This design comes from an exercise in tuning for small area, a short achievable clock period and few clock cycles per item on the open sky130 flow, not from production work.
At most, simulation tests tie the RTL to the original design; equivalence was not proved.
The series may have gaps, and a smaller design here may also do less where the tests do not look.
Only the layout flow was run in runs 14 to 17; the RTL was not checked for function there.

`design/flow/constraint.sdc`:
```
create_clock -name core_clock -period 16.0 [get_ports {clk}]
set_input_delay 3.2000 -clock core_clock [delete_from_list [all_inputs] [get_ports {clk}]]
set_output_delay 3.2000 -clock core_clock [all_outputs]
set_load 0.01 [all_outputs]
```
`design/flow/standard.sh`:
```
#!/bin/bash
# synth_recipe.tcl (not shown) runs the flow's synth.tcl, then flattens the netlist and writes it again
# the make line also repeats each setting of config.mk as NAME=value (left out here)
make -C /OpenROAD-flow-scripts/flow DESIGN_CONFIG=/design/flow/config.mk WORK_HOME=/design/flow/orfs CLKGATE_MAP_FILE= SYNTH_SCRIPT=/design/flow/synth_recipe.tcl "${@:-finish}"
```
`design/flow/design.v`:
```
module SNN(
	input            clk,
	input            rst_n,
	input            in_valid,
	input [7:0]      img,
	input [7:0]      ker,
	input [7:0]      weight,
	output reg       out_valid,
	output reg [9:0] out_data
);
integer k;
reg        v0;
reg  [2:0] col, row;
reg        im;
reg  [7:0] win [0:10];           
always @(posedge clk or negedge rst_n) begin
	if (!rst_n) v0 <= 1'b0;
	else        v0 <= in_valid;
end
always @(posedge clk) begin
	win[0] <= img;
	for (k = 1; k < 11; k = k + 1) win[k] <= win[k-1];
end
always @(posedge clk or negedge rst_n) begin
	if (!rst_n) begin
		col <= 3'd0; row <= 3'd0; im <= 1'b0;
	end else if (v0) begin
		if (col == 3'd5) begin
			col <= 3'd0;
			if (row == 3'd5) begin
				row <= 3'd0;
				im  <= ~im;
			end else begin
				row <= row + 3'd1;
			end
		end else begin
			col <= col + 3'd1;
		end
	end
end
reg  [7:0] kr [0:8];
reg  [7:0] wr [0:3];
wire [3:0] w0_idx = row[0] ? {1'b0, col} + 4'd6 : {1'b0, col};
wire       w0_ok  = !im && (row[2:1] == 2'b00);
reg  [8:0] ld_sel;
always @(*) begin
	for (k = 0; k < 9; k = k + 1)
		ld_sel[k] = (k == 0) ? !v0 : (v0 && w0_ok && w0_idx == k - 1);
end
always @(posedge clk) begin
	for (k = 0; k < 9; k = k + 1)
		if (in_valid && ld_sel[k]) kr[k] <= ker;
	for (k = 0; k < 4; k = k + 1)
		if (in_valid && ld_sel[k]) wr[k] <= weight;
end
wire [16:0] s1_s, s1_c;
wire [17:0] s2_s, s2_c;
wire [18:0] s3_s, s3_c;
wire [18:0] s4_s, s4_c;
wire [19:0] s5_s, s5_c;
reg  [16:0] r1_s, r1_c;
reg  [17:0] r2_s, r2_c;
reg  [18:0] r3_s, r3_c;
reg  [18:0] r4_s, r4_c;
reg  [19:0] rc_s, rc_c;
csa_conv_1 u_1(.k0(kr[0]), .x0(win[10]), .k1(kr[1]), .x1(win[9]), .s(s1_s), .c(s1_c));
csa_conv_2 u_2(.k0(kr[2]), .x0(win[9]),  .k1(kr[3]), .x1(win[5]),
               .r0(r1_s), .r1(r1_c), .s(s2_s), .c(s2_c));
csa_conv_3 u_3(.k0(kr[4]), .x0(win[5]),  .k1(kr[5]), .x1(win[4]),
               .r0(r2_s), .r1(r2_c), .s(s3_s), .c(s3_c));
csa_conv_4 u_4(.k0(kr[6]), .x0(win[1]),  .k1(kr[7]), .x1(win[0]),
               .r0(r3_s), .r1(r3_c), .s(s4_s), .c(s4_c));
csa_conv_5 u_5(.k0(kr[8]), .x0(win[0]),
               .r0(r4_s), .r1(r4_c), .s(s5_s), .c(s5_c));
always @(posedge clk) begin
	r1_s <= s1_s; r1_c <= s1_c;
	r2_s <= s2_s; r2_c <= s2_c;
	r3_s <= s3_s; r3_c <= s3_c;
	r4_s <= s4_s; r4_c <= s4_c;
	rc_s <= s5_s; rc_c <= s5_c;
end
reg       d_v;
reg [1:0] d_i, d_j;
reg       d_im;
always @(posedge clk or negedge rst_n) begin
	if (!rst_n) d_v <= 1'b0;
	else        d_v <= v0 && (row >= 3'd2) && (col >= 3'd2);
end
always @(posedge clk) begin
	d_i  <= row[1:0] - 2'd2;
	d_j  <= col[1:0] - 2'd2;
	d_im <= im;
end
wire [19:0] cs_s     = ~rc_s;
wire [19:0] cs_c     = ~rc_c;
wire [19:0] conv_sum = cs_s + cs_c;
reg  [19:0] pm [0:1];
wire        d_b     = d_j[1];
wire        d_first = !d_i[0] && !d_j[0];
wire        d_last  =  d_i[0] &&  d_j[0];
wire [19:0] pm_cur  = pm[d_b];
wire [20:0] d_cmp   = {1'b0, cs_s} + {1'b0, cs_c} + {1'b0, ~pm_cur};
always @(posedge clk) begin
	if (d_v && (d_first || d_cmp[20])) pm[d_b] <= conv_sum;
end
reg       e_v, e_b, e_a, e_im;
always @(posedge clk or negedge rst_n) begin
	if (!rst_n) e_v <= 1'b0;
	else        e_v <= d_v && d_last;
end
always @(posedge clk) begin
	e_b <= d_b; e_a <= d_i[1]; e_im <= d_im;
end
wire [35:0] e_s, e_c;
csa_div255 u_e(.r0(pm[e_b]), .s(e_s), .c(e_c));
wire [35:0] e_sum = e_s + e_c;
reg  [11:0] q1;
reg         f_v, f_b, f_a, f_im;
always @(posedge clk or negedge rst_n) begin
	if (!rst_n) f_v <= 1'b0;
	else        f_v <= e_v;
end
always @(posedge clk) begin
	q1 <= e_sum[35:24];
	f_b <= e_b; f_a <= e_a; f_im <= e_im;
end
wire [21:0] f_s, f_c;
csa_div9 u_f(.r0(q1), .s(f_s), .c(f_c));
wire [21:0] f_sum = f_s + f_c;
reg  [7:0]  pq;
reg  [4:0]  mo;                  
reg  [3:0]  mt, mn;              
function [12:0] booth;           
	input [7:0] y;
	integer i;
	reg [8:0] z;
	begin
		z = {y, 1'b0};
		for (i = 0; i < 4; i = i + 1) begin
			booth[i]     = z[2*i+1] ^ z[2*i];
			booth[5+i]   = (z[2*i+2] & ~z[2*i+1] & ~z[2*i]) | (~z[2*i+2] & z[2*i+1] & z[2*i]);
			booth[9+i]   = z[2*i+2] & ~(z[2*i+1] & z[2*i]);
		end
		booth[4] = y[7];
	end
endfunction
reg         m0_v, m1_v, m_b, m_a, m_im;
always @(posedge clk or negedge rst_n) begin
	if (!rst_n) begin
		m0_v <= 1'b0; m1_v <= 1'b0;
	end else begin
		m0_v <= f_v;
		m1_v <= m0_v;
	end
end
always @(posedge clk) begin
	if (f_v) begin
		pq  <= f_sum[21:14];
		m_b <= f_b; m_a <= f_a; m_im <= f_im;
	end
	{mn, mt, mo} <= booth(f_v ? (f_b ? wr[2] : wr[0]) : (m_b ? wr[3] : wr[1]));
end
reg  [16:0] mres, mres_d;
wire [16:0] madd = m_b ? mres_d : 17'd0;
wire [16:0] m_s, m_c;
csa_mac u_m(.x(pq), .one(mo), .two(mt), .neg(mn), .r0(madd), .s(m_s), .c(m_c));
wire [16:0] mac_res = m_s + m_c;
always @(posedge clk) begin
	mres   <= mac_res;
	mres_d <= mres;
end
reg        h_v, h_s;
always @(posedge clk or negedge rst_n) begin
	if (!rst_n) h_v <= 1'b0;
	else        h_v <= (m0_v || m1_v) && m_b;
end
always @(posedge clk) begin
	h_s <= m1_v;
end
wire [15:0] h_y   = mres[16:1];
wire [16:0] h_t   = h_y + {8'd0, h_y[15:8]} + 17'd1;
reg  [7:0]  eqv, eref;
reg  [7:0]  e0 [0:3];
reg         i_v, i_s;
wire [1:0]  h_idx = {m_a, h_s};
always @(posedge clk or negedge rst_n) begin
	if (!rst_n) i_v <= 1'b0;
	else        i_v <= h_v;
end
always @(posedge clk) begin
	eqv  <= h_t[15:8];
	eref <= e0[h_idx];
	i_s  <= h_s;
end
wire [1:0] i_idx = {m_a, i_s};
always @(posedge clk) begin
	if (i_v && !m_im) e0[i_idx] <= eqv;
end
reg  [9:0] dacc;
wire [9:0] dbase = (i_idx == 2'd0) ? 10'd0 : dacc;
wire [9:0] dnew  = (eref > eqv) ? dbase + {2'd0, eref} - {2'd0, eqv}
                                : dbase + {2'd0, eqv} - {2'd0, eref};
wire       i_fin = i_v && m_im && (i_idx == 2'd3);
always @(posedge clk) begin
	if (i_v && m_im) dacc <= dnew;
end
always @(posedge clk or negedge rst_n) begin
	if (!rst_n) begin
		out_valid <= 1'b0;
		out_data  <= 10'd0;
	end else begin
		out_valid <= i_fin;
		out_data  <= (i_fin && dnew[9:4] != 6'd0) ? dnew : 10'd0;
	end
end
endmodule
module csa_conv_1(
  input [7:0] k0,
  input [7:0] x0,
  input [7:0] k1,
  input [7:0] x1,
  output [16:0] s,
  output [16:0] c
);
wire p0 = ~(k0[0] & x0[0]);
wire p1 = ~(k0[0] & x0[1]);
wire p2 = ~(k0[0] & x0[2]);
wire p3 = ~(k0[0] & x0[3]);
wire p4 = ~(k0[0] & x0[4]);
wire p5 = ~(k0[0] & x0[5]);
wire p6 = ~(k0[0] & x0[6]);
wire p7 = ~(k0[0] & x0[7]);
wire p8 = ~(k0[1] & x0[0]);
wire p9 = ~(k0[1] & x0[1]);
wire p10 = ~(k0[1] & x0[2]);
wire p11 = ~(k0[1] & x0[3]);
wire p12 = ~(k0[1] & x0[4]);
wire p13 = ~(k0[1] & x0[5]);
wire p14 = ~(k0[1] & x0[6]);
wire p15 = ~(k0[1] & x0[7]);
wire p16 = ~(k0[2] & x0[0]);
wire p17 = ~(k0[2] & x0[1]);
wire p18 = ~(k0[2] & x0[2]);
wire p19 = ~(k0[2] & x0[3]);
wire p20 = ~(k0[2] & x0[4]);
wire p21 = ~(k0[2] & x0[5]);
wire p22 = ~(k0[2] & x0[6]);
wire p23 = ~(k0[2] & x0[7]);
wire p24 = ~(k0[3] & x0[0]);
wire p25 = ~(k0[3] & x0[1]);
wire p26 = ~(k0[3] & x0[2]);
wire p27 = ~(k0[3] & x0[3]);
wire p28 = ~(k0[3] & x0[4]);
wire p29 = ~(k0[3] & x0[5]);
wire p30 = ~(k0[3] & x0[6]);
wire p31 = ~(k0[3] & x0[7]);
wire p32 = ~(k0[4] & x0[0]);
wire p33 = ~(k0[4] & x0[1]);
wire p34 = ~(k0[4] & x0[2]);
wire p35 = ~(k0[4] & x0[3]);
wire p36 = ~(k0[4] & x0[4]);
wire p37 = ~(k0[4] & x0[5]);
wire p38 = ~(k0[4] & x0[6]);
wire p39 = ~(k0[4] & x0[7]);
wire p40 = ~(k0[5] & x0[0]);
wire p41 = ~(k0[5] & x0[1]);
wire p42 = ~(k0[5] & x0[2]);
wire p43 = ~(k0[5] & x0[3]);
wire p44 = ~(k0[5] & x0[4]);
wire p45 = ~(k0[5] & x0[5]);
wire p46 = ~(k0[5] & x0[6]);
wire p47 = ~(k0[5] & x0[7]);
wire p48 = ~(k0[6] & x0[0]);
wire p49 = ~(k0[6] & x0[1]);
wire p50 = ~(k0[6] & x0[2]);
wire p51 = ~(k0[6] & x0[3]);
wire p52 = ~(k0[6] & x0[4]);
wire p53 = ~(k0[6] & x0[5]);
wire p54 = ~(k0[6] & x0[6]);
wire p55 = ~(k0[6] & x0[7]);
wire p56 = ~(k0[7] & x0[0]);
wire p57 = ~(k0[7] & x0[1]);
wire p58 = ~(k0[7] & x0[2]);
wire p59 = ~(k0[7] & x0[3]);
wire p60 = ~(k0[7] & x0[4]);
wire p61 = ~(k0[7] & x0[5]);
wire p62 = ~(k0[7] & x0[6]);
wire p63 = ~(k0[7] & x0[7]);
wire p64 = ~(k1[0] & x1[0]);
wire p65 = ~(k1[0] & x1[1]);
wire p66 = ~(k1[0] & x1[2]);
wire p67 = ~(k1[0] & x1[3]);
wire p68 = ~(k1[0] & x1[4]);
wire p69 = ~(k1[0] & x1[5]);
wire p70 = ~(k1[0] & x1[6]);
wire p71 = ~(k1[0] & x1[7]);
wire p72 = ~(k1[1] & x1[0]);
wire p73 = ~(k1[1] & x1[1]);
wire p74 = ~(k1[1] & x1[2]);
wire p75 = ~(k1[1] & x1[3]);
wire p76 = ~(k1[1] & x1[4]);
wire p77 = ~(k1[1] & x1[5]);
wire p78 = ~(k1[1] & x1[6]);
wire p79 = ~(k1[1] & x1[7]);
wire p80 = ~(k1[2] & x1[0]);
wire p81 = ~(k1[2] & x1[1]);
wire p82 = ~(k1[2] & x1[2]);
wire p83 = ~(k1[2] & x1[3]);
wire p84 = ~(k1[2] & x1[4]);
wire p85 = ~(k1[2] & x1[5]);
wire p86 = ~(k1[2] & x1[6]);
wire p87 = ~(k1[2] & x1[7]);
wire p88 = ~(k1[3] & x1[0]);
wire p89 = ~(k1[3] & x1[1]);
wire p90 = ~(k1[3] & x1[2]);
wire p91 = ~(k1[3] & x1[3]);
wire p92 = ~(k1[3] & x1[4]);
wire p93 = ~(k1[3] & x1[5]);
wire p94 = ~(k1[3] & x1[6]);
wire p95 = ~(k1[3] & x1[7]);
wire p96 = ~(k1[4] & x1[0]);
wire p97 = ~(k1[4] & x1[1]);
wire p98 = ~(k1[4] & x1[2]);
wire p99 = ~(k1[4] & x1[3]);
wire p100 = ~(k1[4] & x1[4]);
wire p101 = ~(k1[4] & x1[5]);
wire p102 = ~(k1[4] & x1[6]);
wire p103 = ~(k1[4] & x1[7]);
wire p104 = ~(k1[5] & x1[0]);
wire p105 = ~(k1[5] & x1[1]);
wire p106 = ~(k1[5] & x1[2]);
wire p107 = ~(k1[5] & x1[3]);
wire p108 = ~(k1[5] & x1[4]);
wire p109 = ~(k1[5] & x1[5]);
wire p110 = ~(k1[5] & x1[6]);
wire p111 = ~(k1[5] & x1[7]);
wire p112 = ~(k1[6] & x1[0]);
wire p113 = ~(k1[6] & x1[1]);
wire p114 = ~(k1[6] & x1[2]);
wire p115 = ~(k1[6] & x1[3]);
wire p116 = ~(k1[6] & x1[4]);
wire p117 = ~(k1[6] & x1[5]);
wire p118 = ~(k1[6] & x1[6]);
wire p119 = ~(k1[6] & x1[7]);
wire p120 = ~(k1[7] & x1[0]);
wire p121 = ~(k1[7] & x1[1]);
wire p122 = ~(k1[7] & x1[2]);
wire p123 = ~(k1[7] & x1[3]);
wire p124 = ~(k1[7] & x1[4]);
wire p125 = ~(k1[7] & x1[5]);
wire p126 = ~(k1[7] & x1[6]);
wire p127 = ~(k1[7] & x1[7]);
wire n128, n129;
snn_fa un128(.a(p6), .b(p13), .c(p20), .s(n128), .co(n129));
wire n130, n131;
snn_fa un130(.a(p7), .b(p14), .c(p21), .s(n130), .co(n131));
wire n132, n133;
snn_fa un132(.a(p28), .b(p35), .c(p42), .s(n132), .co(n133));
wire n134, n135;
snn_fa un134(.a(p15), .b(p22), .c(p29), .s(n134), .co(n135));
wire n136, n137;
snn_fa un136(.a(p36), .b(p43), .c(p50), .s(n136), .co(n137));
wire n138, n139;
snn_fa un138(.a(p23), .b(p30), .c(p37), .s(n138), .co(n139));
wire n140, n141;
snn_fa un140(.a(p4), .b(p11), .c(p18), .s(n140), .co(n141));
wire n142, n143;
snn_fa un142(.a(p5), .b(p12), .c(p19), .s(n142), .co(n143));
wire n144, n145;
snn_fa un144(.a(p26), .b(p33), .c(p40), .s(n144), .co(n145));
wire n146, n147;
snn_fa un146(.a(n128), .b(p27), .c(p34), .s(n146), .co(n147));
wire n148, n149;
snn_fa un148(.a(p41), .b(p48), .c(p70), .s(n148), .co(n149));
wire n150, n151;
snn_fa un150(.a(p77), .b(p84), .c(p91), .s(n150), .co(n151));
wire n152, n153;
snn_fa un152(.a(n130), .b(n132), .c(p49), .s(n152), .co(n153));
wire n154, n155;
snn_fa un154(.a(p56), .b(p71), .c(p78), .s(n154), .co(n155));
wire n156, n157;
snn_fa un156(.a(p85), .b(p92), .c(p99), .s(n156), .co(n157));
wire n158, n159;
snn_fa un158(.a(p106), .b(p113), .c(p120), .s(n158), .co(n159));
wire n160, n161;
snn_fa un160(.a(n134), .b(n136), .c(p57), .s(n160), .co(n161));
wire n162, n163;
snn_fa un162(.a(p79), .b(p86), .c(p93), .s(n162), .co(n163));
wire n164, n165;
snn_fa un164(.a(p100), .b(p107), .c(p114), .s(n164), .co(n165));
wire n166, n167;
snn_fa un166(.a(p121), .b(n131), .c(n133), .s(n166), .co(n167));
wire n168, n169;
snn_fa un168(.a(n138), .b(p44), .c(p51), .s(n168), .co(n169));
wire n170, n171;
snn_fa un170(.a(p58), .b(p87), .c(p94), .s(n170), .co(n171));
wire n172, n173;
snn_fa un172(.a(p101), .b(p108), .c(p115), .s(n172), .co(n173));
wire n174, n175;
snn_fa un174(.a(p122), .b(n135), .c(n137), .s(n174), .co(n175));
wire n176, n177;
snn_fa un176(.a(p31), .b(p38), .c(p45), .s(n176), .co(n177));
wire n178, n179;
snn_fa un178(.a(p52), .b(p59), .c(p95), .s(n178), .co(n179));
wire n180, n181;
snn_fa un180(.a(p102), .b(p109), .c(p116), .s(n180), .co(n181));
wire n182, n183;
snn_fa un182(.a(p39), .b(p46), .c(p53), .s(n182), .co(n183));
wire n184, n185;
snn_fa un184(.a(p3), .b(p10), .c(p17), .s(n184), .co(n185));
wire n186, n187;
snn_fa un186(.a(n140), .b(p25), .c(p32), .s(n186), .co(n187));
wire n188, n189;
snn_fa un188(.a(p68), .b(p75), .c(p82), .s(n188), .co(n189));
wire n190, n191;
snn_fa un190(.a(n142), .b(n144), .c(p69), .s(n190), .co(n191));
wire n192, n193;
snn_fa un192(.a(p76), .b(p83), .c(p90), .s(n192), .co(n193));
wire n194, n195;
snn_fa un194(.a(p97), .b(p104), .c(n141), .s(n194), .co(n195));
wire n196, n197;
snn_fa un196(.a(n146), .b(n148), .c(n150), .s(n196), .co(n197));
wire n198, n199;
snn_fa un198(.a(p98), .b(p105), .c(p112), .s(n198), .co(n199));
wire n200, n201;
snn_fa un200(.a(n143), .b(n145), .c(1'b1), .s(n200), .co(n201));
wire n202, n203;
snn_fa un202(.a(n152), .b(n154), .c(n156), .s(n202), .co(n203));
wire n204, n205;
snn_fa un204(.a(n158), .b(n129), .c(n147), .s(n204), .co(n205));
wire n206, n207;
snn_fa un206(.a(n149), .b(n151), .c(1'b1), .s(n206), .co(n207));
wire n208, n209;
snn_fa un208(.a(n160), .b(n162), .c(n164), .s(n208), .co(n209));
wire n210, n211;
snn_fa un210(.a(n166), .b(n153), .c(n155), .s(n210), .co(n211));
wire n212, n213;
snn_fa un212(.a(n157), .b(n159), .c(1'b1), .s(n212), .co(n213));
wire n214, n215;
snn_fa un214(.a(n168), .b(n170), .c(n172), .s(n214), .co(n215));
wire n216, n217;
snn_fa un216(.a(n174), .b(n161), .c(n163), .s(n216), .co(n217));
wire n218, n219;
snn_fa un218(.a(n165), .b(n167), .c(1'b1), .s(n218), .co(n219));
wire n220, n221;
snn_fa un220(.a(n176), .b(n178), .c(n180), .s(n220), .co(n221));
wire n222, n223;
snn_fa un222(.a(p123), .b(n139), .c(n169), .s(n222), .co(n223));
wire n224, n225;
snn_fa un224(.a(n171), .b(n173), .c(n175), .s(n224), .co(n225));
wire n226, n227;
snn_fa un226(.a(n182), .b(p60), .c(p103), .s(n226), .co(n227));
wire n228, n229;
snn_fa un228(.a(p110), .b(p117), .c(p124), .s(n228), .co(n229));
wire n230, n231;
snn_fa un230(.a(n177), .b(n179), .c(n181), .s(n230), .co(n231));
wire n232, n233;
snn_fa un232(.a(p47), .b(p54), .c(p61), .s(n232), .co(n233));
wire n234, n235;
snn_fa un234(.a(p111), .b(p118), .c(p125), .s(n234), .co(n235));
wire n236, n237;
snn_fa un236(.a(p2), .b(p9), .c(p16), .s(n236), .co(n237));
wire n238, n239;
snn_fa un238(.a(n184), .b(p24), .c(p67), .s(n238), .co(n239));
wire n240, n241;
snn_fa un240(.a(p74), .b(p81), .c(p88), .s(n240), .co(n241));
wire n242, n243;
snn_fa un242(.a(n186), .b(n188), .c(p89), .s(n242), .co(n243));
wire n244, n245;
snn_fa un244(.a(p96), .b(n185), .c(1'b1), .s(n244), .co(n245));
wire n246, n247;
snn_fa un246(.a(n190), .b(n192), .c(n194), .s(n246), .co(n247));
wire n248, n249;
snn_fa un248(.a(n187), .b(n189), .c(1'b1), .s(n248), .co(n249));
wire n250, n251;
snn_fa un250(.a(n196), .b(n198), .c(n200), .s(n250), .co(n251));
wire n252, n253;
snn_fa un252(.a(n191), .b(n193), .c(n195), .s(n252), .co(n253));
wire n254, n255;
snn_fa un254(.a(n202), .b(n204), .c(n206), .s(n254), .co(n255));
wire n256, n257;
snn_fa un256(.a(n197), .b(n199), .c(n201), .s(n256), .co(n257));
wire n258, n259;
snn_fa un258(.a(n208), .b(n210), .c(n212), .s(n258), .co(n259));
wire n260, n261;
snn_fa un260(.a(n203), .b(n205), .c(n207), .s(n260), .co(n261));
wire n262, n263;
snn_fa un262(.a(n214), .b(n216), .c(n218), .s(n262), .co(n263));
wire n264, n265;
snn_fa un264(.a(n209), .b(n211), .c(n213), .s(n264), .co(n265));
wire n266, n267;
snn_fa un266(.a(n220), .b(n222), .c(n224), .s(n266), .co(n267));
wire n268, n269;
snn_fa un268(.a(n215), .b(n217), .c(n219), .s(n268), .co(n269));
wire n270, n271;
snn_fa un270(.a(n226), .b(n228), .c(n230), .s(n270), .co(n271));
wire n272, n273;
snn_fa un272(.a(n221), .b(n223), .c(n225), .s(n272), .co(n273));
wire n274, n275;
snn_fa un274(.a(n232), .b(n234), .c(n183), .s(n274), .co(n275));
wire n276, n277;
snn_fa un276(.a(n227), .b(n229), .c(n231), .s(n276), .co(n277));
wire n278, n279;
snn_fa un278(.a(p55), .b(p62), .c(p119), .s(n278), .co(n279));
wire n280, n281;
snn_fa un280(.a(p126), .b(n233), .c(n235), .s(n280), .co(n281));
wire n282, n283;
snn_fa un282(.a(p1), .b(p8), .c(p65), .s(n282), .co(n283));
wire n284, n285;
snn_fa un284(.a(n236), .b(p66), .c(p73), .s(n284), .co(n285));
wire n286, n287;
snn_fa un286(.a(n238), .b(n240), .c(n237), .s(n286), .co(n287));
wire n288, n289;
snn_fa un288(.a(n242), .b(n244), .c(n239), .s(n288), .co(n289));
wire n290, n291;
snn_fa un290(.a(n246), .b(n248), .c(n243), .s(n290), .co(n291));
wire n292, n293;
snn_fa un292(.a(n250), .b(n252), .c(n247), .s(n292), .co(n293));
wire n294, n295;
snn_fa un294(.a(n254), .b(n256), .c(n251), .s(n294), .co(n295));
wire n296, n297;
snn_fa un296(.a(n258), .b(n260), .c(n255), .s(n296), .co(n297));
wire n298, n299;
snn_fa un298(.a(n262), .b(n264), .c(n259), .s(n298), .co(n299));
wire n300, n301;
snn_fa un300(.a(n266), .b(n268), .c(n263), .s(n300), .co(n301));
wire n302, n303;
snn_fa un302(.a(n270), .b(n272), .c(n267), .s(n302), .co(n303));
wire n304, n305;
snn_fa un304(.a(n274), .b(n276), .c(n271), .s(n304), .co(n305));
wire n306, n307;
snn_fa un306(.a(n278), .b(n280), .c(n275), .s(n306), .co(n307));
wire n308, n309;
snn_fa un308(.a(p63), .b(p127), .c(n279), .s(n308), .co(n309));
wire n310, n311;
snn_fa un310(.a(n284), .b(p80), .c(n283), .s(n310), .co(n311));
wire n312, n313;
snn_fa un312(.a(n286), .b(n285), .c(1'b1), .s(n312), .co(n313));
wire n314, n315;
snn_fa un314(.a(n288), .b(n241), .c(n287), .s(n314), .co(n315));
wire n316, n317;
snn_fa un316(.a(n290), .b(n245), .c(n289), .s(n316), .co(n317));
wire n318, n319;
snn_fa un318(.a(n292), .b(n249), .c(n291), .s(n318), .co(n319));
wire n320, n321;
snn_fa un320(.a(n294), .b(n253), .c(n293), .s(n320), .co(n321));
wire n322, n323;
snn_fa un322(.a(n296), .b(n257), .c(n295), .s(n322), .co(n323));
wire n324, n325;
snn_fa un324(.a(n298), .b(n261), .c(n297), .s(n324), .co(n325));
wire n326, n327;
snn_fa un326(.a(n300), .b(n265), .c(n299), .s(n326), .co(n327));
wire n328, n329;
snn_fa un328(.a(n302), .b(n269), .c(n301), .s(n328), .co(n329));
wire n330, n331;
snn_fa un330(.a(n304), .b(n273), .c(n303), .s(n330), .co(n331));
wire n332, n333;
snn_fa un332(.a(n306), .b(n277), .c(n305), .s(n332), .co(n333));
wire n334, n335;
snn_fa un334(.a(n308), .b(n281), .c(n307), .s(n334), .co(n335));
assign s = {1'b1, n309, n334, n332, n330, n328, n326, n324, n322, n320, n318, n316, n314, n312, n310, n282, p0};
assign c = {1'b1, n335, n333, n331, n329, n327, n325, n323, n321, n319, n317, n315, n313, n311, 1'b1, p72, p64};
endmodule
module csa_conv_2(
  input [7:0] k0,
  input [7:0] x0,
  input [7:0] k1,
  input [7:0] x1,
  input [16:0] r0,
  input [16:0] r1,
  output [17:0] s,
  output [17:0] c
);
wire p0 = ~(k0[0] & x0[0]);
wire p1 = ~(k0[0] & x0[1]);
wire p2 = ~(k0[0] & x0[2]);
wire p3 = ~(k0[0] & x0[3]);
wire p4 = ~(k0[0] & x0[4]);
wire p5 = ~(k0[0] & x0[5]);
wire p6 = ~(k0[0] & x0[6]);
wire p7 = ~(k0[0] & x0[7]);
wire p8 = ~(k0[1] & x0[0]);
wire p9 = ~(k0[1] & x0[1]);
wire p10 = ~(k0[1] & x0[2]);
wire p11 = ~(k0[1] & x0[3]);
wire p12 = ~(k0[1] & x0[4]);
wire p13 = ~(k0[1] & x0[5]);
wire p14 = ~(k0[1] & x0[6]);
wire p15 = ~(k0[1] & x0[7]);
wire p16 = ~(k0[2] & x0[0]);
wire p17 = ~(k0[2] & x0[1]);
wire p18 = ~(k0[2] & x0[2]);
wire p19 = ~(k0[2] & x0[3]);
wire p20 = ~(k0[2] & x0[4]);
wire p21 = ~(k0[2] & x0[5]);
wire p22 = ~(k0[2] & x0[6]);
wire p23 = ~(k0[2] & x0[7]);
wire p24 = ~(k0[3] & x0[0]);
wire p25 = ~(k0[3] & x0[1]);
wire p26 = ~(k0[3] & x0[2]);
wire p27 = ~(k0[3] & x0[3]);
wire p28 = ~(k0[3] & x0[4]);
wire p29 = ~(k0[3] & x0[5]);
wire p30 = ~(k0[3] & x0[6]);
wire p31 = ~(k0[3] & x0[7]);
wire p32 = ~(k0[4] & x0[0]);
wire p33 = ~(k0[4] & x0[1]);
wire p34 = ~(k0[4] & x0[2]);
wire p35 = ~(k0[4] & x0[3]);
wire p36 = ~(k0[4] & x0[4]);
wire p37 = ~(k0[4] & x0[5]);
wire p38 = ~(k0[4] & x0[6]);
wire p39 = ~(k0[4] & x0[7]);
wire p40 = ~(k0[5] & x0[0]);
wire p41 = ~(k0[5] & x0[1]);
wire p42 = ~(k0[5] & x0[2]);
wire p43 = ~(k0[5] & x0[3]);
wire p44 = ~(k0[5] & x0[4]);
wire p45 = ~(k0[5] & x0[5]);
wire p46 = ~(k0[5] & x0[6]);
wire p47 = ~(k0[5] & x0[7]);
wire p48 = ~(k0[6] & x0[0]);
wire p49 = ~(k0[6] & x0[1]);
wire p50 = ~(k0[6] & x0[2]);
wire p51 = ~(k0[6] & x0[3]);
wire p52 = ~(k0[6] & x0[4]);
wire p53 = ~(k0[6] & x0[5]);
wire p54 = ~(k0[6] & x0[6]);
wire p55 = ~(k0[6] & x0[7]);
wire p56 = ~(k0[7] & x0[0]);
wire p57 = ~(k0[7] & x0[1]);
wire p58 = ~(k0[7] & x0[2]);
wire p59 = ~(k0[7] & x0[3]);
wire p60 = ~(k0[7] & x0[4]);
wire p61 = ~(k0[7] & x0[5]);
wire p62 = ~(k0[7] & x0[6]);
wire p63 = ~(k0[7] & x0[7]);
wire p64 = ~(k1[0] & x1[0]);
wire p65 = ~(k1[0] & x1[1]);
wire p66 = ~(k1[0] & x1[2]);
wire p67 = ~(k1[0] & x1[3]);
wire p68 = ~(k1[0] & x1[4]);
wire p69 = ~(k1[0] & x1[5]);
wire p70 = ~(k1[0] & x1[6]);
wire p71 = ~(k1[0] & x1[7]);
wire p72 = ~(k1[1] & x1[0]);
wire p73 = ~(k1[1] & x1[1]);
wire p74 = ~(k1[1] & x1[2]);
wire p75 = ~(k1[1] & x1[3]);
wire p76 = ~(k1[1] & x1[4]);
wire p77 = ~(k1[1] & x1[5]);
wire p78 = ~(k1[1] & x1[6]);
wire p79 = ~(k1[1] & x1[7]);
wire p80 = ~(k1[2] & x1[0]);
wire p81 = ~(k1[2] & x1[1]);
wire p82 = ~(k1[2] & x1[2]);
wire p83 = ~(k1[2] & x1[3]);
wire p84 = ~(k1[2] & x1[4]);
wire p85 = ~(k1[2] & x1[5]);
wire p86 = ~(k1[2] & x1[6]);
wire p87 = ~(k1[2] & x1[7]);
wire p88 = ~(k1[3] & x1[0]);
wire p89 = ~(k1[3] & x1[1]);
wire p90 = ~(k1[3] & x1[2]);
wire p91 = ~(k1[3] & x1[3]);
wire p92 = ~(k1[3] & x1[4]);
wire p93 = ~(k1[3] & x1[5]);
wire p94 = ~(k1[3] & x1[6]);
wire p95 = ~(k1[3] & x1[7]);
wire p96 = ~(k1[4] & x1[0]);
wire p97 = ~(k1[4] & x1[1]);
wire p98 = ~(k1[4] & x1[2]);
wire p99 = ~(k1[4] & x1[3]);
wire p100 = ~(k1[4] & x1[4]);
wire p101 = ~(k1[4] & x1[5]);
wire p102 = ~(k1[4] & x1[6]);
wire p103 = ~(k1[4] & x1[7]);
wire p104 = ~(k1[5] & x1[0]);
wire p105 = ~(k1[5] & x1[1]);
wire p106 = ~(k1[5] & x1[2]);
wire p107 = ~(k1[5] & x1[3]);
wire p108 = ~(k1[5] & x1[4]);
wire p109 = ~(k1[5] & x1[5]);
wire p110 = ~(k1[5] & x1[6]);
wire p111 = ~(k1[5] & x1[7]);
wire p112 = ~(k1[6] & x1[0]);
wire p113 = ~(k1[6] & x1[1]);
wire p114 = ~(k1[6] & x1[2]);
wire p115 = ~(k1[6] & x1[3]);
wire p116 = ~(k1[6] & x1[4]);
wire p117 = ~(k1[6] & x1[5]);
wire p118 = ~(k1[6] & x1[6]);
wire p119 = ~(k1[6] & x1[7]);
wire p120 = ~(k1[7] & x1[0]);
wire p121 = ~(k1[7] & x1[1]);
wire p122 = ~(k1[7] & x1[2]);
wire p123 = ~(k1[7] & x1[3]);
wire p124 = ~(k1[7] & x1[4]);
wire p125 = ~(k1[7] & x1[5]);
wire p126 = ~(k1[7] & x1[6]);
wire p127 = ~(k1[7] & x1[7]);
wire n128, n129;
snn_fa un128(.a(p5), .b(p12), .c(p19), .s(n128), .co(n129));
wire n130, n131;
snn_fa un130(.a(p6), .b(p13), .c(p20), .s(n130), .co(n131));
wire n132, n133;
snn_fa un132(.a(p27), .b(p34), .c(p41), .s(n132), .co(n133));
wire n134, n135;
snn_fa un134(.a(p7), .b(p14), .c(p21), .s(n134), .co(n135));
wire n136, n137;
snn_fa un136(.a(p28), .b(p35), .c(p42), .s(n136), .co(n137));
wire n138, n139;
snn_fa un138(.a(p49), .b(p56), .c(p71), .s(n138), .co(n139));
wire n140, n141;
snn_fa un140(.a(p78), .b(p85), .c(p92), .s(n140), .co(n141));
wire n142, n143;
snn_fa un142(.a(p15), .b(p22), .c(p29), .s(n142), .co(n143));
wire n144, n145;
snn_fa un144(.a(p36), .b(p43), .c(p50), .s(n144), .co(n145));
wire n146, n147;
snn_fa un146(.a(p57), .b(p79), .c(p86), .s(n146), .co(n147));
wire n148, n149;
snn_fa un148(.a(p93), .b(p100), .c(p107), .s(n148), .co(n149));
wire n150, n151;
snn_fa un150(.a(p23), .b(p30), .c(p37), .s(n150), .co(n151));
wire n152, n153;
snn_fa un152(.a(p44), .b(p51), .c(p58), .s(n152), .co(n153));
wire n154, n155;
snn_fa un154(.a(p87), .b(p94), .c(p101), .s(n154), .co(n155));
wire n156, n157;
snn_fa un156(.a(p31), .b(p38), .c(p45), .s(n156), .co(n157));
wire n158, n159;
snn_fa un158(.a(p3), .b(p10), .c(p17), .s(n158), .co(n159));
wire n160, n161;
snn_fa un160(.a(p4), .b(p11), .c(p18), .s(n160), .co(n161));
wire n162, n163;
snn_fa un162(.a(p25), .b(p32), .c(p68), .s(n162), .co(n163));
wire n164, n165;
snn_fa un164(.a(n128), .b(p26), .c(p33), .s(n164), .co(n165));
wire n166, n167;
snn_fa un166(.a(p40), .b(p69), .c(p76), .s(n166), .co(n167));
wire n168, n169;
snn_fa un168(.a(p83), .b(p90), .c(p97), .s(n168), .co(n169));
wire n170, n171;
snn_fa un170(.a(n130), .b(n132), .c(p48), .s(n170), .co(n171));
wire n172, n173;
snn_fa un172(.a(p70), .b(p77), .c(p84), .s(n172), .co(n173));
wire n174, n175;
snn_fa un174(.a(p91), .b(p98), .c(p105), .s(n174), .co(n175));
wire n176, n177;
snn_fa un176(.a(p112), .b(r0[6]), .c(r1[6]), .s(n176), .co(n177));
wire n178, n179;
snn_fa un178(.a(n134), .b(n136), .c(n138), .s(n178), .co(n179));
wire n180, n181;
snn_fa un180(.a(n140), .b(p99), .c(p106), .s(n180), .co(n181));
wire n182, n183;
snn_fa un182(.a(p113), .b(p120), .c(r0[7]), .s(n182), .co(n183));
wire n184, n185;
snn_fa un184(.a(r1[7]), .b(n131), .c(n133), .s(n184), .co(n185));
wire n186, n187;
snn_fa un186(.a(n142), .b(n144), .c(n146), .s(n186), .co(n187));
wire n188, n189;
snn_fa un188(.a(n148), .b(p114), .c(p121), .s(n188), .co(n189));
wire n190, n191;
snn_fa un190(.a(r0[8]), .b(r1[8]), .c(n135), .s(n190), .co(n191));
wire n192, n193;
snn_fa un192(.a(n137), .b(n139), .c(n141), .s(n192), .co(n193));
wire n194, n195;
snn_fa un194(.a(n150), .b(n152), .c(n154), .s(n194), .co(n195));
wire n196, n197;
snn_fa un196(.a(p108), .b(p115), .c(p122), .s(n196), .co(n197));
wire n198, n199;
snn_fa un198(.a(r0[9]), .b(r1[9]), .c(n143), .s(n198), .co(n199));
wire n200, n201;
snn_fa un200(.a(n145), .b(n147), .c(n149), .s(n200), .co(n201));
wire n202, n203;
snn_fa un202(.a(n156), .b(p52), .c(p59), .s(n202), .co(n203));
wire n204, n205;
snn_fa un204(.a(p95), .b(p102), .c(p109), .s(n204), .co(n205));
wire n206, n207;
snn_fa un206(.a(p116), .b(p123), .c(r0[10]), .s(n206), .co(n207));
wire n208, n209;
snn_fa un208(.a(r1[10]), .b(n151), .c(n153), .s(n208), .co(n209));
wire n210, n211;
snn_fa un210(.a(p39), .b(p46), .c(p53), .s(n210), .co(n211));
wire n212, n213;
snn_fa un212(.a(p60), .b(p103), .c(p110), .s(n212), .co(n213));
wire n214, n215;
snn_fa un214(.a(p117), .b(p124), .c(r0[11]), .s(n214), .co(n215));
wire n216, n217;
snn_fa un216(.a(p47), .b(p54), .c(p61), .s(n216), .co(n217));
wire n218, n219;
snn_fa un218(.a(p2), .b(p9), .c(p16), .s(n218), .co(n219));
wire n220, n221;
snn_fa un220(.a(n158), .b(p24), .c(p67), .s(n220), .co(n221));
wire n222, n223;
snn_fa un222(.a(p74), .b(p81), .c(p88), .s(n222), .co(n223));
wire n224, n225;
snn_fa un224(.a(n160), .b(n162), .c(p75), .s(n224), .co(n225));
wire n226, n227;
snn_fa un226(.a(p82), .b(p89), .c(p96), .s(n226), .co(n227));
wire n228, n229;
snn_fa un228(.a(r0[4]), .b(r1[4]), .c(n159), .s(n228), .co(n229));
wire n230, n231;
snn_fa un230(.a(n164), .b(n166), .c(n168), .s(n230), .co(n231));
wire n232, n233;
snn_fa un232(.a(p104), .b(r0[5]), .c(r1[5]), .s(n232), .co(n233));
wire n234, n235;
snn_fa un234(.a(n161), .b(n163), .c(1'b1), .s(n234), .co(n235));
wire n236, n237;
snn_fa un236(.a(n170), .b(n172), .c(n174), .s(n236), .co(n237));
wire n238, n239;
snn_fa un238(.a(n176), .b(n129), .c(n165), .s(n238), .co(n239));
wire n240, n241;
snn_fa un240(.a(n167), .b(n169), .c(1'b1), .s(n240), .co(n241));
wire n242, n243;
snn_fa un242(.a(n178), .b(n180), .c(n182), .s(n242), .co(n243));
wire n244, n245;
snn_fa un244(.a(n184), .b(n171), .c(n173), .s(n244), .co(n245));
wire n246, n247;
snn_fa un246(.a(n175), .b(n177), .c(1'b1), .s(n246), .co(n247));
wire n248, n249;
snn_fa un248(.a(n186), .b(n188), .c(n190), .s(n248), .co(n249));
wire n250, n251;
snn_fa un250(.a(n192), .b(n179), .c(n181), .s(n250), .co(n251));
wire n252, n253;
snn_fa un252(.a(n183), .b(n185), .c(1'b1), .s(n252), .co(n253));
wire n254, n255;
snn_fa un254(.a(n194), .b(n196), .c(n198), .s(n254), .co(n255));
wire n256, n257;
snn_fa un256(.a(n200), .b(n187), .c(n189), .s(n256), .co(n257));
wire n258, n259;
snn_fa un258(.a(n191), .b(n193), .c(1'b1), .s(n258), .co(n259));
wire n260, n261;
snn_fa un260(.a(n202), .b(n204), .c(n206), .s(n260), .co(n261));
wire n262, n263;
snn_fa un262(.a(n208), .b(n155), .c(n195), .s(n262), .co(n263));
wire n264, n265;
snn_fa un264(.a(n197), .b(n199), .c(n201), .s(n264), .co(n265));
wire n266, n267;
snn_fa un266(.a(n210), .b(n212), .c(n214), .s(n266), .co(n267));
wire n268, n269;
snn_fa un268(.a(r1[11]), .b(n157), .c(n203), .s(n268), .co(n269));
wire n270, n271;
snn_fa un270(.a(n205), .b(n207), .c(n209), .s(n270), .co(n271));
wire n272, n273;
snn_fa un272(.a(n216), .b(p111), .c(p118), .s(n272), .co(n273));
wire n274, n275;
snn_fa un274(.a(p125), .b(r0[12]), .c(r1[12]), .s(n274), .co(n275));
wire n276, n277;
snn_fa un276(.a(n211), .b(n213), .c(n215), .s(n276), .co(n277));
wire n278, n279;
snn_fa un278(.a(p55), .b(p62), .c(p119), .s(n278), .co(n279));
wire n280, n281;
snn_fa un280(.a(p126), .b(r0[13]), .c(r1[13]), .s(n280), .co(n281));
wire n282, n283;
snn_fa un282(.a(p1), .b(p8), .c(p65), .s(n282), .co(n283));
wire n284, n285;
snn_fa un284(.a(n218), .b(p66), .c(p73), .s(n284), .co(n285));
wire n286, n287;
snn_fa un286(.a(p80), .b(r0[2]), .c(r1[2]), .s(n286), .co(n287));
wire n288, n289;
snn_fa un288(.a(n220), .b(n222), .c(r0[3]), .s(n288), .co(n289));
wire n290, n291;
snn_fa un290(.a(r1[3]), .b(n219), .c(1'b1), .s(n290), .co(n291));
wire n292, n293;
snn_fa un292(.a(n224), .b(n226), .c(n228), .s(n292), .co(n293));
wire n294, n295;
snn_fa un294(.a(n221), .b(n223), .c(1'b1), .s(n294), .co(n295));
wire n296, n297;
snn_fa un296(.a(n230), .b(n232), .c(n234), .s(n296), .co(n297));
wire n298, n299;
snn_fa un298(.a(n225), .b(n227), .c(n229), .s(n298), .co(n299));
wire n300, n301;
snn_fa un300(.a(n236), .b(n238), .c(n240), .s(n300), .co(n301));
wire n302, n303;
snn_fa un302(.a(n231), .b(n233), .c(n235), .s(n302), .co(n303));
wire n304, n305;
snn_fa un304(.a(n242), .b(n244), .c(n246), .s(n304), .co(n305));
wire n306, n307;
snn_fa un306(.a(n237), .b(n239), .c(n241), .s(n306), .co(n307));
wire n308, n309;
snn_fa un308(.a(n248), .b(n250), .c(n252), .s(n308), .co(n309));
wire n310, n311;
snn_fa un310(.a(n243), .b(n245), .c(n247), .s(n310), .co(n311));
wire n312, n313;
snn_fa un312(.a(n254), .b(n256), .c(n258), .s(n312), .co(n313));
wire n314, n315;
snn_fa un314(.a(n249), .b(n251), .c(n253), .s(n314), .co(n315));
wire n316, n317;
snn_fa un316(.a(n260), .b(n262), .c(n264), .s(n316), .co(n317));
wire n318, n319;
snn_fa un318(.a(n255), .b(n257), .c(n259), .s(n318), .co(n319));
wire n320, n321;
snn_fa un320(.a(n266), .b(n268), .c(n270), .s(n320), .co(n321));
wire n322, n323;
snn_fa un322(.a(n261), .b(n263), .c(n265), .s(n322), .co(n323));
wire n324, n325;
snn_fa un324(.a(n272), .b(n274), .c(n276), .s(n324), .co(n325));
wire n326, n327;
snn_fa un326(.a(n267), .b(n269), .c(n271), .s(n326), .co(n327));
wire n328, n329;
snn_fa un328(.a(n278), .b(n280), .c(n217), .s(n328), .co(n329));
wire n330, n331;
snn_fa un330(.a(n273), .b(n275), .c(n277), .s(n330), .co(n331));
wire n332, n333;
snn_fa un332(.a(p63), .b(p127), .c(r0[14]), .s(n332), .co(n333));
wire n334, n335;
snn_fa un334(.a(r1[14]), .b(n279), .c(n281), .s(n334), .co(n335));
wire n336, n337;
snn_fa un336(.a(p0), .b(p64), .c(r0[0]), .s(n336), .co(n337));
wire n338, n339;
snn_fa un338(.a(n282), .b(p72), .c(r0[1]), .s(n338), .co(n339));
wire n340, n341;
snn_fa un340(.a(n284), .b(n286), .c(n283), .s(n340), .co(n341));
wire n342, n343;
snn_fa un342(.a(n288), .b(n290), .c(n285), .s(n342), .co(n343));
wire n344, n345;
snn_fa un344(.a(n292), .b(n294), .c(n289), .s(n344), .co(n345));
wire n346, n347;
snn_fa un346(.a(n296), .b(n298), .c(n293), .s(n346), .co(n347));
wire n348, n349;
snn_fa un348(.a(n300), .b(n302), .c(n297), .s(n348), .co(n349));
wire n350, n351;
snn_fa un350(.a(n304), .b(n306), .c(n301), .s(n350), .co(n351));
wire n352, n353;
snn_fa un352(.a(n308), .b(n310), .c(n305), .s(n352), .co(n353));
wire n354, n355;
snn_fa un354(.a(n312), .b(n314), .c(n309), .s(n354), .co(n355));
wire n356, n357;
snn_fa un356(.a(n316), .b(n318), .c(n313), .s(n356), .co(n357));
wire n358, n359;
snn_fa un358(.a(n320), .b(n322), .c(n317), .s(n358), .co(n359));
wire n360, n361;
snn_fa un360(.a(n324), .b(n326), .c(n321), .s(n360), .co(n361));
wire n362, n363;
snn_fa un362(.a(n328), .b(n330), .c(n325), .s(n362), .co(n363));
wire n364, n365;
snn_fa un364(.a(n332), .b(n334), .c(n329), .s(n364), .co(n365));
wire n366, n367;
snn_fa un366(.a(r0[15]), .b(r1[15]), .c(n333), .s(n366), .co(n367));
wire n368, n369;
snn_fa un368(.a(n338), .b(r1[1]), .c(n337), .s(n368), .co(n369));
wire n370, n371;
snn_fa un370(.a(n340), .b(n339), .c(1'b1), .s(n370), .co(n371));
wire n372, n373;
snn_fa un372(.a(n342), .b(n287), .c(n341), .s(n372), .co(n373));
wire n374, n375;
snn_fa un374(.a(n344), .b(n291), .c(n343), .s(n374), .co(n375));
wire n376, n377;
snn_fa un376(.a(n346), .b(n295), .c(n345), .s(n376), .co(n377));
wire n378, n379;
snn_fa un378(.a(n348), .b(n299), .c(n347), .s(n378), .co(n379));
wire n380, n381;
snn_fa un380(.a(n350), .b(n303), .c(n349), .s(n380), .co(n381));
wire n382, n383;
snn_fa un382(.a(n352), .b(n307), .c(n351), .s(n382), .co(n383));
wire n384, n385;
snn_fa un384(.a(n354), .b(n311), .c(n353), .s(n384), .co(n385));
wire n386, n387;
snn_fa un386(.a(n356), .b(n315), .c(n355), .s(n386), .co(n387));
wire n388, n389;
snn_fa un388(.a(n358), .b(n319), .c(n357), .s(n388), .co(n389));
wire n390, n391;
snn_fa un390(.a(n360), .b(n323), .c(n359), .s(n390), .co(n391));
wire n392, n393;
snn_fa un392(.a(n362), .b(n327), .c(n361), .s(n392), .co(n393));
wire n394, n395;
snn_fa un394(.a(n364), .b(n331), .c(n363), .s(n394), .co(n395));
wire n396, n397;
snn_fa un396(.a(n366), .b(n335), .c(n365), .s(n396), .co(n397));
wire n398, n399;
snn_fa un398(.a(r0[16]), .b(r1[16]), .c(n367), .s(n398), .co(n399));
assign s = {n399, n398, n396, n394, n392, n390, n388, n386, n384, n382, n380, n378, n376, n374, n372, n370, n368, n336};
assign c = {1'b1, n397, n395, n393, n391, n389, n387, n385, n383, n381, n379, n377, n375, n373, n371, n369, 1'b1, r1[0]};
endmodule
module csa_conv_3(
  input [7:0] k0,
  input [7:0] x0,
  input [7:0] k1,
  input [7:0] x1,
  input [17:0] r0,
  input [17:0] r1,
  output [18:0] s,
  output [18:0] c
);
wire p0 = ~(k0[0] & x0[0]);
wire p1 = ~(k0[0] & x0[1]);
wire p2 = ~(k0[0] & x0[2]);
wire p3 = ~(k0[0] & x0[3]);
wire p4 = ~(k0[0] & x0[4]);
wire p5 = ~(k0[0] & x0[5]);
wire p6 = ~(k0[0] & x0[6]);
wire p7 = ~(k0[0] & x0[7]);
wire p8 = ~(k0[1] & x0[0]);
wire p9 = ~(k0[1] & x0[1]);
wire p10 = ~(k0[1] & x0[2]);
wire p11 = ~(k0[1] & x0[3]);
wire p12 = ~(k0[1] & x0[4]);
wire p13 = ~(k0[1] & x0[5]);
wire p14 = ~(k0[1] & x0[6]);
wire p15 = ~(k0[1] & x0[7]);
wire p16 = ~(k0[2] & x0[0]);
wire p17 = ~(k0[2] & x0[1]);
wire p18 = ~(k0[2] & x0[2]);
wire p19 = ~(k0[2] & x0[3]);
wire p20 = ~(k0[2] & x0[4]);
wire p21 = ~(k0[2] & x0[5]);
wire p22 = ~(k0[2] & x0[6]);
wire p23 = ~(k0[2] & x0[7]);
wire p24 = ~(k0[3] & x0[0]);
wire p25 = ~(k0[3] & x0[1]);
wire p26 = ~(k0[3] & x0[2]);
wire p27 = ~(k0[3] & x0[3]);
wire p28 = ~(k0[3] & x0[4]);
wire p29 = ~(k0[3] & x0[5]);
wire p30 = ~(k0[3] & x0[6]);
wire p31 = ~(k0[3] & x0[7]);
wire p32 = ~(k0[4] & x0[0]);
wire p33 = ~(k0[4] & x0[1]);
wire p34 = ~(k0[4] & x0[2]);
wire p35 = ~(k0[4] & x0[3]);
wire p36 = ~(k0[4] & x0[4]);
wire p37 = ~(k0[4] & x0[5]);
wire p38 = ~(k0[4] & x0[6]);
wire p39 = ~(k0[4] & x0[7]);
wire p40 = ~(k0[5] & x0[0]);
wire p41 = ~(k0[5] & x0[1]);
wire p42 = ~(k0[5] & x0[2]);
wire p43 = ~(k0[5] & x0[3]);
wire p44 = ~(k0[5] & x0[4]);
wire p45 = ~(k0[5] & x0[5]);
wire p46 = ~(k0[5] & x0[6]);
wire p47 = ~(k0[5] & x0[7]);
wire p48 = ~(k0[6] & x0[0]);
wire p49 = ~(k0[6] & x0[1]);
wire p50 = ~(k0[6] & x0[2]);
wire p51 = ~(k0[6] & x0[3]);
wire p52 = ~(k0[6] & x0[4]);
wire p53 = ~(k0[6] & x0[5]);
wire p54 = ~(k0[6] & x0[6]);
wire p55 = ~(k0[6] & x0[7]);
wire p56 = ~(k0[7] & x0[0]);
wire p57 = ~(k0[7] & x0[1]);
wire p58 = ~(k0[7] & x0[2]);
wire p59 = ~(k0[7] & x0[3]);
wire p60 = ~(k0[7] & x0[4]);
wire p61 = ~(k0[7] & x0[5]);
wire p62 = ~(k0[7] & x0[6]);
wire p63 = ~(k0[7] & x0[7]);
wire p64 = ~(k1[0] & x1[0]);
wire p65 = ~(k1[0] & x1[1]);
wire p66 = ~(k1[0] & x1[2]);
wire p67 = ~(k1[0] & x1[3]);
wire p68 = ~(k1[0] & x1[4]);
wire p69 = ~(k1[0] & x1[5]);
wire p70 = ~(k1[0] & x1[6]);
wire p71 = ~(k1[0] & x1[7]);
wire p72 = ~(k1[1] & x1[0]);
wire p73 = ~(k1[1] & x1[1]);
wire p74 = ~(k1[1] & x1[2]);
wire p75 = ~(k1[1] & x1[3]);
wire p76 = ~(k1[1] & x1[4]);
wire p77 = ~(k1[1] & x1[5]);
wire p78 = ~(k1[1] & x1[6]);
wire p79 = ~(k1[1] & x1[7]);
wire p80 = ~(k1[2] & x1[0]);
wire p81 = ~(k1[2] & x1[1]);
wire p82 = ~(k1[2] & x1[2]);
wire p83 = ~(k1[2] & x1[3]);
wire p84 = ~(k1[2] & x1[4]);
wire p85 = ~(k1[2] & x1[5]);
wire p86 = ~(k1[2] & x1[6]);
wire p87 = ~(k1[2] & x1[7]);
wire p88 = ~(k1[3] & x1[0]);
wire p89 = ~(k1[3] & x1[1]);
wire p90 = ~(k1[3] & x1[2]);
wire p91 = ~(k1[3] & x1[3]);
wire p92 = ~(k1[3] & x1[4]);
wire p93 = ~(k1[3] & x1[5]);
wire p94 = ~(k1[3] & x1[6]);
wire p95 = ~(k1[3] & x1[7]);
wire p96 = ~(k1[4] & x1[0]);
wire p97 = ~(k1[4] & x1[1]);
wire p98 = ~(k1[4] & x1[2]);
wire p99 = ~(k1[4] & x1[3]);
wire p100 = ~(k1[4] & x1[4]);
wire p101 = ~(k1[4] & x1[5]);
wire p102 = ~(k1[4] & x1[6]);
wire p103 = ~(k1[4] & x1[7]);
wire p104 = ~(k1[5] & x1[0]);
wire p105 = ~(k1[5] & x1[1]);
wire p106 = ~(k1[5] & x1[2]);
wire p107 = ~(k1[5] & x1[3]);
wire p108 = ~(k1[5] & x1[4]);
wire p109 = ~(k1[5] & x1[5]);
wire p110 = ~(k1[5] & x1[6]);
wire p111 = ~(k1[5] & x1[7]);
wire p112 = ~(k1[6] & x1[0]);
wire p113 = ~(k1[6] & x1[1]);
wire p114 = ~(k1[6] & x1[2]);
wire p115 = ~(k1[6] & x1[3]);
wire p116 = ~(k1[6] & x1[4]);
wire p117 = ~(k1[6] & x1[5]);
wire p118 = ~(k1[6] & x1[6]);
wire p119 = ~(k1[6] & x1[7]);
wire p120 = ~(k1[7] & x1[0]);
wire p121 = ~(k1[7] & x1[1]);
wire p122 = ~(k1[7] & x1[2]);
wire p123 = ~(k1[7] & x1[3]);
wire p124 = ~(k1[7] & x1[4]);
wire p125 = ~(k1[7] & x1[5]);
wire p126 = ~(k1[7] & x1[6]);
wire p127 = ~(k1[7] & x1[7]);
wire n128, n129;
snn_fa un128(.a(p5), .b(p12), .c(p19), .s(n128), .co(n129));
wire n130, n131;
snn_fa un130(.a(p6), .b(p13), .c(p20), .s(n130), .co(n131));
wire n132, n133;
snn_fa un132(.a(p27), .b(p34), .c(p41), .s(n132), .co(n133));
wire n134, n135;
snn_fa un134(.a(p7), .b(p14), .c(p21), .s(n134), .co(n135));
wire n136, n137;
snn_fa un136(.a(p28), .b(p35), .c(p42), .s(n136), .co(n137));
wire n138, n139;
snn_fa un138(.a(p49), .b(p56), .c(p71), .s(n138), .co(n139));
wire n140, n141;
snn_fa un140(.a(p78), .b(p85), .c(p92), .s(n140), .co(n141));
wire n142, n143;
snn_fa un142(.a(p15), .b(p22), .c(p29), .s(n142), .co(n143));
wire n144, n145;
snn_fa un144(.a(p36), .b(p43), .c(p50), .s(n144), .co(n145));
wire n146, n147;
snn_fa un146(.a(p57), .b(p79), .c(p86), .s(n146), .co(n147));
wire n148, n149;
snn_fa un148(.a(p93), .b(p100), .c(p107), .s(n148), .co(n149));
wire n150, n151;
snn_fa un150(.a(p23), .b(p30), .c(p37), .s(n150), .co(n151));
wire n152, n153;
snn_fa un152(.a(p44), .b(p51), .c(p58), .s(n152), .co(n153));
wire n154, n155;
snn_fa un154(.a(p87), .b(p94), .c(p101), .s(n154), .co(n155));
wire n156, n157;
snn_fa un156(.a(p31), .b(p38), .c(p45), .s(n156), .co(n157));
wire n158, n159;
snn_fa un158(.a(p3), .b(p10), .c(p17), .s(n158), .co(n159));
wire n160, n161;
snn_fa un160(.a(p4), .b(p11), .c(p18), .s(n160), .co(n161));
wire n162, n163;
snn_fa un162(.a(p25), .b(p32), .c(p68), .s(n162), .co(n163));
wire n164, n165;
snn_fa un164(.a(n128), .b(p26), .c(p33), .s(n164), .co(n165));
wire n166, n167;
snn_fa un166(.a(p40), .b(p69), .c(p76), .s(n166), .co(n167));
wire n168, n169;
snn_fa un168(.a(p83), .b(p90), .c(p97), .s(n168), .co(n169));
wire n170, n171;
snn_fa un170(.a(n130), .b(n132), .c(p48), .s(n170), .co(n171));
wire n172, n173;
snn_fa un172(.a(p70), .b(p77), .c(p84), .s(n172), .co(n173));
wire n174, n175;
snn_fa un174(.a(p91), .b(p98), .c(p105), .s(n174), .co(n175));
wire n176, n177;
snn_fa un176(.a(p112), .b(r0[6]), .c(r1[6]), .s(n176), .co(n177));
wire n178, n179;
snn_fa un178(.a(n134), .b(n136), .c(n138), .s(n178), .co(n179));
wire n180, n181;
snn_fa un180(.a(n140), .b(p99), .c(p106), .s(n180), .co(n181));
wire n182, n183;
snn_fa un182(.a(p113), .b(p120), .c(r0[7]), .s(n182), .co(n183));
wire n184, n185;
snn_fa un184(.a(r1[7]), .b(n131), .c(n133), .s(n184), .co(n185));
wire n186, n187;
snn_fa un186(.a(n142), .b(n144), .c(n146), .s(n186), .co(n187));
wire n188, n189;
snn_fa un188(.a(n148), .b(p114), .c(p121), .s(n188), .co(n189));
wire n190, n191;
snn_fa un190(.a(r0[8]), .b(r1[8]), .c(n135), .s(n190), .co(n191));
wire n192, n193;
snn_fa un192(.a(n137), .b(n139), .c(n141), .s(n192), .co(n193));
wire n194, n195;
snn_fa un194(.a(n150), .b(n152), .c(n154), .s(n194), .co(n195));
wire n196, n197;
snn_fa un196(.a(p108), .b(p115), .c(p122), .s(n196), .co(n197));
wire n198, n199;
snn_fa un198(.a(r0[9]), .b(r1[9]), .c(n143), .s(n198), .co(n199));
wire n200, n201;
snn_fa un200(.a(n145), .b(n147), .c(n149), .s(n200), .co(n201));
wire n202, n203;
snn_fa un202(.a(n156), .b(p52), .c(p59), .s(n202), .co(n203));
wire n204, n205;
snn_fa un204(.a(p95), .b(p102), .c(p109), .s(n204), .co(n205));
wire n206, n207;
snn_fa un206(.a(p116), .b(p123), .c(r0[10]), .s(n206), .co(n207));
wire n208, n209;
snn_fa un208(.a(r1[10]), .b(n151), .c(n153), .s(n208), .co(n209));
wire n210, n211;
snn_fa un210(.a(p39), .b(p46), .c(p53), .s(n210), .co(n211));
wire n212, n213;
snn_fa un212(.a(p60), .b(p103), .c(p110), .s(n212), .co(n213));
wire n214, n215;
snn_fa un214(.a(p117), .b(p124), .c(r0[11]), .s(n214), .co(n215));
wire n216, n217;
snn_fa un216(.a(p47), .b(p54), .c(p61), .s(n216), .co(n217));
wire n218, n219;
snn_fa un218(.a(p2), .b(p9), .c(p16), .s(n218), .co(n219));
wire n220, n221;
snn_fa un220(.a(n158), .b(p24), .c(p67), .s(n220), .co(n221));
wire n222, n223;
snn_fa un222(.a(p74), .b(p81), .c(p88), .s(n222), .co(n223));
wire n224, n225;
snn_fa un224(.a(n160), .b(n162), .c(p75), .s(n224), .co(n225));
wire n226, n227;
snn_fa un226(.a(p82), .b(p89), .c(p96), .s(n226), .co(n227));
wire n228, n229;
snn_fa un228(.a(r0[4]), .b(r1[4]), .c(n159), .s(n228), .co(n229));
wire n230, n231;
snn_fa un230(.a(n164), .b(n166), .c(n168), .s(n230), .co(n231));
wire n232, n233;
snn_fa un232(.a(p104), .b(r0[5]), .c(r1[5]), .s(n232), .co(n233));
wire n234, n235;
snn_fa un234(.a(n161), .b(n163), .c(1'b1), .s(n234), .co(n235));
wire n236, n237;
snn_fa un236(.a(n170), .b(n172), .c(n174), .s(n236), .co(n237));
wire n238, n239;
snn_fa un238(.a(n176), .b(n129), .c(n165), .s(n238), .co(n239));
wire n240, n241;
snn_fa un240(.a(n167), .b(n169), .c(1'b1), .s(n240), .co(n241));
wire n242, n243;
snn_fa un242(.a(n178), .b(n180), .c(n182), .s(n242), .co(n243));
wire n244, n245;
snn_fa un244(.a(n184), .b(n171), .c(n173), .s(n244), .co(n245));
wire n246, n247;
snn_fa un246(.a(n175), .b(n177), .c(1'b1), .s(n246), .co(n247));
wire n248, n249;
snn_fa un248(.a(n186), .b(n188), .c(n190), .s(n248), .co(n249));
wire n250, n251;
snn_fa un250(.a(n192), .b(n179), .c(n181), .s(n250), .co(n251));
wire n252, n253;
snn_fa un252(.a(n183), .b(n185), .c(1'b1), .s(n252), .co(n253));
wire n254, n255;
snn_fa un254(.a(n194), .b(n196), .c(n198), .s(n254), .co(n255));
wire n256, n257;
snn_fa un256(.a(n200), .b(n187), .c(n189), .s(n256), .co(n257));
wire n258, n259;
snn_fa un258(.a(n191), .b(n193), .c(1'b1), .s(n258), .co(n259));
wire n260, n261;
snn_fa un260(.a(n202), .b(n204), .c(n206), .s(n260), .co(n261));
wire n262, n263;
snn_fa un262(.a(n208), .b(n155), .c(n195), .s(n262), .co(n263));
wire n264, n265;
snn_fa un264(.a(n197), .b(n199), .c(n201), .s(n264), .co(n265));
wire n266, n267;
snn_fa un266(.a(n210), .b(n212), .c(n214), .s(n266), .co(n267));
wire n268, n269;
snn_fa un268(.a(r1[11]), .b(n157), .c(n203), .s(n268), .co(n269));
wire n270, n271;
snn_fa un270(.a(n205), .b(n207), .c(n209), .s(n270), .co(n271));
wire n272, n273;
snn_fa un272(.a(n216), .b(p111), .c(p118), .s(n272), .co(n273));
wire n274, n275;
snn_fa un274(.a(p125), .b(r0[12]), .c(r1[12]), .s(n274), .co(n275));
wire n276, n277;
snn_fa un276(.a(n211), .b(n213), .c(n215), .s(n276), .co(n277));
wire n278, n279;
snn_fa un278(.a(p55), .b(p62), .c(p119), .s(n278), .co(n279));
wire n280, n281;
snn_fa un280(.a(p126), .b(r0[13]), .c(r1[13]), .s(n280), .co(n281));
wire n282, n283;
snn_fa un282(.a(p1), .b(p8), .c(p65), .s(n282), .co(n283));
wire n284, n285;
snn_fa un284(.a(n218), .b(p66), .c(p73), .s(n284), .co(n285));
wire n286, n287;
snn_fa un286(.a(p80), .b(r0[2]), .c(r1[2]), .s(n286), .co(n287));
wire n288, n289;
snn_fa un288(.a(n220), .b(n222), .c(r0[3]), .s(n288), .co(n289));
wire n290, n291;
snn_fa un290(.a(r1[3]), .b(n219), .c(1'b1), .s(n290), .co(n291));
wire n292, n293;
snn_fa un292(.a(n224), .b(n226), .c(n228), .s(n292), .co(n293));
wire n294, n295;
snn_fa un294(.a(n221), .b(n223), .c(1'b1), .s(n294), .co(n295));
wire n296, n297;
snn_fa un296(.a(n230), .b(n232), .c(n234), .s(n296), .co(n297));
wire n298, n299;
snn_fa un298(.a(n225), .b(n227), .c(n229), .s(n298), .co(n299));
wire n300, n301;
snn_fa un300(.a(n236), .b(n238), .c(n240), .s(n300), .co(n301));
wire n302, n303;
snn_fa un302(.a(n231), .b(n233), .c(n235), .s(n302), .co(n303));
wire n304, n305;
snn_fa un304(.a(n242), .b(n244), .c(n246), .s(n304), .co(n305));
wire n306, n307;
snn_fa un306(.a(n237), .b(n239), .c(n241), .s(n306), .co(n307));
wire n308, n309;
snn_fa un308(.a(n248), .b(n250), .c(n252), .s(n308), .co(n309));
wire n310, n311;
snn_fa un310(.a(n243), .b(n245), .c(n247), .s(n310), .co(n311));
wire n312, n313;
snn_fa un312(.a(n254), .b(n256), .c(n258), .s(n312), .co(n313));
wire n314, n315;
snn_fa un314(.a(n249), .b(n251), .c(n253), .s(n314), .co(n315));
wire n316, n317;
snn_fa un316(.a(n260), .b(n262), .c(n264), .s(n316), .co(n317));
wire n318, n319;
snn_fa un318(.a(n255), .b(n257), .c(n259), .s(n318), .co(n319));
wire n320, n321;
snn_fa un320(.a(n266), .b(n268), .c(n270), .s(n320), .co(n321));
wire n322, n323;
snn_fa un322(.a(n261), .b(n263), .c(n265), .s(n322), .co(n323));
wire n324, n325;
snn_fa un324(.a(n272), .b(n274), .c(n276), .s(n324), .co(n325));
wire n326, n327;
snn_fa un326(.a(n267), .b(n269), .c(n271), .s(n326), .co(n327));
wire n328, n329;
snn_fa un328(.a(n278), .b(n280), .c(n217), .s(n328), .co(n329));
wire n330, n331;
snn_fa un330(.a(n273), .b(n275), .c(n277), .s(n330), .co(n331));
wire n332, n333;
snn_fa un332(.a(p63), .b(p127), .c(r0[14]), .s(n332), .co(n333));
wire n334, n335;
snn_fa un334(.a(r1[14]), .b(n279), .c(n281), .s(n334), .co(n335));
wire n336, n337;
snn_fa un336(.a(p0), .b(p64), .c(r0[0]), .s(n336), .co(n337));
wire n338, n339;
snn_fa un338(.a(n282), .b(p72), .c(r0[1]), .s(n338), .co(n339));
wire n340, n341;
snn_fa un340(.a(n284), .b(n286), .c(n283), .s(n340), .co(n341));
wire n342, n343;
snn_fa un342(.a(n288), .b(n290), .c(n285), .s(n342), .co(n343));
wire n344, n345;
snn_fa un344(.a(n292), .b(n294), .c(n289), .s(n344), .co(n345));
wire n346, n347;
snn_fa un346(.a(n296), .b(n298), .c(n293), .s(n346), .co(n347));
wire n348, n349;
snn_fa un348(.a(n300), .b(n302), .c(n297), .s(n348), .co(n349));
wire n350, n351;
snn_fa un350(.a(n304), .b(n306), .c(n301), .s(n350), .co(n351));
wire n352, n353;
snn_fa un352(.a(n308), .b(n310), .c(n305), .s(n352), .co(n353));
wire n354, n355;
snn_fa un354(.a(n312), .b(n314), .c(n309), .s(n354), .co(n355));
wire n356, n357;
snn_fa un356(.a(n316), .b(n318), .c(n313), .s(n356), .co(n357));
wire n358, n359;
snn_fa un358(.a(n320), .b(n322), .c(n317), .s(n358), .co(n359));
wire n360, n361;
snn_fa un360(.a(n324), .b(n326), .c(n321), .s(n360), .co(n361));
wire n362, n363;
snn_fa un362(.a(n328), .b(n330), .c(n325), .s(n362), .co(n363));
wire n364, n365;
snn_fa un364(.a(n332), .b(n334), .c(n329), .s(n364), .co(n365));
wire n366, n367;
snn_fa un366(.a(r0[15]), .b(r1[15]), .c(n333), .s(n366), .co(n367));
wire n368, n369;
snn_fa un368(.a(n338), .b(r1[1]), .c(n337), .s(n368), .co(n369));
wire n370, n371;
snn_fa un370(.a(n340), .b(n339), .c(1'b1), .s(n370), .co(n371));
wire n372, n373;
snn_fa un372(.a(n342), .b(n287), .c(n341), .s(n372), .co(n373));
wire n374, n375;
snn_fa un374(.a(n344), .b(n291), .c(n343), .s(n374), .co(n375));
wire n376, n377;
snn_fa un376(.a(n346), .b(n295), .c(n345), .s(n376), .co(n377));
wire n378, n379;
snn_fa un378(.a(n348), .b(n299), .c(n347), .s(n378), .co(n379));
wire n380, n381;
snn_fa un380(.a(n350), .b(n303), .c(n349), .s(n380), .co(n381));
wire n382, n383;
snn_fa un382(.a(n352), .b(n307), .c(n351), .s(n382), .co(n383));
wire n384, n385;
snn_fa un384(.a(n354), .b(n311), .c(n353), .s(n384), .co(n385));
wire n386, n387;
snn_fa un386(.a(n356), .b(n315), .c(n355), .s(n386), .co(n387));
wire n388, n389;
snn_fa un388(.a(n358), .b(n319), .c(n357), .s(n388), .co(n389));
wire n390, n391;
snn_fa un390(.a(n360), .b(n323), .c(n359), .s(n390), .co(n391));
wire n392, n393;
snn_fa un392(.a(n362), .b(n327), .c(n361), .s(n392), .co(n393));
wire n394, n395;
snn_fa un394(.a(n364), .b(n331), .c(n363), .s(n394), .co(n395));
wire n396, n397;
snn_fa un396(.a(n366), .b(n335), .c(n365), .s(n396), .co(n397));
wire n398, n399;
snn_fa un398(.a(r0[16]), .b(r1[16]), .c(n367), .s(n398), .co(n399));
wire n400, n401;
snn_fa un400(.a(r0[17]), .b(r1[17]), .c(1'b1), .s(n400), .co(n401));
assign s = {n401, n400, n398, n396, n394, n392, n390, n388, n386, n384, n382, n380, n378, n376, n374, n372, n370, n368, n336};
assign c = {1'b1, n399, n397, n395, n393, n391, n389, n387, n385, n383, n381, n379, n377, n375, n373, n371, n369, 1'b1, r1[0]};
endmodule
module csa_conv_4(
  input [7:0] k0,
  input [7:0] x0,
  input [7:0] k1,
  input [7:0] x1,
  input [18:0] r0,
  input [18:0] r1,
  output [18:0] s,
  output [18:0] c
);
wire p0 = ~(k0[0] & x0[0]);
wire p1 = ~(k0[0] & x0[1]);
wire p2 = ~(k0[0] & x0[2]);
wire p3 = ~(k0[0] & x0[3]);
wire p4 = ~(k0[0] & x0[4]);
wire p5 = ~(k0[0] & x0[5]);
wire p6 = ~(k0[0] & x0[6]);
wire p7 = ~(k0[0] & x0[7]);
wire p8 = ~(k0[1] & x0[0]);
wire p9 = ~(k0[1] & x0[1]);
wire p10 = ~(k0[1] & x0[2]);
wire p11 = ~(k0[1] & x0[3]);
wire p12 = ~(k0[1] & x0[4]);
wire p13 = ~(k0[1] & x0[5]);
wire p14 = ~(k0[1] & x0[6]);
wire p15 = ~(k0[1] & x0[7]);
wire p16 = ~(k0[2] & x0[0]);
wire p17 = ~(k0[2] & x0[1]);
wire p18 = ~(k0[2] & x0[2]);
wire p19 = ~(k0[2] & x0[3]);
wire p20 = ~(k0[2] & x0[4]);
wire p21 = ~(k0[2] & x0[5]);
wire p22 = ~(k0[2] & x0[6]);
wire p23 = ~(k0[2] & x0[7]);
wire p24 = ~(k0[3] & x0[0]);
wire p25 = ~(k0[3] & x0[1]);
wire p26 = ~(k0[3] & x0[2]);
wire p27 = ~(k0[3] & x0[3]);
wire p28 = ~(k0[3] & x0[4]);
wire p29 = ~(k0[3] & x0[5]);
wire p30 = ~(k0[3] & x0[6]);
wire p31 = ~(k0[3] & x0[7]);
wire p32 = ~(k0[4] & x0[0]);
wire p33 = ~(k0[4] & x0[1]);
wire p34 = ~(k0[4] & x0[2]);
wire p35 = ~(k0[4] & x0[3]);
wire p36 = ~(k0[4] & x0[4]);
wire p37 = ~(k0[4] & x0[5]);
wire p38 = ~(k0[4] & x0[6]);
wire p39 = ~(k0[4] & x0[7]);
wire p40 = ~(k0[5] & x0[0]);
wire p41 = ~(k0[5] & x0[1]);
wire p42 = ~(k0[5] & x0[2]);
wire p43 = ~(k0[5] & x0[3]);
wire p44 = ~(k0[5] & x0[4]);
wire p45 = ~(k0[5] & x0[5]);
wire p46 = ~(k0[5] & x0[6]);
wire p47 = ~(k0[5] & x0[7]);
wire p48 = ~(k0[6] & x0[0]);
wire p49 = ~(k0[6] & x0[1]);
wire p50 = ~(k0[6] & x0[2]);
wire p51 = ~(k0[6] & x0[3]);
wire p52 = ~(k0[6] & x0[4]);
wire p53 = ~(k0[6] & x0[5]);
wire p54 = ~(k0[6] & x0[6]);
wire p55 = ~(k0[6] & x0[7]);
wire p56 = ~(k0[7] & x0[0]);
wire p57 = ~(k0[7] & x0[1]);
wire p58 = ~(k0[7] & x0[2]);
wire p59 = ~(k0[7] & x0[3]);
wire p60 = ~(k0[7] & x0[4]);
wire p61 = ~(k0[7] & x0[5]);
wire p62 = ~(k0[7] & x0[6]);
wire p63 = ~(k0[7] & x0[7]);
wire p64 = ~(k1[0] & x1[0]);
wire p65 = ~(k1[0] & x1[1]);
wire p66 = ~(k1[0] & x1[2]);
wire p67 = ~(k1[0] & x1[3]);
wire p68 = ~(k1[0] & x1[4]);
wire p69 = ~(k1[0] & x1[5]);
wire p70 = ~(k1[0] & x1[6]);
wire p71 = ~(k1[0] & x1[7]);
wire p72 = ~(k1[1] & x1[0]);
wire p73 = ~(k1[1] & x1[1]);
wire p74 = ~(k1[1] & x1[2]);
wire p75 = ~(k1[1] & x1[3]);
wire p76 = ~(k1[1] & x1[4]);
wire p77 = ~(k1[1] & x1[5]);
wire p78 = ~(k1[1] & x1[6]);
wire p79 = ~(k1[1] & x1[7]);
wire p80 = ~(k1[2] & x1[0]);
wire p81 = ~(k1[2] & x1[1]);
wire p82 = ~(k1[2] & x1[2]);
wire p83 = ~(k1[2] & x1[3]);
wire p84 = ~(k1[2] & x1[4]);
wire p85 = ~(k1[2] & x1[5]);
wire p86 = ~(k1[2] & x1[6]);
wire p87 = ~(k1[2] & x1[7]);
wire p88 = ~(k1[3] & x1[0]);
wire p89 = ~(k1[3] & x1[1]);
wire p90 = ~(k1[3] & x1[2]);
wire p91 = ~(k1[3] & x1[3]);
wire p92 = ~(k1[3] & x1[4]);
wire p93 = ~(k1[3] & x1[5]);
wire p94 = ~(k1[3] & x1[6]);
wire p95 = ~(k1[3] & x1[7]);
wire p96 = ~(k1[4] & x1[0]);
wire p97 = ~(k1[4] & x1[1]);
wire p98 = ~(k1[4] & x1[2]);
wire p99 = ~(k1[4] & x1[3]);
wire p100 = ~(k1[4] & x1[4]);
wire p101 = ~(k1[4] & x1[5]);
wire p102 = ~(k1[4] & x1[6]);
wire p103 = ~(k1[4] & x1[7]);
wire p104 = ~(k1[5] & x1[0]);
wire p105 = ~(k1[5] & x1[1]);
wire p106 = ~(k1[5] & x1[2]);
wire p107 = ~(k1[5] & x1[3]);
wire p108 = ~(k1[5] & x1[4]);
wire p109 = ~(k1[5] & x1[5]);
wire p110 = ~(k1[5] & x1[6]);
wire p111 = ~(k1[5] & x1[7]);
wire p112 = ~(k1[6] & x1[0]);
wire p113 = ~(k1[6] & x1[1]);
wire p114 = ~(k1[6] & x1[2]);
wire p115 = ~(k1[6] & x1[3]);
wire p116 = ~(k1[6] & x1[4]);
wire p117 = ~(k1[6] & x1[5]);
wire p118 = ~(k1[6] & x1[6]);
wire p119 = ~(k1[6] & x1[7]);
wire p120 = ~(k1[7] & x1[0]);
wire p121 = ~(k1[7] & x1[1]);
wire p122 = ~(k1[7] & x1[2]);
wire p123 = ~(k1[7] & x1[3]);
wire p124 = ~(k1[7] & x1[4]);
wire p125 = ~(k1[7] & x1[5]);
wire p126 = ~(k1[7] & x1[6]);
wire p127 = ~(k1[7] & x1[7]);
wire n128, n129;
snn_fa un128(.a(p5), .b(p12), .c(p19), .s(n128), .co(n129));
wire n130, n131;
snn_fa un130(.a(p6), .b(p13), .c(p20), .s(n130), .co(n131));
wire n132, n133;
snn_fa un132(.a(p27), .b(p34), .c(p41), .s(n132), .co(n133));
wire n134, n135;
snn_fa un134(.a(p7), .b(p14), .c(p21), .s(n134), .co(n135));
wire n136, n137;
snn_fa un136(.a(p28), .b(p35), .c(p42), .s(n136), .co(n137));
wire n138, n139;
snn_fa un138(.a(p49), .b(p56), .c(p71), .s(n138), .co(n139));
wire n140, n141;
snn_fa un140(.a(p78), .b(p85), .c(p92), .s(n140), .co(n141));
wire n142, n143;
snn_fa un142(.a(p15), .b(p22), .c(p29), .s(n142), .co(n143));
wire n144, n145;
snn_fa un144(.a(p36), .b(p43), .c(p50), .s(n144), .co(n145));
wire n146, n147;
snn_fa un146(.a(p57), .b(p79), .c(p86), .s(n146), .co(n147));
wire n148, n149;
snn_fa un148(.a(p93), .b(p100), .c(p107), .s(n148), .co(n149));
wire n150, n151;
snn_fa un150(.a(p23), .b(p30), .c(p37), .s(n150), .co(n151));
wire n152, n153;
snn_fa un152(.a(p44), .b(p51), .c(p58), .s(n152), .co(n153));
wire n154, n155;
snn_fa un154(.a(p87), .b(p94), .c(p101), .s(n154), .co(n155));
wire n156, n157;
snn_fa un156(.a(p31), .b(p38), .c(p45), .s(n156), .co(n157));
wire n158, n159;
snn_fa un158(.a(p3), .b(p10), .c(p17), .s(n158), .co(n159));
wire n160, n161;
snn_fa un160(.a(p4), .b(p11), .c(p18), .s(n160), .co(n161));
wire n162, n163;
snn_fa un162(.a(p25), .b(p32), .c(p68), .s(n162), .co(n163));
wire n164, n165;
snn_fa un164(.a(n128), .b(p26), .c(p33), .s(n164), .co(n165));
wire n166, n167;
snn_fa un166(.a(p40), .b(p69), .c(p76), .s(n166), .co(n167));
wire n168, n169;
snn_fa un168(.a(p83), .b(p90), .c(p97), .s(n168), .co(n169));
wire n170, n171;
snn_fa un170(.a(n130), .b(n132), .c(p48), .s(n170), .co(n171));
wire n172, n173;
snn_fa un172(.a(p70), .b(p77), .c(p84), .s(n172), .co(n173));
wire n174, n175;
snn_fa un174(.a(p91), .b(p98), .c(p105), .s(n174), .co(n175));
wire n176, n177;
snn_fa un176(.a(p112), .b(r0[6]), .c(r1[6]), .s(n176), .co(n177));
wire n178, n179;
snn_fa un178(.a(n134), .b(n136), .c(n138), .s(n178), .co(n179));
wire n180, n181;
snn_fa un180(.a(n140), .b(p99), .c(p106), .s(n180), .co(n181));
wire n182, n183;
snn_fa un182(.a(p113), .b(p120), .c(r0[7]), .s(n182), .co(n183));
wire n184, n185;
snn_fa un184(.a(r1[7]), .b(n131), .c(n133), .s(n184), .co(n185));
wire n186, n187;
snn_fa un186(.a(n142), .b(n144), .c(n146), .s(n186), .co(n187));
wire n188, n189;
snn_fa un188(.a(n148), .b(p114), .c(p121), .s(n188), .co(n189));
wire n190, n191;
snn_fa un190(.a(r0[8]), .b(r1[8]), .c(n135), .s(n190), .co(n191));
wire n192, n193;
snn_fa un192(.a(n137), .b(n139), .c(n141), .s(n192), .co(n193));
wire n194, n195;
snn_fa un194(.a(n150), .b(n152), .c(n154), .s(n194), .co(n195));
wire n196, n197;
snn_fa un196(.a(p108), .b(p115), .c(p122), .s(n196), .co(n197));
wire n198, n199;
snn_fa un198(.a(r0[9]), .b(r1[9]), .c(n143), .s(n198), .co(n199));
wire n200, n201;
snn_fa un200(.a(n145), .b(n147), .c(n149), .s(n200), .co(n201));
wire n202, n203;
snn_fa un202(.a(n156), .b(p52), .c(p59), .s(n202), .co(n203));
wire n204, n205;
snn_fa un204(.a(p95), .b(p102), .c(p109), .s(n204), .co(n205));
wire n206, n207;
snn_fa un206(.a(p116), .b(p123), .c(r0[10]), .s(n206), .co(n207));
wire n208, n209;
snn_fa un208(.a(r1[10]), .b(n151), .c(n153), .s(n208), .co(n209));
wire n210, n211;
snn_fa un210(.a(p39), .b(p46), .c(p53), .s(n210), .co(n211));
wire n212, n213;
snn_fa un212(.a(p60), .b(p103), .c(p110), .s(n212), .co(n213));
wire n214, n215;
snn_fa un214(.a(p117), .b(p124), .c(r0[11]), .s(n214), .co(n215));
wire n216, n217;
snn_fa un216(.a(p47), .b(p54), .c(p61), .s(n216), .co(n217));
wire n218, n219;
snn_fa un218(.a(p2), .b(p9), .c(p16), .s(n218), .co(n219));
wire n220, n221;
snn_fa un220(.a(n158), .b(p24), .c(p67), .s(n220), .co(n221));
wire n222, n223;
snn_fa un222(.a(p74), .b(p81), .c(p88), .s(n222), .co(n223));
wire n224, n225;
snn_fa un224(.a(n160), .b(n162), .c(p75), .s(n224), .co(n225));
wire n226, n227;
snn_fa un226(.a(p82), .b(p89), .c(p96), .s(n226), .co(n227));
wire n228, n229;
snn_fa un228(.a(r0[4]), .b(r1[4]), .c(n159), .s(n228), .co(n229));
wire n230, n231;
snn_fa un230(.a(n164), .b(n166), .c(n168), .s(n230), .co(n231));
wire n232, n233;
snn_fa un232(.a(p104), .b(r0[5]), .c(r1[5]), .s(n232), .co(n233));
wire n234, n235;
snn_fa un234(.a(n161), .b(n163), .c(1'b1), .s(n234), .co(n235));
wire n236, n237;
snn_fa un236(.a(n170), .b(n172), .c(n174), .s(n236), .co(n237));
wire n238, n239;
snn_fa un238(.a(n176), .b(n129), .c(n165), .s(n238), .co(n239));
wire n240, n241;
snn_fa un240(.a(n167), .b(n169), .c(1'b1), .s(n240), .co(n241));
wire n242, n243;
snn_fa un242(.a(n178), .b(n180), .c(n182), .s(n242), .co(n243));
wire n244, n245;
snn_fa un244(.a(n184), .b(n171), .c(n173), .s(n244), .co(n245));
wire n246, n247;
snn_fa un246(.a(n175), .b(n177), .c(1'b1), .s(n246), .co(n247));
wire n248, n249;
snn_fa un248(.a(n186), .b(n188), .c(n190), .s(n248), .co(n249));
wire n250, n251;
snn_fa un250(.a(n192), .b(n179), .c(n181), .s(n250), .co(n251));
wire n252, n253;
snn_fa un252(.a(n183), .b(n185), .c(1'b1), .s(n252), .co(n253));
wire n254, n255;
snn_fa un254(.a(n194), .b(n196), .c(n198), .s(n254), .co(n255));
wire n256, n257;
snn_fa un256(.a(n200), .b(n187), .c(n189), .s(n256), .co(n257));
wire n258, n259;
snn_fa un258(.a(n191), .b(n193), .c(1'b1), .s(n258), .co(n259));
wire n260, n261;
snn_fa un260(.a(n202), .b(n204), .c(n206), .s(n260), .co(n261));
wire n262, n263;
snn_fa un262(.a(n208), .b(n155), .c(n195), .s(n262), .co(n263));
wire n264, n265;
snn_fa un264(.a(n197), .b(n199), .c(n201), .s(n264), .co(n265));
wire n266, n267;
snn_fa un266(.a(n210), .b(n212), .c(n214), .s(n266), .co(n267));
wire n268, n269;
snn_fa un268(.a(r1[11]), .b(n157), .c(n203), .s(n268), .co(n269));
wire n270, n271;
snn_fa un270(.a(n205), .b(n207), .c(n209), .s(n270), .co(n271));
wire n272, n273;
snn_fa un272(.a(n216), .b(p111), .c(p118), .s(n272), .co(n273));
wire n274, n275;
snn_fa un274(.a(p125), .b(r0[12]), .c(r1[12]), .s(n274), .co(n275));
wire n276, n277;
snn_fa un276(.a(n211), .b(n213), .c(n215), .s(n276), .co(n277));
wire n278, n279;
snn_fa un278(.a(p55), .b(p62), .c(p119), .s(n278), .co(n279));
wire n280, n281;
snn_fa un280(.a(p126), .b(r0[13]), .c(r1[13]), .s(n280), .co(n281));
wire n282, n283;
snn_fa un282(.a(p1), .b(p8), .c(p65), .s(n282), .co(n283));
wire n284, n285;
snn_fa un284(.a(n218), .b(p66), .c(p73), .s(n284), .co(n285));
wire n286, n287;
snn_fa un286(.a(p80), .b(r0[2]), .c(r1[2]), .s(n286), .co(n287));
wire n288, n289;
snn_fa un288(.a(n220), .b(n222), .c(r0[3]), .s(n288), .co(n289));
wire n290, n291;
snn_fa un290(.a(r1[3]), .b(n219), .c(1'b1), .s(n290), .co(n291));
wire n292, n293;
snn_fa un292(.a(n224), .b(n226), .c(n228), .s(n292), .co(n293));
wire n294, n295;
snn_fa un294(.a(n221), .b(n223), .c(1'b1), .s(n294), .co(n295));
wire n296, n297;
snn_fa un296(.a(n230), .b(n232), .c(n234), .s(n296), .co(n297));
wire n298, n299;
snn_fa un298(.a(n225), .b(n227), .c(n229), .s(n298), .co(n299));
wire n300, n301;
snn_fa un300(.a(n236), .b(n238), .c(n240), .s(n300), .co(n301));
wire n302, n303;
snn_fa un302(.a(n231), .b(n233), .c(n235), .s(n302), .co(n303));
wire n304, n305;
snn_fa un304(.a(n242), .b(n244), .c(n246), .s(n304), .co(n305));
wire n306, n307;
snn_fa un306(.a(n237), .b(n239), .c(n241), .s(n306), .co(n307));
wire n308, n309;
snn_fa un308(.a(n248), .b(n250), .c(n252), .s(n308), .co(n309));
wire n310, n311;
snn_fa un310(.a(n243), .b(n245), .c(n247), .s(n310), .co(n311));
wire n312, n313;
snn_fa un312(.a(n254), .b(n256), .c(n258), .s(n312), .co(n313));
wire n314, n315;
snn_fa un314(.a(n249), .b(n251), .c(n253), .s(n314), .co(n315));
wire n316, n317;
snn_fa un316(.a(n260), .b(n262), .c(n264), .s(n316), .co(n317));
wire n318, n319;
snn_fa un318(.a(n255), .b(n257), .c(n259), .s(n318), .co(n319));
wire n320, n321;
snn_fa un320(.a(n266), .b(n268), .c(n270), .s(n320), .co(n321));
wire n322, n323;
snn_fa un322(.a(n261), .b(n263), .c(n265), .s(n322), .co(n323));
wire n324, n325;
snn_fa un324(.a(n272), .b(n274), .c(n276), .s(n324), .co(n325));
wire n326, n327;
snn_fa un326(.a(n267), .b(n269), .c(n271), .s(n326), .co(n327));
wire n328, n329;
snn_fa un328(.a(n278), .b(n280), .c(n217), .s(n328), .co(n329));
wire n330, n331;
snn_fa un330(.a(n273), .b(n275), .c(n277), .s(n330), .co(n331));
wire n332, n333;
snn_fa un332(.a(p63), .b(p127), .c(r0[14]), .s(n332), .co(n333));
wire n334, n335;
snn_fa un334(.a(r1[14]), .b(n279), .c(n281), .s(n334), .co(n335));
wire n336, n337;
snn_fa un336(.a(p0), .b(p64), .c(r0[0]), .s(n336), .co(n337));
wire n338, n339;
snn_fa un338(.a(n282), .b(p72), .c(r0[1]), .s(n338), .co(n339));
wire n340, n341;
snn_fa un340(.a(n284), .b(n286), .c(n283), .s(n340), .co(n341));
wire n342, n343;
snn_fa un342(.a(n288), .b(n290), .c(n285), .s(n342), .co(n343));
wire n344, n345;
snn_fa un344(.a(n292), .b(n294), .c(n289), .s(n344), .co(n345));
wire n346, n347;
snn_fa un346(.a(n296), .b(n298), .c(n293), .s(n346), .co(n347));
wire n348, n349;
snn_fa un348(.a(n300), .b(n302), .c(n297), .s(n348), .co(n349));
wire n350, n351;
snn_fa un350(.a(n304), .b(n306), .c(n301), .s(n350), .co(n351));
wire n352, n353;
snn_fa un352(.a(n308), .b(n310), .c(n305), .s(n352), .co(n353));
wire n354, n355;
snn_fa un354(.a(n312), .b(n314), .c(n309), .s(n354), .co(n355));
wire n356, n357;
snn_fa un356(.a(n316), .b(n318), .c(n313), .s(n356), .co(n357));
wire n358, n359;
snn_fa un358(.a(n320), .b(n322), .c(n317), .s(n358), .co(n359));
wire n360, n361;
snn_fa un360(.a(n324), .b(n326), .c(n321), .s(n360), .co(n361));
wire n362, n363;
snn_fa un362(.a(n328), .b(n330), .c(n325), .s(n362), .co(n363));
wire n364, n365;
snn_fa un364(.a(n332), .b(n334), .c(n329), .s(n364), .co(n365));
wire n366, n367;
snn_fa un366(.a(r0[15]), .b(r1[15]), .c(n333), .s(n366), .co(n367));
wire n368, n369;
snn_fa un368(.a(n338), .b(r1[1]), .c(n337), .s(n368), .co(n369));
wire n370, n371;
snn_fa un370(.a(n340), .b(n339), .c(1'b1), .s(n370), .co(n371));
wire n372, n373;
snn_fa un372(.a(n342), .b(n287), .c(n341), .s(n372), .co(n373));
wire n374, n375;
snn_fa un374(.a(n344), .b(n291), .c(n343), .s(n374), .co(n375));
wire n376, n377;
snn_fa un376(.a(n346), .b(n295), .c(n345), .s(n376), .co(n377));
wire n378, n379;
snn_fa un378(.a(n348), .b(n299), .c(n347), .s(n378), .co(n379));
wire n380, n381;
snn_fa un380(.a(n350), .b(n303), .c(n349), .s(n380), .co(n381));
wire n382, n383;
snn_fa un382(.a(n352), .b(n307), .c(n351), .s(n382), .co(n383));
wire n384, n385;
snn_fa un384(.a(n354), .b(n311), .c(n353), .s(n384), .co(n385));
wire n386, n387;
snn_fa un386(.a(n356), .b(n315), .c(n355), .s(n386), .co(n387));
wire n388, n389;
snn_fa un388(.a(n358), .b(n319), .c(n357), .s(n388), .co(n389));
wire n390, n391;
snn_fa un390(.a(n360), .b(n323), .c(n359), .s(n390), .co(n391));
wire n392, n393;
snn_fa un392(.a(n362), .b(n327), .c(n361), .s(n392), .co(n393));
wire n394, n395;
snn_fa un394(.a(n364), .b(n331), .c(n363), .s(n394), .co(n395));
wire n396, n397;
snn_fa un396(.a(n366), .b(n335), .c(n365), .s(n396), .co(n397));
wire n398, n399;
snn_fa un398(.a(r0[16]), .b(r1[16]), .c(n367), .s(n398), .co(n399));
wire n400, n401;
snn_fa un400(.a(r0[17]), .b(r1[17]), .c(1'b1), .s(n400), .co(n401));
wire n402, n403;
snn_fa un402(.a(r0[18]), .b(r1[18]), .c(1'b1), .s(n402), .co(n403));
assign s = {n402, n400, n398, n396, n394, n392, n390, n388, n386, n384, n382, n380, n378, n376, n374, n372, n370, n368, n336};
assign c = {n401, n399, n397, n395, n393, n391, n389, n387, n385, n383, n381, n379, n377, n375, n373, n371, n369, 1'b1, r1[0]};
endmodule
module csa_conv_5(
  input [7:0] k0,
  input [7:0] x0,
  input [18:0] r0,
  input [18:0] r1,
  output [19:0] s,
  output [19:0] c
);
wire p0 = ~(k0[0] & x0[0]);
wire p1 = ~(k0[0] & x0[1]);
wire p2 = ~(k0[0] & x0[2]);
wire p3 = ~(k0[0] & x0[3]);
wire p4 = ~(k0[0] & x0[4]);
wire p5 = ~(k0[0] & x0[5]);
wire p6 = ~(k0[0] & x0[6]);
wire p7 = ~(k0[0] & x0[7]);
wire p8 = ~(k0[1] & x0[0]);
wire p9 = ~(k0[1] & x0[1]);
wire p10 = ~(k0[1] & x0[2]);
wire p11 = ~(k0[1] & x0[3]);
wire p12 = ~(k0[1] & x0[4]);
wire p13 = ~(k0[1] & x0[5]);
wire p14 = ~(k0[1] & x0[6]);
wire p15 = ~(k0[1] & x0[7]);
wire p16 = ~(k0[2] & x0[0]);
wire p17 = ~(k0[2] & x0[1]);
wire p18 = ~(k0[2] & x0[2]);
wire p19 = ~(k0[2] & x0[3]);
wire p20 = ~(k0[2] & x0[4]);
wire p21 = ~(k0[2] & x0[5]);
wire p22 = ~(k0[2] & x0[6]);
wire p23 = ~(k0[2] & x0[7]);
wire p24 = ~(k0[3] & x0[0]);
wire p25 = ~(k0[3] & x0[1]);
wire p26 = ~(k0[3] & x0[2]);
wire p27 = ~(k0[3] & x0[3]);
wire p28 = ~(k0[3] & x0[4]);
wire p29 = ~(k0[3] & x0[5]);
wire p30 = ~(k0[3] & x0[6]);
wire p31 = ~(k0[3] & x0[7]);
wire p32 = ~(k0[4] & x0[0]);
wire p33 = ~(k0[4] & x0[1]);
wire p34 = ~(k0[4] & x0[2]);
wire p35 = ~(k0[4] & x0[3]);
wire p36 = ~(k0[4] & x0[4]);
wire p37 = ~(k0[4] & x0[5]);
wire p38 = ~(k0[4] & x0[6]);
wire p39 = ~(k0[4] & x0[7]);
wire p40 = ~(k0[5] & x0[0]);
wire p41 = ~(k0[5] & x0[1]);
wire p42 = ~(k0[5] & x0[2]);
wire p43 = ~(k0[5] & x0[3]);
wire p44 = ~(k0[5] & x0[4]);
wire p45 = ~(k0[5] & x0[5]);
wire p46 = ~(k0[5] & x0[6]);
wire p47 = ~(k0[5] & x0[7]);
wire p48 = ~(k0[6] & x0[0]);
wire p49 = ~(k0[6] & x0[1]);
wire p50 = ~(k0[6] & x0[2]);
wire p51 = ~(k0[6] & x0[3]);
wire p52 = ~(k0[6] & x0[4]);
wire p53 = ~(k0[6] & x0[5]);
wire p54 = ~(k0[6] & x0[6]);
wire p55 = ~(k0[6] & x0[7]);
wire p56 = ~(k0[7] & x0[0]);
wire p57 = ~(k0[7] & x0[1]);
wire p58 = ~(k0[7] & x0[2]);
wire p59 = ~(k0[7] & x0[3]);
wire p60 = ~(k0[7] & x0[4]);
wire p61 = ~(k0[7] & x0[5]);
wire p62 = ~(k0[7] & x0[6]);
wire p63 = ~(k0[7] & x0[7]);
wire n64, n65;
snn_fa un64(.a(p7), .b(p14), .c(p21), .s(n64), .co(n65));
wire n66, n67;
snn_fa un66(.a(p15), .b(p22), .c(p29), .s(n66), .co(n67));
wire n68, n69;
snn_fa un68(.a(p4), .b(p11), .c(p18), .s(n68), .co(n69));
wire n70, n71;
snn_fa un70(.a(p5), .b(p12), .c(p19), .s(n70), .co(n71));
wire n72, n73;
snn_fa un72(.a(p26), .b(p33), .c(p40), .s(n72), .co(n73));
wire n74, n75;
snn_fa un74(.a(p6), .b(p13), .c(p20), .s(n74), .co(n75));
wire n76, n77;
snn_fa un76(.a(p27), .b(p34), .c(p41), .s(n76), .co(n77));
wire n78, n79;
snn_fa un78(.a(p48), .b(r0[6]), .c(r1[6]), .s(n78), .co(n79));
wire n80, n81;
snn_fa un80(.a(n64), .b(p28), .c(p35), .s(n80), .co(n81));
wire n82, n83;
snn_fa un82(.a(p42), .b(p49), .c(p56), .s(n82), .co(n83));
wire n84, n85;
snn_fa un84(.a(r0[7]), .b(r1[7]), .c(1'b1), .s(n84), .co(n85));
wire n86, n87;
snn_fa un86(.a(n66), .b(p36), .c(p43), .s(n86), .co(n87));
wire n88, n89;
snn_fa un88(.a(p50), .b(p57), .c(r0[8]), .s(n88), .co(n89));
wire n90, n91;
snn_fa un90(.a(r1[8]), .b(n65), .c(1'b1), .s(n90), .co(n91));
wire n92, n93;
snn_fa un92(.a(p23), .b(p30), .c(p37), .s(n92), .co(n93));
wire n94, n95;
snn_fa un94(.a(p44), .b(p51), .c(p58), .s(n94), .co(n95));
wire n96, n97;
snn_fa un96(.a(r0[9]), .b(r1[9]), .c(n67), .s(n96), .co(n97));
wire n98, n99;
snn_fa un98(.a(p31), .b(p38), .c(p45), .s(n98), .co(n99));
wire n100, n101;
snn_fa un100(.a(p52), .b(p59), .c(r0[10]), .s(n100), .co(n101));
wire n102, n103;
snn_fa un102(.a(p39), .b(p46), .c(p53), .s(n102), .co(n103));
wire n104, n105;
snn_fa un104(.a(p2), .b(p9), .c(p16), .s(n104), .co(n105));
wire n106, n107;
snn_fa un106(.a(p3), .b(p10), .c(p17), .s(n106), .co(n107));
wire n108, n109;
snn_fa un108(.a(p24), .b(r0[3]), .c(r1[3]), .s(n108), .co(n109));
wire n110, n111;
snn_fa un110(.a(n68), .b(p25), .c(p32), .s(n110), .co(n111));
wire n112, n113;
snn_fa un112(.a(r0[4]), .b(r1[4]), .c(1'b1), .s(n112), .co(n113));
wire n114, n115;
snn_fa un114(.a(n70), .b(n72), .c(r0[5]), .s(n114), .co(n115));
wire n116, n117;
snn_fa un116(.a(r1[5]), .b(n69), .c(1'b1), .s(n116), .co(n117));
wire n118, n119;
snn_fa un118(.a(n74), .b(n76), .c(n78), .s(n118), .co(n119));
wire n120, n121;
snn_fa un120(.a(n71), .b(n73), .c(1'b1), .s(n120), .co(n121));
wire n122, n123;
snn_fa un122(.a(n80), .b(n82), .c(n84), .s(n122), .co(n123));
wire n124, n125;
snn_fa un124(.a(n75), .b(n77), .c(n79), .s(n124), .co(n125));
wire n126, n127;
snn_fa un126(.a(n86), .b(n88), .c(n90), .s(n126), .co(n127));
wire n128, n129;
snn_fa un128(.a(n81), .b(n83), .c(n85), .s(n128), .co(n129));
wire n130, n131;
snn_fa un130(.a(n92), .b(n94), .c(n96), .s(n130), .co(n131));
wire n132, n133;
snn_fa un132(.a(n87), .b(n89), .c(n91), .s(n132), .co(n133));
wire n134, n135;
snn_fa un134(.a(n98), .b(n100), .c(r1[10]), .s(n134), .co(n135));
wire n136, n137;
snn_fa un136(.a(n93), .b(n95), .c(n97), .s(n136), .co(n137));
wire n138, n139;
snn_fa un138(.a(n102), .b(p60), .c(r0[11]), .s(n138), .co(n139));
wire n140, n141;
snn_fa un140(.a(r1[11]), .b(n99), .c(n101), .s(n140), .co(n141));
wire n142, n143;
snn_fa un142(.a(p47), .b(p54), .c(p61), .s(n142), .co(n143));
wire n144, n145;
snn_fa un144(.a(r0[12]), .b(r1[12]), .c(n103), .s(n144), .co(n145));
wire n146, n147;
snn_fa un146(.a(p55), .b(p62), .c(r0[13]), .s(n146), .co(n147));
wire n148, n149;
snn_fa un148(.a(p1), .b(p8), .c(r0[1]), .s(n148), .co(n149));
wire n150, n151;
snn_fa un150(.a(n104), .b(r0[2]), .c(r1[2]), .s(n150), .co(n151));
wire n152, n153;
snn_fa un152(.a(n106), .b(n108), .c(n105), .s(n152), .co(n153));
wire n154, n155;
snn_fa un154(.a(n110), .b(n112), .c(n107), .s(n154), .co(n155));
wire n156, n157;
snn_fa un156(.a(n114), .b(n116), .c(n111), .s(n156), .co(n157));
wire n158, n159;
snn_fa un158(.a(n118), .b(n120), .c(n115), .s(n158), .co(n159));
wire n160, n161;
snn_fa un160(.a(n122), .b(n124), .c(n119), .s(n160), .co(n161));
wire n162, n163;
snn_fa un162(.a(n126), .b(n128), .c(n123), .s(n162), .co(n163));
wire n164, n165;
snn_fa un164(.a(n130), .b(n132), .c(n127), .s(n164), .co(n165));
wire n166, n167;
snn_fa un166(.a(n134), .b(n136), .c(n131), .s(n166), .co(n167));
wire n168, n169;
snn_fa un168(.a(n138), .b(n140), .c(n135), .s(n168), .co(n169));
wire n170, n171;
snn_fa un170(.a(n142), .b(n144), .c(n139), .s(n170), .co(n171));
wire n172, n173;
snn_fa un172(.a(n146), .b(r1[13]), .c(n143), .s(n172), .co(n173));
wire n174, n175;
snn_fa un174(.a(p63), .b(r0[14]), .c(r1[14]), .s(n174), .co(n175));
wire n176, n177;
snn_fa un176(.a(p0), .b(r0[0]), .c(r1[0]), .s(n176), .co(n177));
wire n178, n179;
snn_fa un178(.a(n148), .b(r1[1]), .c(1'b1), .s(n178), .co(n179));
wire n180, n181;
snn_fa un180(.a(n150), .b(n149), .c(1'b1), .s(n180), .co(n181));
wire n182, n183;
snn_fa un182(.a(n152), .b(n151), .c(1'b1), .s(n182), .co(n183));
wire n184, n185;
snn_fa un184(.a(n154), .b(n109), .c(n153), .s(n184), .co(n185));
wire n186, n187;
snn_fa un186(.a(n156), .b(n113), .c(n155), .s(n186), .co(n187));
wire n188, n189;
snn_fa un188(.a(n158), .b(n117), .c(n157), .s(n188), .co(n189));
wire n190, n191;
snn_fa un190(.a(n160), .b(n121), .c(n159), .s(n190), .co(n191));
wire n192, n193;
snn_fa un192(.a(n162), .b(n125), .c(n161), .s(n192), .co(n193));
wire n194, n195;
snn_fa un194(.a(n164), .b(n129), .c(n163), .s(n194), .co(n195));
wire n196, n197;
snn_fa un196(.a(n166), .b(n133), .c(n165), .s(n196), .co(n197));
wire n198, n199;
snn_fa un198(.a(n168), .b(n137), .c(n167), .s(n198), .co(n199));
wire n200, n201;
snn_fa un200(.a(n170), .b(n141), .c(n169), .s(n200), .co(n201));
wire n202, n203;
snn_fa un202(.a(n172), .b(n145), .c(n171), .s(n202), .co(n203));
wire n204, n205;
snn_fa un204(.a(n174), .b(n147), .c(n173), .s(n204), .co(n205));
wire n206, n207;
snn_fa un206(.a(r0[15]), .b(r1[15]), .c(n175), .s(n206), .co(n207));
wire n208, n209;
snn_fa un208(.a(r0[16]), .b(r1[16]), .c(1'b1), .s(n208), .co(n209));
wire n210, n211;
snn_fa un210(.a(r0[17]), .b(r1[17]), .c(1'b1), .s(n210), .co(n211));
wire n212, n213;
snn_fa un212(.a(r0[18]), .b(r1[18]), .c(1'b1), .s(n212), .co(n213));
assign s = {n213, n212, n210, n208, n206, n204, n202, n200, n198, n196, n194, n192, n190, n188, n186, n184, n182, n180, n178, n176};
assign c = {1'b1, n211, n209, n207, n205, n203, n201, n199, n197, n195, n193, n191, n189, n187, n185, n183, n181, n179, n177, 1'b1};
endmodule
module csa_div255(
  input [19:0] r0,
  output [35:0] s,
  output [35:0] c
);
wire n0, n1;
snn_fa un0(.a(r0[16]), .b(r0[8]), .c(r0[0]), .s(n0), .co(n1));
wire n2, n3;
snn_fa un2(.a(r0[17]), .b(r0[9]), .c(r0[1]), .s(n2), .co(n3));
wire n4, n5;
snn_fa un4(.a(r0[18]), .b(r0[10]), .c(r0[2]), .s(n4), .co(n5));
wire n6, n7;
snn_fa un6(.a(r0[19]), .b(r0[11]), .c(r0[3]), .s(n6), .co(n7));
wire n8, n9;
snn_fa un8(.a(r0[8]), .b(r0[0]), .c(1'b1), .s(n8), .co(n9));
wire n10, n11;
snn_ha un10(.a(r0[9]), .b(r0[1]), .s(n10), .co(n11));
wire n12, n13;
snn_ha un12(.a(r0[10]), .b(r0[2]), .s(n12), .co(n13));
wire n14, n15;
snn_ha un14(.a(r0[11]), .b(r0[3]), .s(n14), .co(n15));
wire n16, n17;
snn_ha un16(.a(r0[12]), .b(r0[4]), .s(n16), .co(n17));
wire n18, n19;
snn_ha un18(.a(r0[13]), .b(r0[5]), .s(n18), .co(n19));
wire n20, n21;
snn_ha un20(.a(r0[14]), .b(r0[6]), .s(n20), .co(n21));
wire n22, n23;
snn_ha un22(.a(r0[15]), .b(r0[7]), .s(n22), .co(n23));
wire n24, n25;
snn_ha un24(.a(n0), .b(1'b1), .s(n24), .co(n25));
wire n26, n27;
snn_ha un26(.a(n2), .b(n1), .s(n26), .co(n27));
wire n28, n29;
snn_ha un28(.a(n4), .b(n3), .s(n28), .co(n29));
wire n30, n31;
snn_ha un30(.a(n6), .b(n5), .s(n30), .co(n31));
wire n32, n33;
snn_fa un32(.a(r0[12]), .b(r0[4]), .c(n7), .s(n32), .co(n33));
wire n34, n35;
snn_ha un34(.a(r0[13]), .b(r0[5]), .s(n34), .co(n35));
wire n36, n37;
snn_ha un36(.a(r0[14]), .b(r0[6]), .s(n36), .co(n37));
wire n38, n39;
snn_ha un38(.a(r0[15]), .b(r0[7]), .s(n38), .co(n39));
wire n40, n41;
snn_ha un40(.a(r0[16]), .b(r0[8]), .s(n40), .co(n41));
wire n42, n43;
snn_ha un42(.a(r0[17]), .b(r0[9]), .s(n42), .co(n43));
wire n44, n45;
snn_ha un44(.a(r0[18]), .b(r0[10]), .s(n44), .co(n45));
wire n46, n47;
snn_ha un46(.a(r0[19]), .b(r0[11]), .s(n46), .co(n47));
assign s = {r0[19], r0[18], r0[17], r0[16], r0[15], r0[14], r0[13], r0[12], n46, n44, n42, n40, n38, n36, n34, n32, n30, n28, n26, n24, n22, n20, n18, n16, n14, n12, n10, n8, r0[7], r0[6], r0[5], r0[4], r0[3], r0[2], r0[1], r0[0]};
assign c = {1'b0, 1'b0, 1'b0, 1'b0, 1'b0, 1'b0, 1'b0, n47, n45, n43, n41, n39, n37, n35, n33, n31, n29, n27, n25, n23, n21, n19, n17, n15, n13, n11, n9, 1'b0, 1'b0, 1'b0, 1'b0, 1'b0, 1'b0, 1'b0, 1'b0, 1'b1};
endmodule
module csa_div9(
  input [11:0] r0,
  output [21:0] s,
  output [21:0] c
);
wire p0 = ~r0[0];
wire p1 = ~r0[1];
wire p2 = ~r0[2];
wire p3 = ~r0[3];
wire p4 = ~r0[4];
wire p5 = ~r0[5];
wire p6 = ~r0[6];
wire p7 = ~r0[7];
wire p8 = ~r0[8];
wire p9 = ~r0[9];
wire p10 = ~r0[10];
wire p11 = ~r0[11];
wire p12 = ~r0[0];
wire p13 = ~r0[1];
wire p14 = ~r0[2];
wire p15 = ~r0[3];
wire p16 = ~r0[4];
wire p17 = ~r0[5];
wire p18 = ~r0[6];
wire p19 = ~r0[7];
wire p20 = ~r0[8];
wire p21 = ~r0[9];
wire p22 = ~r0[10];
wire p23 = ~r0[11];
wire n24, n25;
snn_fa un24(.a(p0), .b(r0[3]), .c(p18), .s(n24), .co(n25));
wire n26, n27;
snn_fa un26(.a(p1), .b(r0[4]), .c(p19), .s(n26), .co(n27));
wire n28, n29;
snn_fa un28(.a(p2), .b(r0[5]), .c(p20), .s(n28), .co(n29));
wire n30, n31;
snn_fa un30(.a(r0[0]), .b(p3), .c(r0[6]), .s(n30), .co(n31));
wire n32, n33;
snn_fa un32(.a(r0[1]), .b(p4), .c(r0[7]), .s(n32), .co(n33));
wire n34, n35;
snn_fa un34(.a(r0[2]), .b(p5), .c(r0[8]), .s(n34), .co(n35));
wire n36, n37;
snn_fa un36(.a(r0[3]), .b(p6), .c(r0[9]), .s(n36), .co(n37));
wire n38, n39;
snn_fa un38(.a(r0[4]), .b(p7), .c(r0[10]), .s(n38), .co(n39));
wire n40, n41;
snn_fa un40(.a(r0[5]), .b(p8), .c(r0[11]), .s(n40), .co(n41));
wire n42, n43;
snn_fa un42(.a(n30), .b(p21), .c(r0[11]), .s(n42), .co(n43));
wire n44, n45;
snn_fa un44(.a(n32), .b(p22), .c(n31), .s(n44), .co(n45));
wire n46, n47;
snn_fa un46(.a(n34), .b(p23), .c(n33), .s(n46), .co(n47));
wire n48, n49;
snn_fa un48(.a(n36), .b(1'b1), .c(n35), .s(n48), .co(n49));
wire n50, n51;
snn_fa un50(.a(n38), .b(1'b1), .c(n37), .s(n50), .co(n51));
wire n52, n53;
snn_fa un52(.a(n40), .b(1'b1), .c(n39), .s(n52), .co(n53));
wire n54, n55;
snn_fa un54(.a(r0[6]), .b(p9), .c(1'b1), .s(n54), .co(n55));
wire n56, n57;
snn_fa un56(.a(r0[7]), .b(p10), .c(1'b1), .s(n56), .co(n57));
wire n58, n59;
snn_fa un58(.a(r0[8]), .b(p11), .c(1'b1), .s(n58), .co(n59));
wire n60, n61;
snn_fa un60(.a(p12), .b(r0[2]), .c(1'b1), .s(n60), .co(n61));
wire n62, n63;
snn_ha un62(.a(p13), .b(r0[3]), .s(n62), .co(n63));
wire n64, n65;
snn_ha un64(.a(p14), .b(r0[4]), .s(n64), .co(n65));
wire n66, n67;
snn_fa un66(.a(r0[0]), .b(p15), .c(r0[5]), .s(n66), .co(n67));
wire n68, n69;
snn_fa un68(.a(r0[1]), .b(p16), .c(r0[6]), .s(n68), .co(n69));
wire n70, n71;
snn_fa un70(.a(r0[2]), .b(p17), .c(r0[7]), .s(n70), .co(n71));
wire n72, n73;
snn_fa un72(.a(n24), .b(r0[8]), .c(1'b1), .s(n72), .co(n73));
wire n74, n75;
snn_fa un74(.a(n26), .b(r0[9]), .c(n25), .s(n74), .co(n75));
wire n76, n77;
snn_fa un76(.a(n28), .b(r0[10]), .c(n27), .s(n76), .co(n77));
wire n78, n79;
snn_ha un78(.a(n42), .b(n29), .s(n78), .co(n79));
wire n80, n81;
snn_ha un80(.a(n44), .b(n43), .s(n80), .co(n81));
wire n82, n83;
snn_ha un82(.a(n46), .b(n45), .s(n82), .co(n83));
wire n84, n85;
snn_ha un84(.a(n48), .b(n47), .s(n84), .co(n85));
wire n86, n87;
snn_ha un86(.a(n50), .b(n49), .s(n86), .co(n87));
wire n88, n89;
snn_ha un88(.a(n52), .b(n51), .s(n88), .co(n89));
wire n90, n91;
snn_fa un90(.a(n54), .b(n41), .c(n53), .s(n90), .co(n91));
wire n92, n93;
snn_ha un92(.a(n56), .b(n55), .s(n92), .co(n93));
wire n94, n95;
snn_ha un94(.a(n58), .b(n57), .s(n94), .co(n95));
wire n96, n97;
snn_ha un96(.a(r0[9]), .b(n59), .s(n96), .co(n97));
wire n98, n99;
snn_ha un98(.a(r0[10]), .b(1'b1), .s(n98), .co(n99));
assign s = {n98, n96, n94, n92, n90, n88, n86, n84, n82, n80, n78, n76, n74, n72, n70, n68, n66, n64, n62, n60, r0[1], r0[0]};
assign c = {n97, n95, n93, n91, n89, n87, n85, n83, n81, n79, n77, n75, n73, n71, n69, n67, n65, n63, n61, 1'b0, 1'b0, 1'b0};
endmodule
module csa_mac(
  input [16:0] r0,
  input [7:0] x,
  input [4:0] one,
  input [3:0] two,
  input [3:0] neg,
  output [16:0] s,
  output [16:0] c
);
wire m0_0 = ((x[0] & one[0])) ^ neg[0];
wire m0_1 = ((x[1] & one[0]) | (x[0] & two[0])) ^ neg[0];
wire m0_2 = ((x[2] & one[0]) | (x[1] & two[0])) ^ neg[0];
wire m0_3 = ((x[3] & one[0]) | (x[2] & two[0])) ^ neg[0];
wire m0_4 = ((x[4] & one[0]) | (x[3] & two[0])) ^ neg[0];
wire m0_5 = ((x[5] & one[0]) | (x[4] & two[0])) ^ neg[0];
wire m0_6 = ((x[6] & one[0]) | (x[5] & two[0])) ^ neg[0];
wire m0_7 = ((x[7] & one[0]) | (x[6] & two[0])) ^ neg[0];
wire m0_8 = ((x[7] & two[0])) ^ neg[0];
wire m1_0 = ((x[0] & one[1])) ^ neg[1];
wire m1_1 = ((x[1] & one[1]) | (x[0] & two[1])) ^ neg[1];
wire m1_2 = ((x[2] & one[1]) | (x[1] & two[1])) ^ neg[1];
wire m1_3 = ((x[3] & one[1]) | (x[2] & two[1])) ^ neg[1];
wire m1_4 = ((x[4] & one[1]) | (x[3] & two[1])) ^ neg[1];
wire m1_5 = ((x[5] & one[1]) | (x[4] & two[1])) ^ neg[1];
wire m1_6 = ((x[6] & one[1]) | (x[5] & two[1])) ^ neg[1];
wire m1_7 = ((x[7] & one[1]) | (x[6] & two[1])) ^ neg[1];
wire m1_8 = ((x[7] & two[1])) ^ neg[1];
wire m2_0 = ((x[0] & one[2])) ^ neg[2];
wire m2_1 = ((x[1] & one[2]) | (x[0] & two[2])) ^ neg[2];
wire m2_2 = ((x[2] & one[2]) | (x[1] & two[2])) ^ neg[2];
wire m2_3 = ((x[3] & one[2]) | (x[2] & two[2])) ^ neg[2];
wire m2_4 = ((x[4] & one[2]) | (x[3] & two[2])) ^ neg[2];
wire m2_5 = ((x[5] & one[2]) | (x[4] & two[2])) ^ neg[2];
wire m2_6 = ((x[6] & one[2]) | (x[5] & two[2])) ^ neg[2];
wire m2_7 = ((x[7] & one[2]) | (x[6] & two[2])) ^ neg[2];
wire m2_8 = ((x[7] & two[2])) ^ neg[2];
wire m3_0 = ((x[0] & one[3])) ^ neg[3];
wire m3_1 = ((x[1] & one[3]) | (x[0] & two[3])) ^ neg[3];
wire m3_2 = ((x[2] & one[3]) | (x[1] & two[3])) ^ neg[3];
wire m3_3 = ((x[3] & one[3]) | (x[2] & two[3])) ^ neg[3];
wire m3_4 = ((x[4] & one[3]) | (x[3] & two[3])) ^ neg[3];
wire m3_5 = ((x[5] & one[3]) | (x[4] & two[3])) ^ neg[3];
wire m3_6 = ((x[6] & one[3]) | (x[5] & two[3])) ^ neg[3];
wire m3_7 = ((x[7] & one[3]) | (x[6] & two[3])) ^ neg[3];
wire m3_8 = ((x[7] & two[3])) ^ neg[3];
wire m4_0 = (x[0] & one[4]);
wire m4_1 = (x[1] & one[4]);
wire m4_2 = (x[2] & one[4]);
wire m4_3 = (x[3] & one[4]);
wire m4_4 = (x[4] & one[4]);
wire m4_5 = (x[5] & one[4]);
wire m4_6 = (x[6] & one[4]);
wire m4_7 = (x[7] & one[4]);
wire n0, n1;
snn_fa un0(.a(r0[4]), .b(m0_4), .c(m1_2), .s(n0), .co(n1));
wire n2, n3;
snn_fa un2(.a(r0[5]), .b(m0_5), .c(m1_3), .s(n2), .co(n3));
wire n4, n5;
snn_fa un4(.a(r0[6]), .b(m0_6), .c(m1_4), .s(n4), .co(n5));
wire n6, n7;
snn_fa un6(.a(m2_2), .b(m3_0), .c(neg[3]), .s(n6), .co(n7));
wire n8, n9;
snn_fa un8(.a(r0[7]), .b(m0_7), .c(m1_5), .s(n8), .co(n9));
wire n10, n11;
snn_ha un10(.a(m2_3), .b(m3_1), .s(n10), .co(n11));
wire n12, n13;
snn_fa un12(.a(r0[8]), .b(m0_8), .c(m1_6), .s(n12), .co(n13));
wire n14, n15;
snn_fa un14(.a(m2_4), .b(m3_2), .c(m4_0), .s(n14), .co(n15));
wire n16, n17;
snn_fa un16(.a(r0[9]), .b(neg[0]), .c(m1_7), .s(n16), .co(n17));
wire n18, n19;
snn_fa un18(.a(m2_5), .b(m3_3), .c(m4_1), .s(n18), .co(n19));
wire n20, n21;
snn_fa un20(.a(r0[10]), .b(neg[0]), .c(m1_8), .s(n20), .co(n21));
wire n22, n23;
snn_fa un22(.a(m2_6), .b(m3_4), .c(m4_2), .s(n22), .co(n23));
wire n24, n25;
snn_fa un24(.a(r0[11]), .b(neg[0]), .c(neg[1]), .s(n24), .co(n25));
wire n26, n27;
snn_fa un26(.a(m2_7), .b(m3_5), .c(m4_3), .s(n26), .co(n27));
wire n28, n29;
snn_fa un28(.a(r0[12]), .b(neg[0]), .c(neg[1]), .s(n28), .co(n29));
wire n30, n31;
snn_fa un30(.a(m2_8), .b(m3_6), .c(m4_4), .s(n30), .co(n31));
wire n32, n33;
snn_fa un32(.a(r0[13]), .b(neg[0]), .c(neg[1]), .s(n32), .co(n33));
wire n34, n35;
snn_fa un34(.a(neg[2]), .b(m3_7), .c(m4_5), .s(n34), .co(n35));
wire n36, n37;
snn_fa un36(.a(r0[14]), .b(neg[0]), .c(neg[1]), .s(n36), .co(n37));
wire n38, n39;
snn_fa un38(.a(neg[2]), .b(m3_8), .c(m4_6), .s(n38), .co(n39));
wire n40, n41;
snn_fa un40(.a(r0[15]), .b(neg[0]), .c(neg[1]), .s(n40), .co(n41));
wire n42, n43;
snn_fa un42(.a(neg[2]), .b(neg[3]), .c(m4_7), .s(n42), .co(n43));
wire n44, n45;
snn_fa un44(.a(r0[16]), .b(neg[0]), .c(neg[1]), .s(n44), .co(n45));
wire n46, n47;
snn_ha un46(.a(neg[2]), .b(neg[3]), .s(n46), .co(n47));
wire n48, n49;
snn_fa un48(.a(r0[2]), .b(m0_2), .c(m1_0), .s(n48), .co(n49));
wire n50, n51;
snn_fa un50(.a(r0[3]), .b(m0_3), .c(m1_1), .s(n50), .co(n51));
wire n52, n53;
snn_fa un52(.a(n0), .b(m2_0), .c(neg[2]), .s(n52), .co(n53));
wire n54, n55;
snn_fa un54(.a(n2), .b(m2_1), .c(n1), .s(n54), .co(n55));
wire n56, n57;
snn_fa un56(.a(n4), .b(n6), .c(n3), .s(n56), .co(n57));
wire n58, n59;
snn_fa un58(.a(n8), .b(n10), .c(n5), .s(n58), .co(n59));
wire n60, n61;
snn_fa un60(.a(n12), .b(n14), .c(n9), .s(n60), .co(n61));
wire n62, n63;
snn_fa un62(.a(n16), .b(n18), .c(n13), .s(n62), .co(n63));
wire n64, n65;
snn_fa un64(.a(n20), .b(n22), .c(n17), .s(n64), .co(n65));
wire n66, n67;
snn_fa un66(.a(n24), .b(n26), .c(n21), .s(n66), .co(n67));
wire n68, n69;
snn_fa un68(.a(n28), .b(n30), .c(n25), .s(n68), .co(n69));
wire n70, n71;
snn_fa un70(.a(n32), .b(n34), .c(n29), .s(n70), .co(n71));
wire n72, n73;
snn_fa un72(.a(n36), .b(n38), .c(n33), .s(n72), .co(n73));
wire n74, n75;
snn_fa un74(.a(n40), .b(n42), .c(n37), .s(n74), .co(n75));
wire n76, n77;
snn_fa un76(.a(n44), .b(n46), .c(n41), .s(n76), .co(n77));
wire n78, n79;
snn_fa un78(.a(r0[0]), .b(m0_0), .c(neg[0]), .s(n78), .co(n79));
wire n80, n81;
snn_ha un80(.a(r0[1]), .b(m0_1), .s(n80), .co(n81));
wire n82, n83;
snn_ha un82(.a(n48), .b(neg[1]), .s(n82), .co(n83));
wire n84, n85;
snn_ha un84(.a(n50), .b(n49), .s(n84), .co(n85));
wire n86, n87;
snn_ha un86(.a(n52), .b(n51), .s(n86), .co(n87));
wire n88, n89;
snn_ha un88(.a(n54), .b(n53), .s(n88), .co(n89));
wire n90, n91;
snn_ha un90(.a(n56), .b(n55), .s(n90), .co(n91));
wire n92, n93;
snn_fa un92(.a(n58), .b(n7), .c(n57), .s(n92), .co(n93));
wire n94, n95;
snn_fa un94(.a(n60), .b(n11), .c(n59), .s(n94), .co(n95));
wire n96, n97;
snn_fa un96(.a(n62), .b(n15), .c(n61), .s(n96), .co(n97));
wire n98, n99;
snn_fa un98(.a(n64), .b(n19), .c(n63), .s(n98), .co(n99));
wire n100, n101;
snn_fa un100(.a(n66), .b(n23), .c(n65), .s(n100), .co(n101));
wire n102, n103;
snn_fa un102(.a(n68), .b(n27), .c(n67), .s(n102), .co(n103));
wire n104, n105;
snn_fa un104(.a(n70), .b(n31), .c(n69), .s(n104), .co(n105));
wire n106, n107;
snn_fa un106(.a(n72), .b(n35), .c(n71), .s(n106), .co(n107));
wire n108, n109;
snn_fa un108(.a(n74), .b(n39), .c(n73), .s(n108), .co(n109));
wire n110, n111;
snn_fa un110(.a(n76), .b(n43), .c(n75), .s(n110), .co(n111));
assign s = {n110, n108, n106, n104, n102, n100, n98, n96, n94, n92, n90, n88, n86, n84, n82, n80, n78};
assign c = {n109, n107, n105, n103, n101, n99, n97, n95, n93, n91, n89, n87, n85, n83, n81, n79, 1'b0};
endmodule
module snn_fa(input a, input b, input c, output s, output co);
assign s = a ^ b ^ c;
assign co = (a & b) | (a & c) | (b & c);
endmodule
module snn_ha(input a, input b, output s, output co);
assign s = a ^ b;
assign co = a & b;
endmodule
```
`design/flow/flow/run.sh`:
```
#!/bin/bash
# Standard ORFS layout (standard.sh with its unchanged synthesis),
# with repair_timing aiming for 11.7 ns of setup margin at the design's
# 16 ns clock, port buffers of buf_2 cells, and clock tree synthesis with
# sink clusters of up to 25 flip-flops within 80 um and no dummy loads.
set -euo pipefail
bash standard.sh SETUP_SLACK_MARGIN=11.7 \
  "BUFFER_PORTS_ARGS=-buffer_cell sky130_fd_sc_hd__buf_2" \
  "CTS_ARGS=-sink_clustering_enable -repair_clock_nets -sink_clustering_size 16 -sink_clustering_max_diameter 60 -dont_use_dummy_load -buf_list sky130_fd_sc_hd__clkbuf_8 -root_buf sky130_fd_sc_hd__clkbuf_16" \
  finish > standard_flow.log 2>&1
```
`design/flow/config.mk`:
```
export PLATFORM = sky130hd
export DESIGN_NAME = SNN
export DESIGN_NICKNAME = SNN
export VERILOG_FILES = /design/flow/design.v
export SDC_FILE = /design/flow/constraint.sdc
export NUM_CORES = 4
export LEC_CHECK = 0
export ABC_CLOCK_PERIOD_IN_PS = 4000
export CAP_MARGIN = 20
export CORE_MARGIN = 2
export CORE_UTILIZATION = 40
export SLEW_MARGIN = 20
export SYNTH_HIERARCHICAL = 1
export SYNTH_MINIMUM_KEEP_SIZE = 0
```
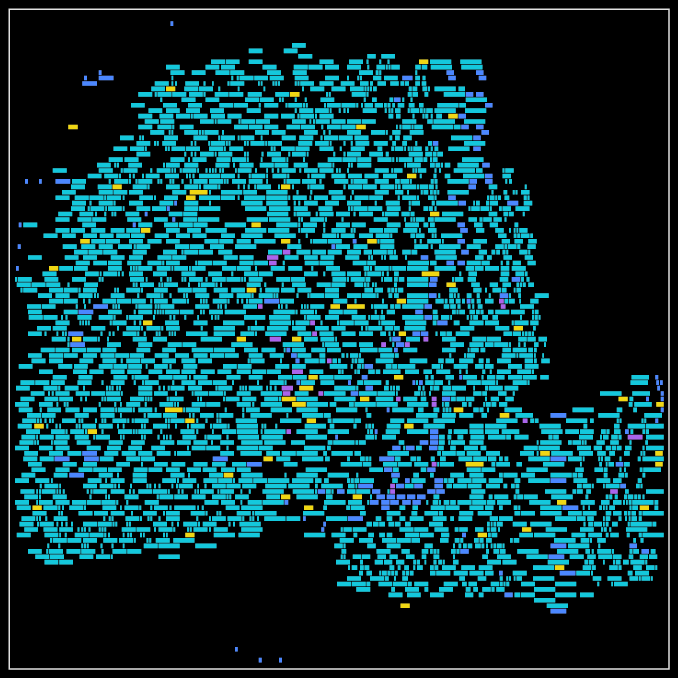
(run_1/sizing.png)
(2 px per µm)
[x1 and smaller] cyan | cells: 2844 | most used: fa_1
[x6 and larger] yellow | cells: 63 | most used: clkbuf_8
[x2] blue | cells: 158 | most used: mux2_2
[x3 and x4] purple | cells: 27 | most used: buf_4

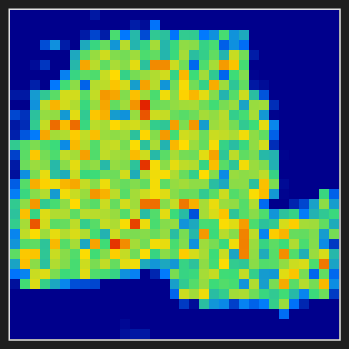
(run_1/util_map.png)
(1 px per µm) 33 x 33 tiles, from dark blue (low) to red (high), 0 to 100% covered.
emptiest ninth of the die: upper right
fullest tile: 96%
tiles over 75% full: 7.4%
nearly empty tiles: 32%
core area: 105000 µm²
Starting Density: 40.2%
final design utilization: 39.4%

==> results.txt, run 1 <==
Post-CTS Setup Bufs: 2
Placer Congestion: 0.822
Synth Area in Compound Gates: 4.39%
Ys Warns: 13
chip width: 329 µm
post-CTS sizing: 8
Critical Path Source: out_data[0]
Post-Synth Simple-Gate Area: 8.35%
critical path buffer and inverter count: 1
drt first pass iters: 5
post-synthesis adder-cell area fraction: 38.9%
fin worst setup slack: 11.68 ns
routed vias/inst: 4.83
R2R Path End: mres[16]
CTS tree: yes
synthesis-to-layout area growth: -2.04%
DRT met1 WL: 33500 µm
Max-Cap Viols: 0
number of nets in the layout: 4013
slowest stage cell, crit path: dfrtp_1
Synth area leader: fa_1
io pins: 38
Routed WL: 79500 µm
Arr. time, crit path: 1.12 ns
TNS Setup: 0 ns
Critical Path Sink: out_data[0]
Residual DRC: 0
ANT nets after route: 0
DP Cell Count: 4417
RSZ-0062 raised after global routing: true
period utilization: 27.0%
Max FO, Critical Path: 1
num sequential: 585
Crit path depth: 1
inverters: 135
# H-tree levels: 2
post-synthesis xor/xnor area fraction: 2.34%
GR Layer Usage met1: 20.3%
Root Buffer: clkbuf_16
highest routing layer actually used: met5
CP startpoint kind: flip-flop
well tap count: 1391
post-route insts no fill: 4487
commonest cells after routing, fill and taps aside: fa_1, nand2_1, dfxtp_1, edfxtp_1, ha_1
total global-route track usage: 15.7%
Post-synth EDFFs: 197
1st-iter DRT viols: 1094
synthesized area per cell: 12.4 µm²
initial antenna violation count: 14
Max Buffers Root-to-Sink: 3
dominant synthesized flop cell: dfxtp_1
Critical Path RT: 12.80 ns
top post-synthesis cells by area: fa_1, dfxtp_1, edfxtp_1, buf_4, nand2_1
worst hold margin: 0.309 ns
number of global-route vias before repair: 24260
Sink Count: 585
worst reg2reg path startpoint: pq[6]
placed cell area: 40400 µm²
depth of the worst hold-timing path: 0
#MultiIn Comb: 2257
Synth top cells by count: fa_1, nand2_1, buf_4
ys async rst share: 4.44%
Via Count: 21688
PortBufs: 37
DP Wirelength: 63300 µm
most instantiated library cell after synthesis: fa_1
post-synth cell types: 68
Seq area share: 33.4%
worst reg2reg path depth: 12
# clk buffers: 56
design area: 41400 µm²
Congestion Overflow GR: 0
mapped cell area: 42300 µm²
max-slew violation total from the final report: 0
GRT met3 Usage: 3.29%
FF+latch count, synth: 585
dominant kind of cell: multi-input gates
top flop regs: win x88, kr x72, pm x40
clock-cell share of area: 2.00%
met2 Usage GRT: 26.4%
pin count of the biggest net entering global routing: 31
most common cell after layout, fill and taps aside: fa_1
Clock Pin Slew Worst Setup and Hold Paths: 0.09 ns
Storage cell area: 13800 µm²
kind of critical path: flip-flop to output pin
layout cells sized above 1: 8.02%
status: timing/DRC/antenna clean
Inserted Clock Buffers: 56
buffering overhead: 0.991%
Seq/Total Area, Yosys: 32.7%
Top reg by flops: win
first-pass GRT wire length: 133000 µm
CP top delay family: flip-flops
# diodes: 4
die area: 108000 µm²
worst-skew pair later-pin latency: 0.61 ns
met3 wire len: 5110 µm
fin crit period: 4.32 ns
wire length per cell: 17.7 µm
dpl ws: 10.94 ns
R2R Setup Slk: 11.74 ns
max incr delay on CP: 0.38 ns
row count: 119
largest family of logic cells by synthesized area: adder cells
cell count after synthesis: 3419
Testbench counts for the RTL of run 1, summed over its fixed seeds: cycles 25,920, items 320.
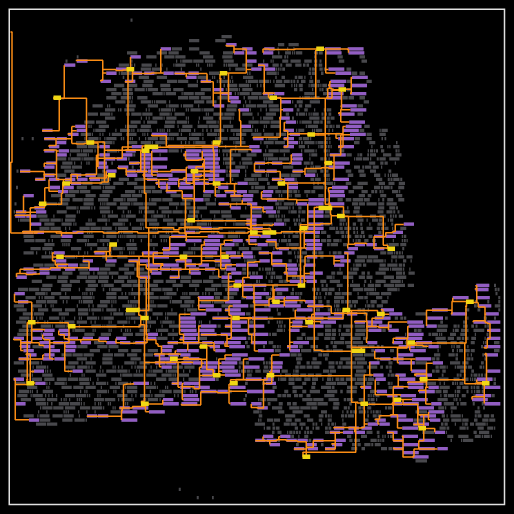
(run_1/clock_wires.png)
(1.5 px per µm)
[clock-net drivers] yellow | count: 56
[clock wires] orange | length: 7440 µm
[flip-flops] purple | count: 585
routed clock nets: 57
Clock Skew: 0.0754 ns

==> inputs of run 2 (changes only) <==
--- a/design/flow/flow/run.sh
+++ b/design/flow/flow/run.sh
@@ -6,5 +6,5 @@
 set -euo pipefail
 bash standard.sh SETUP_SLACK_MARGIN=11.7 \
   "BUFFER_PORTS_ARGS=-buffer_cell sky130_fd_sc_hd__buf_2" \
-  "CTS_ARGS=-sink_clustering_enable -repair_clock_nets -sink_clustering_size 16 -sink_clustering_max_diameter 60 -dont_use_dummy_load -buf_list sky130_fd_sc_hd__clkbuf_8 -root_buf sky130_fd_sc_hd__clkbuf_16" \
+  "CTS_ARGS=-sink_clustering_enable -repair_clock_nets -sink_clustering_size 25 -sink_clustering_max_diameter 80 -dont_use_dummy_load" \
   finish > standard_flow.log 2>&1
--- a/design/flow/config.mk
+++ b/design/flow/config.mk
@@ -5,7 +5,7 @@
 export SDC_FILE = /design/flow/constraint.sdc
 export NUM_CORES = 4
 export LEC_CHECK = 0
-export ABC_CLOCK_PERIOD_IN_PS = 4000
+export ABC_AREA = 1
 export CAP_MARGIN = 20
 export CORE_MARGIN = 2
 export CORE_UTILIZATION = 40
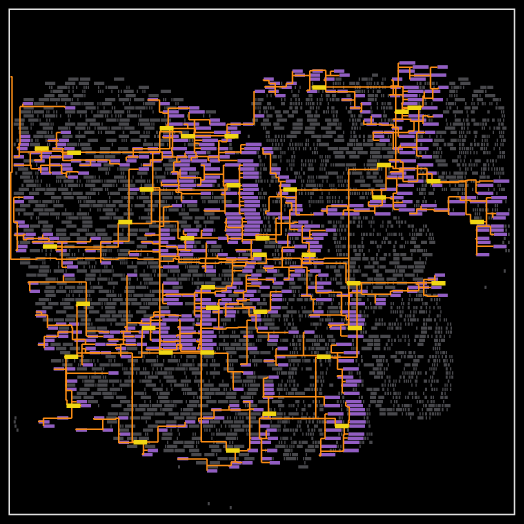
(run_2/clock_wires.png)
(1.5 px per µm)
[clock wires] orange | length: 7030 µm
[clock-net drivers] yellow | count: 38
[flip-flops] purple | count: 585
routed clock nets: 39
worst-skew pair later-pin latency: 0.62 ns
Clock Skew: 0.0766 ns

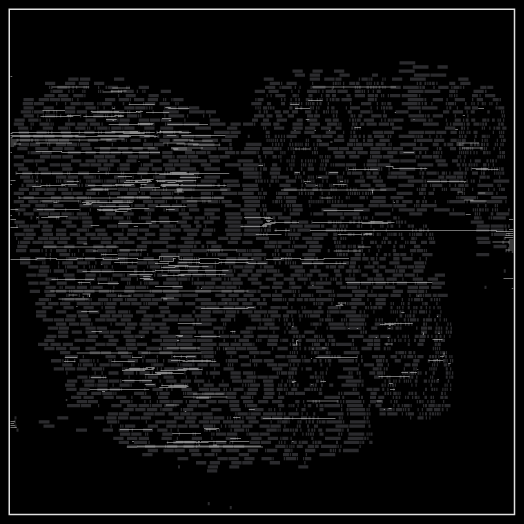
(run_2/m3.png)
(1.5 px per µm) Cells faint in the background.
main direction: horizontal
share of all routed wire: 5.6%

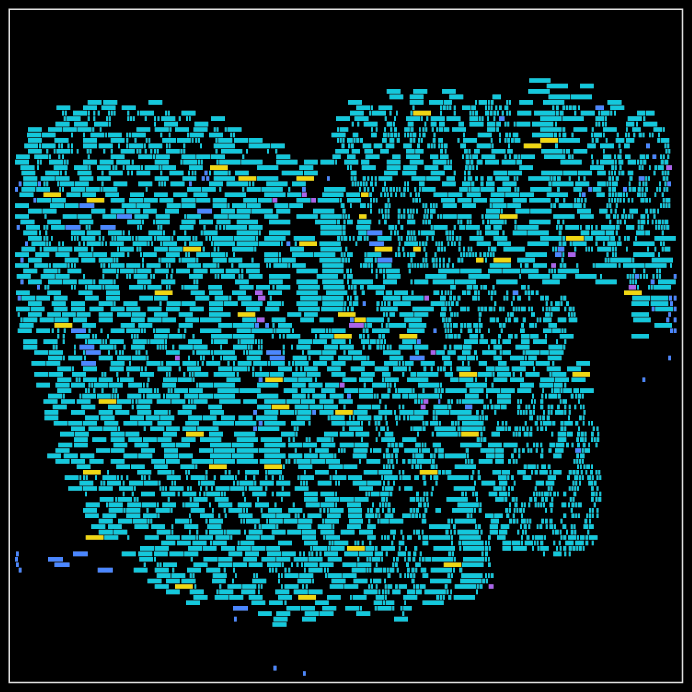
(run_2/sizing.png)
(2 px per µm)
[x2] blue | cells: 86 | most used: buf_2
[x3 and x4] purple | cells: 18 | most used: buf_4
[x6 and larger] yellow | cells: 43 | most used: clkbuf_16
[x1 and smaller] cyan | cells: 3655 | most used: nand2_1

==> run 2 against run 1 <==
Still clean on timing, DRC and antenna. Die area rose by 4.1%. Core utilization rose by 0.12 points. Register-to-register slack improved by 0.07 ns. Worst setup slack improved by 0.031 ns. Via count rose by 18%. Hold slack got worse by 0.029 ns. Global-route usage rose by 0.99 points. Synthesized area rose by 4.2%. Clock skew rose by 0.0012 ns. Highest routed layer unchanged.
==> results.txt, run 2 <==
hold buffers post-CTS: 0
Critical Path Sink: out_data[6]
kind of critical path: flip-flop to output pin
depth of the worst hold-timing path: 0
Synth area leader: fa_1
Root Buffer: clkbuf_16
most common cell after layout, fill and taps aside: nand2_1
row count: 121
status: timing/DRC/antenna clean
Post-Synth Simple-Gate Area: 13.3%
clock-cell share of area: 2.21%
final design utilization: 39.5%
met2 WL: 44200 µm
Max FO, Critical Path: 1
hold_sp: win[7][3]
ANT nets after route: 0
Synth Area in Compound Gates: 4.00%
Via Count: 25629
die area: 113000 µm²
Routed WL: 90300 µm
chip width: 336 µm
GRT busiest layer: met2
Residual DRC: 0
Placer Congestion: 0.870
TNS Setup: 0 ns
# clk buffers: 38
Top reg by flops: win
#MultiIn Comb: 2842
post-synthesis adder-cell area fraction: 37.4%
design area: 43100 µm²
Max-Cap Viols: 0
first-pass GRT wire length: 148000 µm
drt first pass iters: 5
cell count after synthesis: 4158
DP Cell Count: 5178
top flop regs: win x88, kr x72, pm x40
max incr delay on CP: 0.37 ns
GRT met3 Usage: 2.62%
Seq/Total Area, Yosys: 31.4%
post-synth cell types: 53
number of nets in the layout: 4723
critical path buffer and inverter count: 1
Signal buffers: 48
post-CTS sizing: 2
total global-route track usage: 16.6%
worst hold margin: 0.280 ns
fin worst setup slack: 11.71 ns
inverters: 289
multiplexer share of the synthesized area: 0.0483%
Post-CTS Setup Bufs: 0
largest family of logic cells by synthesized area: adder cells
Crit path depth: 1
io pins: 38
Post-synth EDFFs: 197
Clock Pin Slew Worst Setup and Hold Paths: 0.10 ns
synthesized area per cell: 10.6 µm²
placed cell area: 42100 µm²
Sink Count: 585
wire length per cell: 17.3 µm
Critical Path RT: 12.80 ns
Critical Path Source: out_data[6]
commonest cells after routing, fill and taps aside: nand2_1, fa_1, dfxtp_1, inv_1, edfxtp_1
Seq area share: 32.1%
dpl ws: 11.04 ns
worst reg2reg path depth: 7
R2R Setup Slk: 11.81 ns
met3 wire len: 5080 µm
Starting Density: 40.4%
worst reg2reg path startpoint: win[5][3]
final setup vio count: 0
# diodes: 1
CP top delay family: flip-flops
buffering overhead: 0.621%
top post-synthesis cells by area: fa_1, dfxtp_1, edfxtp_1, nand2_1, buf_4
number of global-route vias before repair: 27356
max-slew violation total from the final report: 0
dominant synthesized flop cell: dfxtp_1
# H-tree levels: 2
CP Capture Type: output pin
CP startpoint kind: flip-flop
core area: 109000 µm²
DRT met1 WL: 38900 µm
FF+latch count, synth: 585
Congestion Overflow GR: 0
mapped cell area: 44000 µm²
most instantiated library cell after synthesis: nand2_1
R2R Path End: r3_s[6]
dominant kind of cell: multi-input gates
synthesis-to-layout area growth: -2.18%
Max Buffers Root-to-Sink: 3
well tap count: 1414
met2 Usage GRT: 28.2%
Ys Warns: 13
Inserted Clock Buffers: 38
fin crit period: 4.29 ns
layout cells sized above 1: 3.87%
top-area cell type share of the netlist area: 32.1%
period utilization: 26.8%
CTS tree: yes
post-route insts no fill: 5217
initial antenna violation count: 8
post-synthesis xor/xnor area fraction: 1.41%
highest routing layer actually used: met5
pin count of the biggest net entering global routing: 40
slowest stage cell, crit path: dfrtp_1
1st-iter DRT viols: 1537
Storage cell area: 13800 µm²
PortBufs: 37
RSZ-0062 raised after global routing: true
Synth top cells by count: nand2_1, fa_1, buf_4
num sequential: 585
DP Wirelength: 73200 µm
Arr. time, crit path: 1.09 ns
ys async rst share: 4.44%
routed vias/inst: 4.91
GR Layer Usage met1: 22.3%
==> inputs of run 3 (changes only) <==
==> design/flow/config.mk (replaced) <==
export PLATFORM = sky130hd
export DESIGN_NAME = SNN
export DESIGN_NICKNAME = SNN
export VERILOG_FILES = /design/flow/design.v
export SDC_FILE = /design/flow/constraint.sdc
export NUM_CORES = 4
export LEC_CHECK = 0
export ABC_CLOCK_PERIOD_IN_PS = 4000
export CAP_MARGIN = 20
export CORE_MARGIN = 2
export CORE_UTILIZATION = 50
export PLACE_DENSITY = 0.7
export SLEW_MARGIN = 20
export SYNTH_HIERARCHICAL = 1
export SYNTH_MINIMUM_KEEP_SIZE = 0
==> run 3 against run 2 <==
Still clean on timing, DRC and antenna. Non-clock buffer count increased by 18. Routed wire length decreased by 14%. Via count decreased by 14%. Final area decreased by 4.1%. Hold slack improved by 0.0076 ns. Synthesized cell count decreased by 18%. Clock skew decreased by 0.0044 ns. Flip-flop and latch count unchanged. Critical path type unchanged. Largest cell class unchanged.
==> results.txt, run 3 <==
FF+latch count, synth: 585
multiplexer share of the synthesized area: 1.92%
Post-CTS Setup Bufs: 4
CP Capture Type: output pin
top flop regs: win x88, kr x72, pm x40
Top reg by flops: win
CP top delay family: flip-flops
post-synthesis xor/xnor area fraction: 2.34%
ys async rst share: 4.44%
R2R Path End: mres[16]
dominant kind of cell: multi-input gates
slowest stage cell, crit path: dfrtp_1
depth of the worst hold-timing path: 0
R2R Setup Slk: 11.89 ns
Max Buffers Root-to-Sink: 3
first-pass GRT wire length: 128000 µm
post-route insts no fill: 4220
fin worst setup slack: 11.71 ns
max incr delay on CP: 0.38 ns
critical path buffer and inverter count: 1
chip width: 295 µm
most common cell after layout, fill and taps aside: fa_1
kind of critical path: flip-flop to output pin
pin count of the biggest net entering global routing: 29
Post-synth EDFFs: 197
# diodes: 4
routed vias/inst: 5.21
Critical Path Sink: out_data[4]
core area: 83700 µm²
highest routing layer actually used: met5
well tap count: 1134
period utilization: 26.8%
Synth Area in Compound Gates: 4.39%
GRT met3 Usage: 3.17%
commonest cells after routing, fill and taps aside: fa_1, nand2_1, dfxtp_1, edfxtp_1, ha_1
buffering overhead: 1.10%
status: timing/DRC/antenna clean
CP startpoint kind: flip-flop
hold_sp: win[6][3]
wire length per cell: 18.4 µm
hold buffers post-CTS: 0
io pins: 38
number of nets in the layout: 4003
Via Count: 21978
Synth area leader: fa_1
mapped cell area: 42300 µm²
Crit path depth: 1
#MultiIn Comb: 2257
worst reg2reg path startpoint: pq[4]
top-area cell type share of the netlist area: 33.5%
final setup vio count: 0
Signal buffers: 66
top post-synthesis cells by area: fa_1, dfxtp_1, edfxtp_1, buf_4, nand2_1
fin crit period: 4.29 ns
Ys Warns: 13
Arr. time, crit path: 1.09 ns
Sink Count: 585
# H-tree levels: 2
Root Buffer: clkbuf_16
Post-Synth Simple-Gate Area: 8.35%
Residual DRC: 0
GR Layer Usage met1: 24.9%
Inserted Clock Buffers: 39
num sequential: 585
layout cells sized above 1: 8.01%
Clock Pin Slew Worst Setup and Hold Paths: 0.09 ns
Routed WL: 77500 µm
# clk buffers: 39
number of global-route vias before repair: 23957
DRT met1 WL: 31000 µm
final design utilization: 49.4%
total global-route track usage: 19.0%
DP Wirelength: 61300 µm
GRT busiest layer: met2
initial antenna violation count: 13
post-synthesis adder-cell area fraction: 38.9%
worst reg2reg path depth: 13
post-synth cell types: 68
DP Cell Count: 4155
post-CTS sizing: 10
CTS tree: yes
ANT nets after route: 0
die area: 86900 µm²
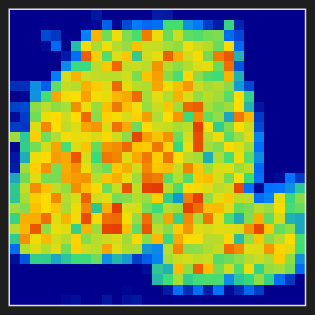
(run_3/util_map.png)
(1 px per µm) 29 x 29 tiles, from dark blue (low) to red (high), 0 to 100% covered.
tiles over 75% full: 21%
densest ninth of the die: center
mean over tiles: 46%
emptiest ninth of the die: upper right
nearly empty tiles: 25%
fullest tile: 93%

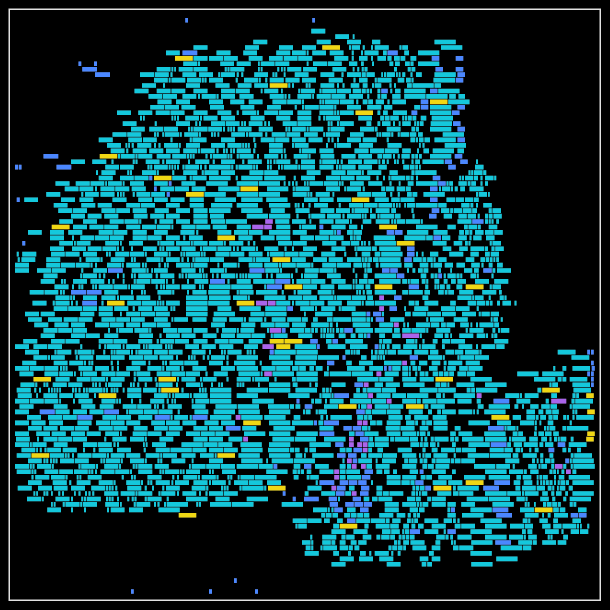
(run_3/sizing.png)
(2 px per µm)
[x2] blue | cells: 164 | most used: mux2_2
[x1 and smaller] cyan | cells: 2835 | most used: fa_1
[x3 and x4] purple | cells: 38 | most used: buf_4
[x6 and larger] yellow | cells: 45 | most used: clkbuf_16

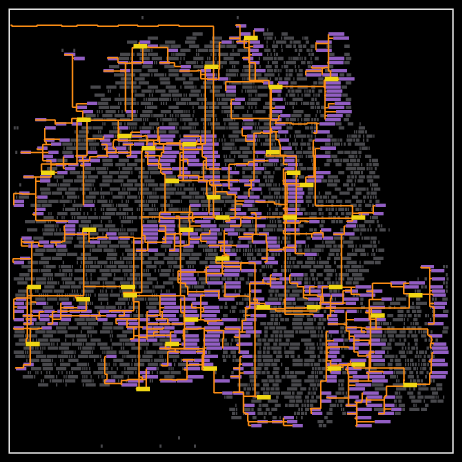
(run_3/clock_wires.png)
(1.5 px per µm)
[flip-flops] purple | count: 585
[clock-net drivers] yellow | count: 39
[clock wires] orange | length: 6700 µm
routed clock nets: 40

==> inputs of run 4 (changes only) <==
--- a/design/flow/config.mk
+++ b/design/flow/config.mk
@@ -8,8 +8,8 @@
 export ABC_CLOCK_PERIOD_IN_PS = 4000
 export CAP_MARGIN = 20
 export CORE_MARGIN = 2
-export CORE_UTILIZATION = 50
-export PLACE_DENSITY = 0.7
+export CORE_UTILIZATION = 70
+export PLACE_DENSITY = 0.8
 export SLEW_MARGIN = 20
 export SYNTH_HIERARCHICAL = 1
 export SYNTH_MINIMUM_KEEP_SIZE = 0
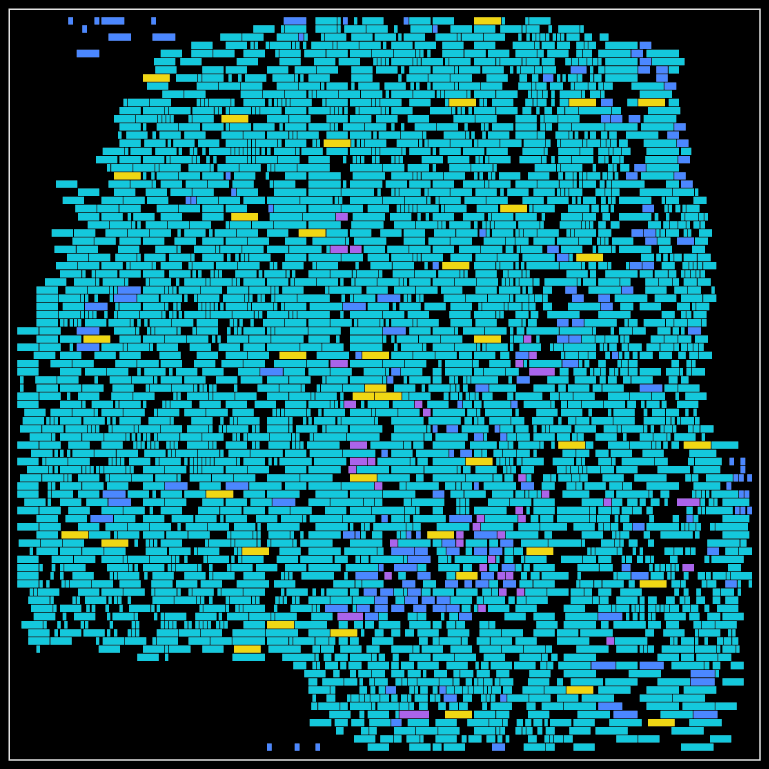
(run_4/sizing.png)
(3 px per µm)
[x6 and larger] yellow | cells: 38 | most used: clkbuf_16
[x1 and smaller] cyan | cells: 2828 | most used: fa_1
[x2] blue | cells: 174 | most used: mux2_2
[x3 and x4] purple | cells: 40 | most used: buf_4

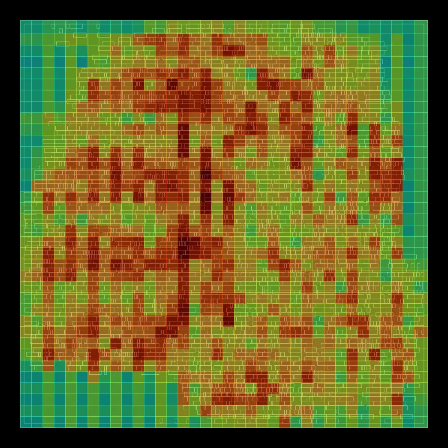
(run_4/congestion_map.png)
final design utilization: 68.0%
GRT met3 Usage: 5.23%

==> run 4 against run 3 <==
Still clean on timing, DRC and antenna. Via count rose by 4.1%. First-iteration DRC count up 43%. Synthesized cell count did not move. Critical path depth unchanged. Count of clock-buffer cells in the layout fell by 4. Critical path type unchanged.
==> results.txt, run 4 <==
status: timing/DRC/antenna clean
GR Layer Usage met1: 35.2%
# H-tree levels: 2
Synth Area in Compound Gates: 4.39%
Critical Path RT: 12.80 ns
final setup vio count: 0
Root Buffer: clkbuf_16
top-area cell type share of the netlist area: 33.5%
R2R Path End: mres[15]
Residual DRC: 0
kind of critical path: flip-flop to output pin
multiplexer share of the synthesized area: 1.92%
number of nets in the layout: 4001
chip width: 250 µm
Seq area share: 34.0%
post-route insts no fill: 3865
Top reg by flops: win
largest family of logic cells by synthesized area: adder cells
Critical Path Source: out_data[8]
fin crit period: 4.29 ns
depth of the worst hold-timing path: 0
fin worst setup slack: 11.71 ns
DRT met1 WL: 30600 µm
synthesized area per cell: 12.4 µm²
worst-skew pair later-pin latency: 0.58 ns
clock-cell share of area: 2.15%
R2R Setup Slk: 11.85 ns
Clock Pin Slew Worst Setup and Hold Paths: 0.09 ns
pin count of the biggest net entering global routing: 29
slowest stage cell, crit path: dfrtp_1
buffering overhead: 1.12%
drt first pass iters: 5
post-synthesis xor/xnor area fraction: 2.34%
CP top delay family: flip-flops
top post-synthesis cells by area: fa_1, dfxtp_1, edfxtp_1, buf_4, nand2_1
Clock Skew: 0.0732 ns
Placer Congestion: 0.915
RSZ-0062 raised after global routing: true
top flop regs: win x88, kr x72, pm x40
Ys Warns: 13
Max FO, Critical Path: 1
Crit path depth: 1
post-CTS sizing: 9
max-slew violation total from the final report: 0
1st-iter DRT viols: 1792
Signal buffers: 68
DP Cell Count: 3801
period utilization: 26.8%
# diodes: 3
PortBufs: 37
worst reg2reg path startpoint: pq[3]
Routed WL: 81600 µm
Synth area leader: fa_1
post-synthesis adder-cell area fraction: 38.9%
row count: 90
wire length per cell: 21.1 µm
mapped cell area: 42300 µm²
hold_sp: win[6][4]
placed cell area: 39600 µm²
ANT nets after route: 0
Critical Path Sink: out_data[8]
worst hold margin: 0.288 ns
num sequential: 585
post-synth cell types: 68
GRT busiest layer: met2
Congestion Overflow GR: 0
ys async rst share: 4.44%
dominant kind of cell: multi-input gates
met2 WL: 41600 µm
TNS Setup: 0 ns
Seq/Total Area, Yosys: 32.7%
hold buffers post-CTS: 0
met2 Usage GRT: 47.1%
commonest cells after routing, fill and taps aside: fa_1, nand2_1, dfxtp_1, edfxtp_1, ha_1
total global-route track usage: 27.6%
design area: 40800 µm²
layout cells sized above 1: 8.18%
critical path buffer and inverter count: 1
Synth top cells by count: fa_1, nand2_1, buf_4
Sink Count: 585
CP Capture Type: output pin
Inserted Clock Buffers: 35
FF+latch count, synth: 585
initial antenna violation count: 13
Max Buffers Root-to-Sink: 3
Arr. time, crit path: 1.09 ns
Starting Density: 70.5%
Via Count: 22884
synthesis-to-layout area growth: -3.50%
met3 wire len: 6070 µm
DP Wirelength: 62900 µm
well tap count: 782
most common cell after layout, fill and taps aside: fa_1
worst reg2reg path depth: 12
number of global-route vias before repair: 25673
highest routing layer actually used: met5
cell count after synthesis: 3419
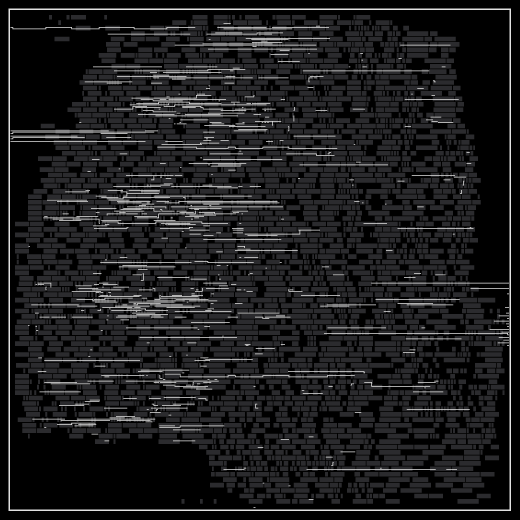
(run_4/m3.png)
(2 px per µm) Cells faint in the background.
main direction: horizontal
share of all routed wire: 7.4%
longest straight run: 91.8 µm

==> inputs of run 5 (changes only) <==
--- a/design/flow/config.mk
+++ b/design/flow/config.mk
@@ -8,8 +8,8 @@
 export ABC_CLOCK_PERIOD_IN_PS = 4000
 export CAP_MARGIN = 20
 export CORE_MARGIN = 2
-export CORE_UTILIZATION = 70
-export PLACE_DENSITY = 0.8
+export CORE_UTILIZATION = 78
+export PLACE_DENSITY = 0.88
 export SLEW_MARGIN = 20
 export SYNTH_HIERARCHICAL = 1
 export SYNTH_MINIMUM_KEEP_SIZE = 0
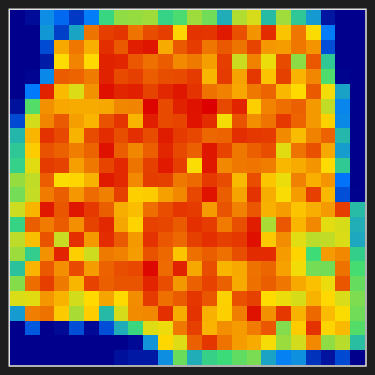
(run_5/util_map.png)
(1.5 px per µm) 24 x 24 tiles, from dark blue (low) to red (high), 0 to 100% covered.
mean over tiles: 71%
tiles over 75% full: 67%
emptiest ninth of the die: lower left
nearly empty tiles: 8.3%
fullest tile: 100%

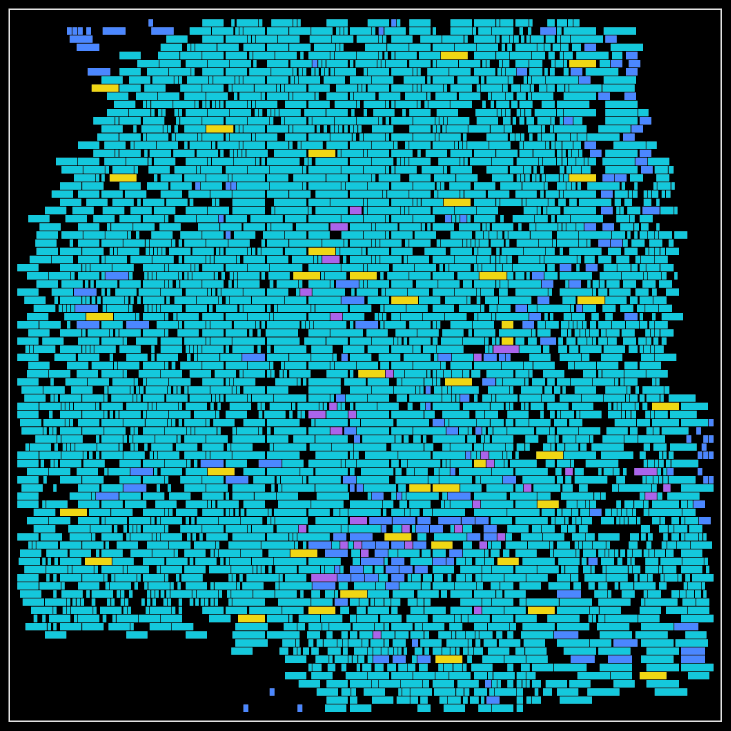
(run_5/sizing.png)
(3 px per µm)
[x2] blue | cells: 173 | most used: mux2_2
[x3 and x4] purple | cells: 33 | most used: buf_4
[x1 and smaller] cyan | cells: 2829 | most used: fa_1
[x6 and larger] yellow | cells: 38 | most used: clkbuf_16

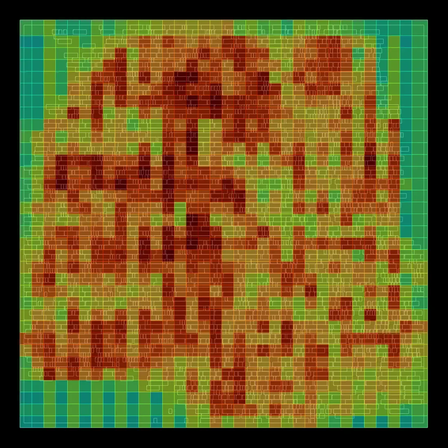
(run_5/congestion_map.png)
met2 Usage GRT: 56.6%
total global-route track usage: 33.3%
GRT busiest layer: met2
final design utilization: 75.6%
GR Layer Usage met1: 39.7%

==> run 5 against run 4 <==
Synthesized area is the same. Core utilization up 7.6 points. Hold slack worse by 0.016 ns. Register-to-register slack got worse by 0.03 ns.
==> results.txt, run 5 <==
status: timing/DRC/antenna clean
area occupied by multi-input gates: 24100 µm²
buffering overhead: 1.13%
Root Buffer: clkbuf_16
ys async rst share: 4.44%
Crit path depth: 1
Critical Path Sink: out_data[5]
ANT nets after route: 0
worst reg2reg path depth: 12
Max-Cap Viols: 0
layout cells sized above 1: 7.94%
Min-Delay Path Class: flip-flop to flip-flop
Max Buffers Root-to-Sink: 3
critical path cell sequence: buf_2
Synth top cells by count: fa_1, nand2_1, buf_4
count of final hold-check violations: 0
max incr delay on CP: 0.37 ns
CP startpoint kind: flip-flop
Critical Path Source: out_data[5]
Fmax: 232 MHz
Placer Congestion: 0.910
DP Wirelength: 65700 µm
num sequential: 585
Seq/Total Area, Yosys: 32.7%
worst hold margin: 0.272 ns
# diodes: 4
commonest cells after routing, fill and taps aside: fa_1, nand2_1, dfxtp_1, edfxtp_1, ha_1
Critical Path RT: 12.80 ns
inverters: 135
drt first pass iters: 6
post-route insts no fill: 3773
largest family of logic cells by synthesized area: adder cells
dominant synthesized flop cell: dfxtp_1
number of fill cells in the layout: 2969
Via Count: 23842
Synth area leader: fa_1
DRT met1 WL: 29800 µm
PortBufs: 37
kind of critical path: flip-flop to output pin
Clock Skew: 0.0547 ns
initial antenna violation count: 15
Top reg by flops: win
Synth Area in Compound Gates: 4.39%
clock-cell share of area: 1.91%
hold-critical path endpoint: win[9][5]
# clk buffers: 31
worst reg2reg path startpoint: pq[7]
RSZ-0062 raised after global routing: true
hold_sp: win[8][5]
share of cell area taken by multi-input logic gates: 59.4%
row count: 85
wire length per cell: 23.7 µm
top-area cell type share of the netlist area: 33.5%
post-CTS sizing: 9
Worst Max-Slew Pin Slew: 1.05 ns
Max transition margin: 29.7%
routed vias/inst: 6.32
io pins: 38
TNS Setup: 0 ns
mapped cell area: 42300 µm²
max reg flops: 88
Max FO, Critical Path: 1
# H-tree levels: 1
slowest stage cell, crit path: dfrtp_1
Residual DRC: 0
first-pass GRT wire length: 144000 µm
Post-synth EDFFs: 197
max-slew violation total from the final report: 0
number of global-route vias before repair: 27579
Starting Density: 78.7%
Storage cell area: 13900 µm²
met2 WL: 44700 µm
design area: 40600 µm²
period utilization: 26.9%
1st-iter DRT viols: 2407
multiplexer share of the synthesized area: 1.92%
number of nets in the layout: 3994
R2R Setup Slk: 11.82 ns
synthesis-to-layout area growth: -4.03%
DP Cell Count: 3714
post-synth cell types: 68
cell count after synthesis: 3419
Routed WL: 89300 µm
GRT met3 Usage: 7.11%
most common cell after layout, fill and taps aside: fa_1
FF+latch count, synth: 585
#MultiIn Comb: 2257
highest routing layer actually used: met5
dpl ws: 10.99 ns
placed cell area: 39500 µm²
CP top delay family: flip-flops
Ys Warns: 13
fin worst setup slack: 11.70 ns
most instantiated library cell after synthesis: fa_1
top post-synthesis cells by area: fa_1, dfxtp_1, edfxtp_1, buf_4, nand2_1
CTS tree: yes
Clock Pin Slew Worst Setup and Hold Paths: 0.10 ns
depth of the worst hold-timing path: 0
Arr. time, crit path: 1.10 ns
die height: 237 µm
final setup vio count: 0
dominant kind of cell: multi-input gates
die area: 56100 µm²
hold buffers post-CTS: 0
core area: 53700 µm²
Sink Count: 585
chip width: 237 µm
Post-CTS Setup Bufs: 13
critical path buffer and inverter count: 1
CP Capture Type: output pin
worst-skew pair later-pin latency: 0.62 ns
met3 wire len: 8590 µm
Seq area share: 34.1%
fin crit period: 4.30 ns
post-synthesis adder-cell area fraction: 38.9%
pin count of the biggest net entering global routing: 29
well tap count: 696
top flop regs: win x88, kr x72, pm x40
Congestion Overflow GR: 0
Signal buffers: 65
Post-Synth Simple-Gate Area: 8.35%
post-synthesis xor/xnor area fraction: 2.34%
synthesized area per cell: 12.4 µm²
R2R Path End: mres[16]
Inserted Clock Buffers: 31
==> inputs of run 6 (changes only) <==
--- a/design/flow/config.mk
+++ b/design/flow/config.mk
@@ -8,8 +8,7 @@
 export ABC_CLOCK_PERIOD_IN_PS = 4000
 export CAP_MARGIN = 20
 export CORE_MARGIN = 2
-export CORE_UTILIZATION = 78
-export PLACE_DENSITY = 0.88
+export CORE_UTILIZATION = 40
 export SLEW_MARGIN = 20
 export SYNTH_HIERARCHICAL = 1
 export SYNTH_MINIMUM_KEEP_SIZE = 0
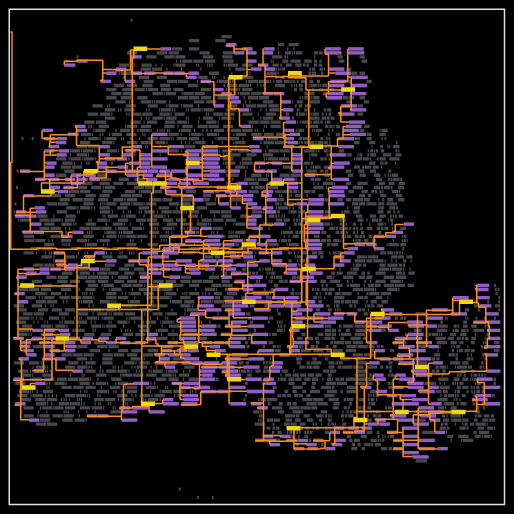
(run_6/clock_wires.png)
(1.5 px per µm)
[clock wires] orange | length: 7030 µm
[clock-net drivers] yellow | count: 38
[flip-flops] purple | count: 585
routed clock nets: 39
Clock Skew: 0.0763 ns

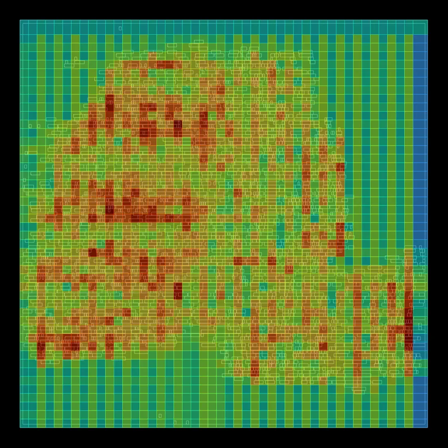
(run_6/congestion_map.png)
GR Layer Usage met1: 20.3%
met2 Usage GRT: 26.4%
wire length per cell: 17.7 µm
GRT met3 Usage: 3.21%
final design utilization: 39.5%

==> run 6 against run 5 <==
Hold slack improved by 0.025 ns. Cell count rose by 18%. Synthesized cell count did not move. Critical endpoint unchanged. Largest cell class unchanged.
==> results.txt, run 6 <==
most instantiated library cell after synthesis: fa_1
Critical Path Sink: out_data[5]
routed vias/inst: 4.84
# H-tree levels: 2
hold-critical path endpoint: win[9][2]
RSZ-0062 raised after global routing: true
mapped cell area: 42300 µm²
critical path cell sequence: buf_6
Min-Delay Path Class: flip-flop to flip-flop
highest routing layer actually used: met5
DP Cell Count: 4417
Via Count: 21611
io pins: 38
row count: 119
fin crit period: 4.32 ns
Signal buffers: 57
Inserted Clock Buffers: 38
post-synthesis adder-cell area fraction: 38.9%
DRT met1 WL: 33500 µm
PortBufs: 37
post-CTS sizing: 10
synthesis-to-layout area growth: -1.76%
top flop regs: win x88, kr x72, pm x40
kind of critical path: flip-flop to output pin
Max Buffers Root-to-Sink: 3
Critical Path Source: out_data[5]
Routed WL: 79300 µm
max-slew violation total from the final report: 0
post-route insts no fill: 4466
Storage cell area: 13800 µm²
Residual DRC: 0
fin worst setup slack: 11.68 ns
# diodes: 3
number of fill cells in the layout: 10046
# clk buffers: 38
chip width: 329 µm
top post-synthesis cells by area: fa_1, dfxtp_1, edfxtp_1, buf_4, nand2_1
core area: 105000 µm²
post-synth cell types: 68
largest family of logic cells by synthesized area: adder cells
synthesized area per cell: 12.4 µm²
dpl ws: 10.94 ns
well tap count: 1391
dominant kind of cell: multi-input gates
pin count of the biggest net entering global routing: 31
worst reg2reg path startpoint: pq[5]
count of final hold-check violations: 0
Max-Cap Viols: 0
buffering overhead: 0.952%
share of cell area taken by multi-input logic gates: 58.0%
Synth top cells by count: fa_1, nand2_1, buf_4
Congestion Overflow GR: 0
most common cell after layout, fill and taps aside: fa_1
ANT nets after route: 0
commonest cells after routing, fill and taps aside: fa_1, nand2_1, dfxtp_1, edfxtp_1, ha_1
worst hold margin: 0.297 ns
met2 WL: 38800 µm
Clock Pin Slew Worst Setup and Hold Paths: 0.09 ns
Arr. time, crit path: 1.12 ns
clock-cell share of area: 2.29%
R2R Setup Slk: 11.91 ns
Synth Area in Compound Gates: 4.39%
first-pass GRT wire length: 132000 µm
post-synthesis xor/xnor area fraction: 2.34%
Crit path depth: 1
Fmax: 231 MHz
#MultiIn Comb: 2257
CP top delay family: flip-flops
critical path buffer and inverter count: 1
CP startpoint kind: flip-flop
hold buffers post-CTS: 0
status: timing/DRC/antenna clean
ys async rst share: 4.44%
top-area cell type share of the netlist area: 33.5%
multiplexer share of the synthesized area: 1.92%
Post-CTS Setup Bufs: 2
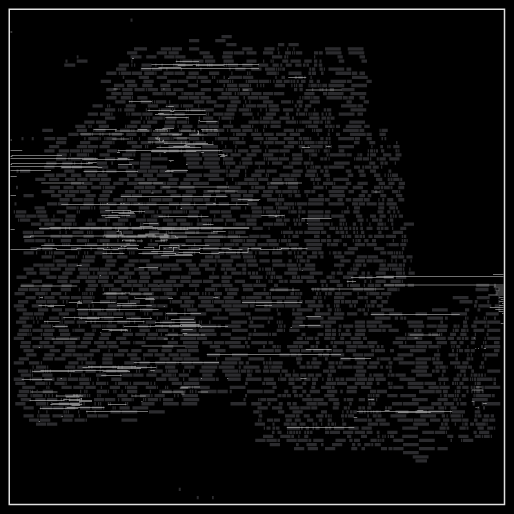
(run_6/m3.png)
(1.5 px per µm) Cells faint in the background.
longest straight run: 140 µm
share of all routed wire: 6.1%
main direction: horizontal
nets with wire on the layer: 177

==> inputs of run 7 (changes only) <==
--- a/design/flow/flow/run.sh
+++ b/design/flow/flow/run.sh
@@ -6,5 +6,5 @@
 set -euo pipefail
 bash standard.sh SETUP_SLACK_MARGIN=11.7 \
   "BUFFER_PORTS_ARGS=-buffer_cell sky130_fd_sc_hd__buf_2" \
-  "CTS_ARGS=-sink_clustering_enable -repair_clock_nets -sink_clustering_size 25 -sink_clustering_max_diameter 80 -dont_use_dummy_load" \
+  "CTS_ARGS=-sink_clustering_enable -repair_clock_nets -sink_clustering_size 40 -sink_clustering_max_diameter 60 -dont_use_dummy_load" \
   finish > standard_flow.log 2>&1
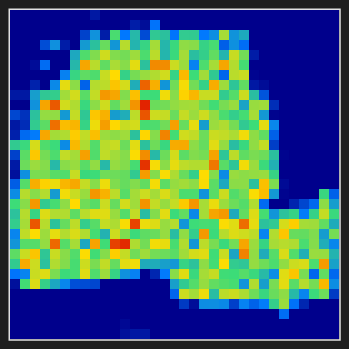
(run_7/util_map.png)
(1 px per µm) 33 x 33 tiles, from dark blue (low) to red (high), 0 to 100% covered.
nearly empty tiles: 32%
fullest tile: 96%
mean over tiles: 37%
tiles over 75% full: 7.0%
emptiest ninth of the die: upper right
final design utilization: 39.8%

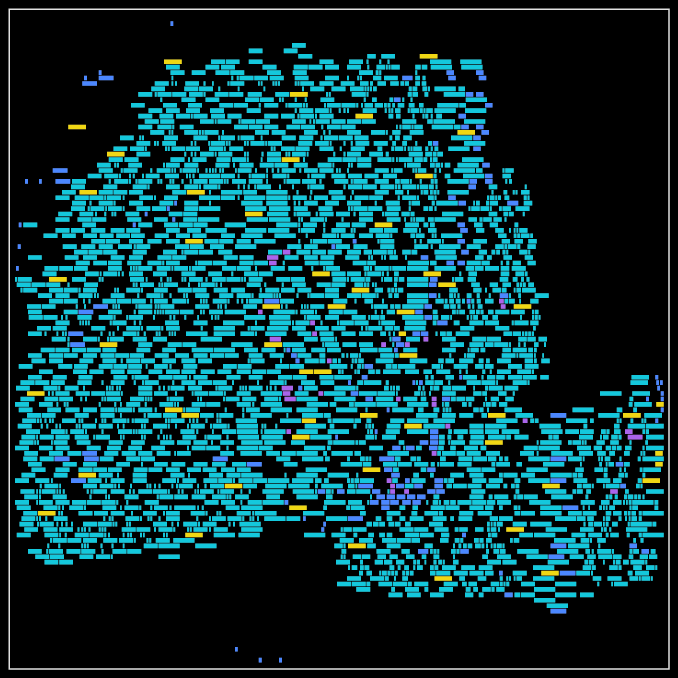
(run_7/sizing.png)
(2 px per µm)
[x3 and x4] purple | cells: 31 | most used: buf_4
[x1 and smaller] cyan | cells: 2843 | most used: fa_1
[x2] blue | cells: 158 | most used: mux2_2
[x6 and larger] yellow | cells: 54 | most used: clkbuf_16

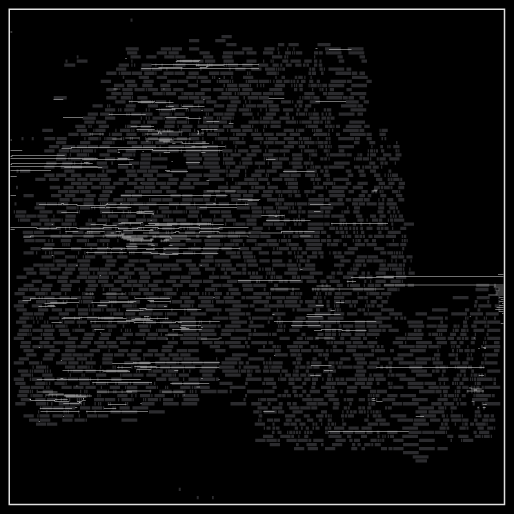
(run_7/m3.png)
(1.5 px per µm) Cells faint in the background.
share of all routed wire: 5.9%
nets with wire on the layer: 181

==> run 7 against run 6 <==
Critical path depth unchanged. First-iteration DRC count down 4.0%. Via count up 0.47%.
==> results.txt, run 7 <==
share of cell area taken by multi-input logic gates: 57.6%
highest routing layer actually used: met5
Max-Cap Viols: 0
CP Capture Type: output pin
buffering overhead: 0.988%
Synth top cells by count: fa_1, nand2_1, buf_4
Synth Area in Compound Gates: 4.39%
slowest stage cell, crit path: dfrtp_1
Residual DRC: 0
die height: 329 µm
dpl ws: 10.94 ns
post-route insts no fill: 4480
post-CTS sizing: 8
Arr. time, crit path: 1.10 ns
Crit path depth: 1
CP startpoint kind: flip-flop
count of final hold-check violations: 0
area occupied by multi-input gates: 24100 µm²
max incr delay on CP: 0.37 ns
post-synth cell types: 68
first-pass GRT wire length: 133000 µm
top post-synthesis cells by area: fa_1, dfxtp_1, edfxtp_1, buf_4, nand2_1
synthesis-to-layout area growth: -1.14%
status: timing/DRC/antenna clean
dominant kind of cell: multi-input gates
Signal buffers: 61
Routed WL: 79600 µm
Critical Path Source: out_data[1]
largest family of logic cells by synthesized area: adder cells
Congestion Overflow GR: 0
Inserted Clock Buffers: 48
number of nets in the layout: 4007
# diodes: 3
DP Cell Count: 4417
#MultiIn Comb: 2257
well tap count: 1391
kind of critical path: flip-flop to output pin
fin worst setup slack: 11.70 ns
Post-Synth Simple-Gate Area: 8.35%
RSZ-0062 raised after global routing: true
Clock Pin Slew Worst Setup and Hold Paths: 0.11 ns
GR Layer Usage met1: 20.4%
most common cell after layout, fill and taps aside: fa_1
inverters: 135
R2R Setup Slk: 11.83 ns
number of global-route vias before repair: 24216
number of fill cells in the layout: 10010
GRT busiest layer: met2
dominant synthesized flop cell: dfxtp_1
max reg flops: 88
Placer Congestion: 0.822
fin crit period: 4.30 ns
clock-cell share of area: 2.87%
routed vias/inst: 4.85
post-synthesis adder-cell area fraction: 38.9%
placed cell area: 40400 µm²
die area: 108000 µm²
num sequential: 585
1st-iter DRT viols: 1137
# H-tree levels: 2
pin count of the biggest net entering global routing: 33
Root Buffer: clkbuf_16
DRT met1 WL: 33800 µm
Sink Count: 585
Max transition margin: 31.8%
met3 wire len: 4690 µm
core area: 105000 µm²
critical path buffer and inverter count: 1
layout cells sized above 1: 7.87%
wire length per cell: 17.8 µm
worst hold margin: 0.284 ns
commonest cells after routing, fill and taps aside: fa_1, nand2_1, dfxtp_1, edfxtp_1, ha_1
top-area cell type share of the netlist area: 33.5%
row count: 119
Ys Warns: 13
Seq/Total Area, Yosys: 32.7%
hold-critical path endpoint: win[9][2]
met2 WL: 38700 µm
Post-synth EDFFs: 197
Post-CTS Setup Bufs: 2
Top reg by flops: win
depth of the worst hold-timing path: 0
Seq area share: 33.1%
R2R Path End: r4_s[8]
synthesized area per cell: 12.4 µm²
post-synthesis xor/xnor area fraction: 2.34%
worst-skew pair later-pin latency: 0.63 ns
Max FO, Critical Path: 1
CTS tree: yes
Max Buffers Root-to-Sink: 3
Critical Path Sink: out_data[1]
top flop regs: win x88, kr x72, pm x40
cell count after synthesis: 3419
hold_sp: win[8][2]
DP Wirelength: 63300 µm
io pins: 38
worst reg2reg path depth: 7
Worst Max-Slew Pin Slew: 1.02 ns
final setup vio count: 0
CP top delay family: flip-flops
drt first pass iters: 5
GRT met3 Usage: 3.02%
ANT nets after route: 0
chip width: 329 µm
initial antenna violation count: 14
design area: 41800 µm²
Min-Delay Path Class: flip-flop to flip-flop
PortBufs: 37
Fmax: 233 MHz
ys async rst share: 4.44%
most instantiated library cell after synthesis: fa_1
# clk buffers: 48
critical path cell sequence: buf_2
multiplexer share of the synthesized area: 1.92%
Storage cell area: 13800 µm²
Via Count: 21713
mapped cell area: 42300 µm²
max-slew violation total from the final report: 0
Synth area leader: fa_1
TNS Setup: 0 ns
Critical Path RT: 12.80 ns
Clock Skew: 0.0688 ns
FF+latch count, synth: 585
met2 Usage GRT: 26.5%
hold buffers post-CTS: 0
Starting Density: 40.2%
total global-route track usage: 15.6%
worst reg2reg path startpoint: win[0][3]
period utilization: 26.9%
==> run_7/congestion_map.png <==
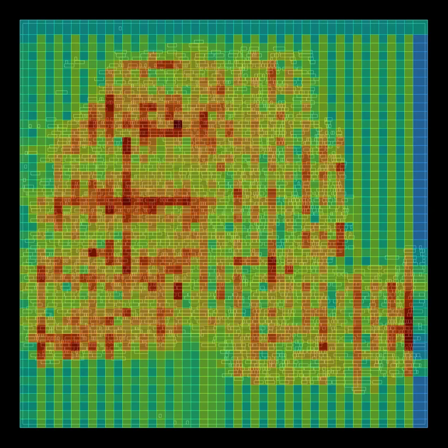

==> inputs of run 8 (changes only) <==
--- a/design/flow/flow/run.sh
+++ b/design/flow/flow/run.sh
@@ -6,5 +6,5 @@
 set -euo pipefail
 bash standard.sh SETUP_SLACK_MARGIN=11.7 \
   "BUFFER_PORTS_ARGS=-buffer_cell sky130_fd_sc_hd__buf_2" \
-  "CTS_ARGS=-sink_clustering_enable -repair_clock_nets -sink_clustering_size 40 -sink_clustering_max_diameter 60 -dont_use_dummy_load" \
+  "CTS_ARGS=-sink_clustering_enable -repair_clock_nets -sink_clustering_size 30 -sink_clustering_max_diameter 60 -dont_use_dummy_load" \
   finish > standard_flow.log 2>&1
--- a/design/flow/config.mk
+++ b/design/flow/config.mk
@@ -8,7 +8,8 @@
 export ABC_CLOCK_PERIOD_IN_PS = 4000
 export CAP_MARGIN = 20
 export CORE_MARGIN = 2
-export CORE_UTILIZATION = 40
+export CORE_UTILIZATION = 60
+export PLACE_DENSITY = 0.75
 export SLEW_MARGIN = 20
 export SYNTH_HIERARCHICAL = 1
 export SYNTH_MINIMUM_KEEP_SIZE = 0
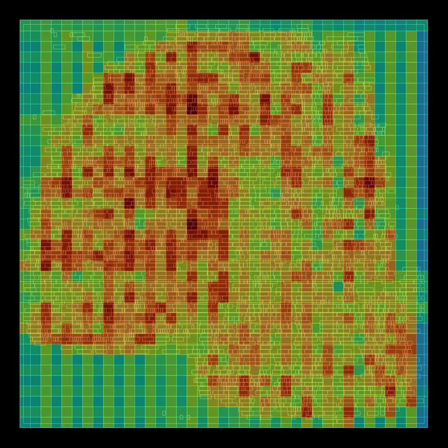
(run_8/congestion_map.png)
wire length per cell: 19.6 µm
GRT met3 Usage: 4.35%
GR Layer Usage met1: 29.5%
met2 Usage GRT: 39.8%
final design utilization: 58.9%

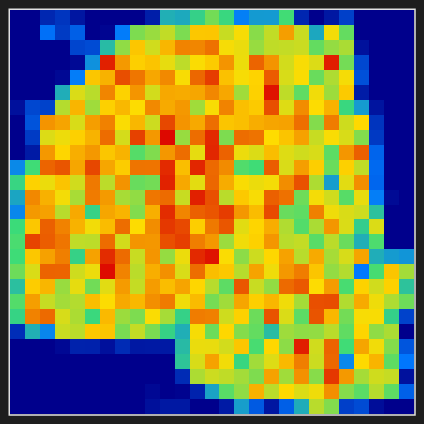
(run_8/util_map.png)
(1.5 px per µm) 27 x 27 tiles, from dark blue (low) to red (high), 0 to 100% covered.
nearly empty tiles: 17%
emptiest ninth of the die: lower left
tiles over 75% full: 35%
mean over tiles: 55%
fullest tile: 99%
densest ninth of the die: center
Starting Density: 60.5%
core area: 69900 µm²

==> run 8 against run 7 <==
Still clean. Worst setup slack better by 0.0072 ns. Register-to-register slack better by 0.02 ns. Clock skew is 0.0061 ns lower. Non-clock buffer count is 7 higher. Global-route usage is 7.4 points higher. Routed wire length is 0.58% lower. Critical path depth is 4 higher. Critical endpoint is now kr[7][3]. Largest cell class unchanged.
==> results.txt, run 8 <==
post-synthesis adder-cell area fraction: 38.9%
RSZ-0062 raised after global routing: true
status: timing/DRC/antenna clean
1st-iter DRT viols: 1431
most instantiated library cell after synthesis: fa_1
num sequential: 585
chip width: 269 µm
largest family of logic cells by synthesized area: adder cells
DRT met1 WL: 31000 µm
R2R Setup Slk: 11.85 ns
Residual DRC: 0
Storage cell area: 13800 µm²
Routed WL: 79200 µm
ANT nets after route: 0
Synth area leader: fa_1
Clock Skew: 0.0627 ns
dominant synthesized flop cell: dfxtp_1
Clock Pin Slew Worst Setup and Hold Paths: 0.07 ns
top flop regs: win x88, kr x72, pm x40
post-route insts no fill: 4030
count of final hold-check violations: 0
Max transition margin: 32.5%
top-area cell type share of the netlist area: 33.5%
worst reg2reg path startpoint: pq[6]
Critical Path Source: in_valid
number of global-route vias before repair: 25329
max reg flops: 88
dpl ws: 10.93 ns
hold-critical path endpoint: win[9][7]
worst-skew pair later-pin latency: 0.61 ns
critical path buffer and inverter count: 1
pin count of the biggest net entering global routing: 31
fin worst setup slack: 11.71 ns
R2R Path End: mres[15]
FF+latch count, synth: 585
critical path cell sequence: buf_2, nand3b_1, nor4_2, nand2b_2, nor3_4
Max FO, Critical Path: 8
number of fill cells in the layout: 5368
Post-Synth Simple-Gate Area: 8.35%
#MultiIn Comb: 2257
Worst Max-Slew Pin Slew: 1.01 ns
met3 wire len: 5180 µm
final setup vio count: 0
TNS Setup: 0 ns
highest routing layer actually used: met5
worst hold margin: 0.291 ns
worst reg2reg path depth: 12
Sink Count: 585
design area: 41200 µm²
max-slew violation total from the final report: 0
dominant kind of cell: multi-input gates
Post-synth EDFFs: 197
Min-Delay Path Class: flip-flop to flip-flop
most common cell after layout, fill and taps aside: fa_1
period utilization: 26.8%
Seq area share: 33.6%
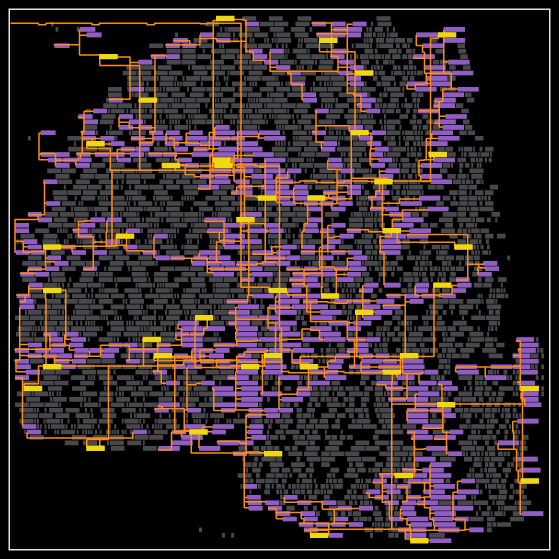
(run_8/clock_wires.png)
(2 px per µm)
[clock-net drivers] yellow | count: 44
[flip-flops] purple | count: 585
[clock wires] orange | length: 6610 µm
flops lie: widely spread

==> inputs of run 9 (changes only) <==
--- a/design/flow/flow/run.sh
+++ b/design/flow/flow/run.sh
@@ -6,5 +6,5 @@
 set -euo pipefail
 bash standard.sh SETUP_SLACK_MARGIN=11.7 \
   "BUFFER_PORTS_ARGS=-buffer_cell sky130_fd_sc_hd__buf_2" \
-  "CTS_ARGS=-sink_clustering_enable -repair_clock_nets -sink_clustering_size 30 -sink_clustering_max_diameter 60 -dont_use_dummy_load" \
+  "CTS_ARGS=-sink_clustering_enable -repair_clock_nets -sink_clustering_size 20 -sink_clustering_max_diameter 50 -dont_use_dummy_load" \
   finish > standard_flow.log 2>&1
==> run 9 against run 8 <==
Die area stayed put. Critical path depth down 4. Synthesized area unchanged. Non-clock buffer count increased by 2. Largest cell class unchanged. Routed wire length about the same.
==> results.txt, run 9 <==
status: timing/DRC/antenna clean
synthesized area per cell: 12.4 µm²
# diodes: 1
number of fill cells in the layout: 5338
GRT busiest layer: met2
# H-tree levels: 2
inverters: 135
depth of the worst hold-timing path: 0
max-slew violation total from the final report: 0
Critical Path Source: out_data[1]
critical path buffer and inverter count: 1
Max Buffers Root-to-Sink: 3
most instantiated library cell after synthesis: fa_1
Top reg by flops: win
well tap count: 940
count of final hold-check violations: 0
R2R Setup Slk: 11.81 ns
Congestion Overflow GR: 0
post-synthesis xor/xnor area fraction: 2.34%
final setup vio count: 0
worst reg2reg path startpoint: win[5][0]
fin crit period: 4.32 ns
critical path cell sequence: buf_2
Root Buffer: clkbuf_16
DRT met1 WL: 30900 µm
Placer Congestion: 0.889
max incr delay on CP: 0.36 ns
worst-skew pair later-pin latency: 0.64 ns
Max transition margin: 32.2%
DP Cell Count: 3960
fin worst setup slack: 11.68 ns
number of global-route vias before repair: 25462
Sink Count: 585
area occupied by multi-input gates: 24100 µm²
io pins: 38
Synth area leader: fa_1
dominant synthesized flop cell: dfxtp_1
initial antenna violation count: 9
Storage cell area: 13800 µm²
design area: 41600 µm²
kind of critical path: flip-flop to output pin
Signal buffers: 70
met2 WL: 39800 µm
Crit path depth: 1
met3 wire len: 5450 µm
period utilization: 27.0%
Synth top cells by count: fa_1, nand2_1, buf_4
Seq/Total Area, Yosys: 32.7%
RSZ-0062 raised after global routing: true
top flop regs: win x88, kr x72, pm x40
cell count after synthesis: 3419
commonest cells after routing, fill and taps aside: fa_1, nand2_1, dfxtp_1, edfxtp_1, ha_1
CP top delay family: flip-flops
buffering overhead: 1.13%
most common cell after layout, fill and taps aside: fa_1
placed cell area: 39800 µm²
CP startpoint kind: flip-flop
first-pass GRT wire length: 133000 µm
Max FO, Critical Path: 1
layout cells sized above 1: 8.69%
Synth Area in Compound Gates: 4.39%
pin count of the biggest net entering global routing: 29
CTS tree: yes
top-area cell type share of the netlist area: 33.5%
#MultiIn Comb: 2257
hold buffers post-CTS: 0
Clock Pin Slew Worst Setup and Hold Paths: 0.06 ns
slowest stage cell, crit path: dfrtp_1
hold_sp: win[3][7]
dominant kind of cell: multi-input gates
Post-Synth Simple-Gate Area: 8.35%
post-route insts no fill: 4048
hold-critical path endpoint: win[4][7]
share of cell area taken by multi-input logic gates: 57.9%
Seq area share: 33.3%
Post-synth EDFFs: 197
PortBufs: 37
Critical Path Sink: out_data[1]
Starting Density: 60.5%
# clk buffers: 60
highest routing layer actually used: met5
Critical Path RT: 12.80 ns
Post-CTS Setup Bufs: 8
Fmax: 231 MHz
Min-Delay Path Class: flip-flop to flip-flop
CP Capture Type: output pin
dpl ws: 10.93 ns
post-synthesis adder-cell area fraction: 38.9%
top post-synthesis cells by area: fa_1, dfxtp_1, edfxtp_1, buf_4, nand2_1
TNS Setup: 0 ns
mapped cell area: 42300 µm²
row count: 97
num sequential: 585
Arr. time, crit path: 1.12 ns
multiplexer share of the synthesized area: 1.92%
die area: 72600 µm²
post-CTS sizing: 7
R2R Path End: r3_s[8]
Worst Max-Slew Pin Slew: 1.02 ns
chip width: 269 µm
drt first pass iters: 6
wire length per cell: 19.6 µm
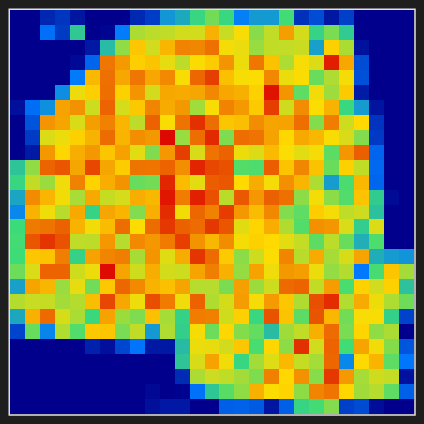
(run_9/util_map.png)
(1.5 px per µm) 27 x 27 tiles, from dark blue (low) to red (high), 0 to 100% covered.
mean over tiles: 56%
densest ninth of the die: center
emptiest ninth of the die: lower left
tiles over 75% full: 38%
fullest tile: 99%
nearly empty tiles: 17%
final design utilization: 59.5%

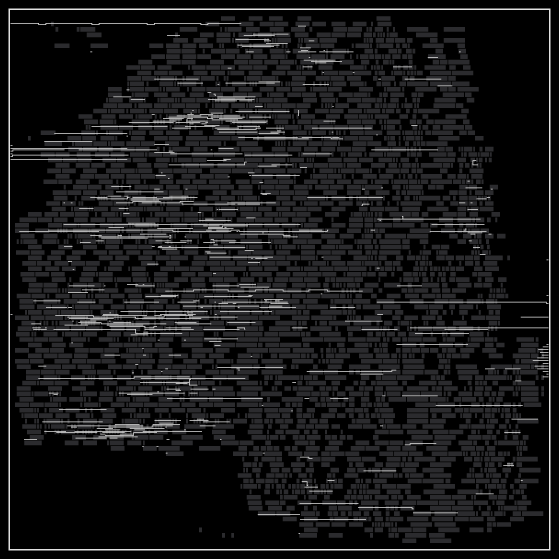
(run_9/m3.png)
(2 px per µm) Cells faint in the background.
longest straight run: 118 µm
wire length on this layer: 5450 µm
share of all routed wire: 6.9%
main direction: horizontal
GRT met3 Usage: 4.08%
Via Count: 22536
Routed WL: 79200 µm

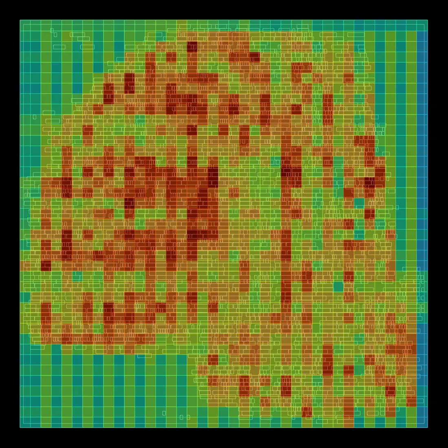
(run_9/congestion_map.png)
GR Layer Usage met1: 29.7%
total global-route track usage: 23.1%

==> run_9/clock_wires.png <==
(2 px per µm)
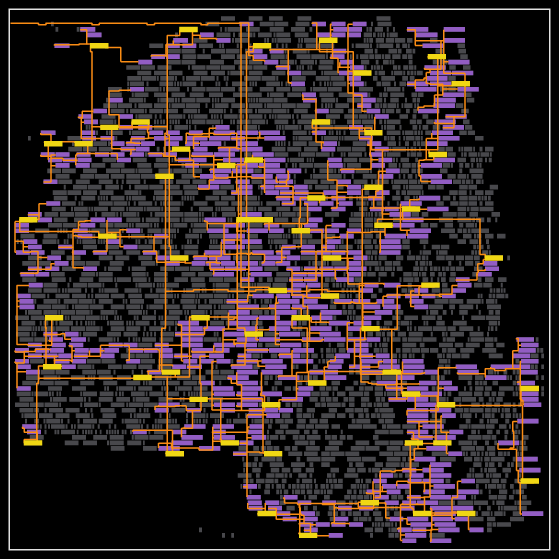

==> inputs of run 10 (changes only) <==
==> design/flow/flow/run.sh (replaced) <==
#!/bin/bash
# Standard ORFS layout (standard.sh with its unchanged synthesis),
# with repair_timing aiming for 11.7 ns of setup margin at the design's
# 16 ns clock, port buffers of buf_2 cells, and clock tree synthesis with
# sink clusters of up to 25 flip-flops within 80 um and no dummy loads.
set -euo pipefail
bash standard.sh SETUP_SLACK_MARGIN=11.76 \
  "BUFFER_PORTS_ARGS=-buffer_cell sky130_fd_sc_hd__buf_2" \
  "CTS_ARGS=-sink_clustering_enable -repair_clock_nets -sink_clustering_size 25 -sink_clustering_max_diameter 80 -dont_use_dummy_load" \
  finish > standard_flow.log 2>&1
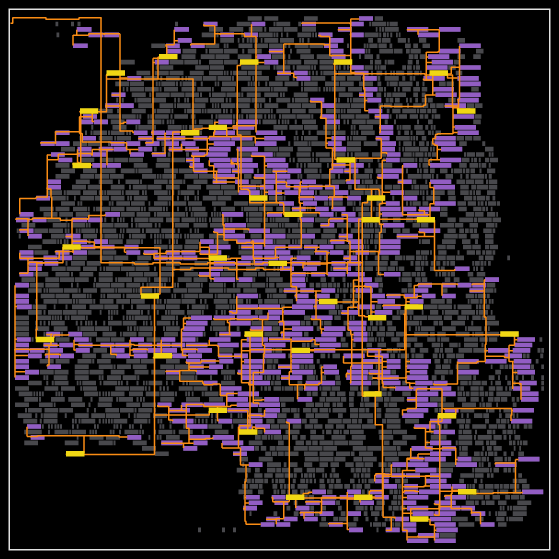
(run_10/clock_wires.png)
(2 px per µm)
[clock wires] orange | length: 6460 µm
[flip-flops] purple | count: 585
[clock-net drivers] yellow | count: 37
flops lie: widely spread
routed clock nets: 38

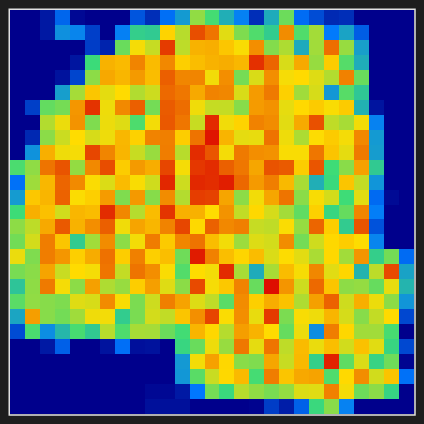
(run_10/util_map.png)
(1.5 px per µm) 27 x 27 tiles, from dark blue (low) to red (high), 0 to 100% covered.
fullest tile: 98%
densest ninth of the die: center
nearly empty tiles: 17%
mean over tiles: 55%
tiles over 75% full: 35%
final design utilization: 58.8%

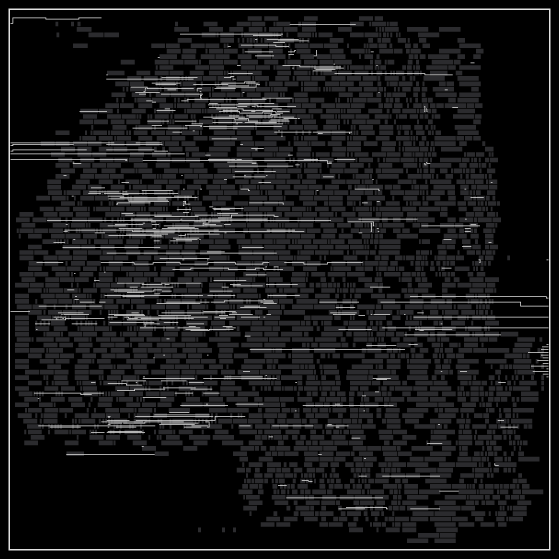
(run_10/m3.png)
(2 px per µm) Cells faint in the background.
main direction: horizontal
longest straight run: 142 µm
nets with wire on the layer: 239
GRT met3 Usage: 4.51%
Routed WL: 80700 µm
Via Count: 22448

==> run 10 against run 9 <==
First-iteration DRC count fell by 0.95%. Clock skew rose by 0.025 ns. Final area fell by 1.2%. Flip-flop and latch count did not move. Synthesized cell count did not move. Cell count fell by 0.47%. Critical path type unchanged.
==> results.txt, run 10 <==
total global-route track usage: 23.2%
Sink Count: 585
#MultiIn Comb: 2257
io pins: 38
Storage cell area: 13900 µm²
max reg flops: 88
FF+latch count, synth: 585
share of cell area taken by multi-input logic gates: 58.7%
status: timing/DRC/antenna clean
max-slew violation total from the final report: 0
GRT busiest layer: met2
initial antenna violation count: 13
ys async rst share: 4.44%
num sequential: 585
slowest stage cell, crit path: dfrtp_1
Ys Warns: 13
Arr. time, crit path: 1.10 ns
placed cell area: 39800 µm²
Signal buffers: 73
top flop regs: win x88, kr x72, pm x40
cell count after synthesis: 3419
Synth Area in Compound Gates: 4.39%
number of global-route vias before repair: 25524
routed vias/inst: 5.57
mapped cell area: 42300 µm²
met3 wire len: 5900 µm
DP Wirelength: 62700 µm
top-area cell type share of the netlist area: 33.5%
max incr delay on CP: 0.37 ns
Max Buffers Root-to-Sink: 3
die height: 269 µm
number of nets in the layout: 4008
commonest cells after routing, fill and taps aside: fa_1, nand2_1, dfxtp_1, edfxtp_1, ha_1
PortBufs: 37
Critical Path Sink: out_data[1]
hold-critical path endpoint: win[4][4]
inverters: 135
Placer Congestion: 0.877
# clk buffers: 37
number of fill cells in the layout: 5457
met2 WL: 40900 µm
chip width: 269 µm
layout cells sized above 1: 8.39%
hold_sp: win[3][4]
Clock Pin Slew Worst Setup and Hold Paths: 0.09 ns
met2 Usage GRT: 40.0%
DRT met1 WL: 31100 µm
top post-synthesis cells by area: fa_1, dfxtp_1, edfxtp_1, buf_4, nand2_1
post-route insts no fill: 4029
critical path cell sequence: buf_2
design area: 41100 µm²
Max FO, Critical Path: 1
1st-iter DRT viols: 1462
Top reg by flops: win
ANT nets after route: 0
synthesized area per cell: 12.4 µm²
drt first pass iters: 5
critical path buffer and inverter count: 1
multiplexer share of the synthesized area: 1.92%
most instantiated library cell after synthesis: fa_1
dominant kind of cell: multi-input gates
Post-CTS Setup Bufs: 6
# H-tree levels: 2
Congestion Overflow GR: 0
Synth area leader: fa_1
first-pass GRT wire length: 133000 µm
CTS tree: yes
Synth top cells by count: fa_1, nand2_1, buf_4
# diodes: 2
CP top delay family: flip-flops
depth of the worst hold-timing path: 0
synthesis-to-layout area growth: -2.77%
Root Buffer: clkbuf_16
R2R Path End: r4_s[9]
wire length per cell: 20.0 µm
post-CTS sizing: 19
count of final hold-check violations: 0
post-synthesis xor/xnor area fraction: 2.34%
Clock Skew: 0.0732 ns
TNS Setup: 0 ns
Max transition margin: 35.3%
highest routing layer actually used: met5
worst reg2reg path startpoint: kr[7][2]
fin crit period: 4.30 ns
clock-cell share of area: 2.25%
Residual DRC: 0
Crit path depth: 1
fin worst setup slack: 11.70 ns
final setup vio count: 0
hold buffers post-CTS: 0
most common cell after layout, fill and taps aside: fa_1
Inserted Clock Buffers: 37
RSZ-0062 raised after global routing: true
period utilization: 26.9%
buffering overhead: 1.29%
post-synth cell types: 68
dpl ws: 10.92 ns
pin count of the biggest net entering global routing: 29
Post-synth EDFFs: 197
well tap count: 940
area occupied by multi-input gates: 24100 µm²
Worst Max-Slew Pin Slew: 0.967 ns
Seq/Total Area, Yosys: 32.7%
Min-Delay Path Class: flip-flop to flip-flop
core area: 69900 µm²
kind of critical path: flip-flop to output pin
dominant synthesized flop cell: dfxtp_1
CP Capture Type: output pin
Critical Path Source: out_data[1]
worst reg2reg path depth: 7
Critical Path RT: 12.80 ns
post-synthesis adder-cell area fraction: 38.9%
DP Cell Count: 3960
Starting Density: 60.5%
worst hold margin: 0.294 ns
R2R Setup Slk: 11.92 ns
CP startpoint kind: flip-flop
Fmax: 233 MHz
largest family of logic cells by synthesized area: adder cells
GR Layer Usage met1: 29.6%
worst-skew pair later-pin latency: 0.61 ns
Max-Cap Viols: 0
die area: 72600 µm²
row count: 97
Post-Synth Simple-Gate Area: 8.35%
Seq area share: 33.7%
==> run_10/sizing.png <==
(2 px per µm)
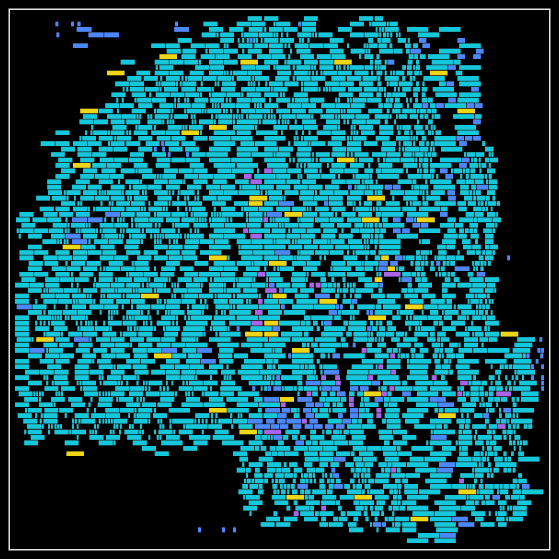

==> inputs of run 11 (changes only) <==
--- a/design/flow/flow/run.sh
+++ b/design/flow/flow/run.sh
@@ -4,7 +4,7 @@
 # 16 ns clock, port buffers of buf_2 cells, and clock tree synthesis with
 # sink clusters of up to 25 flip-flops within 80 um and no dummy loads.
 set -euo pipefail
-bash standard.sh SETUP_SLACK_MARGIN=11.76 \
+bash standard.sh SETUP_SLACK_MARGIN=11.82 \
   "BUFFER_PORTS_ARGS=-buffer_cell sky130_fd_sc_hd__buf_2" \
   "CTS_ARGS=-sink_clustering_enable -repair_clock_nets -sink_clustering_size 25 -sink_clustering_max_diameter 80 -dont_use_dummy_load" \
   finish > standard_flow.log 2>&1
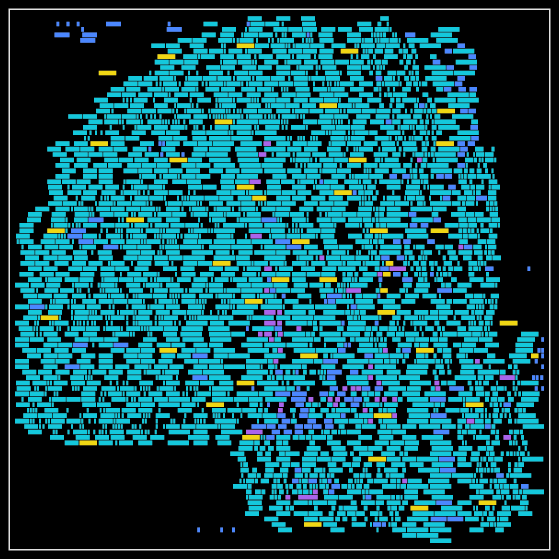
(run_11/sizing.png)
(2 px per µm)
[x1 and smaller] cyan | cells: 2824 | most used: fa_1
[x2] blue | cells: 174 | most used: mux2_2
[x6 and larger] yellow | cells: 43 | most used: clkbuf_16
[x3 and x4] purple | cells: 53 | most used: buf_4

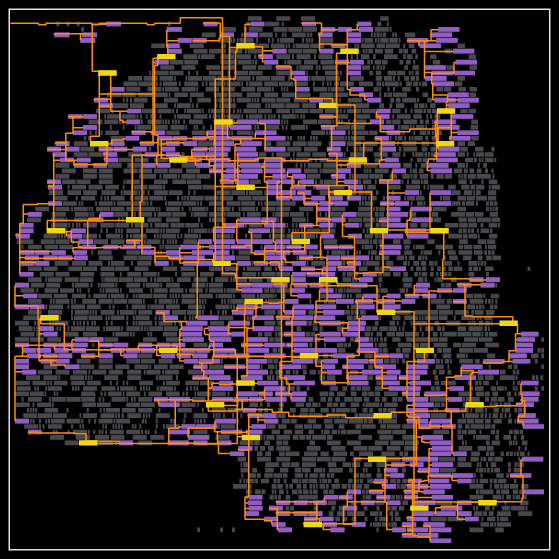
(run_11/clock_wires.png)
(2 px per µm)
[clock-net drivers] yellow | count: 38
[clock wires] orange | length: 6580 µm
[flip-flops] purple | count: 585
routed clock nets: 39
flops lie: widely spread

==> run 11 against run 10 <==
Critical endpoint is now out_data[6]. Final area is 0.19% higher. Still clean. Clock skew decreased by 0.0099 ns. Critical path depth unchanged.
==> results.txt, run 11 <==
# clk buffers: 38
worst hold margin: 0.285 ns
inverters: 135
total global-route track usage: 23.0%
synthesized area per cell: 12.4 µm²
Storage cell area: 13900 µm²
max incr delay on CP: 0.37 ns
Worst Max-Slew Pin Slew: 0.997 ns
design area: 41200 µm²
Arr. time, crit path: 1.09 ns
max-slew violation total from the final report: 0
initial antenna violation count: 12
Max transition margin: 33.2%
post-synthesis xor/xnor area fraction: 2.34%
chip width: 269 µm
first-pass GRT wire length: 132000 µm
count of final hold-check violations: 0
number of nets in the layout: 4015
pin count of the biggest net entering global routing: 29
most common cell after layout, fill and taps aside: fa_1
top-area cell type share of the netlist area: 33.5%
CP top delay family: flip-flops
dominant kind of cell: multi-input gates
worst reg2reg path depth: 7
final setup vio count: 0
io pins: 38
commonest cells after routing, fill and taps aside: fa_1, nand2_1, dfxtp_1, edfxtp_1, ha_1
Sink Count: 585
final design utilization: 58.9%
Max-Cap Viols: 0
#MultiIn Comb: 2257
Inserted Clock Buffers: 38
top post-synthesis cells by area: fa_1, dfxtp_1, edfxtp_1, buf_4, nand2_1
status: timing/DRC/antenna clean
dominant synthesized flop cell: dfxtp_1
clock-cell share of area: 2.31%
buffering overhead: 1.29%
Congestion Overflow GR: 0
DP Cell Count: 3960
DRT met1 WL: 30600 µm
number of fill cells in the layout: 5414
DP Wirelength: 62300 µm
# diodes: 6
Residual DRC: 0
mapped cell area: 42300 µm²
met3 wire len: 6090 µm
share of cell area taken by multi-input logic gates: 58.6%
post-synth cell types: 68
layout cells sized above 1: 8.73%
cell count after synthesis: 3419
critical path buffer and inverter count: 1
period utilization: 26.8%
drt first pass iters: 5
CP Capture Type: output pin
placed cell area: 39800 µm²
Clock Pin Slew Worst Setup and Hold Paths: 0.09 ns
post-CTS sizing: 26
Min-Delay Path Class: flip-flop to flip-flop
CTS tree: yes
Synth top cells by count: fa_1, nand2_1, buf_4
critical path cell sequence: buf_2
number of global-route vias before repair: 25407
highest routing layer actually used: met5
Max Buffers Root-to-Sink: 3
slowest stage cell, crit path: dfrtp_1
met2 WL: 41200 µm
Top reg by flops: win
Post-CTS Setup Bufs: 29
Critical Path Source: out_data[6]
worst reg2reg path startpoint: kr[7][2]
Signal buffers: 79
hold_sp: win[2][3]
PortBufs: 37
FF+latch count, synth: 585
CP startpoint kind: flip-flop
Placer Congestion: 0.883
fin crit period: 4.29 ns
Critical Path RT: 12.80 ns
Seq area share: 33.6%
Max FO, Critical Path: 1
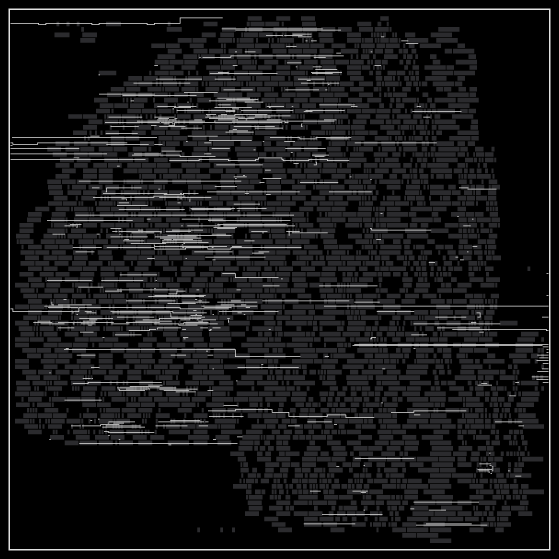
(run_11/m3.png)
(2 px per µm) Cells faint in the background.
wire length on this layer: 6090 µm
nets with wire on the layer: 241
GRT met3 Usage: 4.59%
Via Count: 22510
Routed WL: 80500 µm

==> inputs of run 12 (changes only) <==
--- a/design/flow/flow/run.sh
+++ b/design/flow/flow/run.sh
@@ -4,7 +4,7 @@
 # 16 ns clock, port buffers of buf_2 cells, and clock tree synthesis with
 # sink clusters of up to 25 flip-flops within 80 um and no dummy loads.
 set -euo pipefail
-bash standard.sh SETUP_SLACK_MARGIN=11.82 \
+bash standard.sh SETUP_SLACK_MARGIN=11.7 \
   "BUFFER_PORTS_ARGS=-buffer_cell sky130_fd_sc_hd__buf_2" \
   "CTS_ARGS=-sink_clustering_enable -repair_clock_nets -sink_clustering_size 25 -sink_clustering_max_diameter 80 -dont_use_dummy_load" \
   finish > standard_flow.log 2>&1
==> run 12 against run 11 <==
Register-to-register slack got worse by 0.10 ns. Cell count is 0.52% lower. Clock skew is 0.0069 ns higher. Core utilization decreased by 0.27 points. Routed wire length decreased by 1.7%. Global-route usage is 0.082 points lower. Flip-flop and latch count is the same. Worst setup slack gained 0.029 ns.
==> results.txt, run 12 <==
die area: 72600 µm²
met2 Usage GRT: 39.6%
well tap count: 940
R2R Setup Slk: 11.83 ns
Post-synth EDFFs: 197
first-pass GRT wire length: 132000 µm
Placer Congestion: 0.889
Critical Path Sink: out_data[3]
CTS tree: yes
PortBufs: 37
final setup vio count: 0
fin crit period: 4.26 ns
max reg flops: 88
fin worst setup slack: 11.74 ns
dominant kind of cell: multi-input gates
1st-iter DRT viols: 1484
# diodes: 2
hold_sp: win[2][3]
commonest cells after routing, fill and taps aside: fa_1, nand2_1, dfxtp_1, edfxtp_1, ha_1
DP Wirelength: 62300 µm
core area: 69900 µm²
dominant synthesized flop cell: dfxtp_1
most instantiated library cell after synthesis: fa_1
multiplexer share of the synthesized area: 1.92%
number of global-route vias before repair: 25240
top flop regs: win x88, kr x72, pm x40
DP Cell Count: 3960
Clock Skew: 0.0701 ns
top-area cell type share of the netlist area: 33.5%
worst hold margin: 0.287 ns
row count: 97
CP startpoint kind: flip-flop
worst reg2reg path startpoint: pq[2]
Post-CTS Setup Bufs: 9
max incr delay on CP: 0.36 ns
post-route insts no fill: 4019
cell count after synthesis: 3419
Max Buffers Root-to-Sink: 3
slowest stage cell, crit path: dfrtp_1
hold-critical path endpoint: win[3][3]
critical path cell sequence: buf_2
highest routing layer actually used: met5
synthesized area per cell: 12.4 µm²
Storage cell area: 13800 µm²
Residual DRC: 0
inverters: 135
post-synth cell types: 68
period utilization: 26.7%
Signal buffers: 65
placed cell area: 39800 µm²
clock-cell share of area: 2.14%
Sink Count: 585
# H-tree levels: 2
FF+latch count, synth: 585
Congestion Overflow GR: 0
Clock Pin Slew Worst Setup and Hold Paths: 0.09 ns
Synth Area in Compound Gates: 4.39%
worst reg2reg path depth: 13
status: timing/DRC/antenna clean
area occupied by multi-input gates: 24100 µm²
ANT nets after route: 0
share of cell area taken by multi-input logic gates: 58.8%
ys async rst share: 4.44%
Post-Synth Simple-Gate Area: 8.35%
number of fill cells in the layout: 5395
count of final hold-check violations: 0
max-slew violation total from the final report: 0
met2 WL: 40300 µm
R2R Path End: mres[16]
Arr. time, crit path: 1.06 ns
layout cells sized above 1: 7.83%
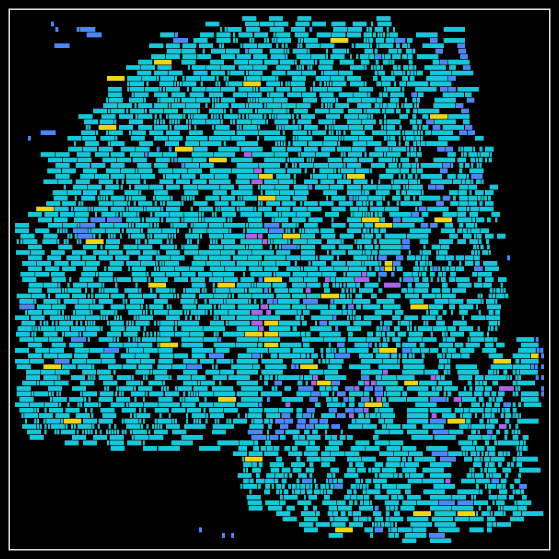
(run_12/sizing.png)
(2 px per µm)
[x3 and x4] purple | cells: 32 | most used: buf_4
[x6 and larger] yellow | cells: 44 | most used: clkbuf_16
[x1 and smaller] cyan | cells: 2836 | most used: fa_1
[x2] blue | cells: 165 | most used: mux2_2
design area: 41000 µm²
synthesis-to-layout area growth: -3.03%

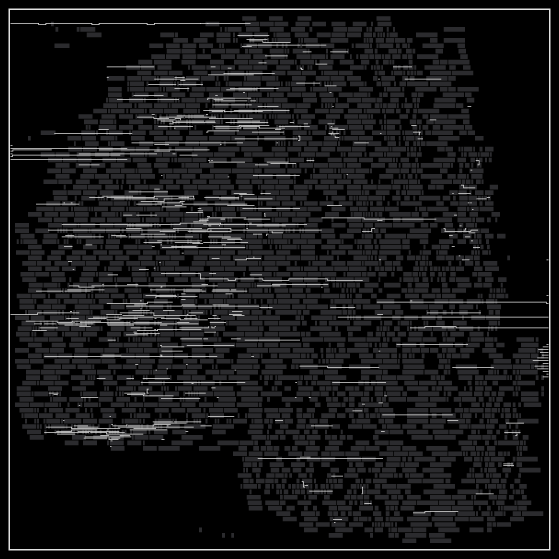
(run_12/m3.png)
(2 px per µm) Cells faint in the background.
main direction: horizontal
share of all routed wire: 6.6%
nets with wire on the layer: 229
longest straight run: 105 µm
wire length on this layer: 5230 µm
Via Count: 22406
Routed WL: 79100 µm
GRT met3 Usage: 3.89%

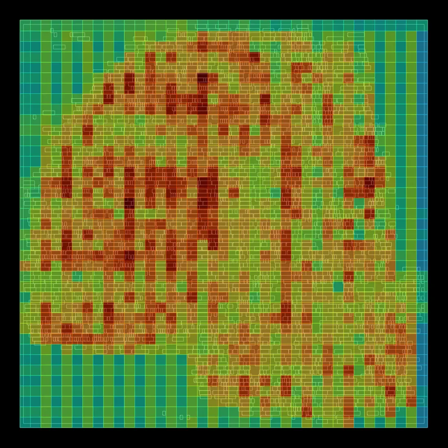
(run_12/congestion_map.png)
GR Layer Usage met1: 29.7%
total global-route track usage: 23.0%
wire length per cell: 19.7 µm
final design utilization: 58.7%

==> run_12/clock_wires.png <==
(2 px per µm)
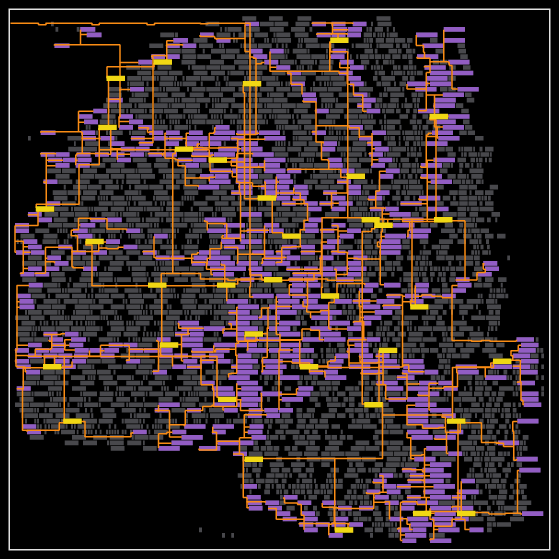

==> inputs of run 13 (changes only) <==
==> design/flow/run.sh (new file) <==
#!/bin/bash
# synth_recipe.tcl (not shown) runs the flow's synth.tcl, then flattens the netlist and writes it again
# the make line also repeats each setting of config.mk as NAME=value (left out here)
make -C /OpenROAD-flow-scripts/flow DESIGN_CONFIG=/design/flow/config.mk WORK_HOME=/design/flow/orfs CLKGATE_MAP_FILE= SYNTH_SCRIPT=/design/flow/synth_recipe.tcl finish
--- a/design/flow/config.mk
+++ b/design/flow/config.mk
@@ -9,6 +9,8 @@
 export CAP_MARGIN = 20
 export CORE_MARGIN = 2
 export CORE_UTILIZATION = 60
+export CTS_CLUSTER_DIAMETER = 80
+export CTS_CLUSTER_SIZE = 25
 export PLACE_DENSITY = 0.75
 export SLEW_MARGIN = 20
 export SYNTH_HIERARCHICAL = 1
removed: design/flow/flow/run.sh
removed: design/flow/standard.sh
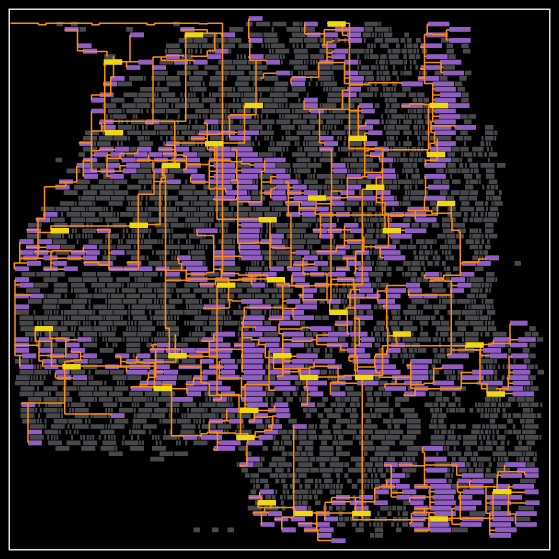
(run_13/clock_wires.png)
(2 px per µm)
[flip-flops] purple | count: 585
[clock wires] orange | length: 6480 µm
[clock-net drivers] yellow | count: 37
routed clock nets: 38
flops lie: widely spread

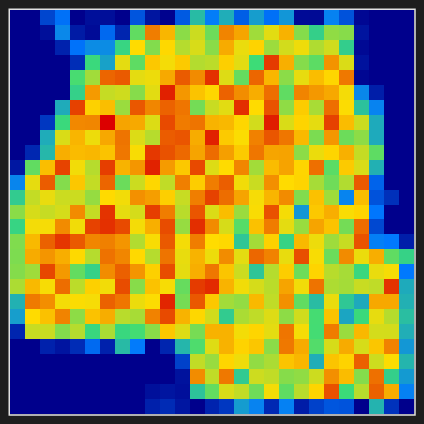
(run_13/util_map.png)
(1.5 px per µm) 27 x 27 tiles, from dark blue (low) to red (high), 0 to 100% covered.
mean over tiles: 55%
densest ninth of the die: center
nearly empty tiles: 16%
fullest tile: 100%
final design utilization: 59.0%

==> run 13 against run 12 <==
Clock skew decreased by 0.039 ns. Highest routed layer unchanged. Hold slack improved by 0.035 ns. Count of clock-buffer cells in the layout increased by 11.
==> results.txt, run 13 <==
status: timing/DRC/antenna clean
RSZ-0062 raised after global routing: false
Sink Count: 585
#MultiIn Comb: 2257
first-pass GRT wire length: 132000 µm
fin crit period: 5.17 ns
wire length per cell: 19.9 µm
critical path buffer and inverter count: 1
DP Wirelength: 62400 µm
Worst Max-Slew Pin Slew: 0.991 ns
Critical Path RT: 16.23 ns
Arr. time, crit path: 5.41 ns
GRT busiest layer: met2
critical path cell sequence: clkdlybuf4s50_1, nand3b_1, nor4_1, nand2b_1, nor3_1
num sequential: 585
mapped cell area: 42300 µm²
Synth area leader: fa_1
inverters: 135
max reg flops: 88
CP startpoint kind: input port
R2R Setup Slk: 11.28 ns
number of nets in the layout: 3980
post-route insts no fill: 4031
depth of the worst hold-timing path: 0
# clk buffers: 46
most instantiated library cell after synthesis: fa_1
DP Cell Count: 3962
synthesis-to-layout area growth: -2.49%
# diodes: 1
hold_sp: win[6][2]
fin worst setup slack: 10.83 ns
placed cell area: 39900 µm²
CP top delay family: simple AND/OR/NAND/NOR gates
dominant synthesized flop cell: dfxtp_1
Placer Congestion: 0.888
dominant kind of cell: multi-input gates
max-slew violation total from the final report: 0
hold buffers post-CTS: 0
count of final hold-check violations: 0
ANT nets after route: 0
top-area cell type share of the netlist area: 33.5%
Max transition margin: 33.9%
met3 wire len: 5910 µm
well tap count: 940
post-CTS sizing: 0
Min-Delay Path Class: flip-flop to flip-flop
met2 WL: 40700 µm
PortBufs: 37
Clock Pin Slew Worst Setup and Hold Paths: 0.10 ns
1st-iter DRT viols: 1532
row count: 97
# H-tree levels: 2
Seq area share: 33.5%
Inserted Clock Buffers: 37
period utilization: 32.3%
die height: 269 µm
worst hold margin: 0.322 ns
Synth Area in Compound Gates: 4.39%
Clock Skew: 0.0315 ns
final setup vio count: 0
GR Layer Usage met1: 29.4%
Ys Warns: 13
GRT met3 Usage: 4.44%
top post-synthesis cells by area: fa_1, dfxtp_1, edfxtp_1, buf_4, nand2_1
hold-critical path endpoint: win[7][2]
CP Capture Type: flip-flop
die area: 72600 µm²
Max Buffers Root-to-Sink: 3
Crit path depth: 5
highest routing layer actually used: met5
FF+latch count, synth: 585
pin count of the biggest net entering global routing: 29
post-synth cell types: 68
Synth top cells by count: fa_1, nand2_1, buf_4
synthesized area per cell: 12.4 µm²
buffering overhead: 1.03%
Storage cell area: 13800 µm²
Post-synth EDFFs: 197
met2 Usage GRT: 39.6%
clock-cell share of area: 3.14%
Starting Density: 60.5%
DRT met1 WL: 31000 µm
worst reg2reg path depth: 11
dpl ws: 9.99 ns
Post-Synth Simple-Gate Area: 8.35%
post-synthesis adder-cell area fraction: 38.9%
Fmax: 193 MHz
kind of critical path: input port to flip-flop
largest family of logic cells by synthesized area: adder cells
design area: 41200 µm²
Top reg by flops: win
share of cell area taken by multi-input logic gates: 58.2%
Congestion Overflow GR: 0
area occupied by multi-input gates: 24000 µm²
io pins: 38
R2R Path End: mres[16]
Max-Cap Viols: 0
total global-route track usage: 23.1%
Signal buffers: 45
worst reg2reg path startpoint: mn[2]
number of global-route vias before repair: 25431
slowest stage cell, crit path: nor3_1
initial antenna violation count: 5
multiplexer share of the synthesized area: 1.92%
Critical Path Source: in_valid
Max FO, Critical Path: 8
post-synthesis xor/xnor area fraction: 2.34%
max incr delay on CP: 0.81 ns
Post-CTS Setup Bufs: 0
drt first pass iters: 5
commonest cells after routing, fill and taps aside: fa_1, nand2_1, dfxtp_1, edfxtp_1, ha_1
routed vias/inst: 5.60
TNS Setup: 0 ns
number of fill cells in the layout: 5444
Critical Path Sink: kr[5][2]
Root Buffer: clkbuf_16
core area: 69900 µm²
ys async rst share: 4.44%
CTS tree: yes
top flop regs: win x88, kr x72, pm x40
layout cells sized above 1: 5.60%
cell count after synthesis: 3419
worst-skew pair later-pin latency: 0.59 ns
Seq/Total Area, Yosys: 32.7%
Routed WL: 80200 µm
Residual DRC: 0
Via Count: 22593
chip width: 269 µm
most common cell after layout, fill and taps aside: fa_1
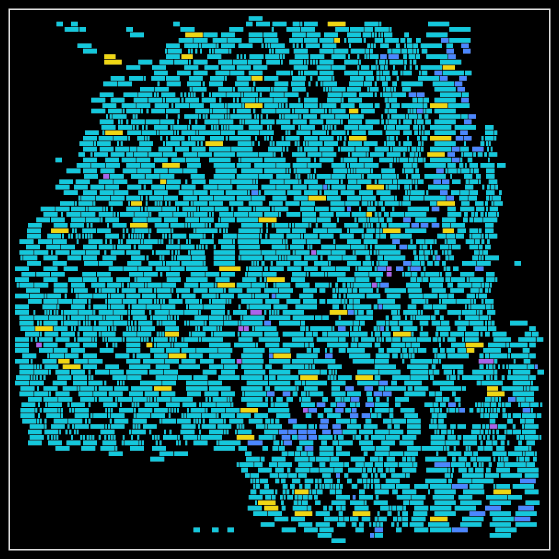
(run_13/sizing.png)
(2 px per µm)
[x2] blue | cells: 104 | most used: mux2_2
[x1 and smaller] cyan | cells: 2917 | most used: fa_1
[x3 and x4] purple | cells: 13 | most used: buf_4
[x6 and larger] yellow | cells: 56 | most used: clkbuf_16

==> inputs of run 14 (changes only) <==
--- a/design/flow/design.v
+++ b/design/flow/design.v
@@ -157,8 +157,10 @@
 	if (f_v) begin
 		pq  <= f_sum[21:14];
 		m_b <= f_b; m_a <= f_a; m_im <= f_im;
+		{mn, mt, mo} <= booth(f_b ? wr[2] : wr[0]);
+	end else if (m0_v) begin
+		{mn, mt, mo} <= booth(m_b ? wr[3] : wr[1]);
 	end
-	{mn, mt, mo} <= booth(f_v ? (f_b ? wr[2] : wr[0]) : (m_b ? wr[3] : wr[1]));
 end
 reg  [16:0] mres, mres_d;
 wire [16:0] madd = m_b ? mres_d : 17'd0;
==> design/flow/flow/run.sh (new file) <==
#!/bin/bash
# Standard ORFS layout (standard.sh, unchanged synthesis and
# clock tree), with repair_timing aiming for 11.7 ns of setup margin at
# the design's 16 ns clock, and the port buffers given buf_2 cells.
set -euo pipefail
bash standard.sh SETUP_SLACK_MARGIN=11.7 "BUFFER_PORTS_ARGS=-buffer_cell sky130_fd_sc_hd__buf_2" finish > standard_flow.log 2>&1
==> design/flow/standard.sh (new file) <==
#!/bin/bash
# synth_recipe.tcl (not shown) runs the flow's synth.tcl, then flattens the netlist and writes it again
# the make line also repeats each setting of config.mk as NAME=value (left out here)
make -C /OpenROAD-flow-scripts/flow DESIGN_CONFIG=/design/flow/config.mk WORK_HOME=/design/flow/orfs CLKGATE_MAP_FILE= SYNTH_SCRIPT=/design/flow/synth_recipe.tcl "${@:-finish}"
--- a/design/flow/config.mk
+++ b/design/flow/config.mk
@@ -8,10 +8,9 @@
 export ABC_CLOCK_PERIOD_IN_PS = 4000
 export CAP_MARGIN = 20
 export CORE_MARGIN = 2
-export CORE_UTILIZATION = 60
+export CORE_UTILIZATION = 40
 export CTS_CLUSTER_DIAMETER = 80
 export CTS_CLUSTER_SIZE = 25
-export PLACE_DENSITY = 0.75
 export SLEW_MARGIN = 20
 export SYNTH_HIERARCHICAL = 1
 export SYNTH_MINIMUM_KEEP_SIZE = 0
removed: design/flow/run.sh
==> run 14 against run 13 <==
Synthesized area grew 0.94%. Critical path depth shrank 4. Largest cell class unchanged. Core utilization shrank 18 points. Final area grew 3.6%. Count of clock-buffer cells in the layout grew 1. Flip-flop and latch count is the same. Synthesized cell count grew 0.67%. Sequential share of layout area shrank 0.83 points. Non-clock buffer count grew 65.
==> results.txt, run 14 <==
hold_sp: win[8][5]
pin count of the biggest net entering global routing: 37
count of final hold-check violations: 0
Worst Max-Slew Pin Slew: 0.862 ns
Max transition margin: 42.3%
Via Count: 22114
DP Cell Count: 4438
most instantiated library cell after synthesis: fa_1
Root Buffer: clkbuf_16
# diodes: 4
most common cell after layout, fill and taps aside: fa_1
cell count after synthesis: 3442
share of cell area taken by multi-input logic gates: 57.0%
dominant synthesized flop cell: dfxtp_1
synthesized area per cell: 12.4 µm²
status: timing/DRC/antenna clean
routed vias/inst: 4.83
highest routing layer actually used: met5
CP Capture Type: output pin
Storage cell area: 14000 µm²
Max Buffers Root-to-Sink: 3
met2 Usage GRT: 26.0%
Seq area share: 32.7%
PortBufs: 37
Post-CTS Setup Bufs: 26
top-area cell type share of the netlist area: 33.2%
num sequential: 585
period utilization: 26.9%
kind of critical path: flip-flop to output pin
FF+latch count, synth: 585
Synth Area in Compound Gates: 4.26%
max incr delay on CP: 0.38 ns
GR Layer Usage met1: 20.3%
# clk buffers: 47
Signal buffers: 110
area occupied by multi-input gates: 24400 µm²
initial antenna violation count: 11
Congestion Overflow GR: 0
Placer Congestion: 0.816
CTS tree: yes
Max-Cap Viols: 0
Inserted Clock Buffers: 38
top post-synthesis cells by area: fa_1, dfxtp_1, edfxtp_1, buf_4, nand2_1
ANT nets after route: 0
final setup vio count: 0
Clock Skew: 0.0330 ns
R2R Setup Slk: 11.87 ns
hold buffers post-CTS: 0
GRT met3 Usage: 3.50%
Max FO, Critical Path: 1
chip width: 331 µm
Clock Pin Slew Worst Setup and Hold Paths: 0.09 ns
Fmax: 232 MHz
post-route insts no fill: 4575
TNS Setup: 0 ns
Min-Delay Path Class: flip-flop to flip-flop
Synth top cells by count: fa_1, nand2_1, buf_4
post-synthesis xor/xnor area fraction: 2.38%
Seq/Total Area, Yosys: 32.7%
buffering overhead: 1.86%
Ys Warns: 13
multiplexer share of the synthesized area: 2.16%
R2R Path End: mres[15]
Post-Synth Simple-Gate Area: 8.50%
inverters: 142
RSZ-0062 raised after global routing: true
dominant kind of cell: multi-input gates
placed cell area: 40800 µm²
synthesis-to-layout area growth: 0.126%
layout cells sized above 1: 9.97%
hold-critical path endpoint: win[9][5]
design area: 42700 µm²
1st-iter DRT viols: 1279
worst-skew pair later-pin latency: 0.60 ns
fin crit period: 4.30 ns
dpl ws: 11.08 ns
largest family of logic cells by synthesized area: adder cells
Sink Count: 585
drt first pass iters: 5
first-pass GRT wire length: 132000 µm
mapped cell area: 42700 µm²
Arr. time, crit path: 1.10 ns
met2 WL: 40200 µm
clock-cell share of area: 3.12%
DP Wirelength: 63300 µm
post-CTS sizing: 5
well tap count: 1391
Post-synth EDFFs: 210
number of nets in the layout: 4072
post-synth cell types: 77
Starting Density: 40.4%
DRT met1 WL: 34500 µm
worst reg2reg path depth: 12
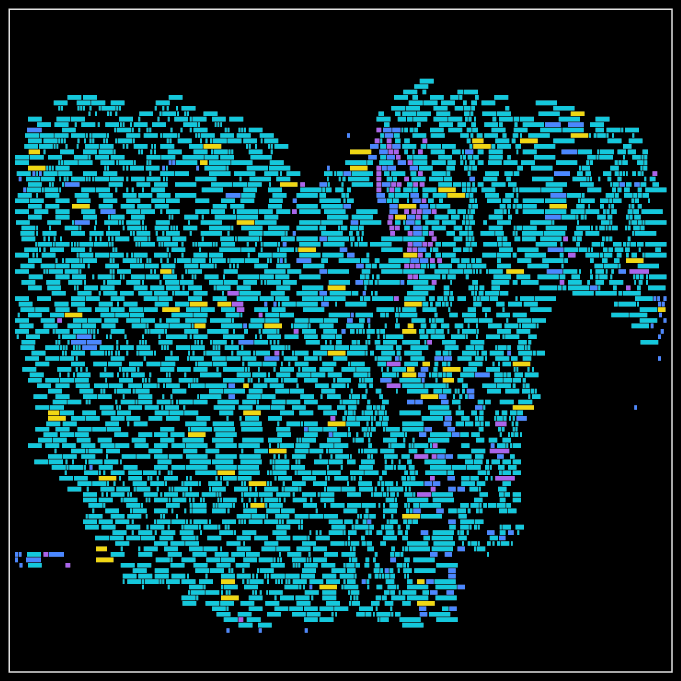
(run_14/sizing.png)
(2 px per µm)
[x2] blue | cells: 172 | most used: mux2_2
[x3 and x4] purple | cells: 82 | most used: buf_4
[x6 and larger] yellow | cells: 63 | most used: clkbuf_16
[x1 and smaller] cyan | cells: 2863 | most used: fa_1

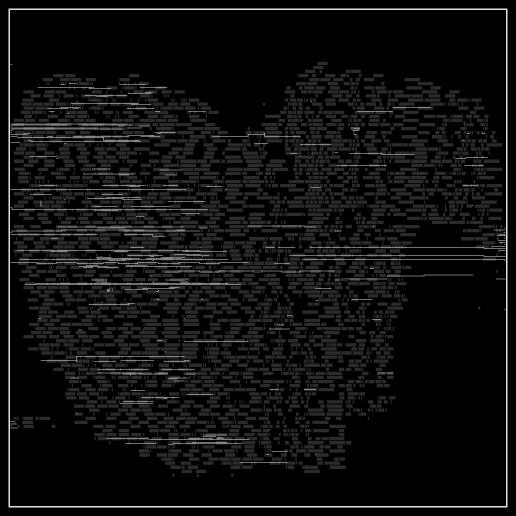
(run_14/m3.png)
(1.5 px per µm) Cells faint in the background.
nets with wire on the layer: 154
main direction: horizontal

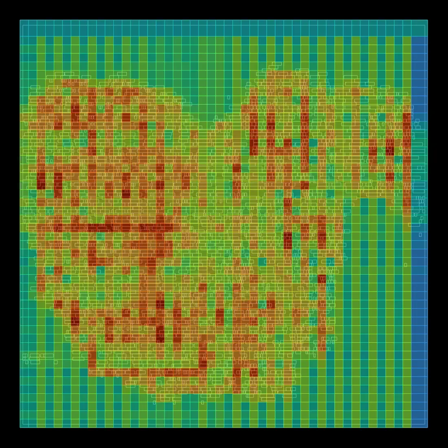
(run_14/congestion_map.png)
total global-route track usage: 15.4%
wire length per cell: 17.7 µm

==> inputs of run 15 (changes only) <==
--- a/design/flow/design.v
+++ b/design/flow/design.v
@@ -10,6 +10,7 @@
 );
 integer k;
 reg        v0;
+reg  [7:0] ker_r, wt_r;
 reg  [2:0] col, row;
 reg        im;
 reg  [7:0] win [0:10];           
@@ -18,6 +19,8 @@
 	else        v0 <= in_valid;
 end
 always @(posedge clk) begin
+	ker_r  <= ker;
+	wt_r   <= weight;
 	win[0] <= img;
 	for (k = 1; k < 11; k = k + 1) win[k] <= win[k-1];
 end
@@ -40,18 +43,13 @@
 end
 reg  [7:0] kr [0:8];
 reg  [7:0] wr [0:3];
-wire [3:0] w0_idx = row[0] ? {1'b0, col} + 4'd6 : {1'b0, col};
-wire       w0_ok  = !im && (row[2:1] == 2'b00);
-reg  [8:0] ld_sel;
-always @(*) begin
-	for (k = 0; k < 9; k = k + 1)
-		ld_sel[k] = (k == 0) ? !v0 : (v0 && w0_ok && w0_idx == k - 1);
-end
+wire       ld_ok  = v0 && !im && (row[2:1] == 2'b00);
+wire [3:0] ld_idx = row[0] ? {1'b0, col} + 4'd6 : {1'b0, col};
 always @(posedge clk) begin
 	for (k = 0; k < 9; k = k + 1)
-		if (in_valid && ld_sel[k]) kr[k] <= ker;
+		if (ld_ok && ld_idx == k) kr[k] <= ker_r;
 	for (k = 0; k < 4; k = k + 1)
-		if (in_valid && ld_sel[k]) wr[k] <= weight;
+		if (ld_ok && ld_idx == k) wr[k] <= wt_r;
 end
 wire [16:0] s1_s, s1_c;
 wire [17:0] s2_s, s2_c;
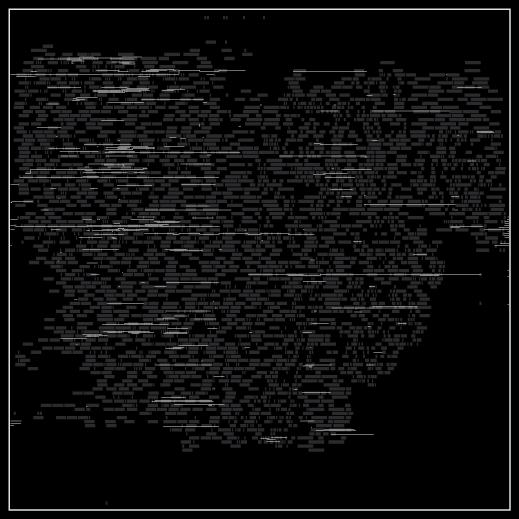
(run_15/m3.png)
(1.5 px per µm) Cells faint in the background.
wire length on this layer: 3810 µm
main direction: horizontal
nets with wire on the layer: 162
longest straight run: 136 µm

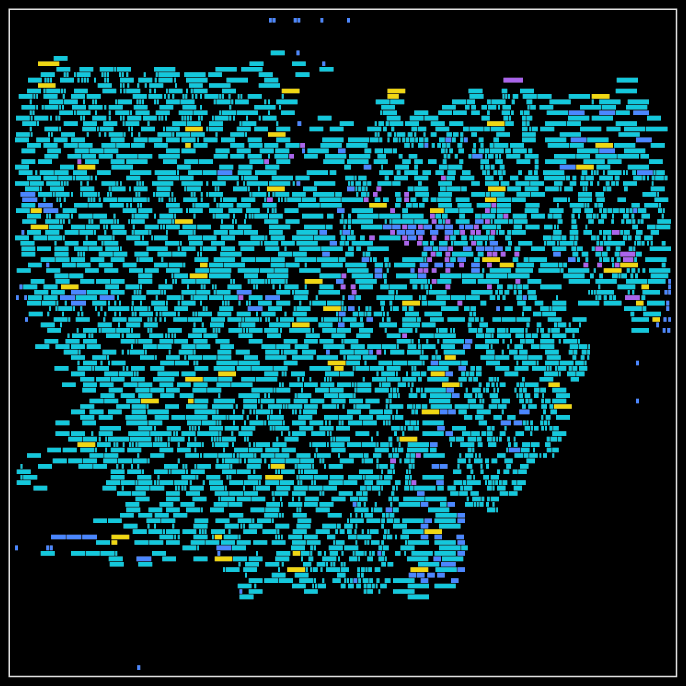
(run_15/sizing.png)
(2 px per µm)
[x1 and smaller] cyan | cells: 2928 | most used: fa_1
[x2] blue | cells: 163 | most used: mux2_2
[x6 and larger] yellow | cells: 59 | most used: clkbuf_16
[x3 and x4] purple | cells: 74 | most used: buf_4

==> run 15 against run 14 <==
Still clean on timing, DRC and antenna. Global-route usage shrank 0.22 points. Hold slack lost 0.0017 ns.
==> results.txt, run 15 <==
hold-critical path endpoint: win[8][3]
post-route insts no fill: 4627
Max Buffers Root-to-Sink: 3
worst reg2reg path depth: 13
depth of the worst hold-timing path: 0
placed cell area: 41300 µm²
# H-tree levels: 2
Clock Pin Slew Worst Setup and Hold Paths: 0.10 ns
Synth top cells by count: fa_1, nand2_1, buf_4
Top reg by flops: win
synthesized area per cell: 12.4 µm²
Storage cell area: 14300 µm²
Placer Congestion: 0.829
CP Capture Type: output pin
Fmax: 231 MHz
max reg flops: 88
R2R Setup Slk: 11.88 ns
top-area cell type share of the netlist area: 32.7%
Root Buffer: clkbuf_16
Post-CTS Setup Bufs: 7
Arr. time, crit path: 1.12 ns
Critical Path Source: out_data[2]
design area: 43100 µm²
synthesis-to-layout area growth: -0.457%
fin crit period: 4.32 ns
pin count of the biggest net entering global routing: 37
CP top delay family: flip-flops
critical path cell sequence: buf_2
Via Count: 22621
# diodes: 0
die height: 333 µm
RSZ-0062 raised after global routing: true
worst-skew pair later-pin latency: 0.63 ns
slowest stage cell, crit path: dfrtp_1
kind of critical path: flip-flop to output pin
Max-Cap Viols: 0
fin worst setup slack: 11.68 ns
highest routing layer actually used: met4
largest family of logic cells by synthesized area: adder cells
Congestion Overflow GR: 0
Min-Delay Path Class: flip-flop to flip-flop
CTS tree: yes
inverters: 136
final design utilization: 40.2%
drt first pass iters: 6
top post-synthesis cells by area: fa_1, dfxtp_1, edfxtp_1, buf_4, nand2_1
most instantiated library cell after synthesis: fa_1
Post-Synth Simple-Gate Area: 8.87%
# clk buffers: 48
dominant kind of cell: multi-input gates
post-synthesis xor/xnor area fraction: 2.21%
Starting Density: 40.4%
Critical Path Sink: out_data[2]
Max FO, Critical Path: 1
post-synthesis adder-cell area fraction: 38.1%
number of global-route vias before repair: 24251
Signal buffers: 103
Worst Max-Slew Pin Slew: 1.02 ns
R2R Path End: mres[13]
routed vias/inst: 4.89
top flop regs: win x88, kr x72, pm x40
area occupied by multi-input gates: 24500 µm²
Post-synth EDFFs: 210
period utilization: 27.0%
row count: 120
share of cell area taken by multi-input logic gates: 57.0%
CP startpoint kind: flip-flop
well tap count: 1403
number of nets in the layout: 4118
Seq area share: 33.2%
worst hold margin: 0.330 ns
core area: 107000 µm²
Max transition margin: 31.8%
post-CTS sizing: 2
met3 wire len: 3810 µm
met2 WL: 41200 µm
clock-cell share of area: 2.93%
hold_sp: win[7][3]
Sink Count: 601
dominant synthesized flop cell: dfxtp_1
post-synth cell types: 76
ys async rst share: 4.33%
multiplexer share of the synthesized area: 2.12%
Synth area leader: fa_1
Clock Skew: 0.0327 ns
chip width: 333 µm
Critical Path RT: 12.80 ns
initial antenna violation count: 1
DRT met1 WL: 35800 µm
hold buffers post-CTS: 0
mapped cell area: 43300 µm²
max-slew violation total from the final report: 0
most common cell after layout, fill and taps aside: fa_1
Crit path depth: 1
number of fill cells in the layout: 10193
TNS Setup: 0 ns
GRT busiest layer: met2
cell count after synthesis: 3498
max incr delay on CP: 0.38 ns
FF+latch count, synth: 601
first-pass GRT wire length: 133000 µm
Inserted Clock Buffers: 36
io pins: 38
1st-iter DRT viols: 1393
ANT nets after route: 0
DP Wirelength: 64900 µm
#MultiIn Comb: 2318
count of final hold-check violations: 0
Routed WL: 82600 µm
status: timing/DRC/antenna clean
critical path buffer and inverter count: 1
buffering overhead: 1.68%
PortBufs: 37
worst reg2reg path startpoint: mo[1]
Seq/Total Area, Yosys: 33.0%
dpl ws: 11.48 ns
layout cells sized above 1: 9.18%
Ys Warns: 13
die area: 111000 µm²
Synth Area in Compound Gates: 4.53%
DP Cell Count: 4510
commonest cells after routing, fill and taps aside: fa_1, nand2_1, dfxtp_1, edfxtp_1, ha_1
Residual DRC: 0
final setup vio count: 0
num sequential: 601
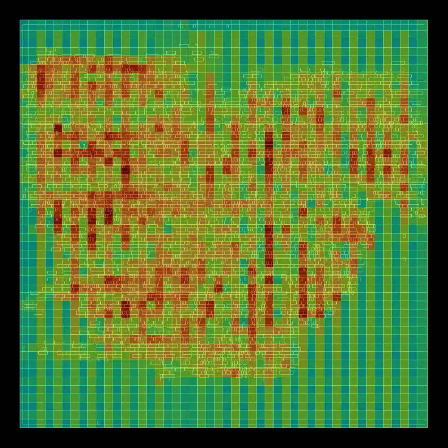
(run_15/congestion_map.png)
met2 Usage GRT: 25.9%
total global-route track usage: 15.2%
GRT met3 Usage: 2.29%
GR Layer Usage met1: 20.4%
wire length per cell: 17.9 µm

==> inputs of run 16 (changes only) <==
--- a/design/flow/config.mk
+++ b/design/flow/config.mk
@@ -9,8 +9,8 @@
 export CAP_MARGIN = 20
 export CORE_MARGIN = 2
 export CORE_UTILIZATION = 40
-export CTS_CLUSTER_DIAMETER = 80
-export CTS_CLUSTER_SIZE = 25
+export CTS_CLUSTER_DIAMETER = 60
+export CTS_CLUSTER_SIZE = 30
 export SLEW_MARGIN = 20
 export SYNTH_HIERARCHICAL = 1
 export SYNTH_MINIMUM_KEEP_SIZE = 0
==> run 16 against run 15 <==
Clock skew rose by 0.011 ns. Register-to-register slack worse by 0.09 ns. Sequential share of layout area decreased by 0.31 points. Core utilization grew 0.38 points. Non-clock buffer count is 19 lower. Via count is 0.24% higher. Critical path type unchanged. Flip-flop and latch count stayed put. Synthesized area unchanged. Global-route usage barely moved. Routed wire length shrank 0.30%.
==> results.txt, run 16 <==
hold buffers post-CTS: 0
CP startpoint kind: flip-flop
Critical Path Source: out_data[2]
Clock Pin Slew Worst Setup and Hold Paths: 0.10 ns
worst reg2reg path startpoint: pq[5]
post-synthesis xor/xnor area fraction: 2.21%
# H-tree levels: 2
Placer Congestion: 0.829
Synth Area in Compound Gates: 4.53%
max reg flops: 88
first-pass GRT wire length: 133000 µm
critical path cell sequence: buf_2
ANT nets after route: 0
io pins: 38
chip width: 333 µm
mapped cell area: 43300 µm²
hold_sp: e_im
DRT met1 WL: 35500 µm
post-route insts no fill: 4628
top flop regs: win x88, kr x72, pm x40
area occupied by multi-input gates: 24500 µm²
R2R Setup Slk: 11.79 ns
top-area cell type share of the netlist area: 32.7%
number of nets in the layout: 4109
largest family of logic cells by synthesized area: adder cells
DP Cell Count: 4510
FF+latch count, synth: 601
final design utilization: 40.6%
Inserted Clock Buffers: 46
status: timing/DRC/antenna clean
worst reg2reg path depth: 13
buffering overhead: 1.34%
Max-Cap Viols: 0
initial antenna violation count: 1
layout cells sized above 1: 9.40%
Residual DRC: 0
Ys Warns: 13
row count: 120
Crit path depth: 1
Post-Synth Simple-Gate Area: 8.87%
GR Layer Usage met1: 20.4%
synthesized area per cell: 12.4 µm²
Synth top cells by count: fa_1, nand2_1, buf_4
max incr delay on CP: 0.39 ns
Max Buffers Root-to-Sink: 3
Clock Skew: 0.0436 ns
Seq area share: 32.9%
met2 WL: 40800 µm
max-slew violation total from the final report: 0
Top reg by flops: win
TNS Setup: 0 ns
number of global-route vias before repair: 24254
worst hold margin: 0.315 ns
critical path buffer and inverter count: 1
core area: 107000 µm²
worst-skew pair later-pin latency: 0.65 ns
Starting Density: 40.4%
most instantiated library cell after synthesis: fa_1
count of final hold-check violations: 0
met3 wire len: 4150 µm
Root Buffer: clkbuf_16
Routed WL: 82400 µm
Max transition margin: 35.6%
#MultiIn Comb: 2318
die height: 333 µm
top post-synthesis cells by area: fa_1, dfxtp_1, edfxtp_1, buf_4, nand2_1
hold-critical path endpoint: f_im
number of fill cells in the layout: 10107
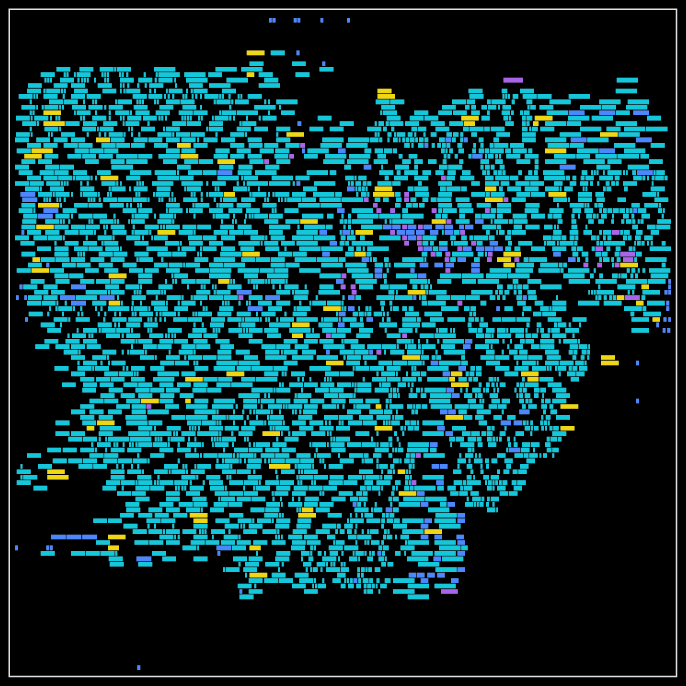
(run_16/sizing.png)
(2 px per µm)
[x6 and larger] yellow | cells: 86 | most used: clkbuf_16
[x1 and smaller] cyan | cells: 2922 | most used: fa_1
[x2] blue | cells: 163 | most used: mux2_2
[x3 and x4] purple | cells: 54 | most used: buf_4
fin worst setup slack: 11.64 ns
Signal buffers: 84

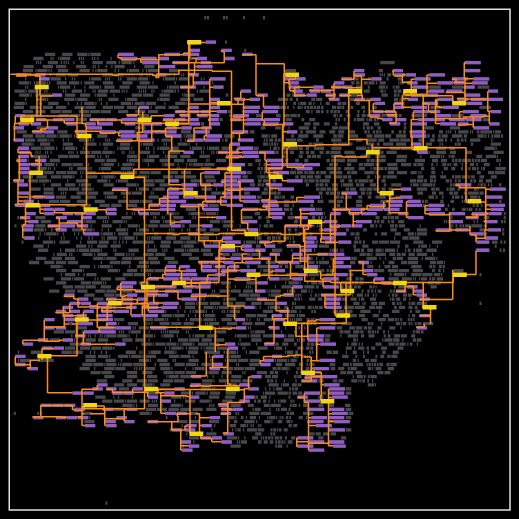
(run_16/clock_wires.png)
(1.5 px per µm)
[clock wires] orange | length: 7310 µm
[flip-flops] purple | count: 601
[clock-net drivers] yellow | count: 46
routed clock nets: 47

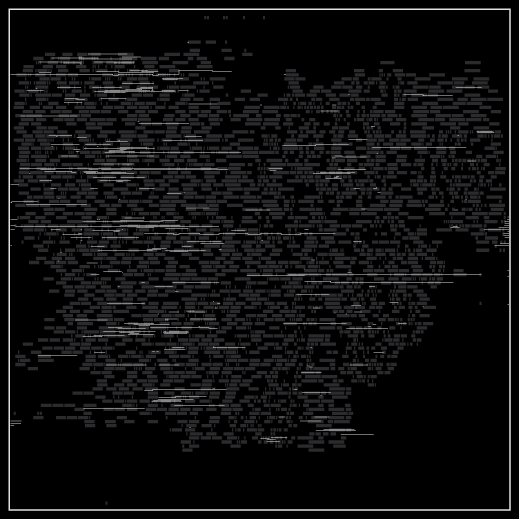
(run_16/m3.png)
(1.5 px per µm) Cells faint in the background.
main direction: horizontal
share of all routed wire: 5.0%
wire length on this layer: 4150 µm

==> inputs of run 17 (changes only) <==
--- a/design/flow/config.mk
+++ b/design/flow/config.mk
@@ -9,8 +9,8 @@
 export CAP_MARGIN = 20
 export CORE_MARGIN = 2
 export CORE_UTILIZATION = 40
-export CTS_CLUSTER_DIAMETER = 60
-export CTS_CLUSTER_SIZE = 30
+export CTS_CLUSTER_DIAMETER = 70
+export CTS_CLUSTER_SIZE = 20
 export SLEW_MARGIN = 20
 export SYNTH_HIERARCHICAL = 1
 export SYNTH_MINIMUM_KEEP_SIZE = 0
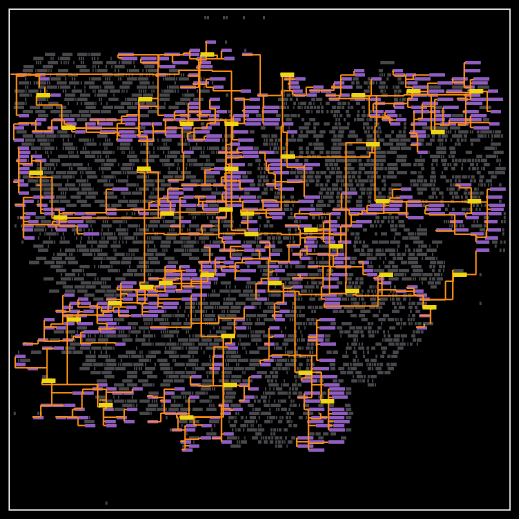
(run_17/clock_wires.png)
(1.5 px per µm)
[clock wires] orange | length: 7320 µm
[flip-flops] purple | count: 601
[clock-net drivers] yellow | count: 42
routed clock nets: 43
Clock Skew: 0.0410 ns

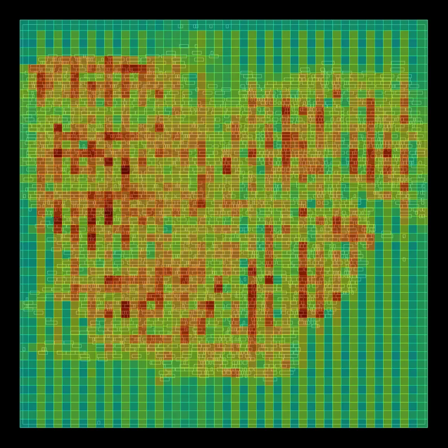
(run_17/congestion_map.png)
met2 Usage GRT: 25.8%
GR Layer Usage met1: 20.3%
wire length per cell: 17.8 µm
final design utilization: 40.3%

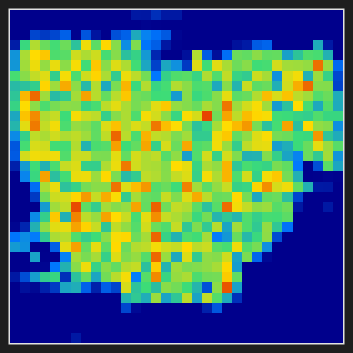
(run_17/util_map.png)
(1 px per µm) 33 x 33 tiles, from dark blue (low) to red (high), 0 to 100% covered.
emptiest ninth of the die: lower right
mean over tiles: 37%
nearly empty tiles: 31%
tiles over 75% full: 7.3%
densest ninth of the die: center
fullest tile: 92%

==> run 17 against run 16 <==
Routed wire length grew 0.21%. Fmax grew 0.56%. Critical path type unchanged. Still clean. Flip-flop and latch count is the same. Sequential share of layout area grew 0.22 points. Clock skew shrank 0.0026 ns.
==> results.txt, run 17 <==
hold-critical path endpoint: win[4][0]
count of final hold-check violations: 0
Top reg by flops: win
pin count of the biggest net entering global routing: 37
Storage cell area: 14300 µm²
post-synthesis adder-cell area fraction: 38.1%
Min-Delay Path Class: flip-flop to flip-flop
design area: 43200 µm²
FF+latch count, synth: 601
Worst Max-Slew Pin Slew: 0.967 ns
ys async rst share: 4.33%
TNS Setup: 0 ns
critical path cell sequence: buf_2
Post-Synth Simple-Gate Area: 8.87%
hold buffers post-CTS: 0
DRT met1 WL: 35800 µm
kind of critical path: flip-flop to output pin
Sink Count: 601
period utilization: 27.1%
fin worst setup slack: 11.66 ns
post-CTS sizing: 2
total global-route track usage: 15.2%
CTS tree: yes
dominant kind of cell: multi-input gates
Placer Congestion: 0.829
Critical Path RT: 12.80 ns
Via Count: 22650
chip width: 333 µm
Routed WL: 82600 µm
post-synthesis xor/xnor area fraction: 2.21%
Congestion Overflow GR: 0
Ys Warns: 13
Residual DRC: 0
Arr. time, crit path: 1.14 ns
CP startpoint kind: flip-flop
commonest cells after routing, fill and taps aside: fa_1, nand2_1, dfxtp_1, edfxtp_1, ha_1
GRT busiest layer: met2
max-slew violation total from the final report: 0
io pins: 38
worst reg2reg path depth: 13
post-route insts no fill: 4637
num sequential: 601
status: timing/DRC/antenna clean
clock-cell share of area: 3.17%
ANT nets after route: 0
Post-synth EDFFs: 210
worst reg2reg path startpoint: mt[2]
routed vias/inst: 4.88
CP top delay family: flip-flops
R2R Setup Slk: 11.91 ns
synthesis-to-layout area growth: -0.208%
GRT met3 Usage: 2.41%
# clk buffers: 58
multiplexer share of the synthesized area: 2.12%
Seq area share: 33.1%
Critical Path Source: out_data[2]
die height: 333 µm
most common cell after layout, fill and taps aside: fa_1
Seq/Total Area, Yosys: 33.0%
max reg flops: 88
final setup vio count: 0
depth of the worst hold-timing path: 0
Root Buffer: clkbuf_16
Synth area leader: fa_1
buffering overhead: 1.67%
top post-synthesis cells by area: fa_1, dfxtp_1, edfxtp_1, buf_4, nand2_1
Inserted Clock Buffers: 42
Fmax: 231 MHz
worst hold margin: 0.295 ns
well tap count: 1403
drt first pass iters: 7
Starting Density: 40.4%
# diodes: 0
hold_sp: win[3][0]
cell count after synthesis: 3498
die area: 111000 µm²
Max Buffers Root-to-Sink: 3
Crit path depth: 1
fin crit period: 4.34 ns
# H-tree levels: 2
PortBufs: 37
post-synth cell types: 76
dominant synthesized flop cell: dfxtp_1
max incr delay on CP: 0.38 ns
most instantiated library cell after synthesis: fa_1
top flop regs: win x88, kr x72, pm x40
share of cell area taken by multi-input logic gates: 56.8%
Critical Path Sink: out_data[2]
Max transition margin: 35.2%
Signal buffers: 101
dpl ws: 11.48 ns
area occupied by multi-input gates: 24500 µm²
first-pass GRT wire length: 133000 µm
R2R Path End: mres[13]
largest family of logic cells by synthesized area: adder cells

[static timing again, ports no longer ideal]
How much do the figures lean on ideal ports? The routed layouts below were timed once more, with nothing changed but the port constraints. Step 1, drivers: a clkbuf_16 drives clk and a buf_2 each remaining input, both assumed. Step 2 moves the port delays by t, midway between the first and last clock arrival at a register: inputs arrive t later, outputs are due t later. That takes back most of the time a late clock gives input paths. Three values: ideal ports, drivers, drivers and shift; two values: the first two.
run	t (ns)	slack for setup (ns)	worst slew at a driven data input, ns
run 1	0.640	11.680 / 11.612 / 11.114	0.15
run 2	0.640	11.711 / 11.644 / 11.074	0.14
run 3	0.627	11.708 / 11.646 / 11.144	0.15
run 4	0.607	11.708 / 11.645 / 11.180	0.11
run 5	0.655	11.696 / 11.633 / 11.031	0.11
run 6	0.633	11.680 / 11.614 / 11.128	0.17
run 7	0.663	11.702 / 11.637 / 11.088	0.17
run 8	0.648	11.709 / 11.661 / 11.039	0.12
run 9	0.670	11.676 / 11.610 / 11.059	0.12
run 10	0.623	11.701 / 11.637 / 11.101	0.13
run 11	0.623	11.707 / 11.641 / 11.239	0.13
run 12	0.615	11.736 / 11.673 / 11.189	0.12
run 13	0.645	10.830 / 10.797 / 10.152	0.12
run 14	0.658	11.696 / 11.629 / 11.131	0.14
run 15	0.673	11.680 / 11.611 / 11.875	0.05
run 16	0.687	11.639 / 11.570 / 11.789	0.06
run 17	0.671	11.664 / 11.595 / 11.913	0.06
After both steps setup and hold are still met in every run listed. For run 13, which loses most, drivers alone change the setup slack by -0.033 ns; drivers and shift together by -0.678 ns.
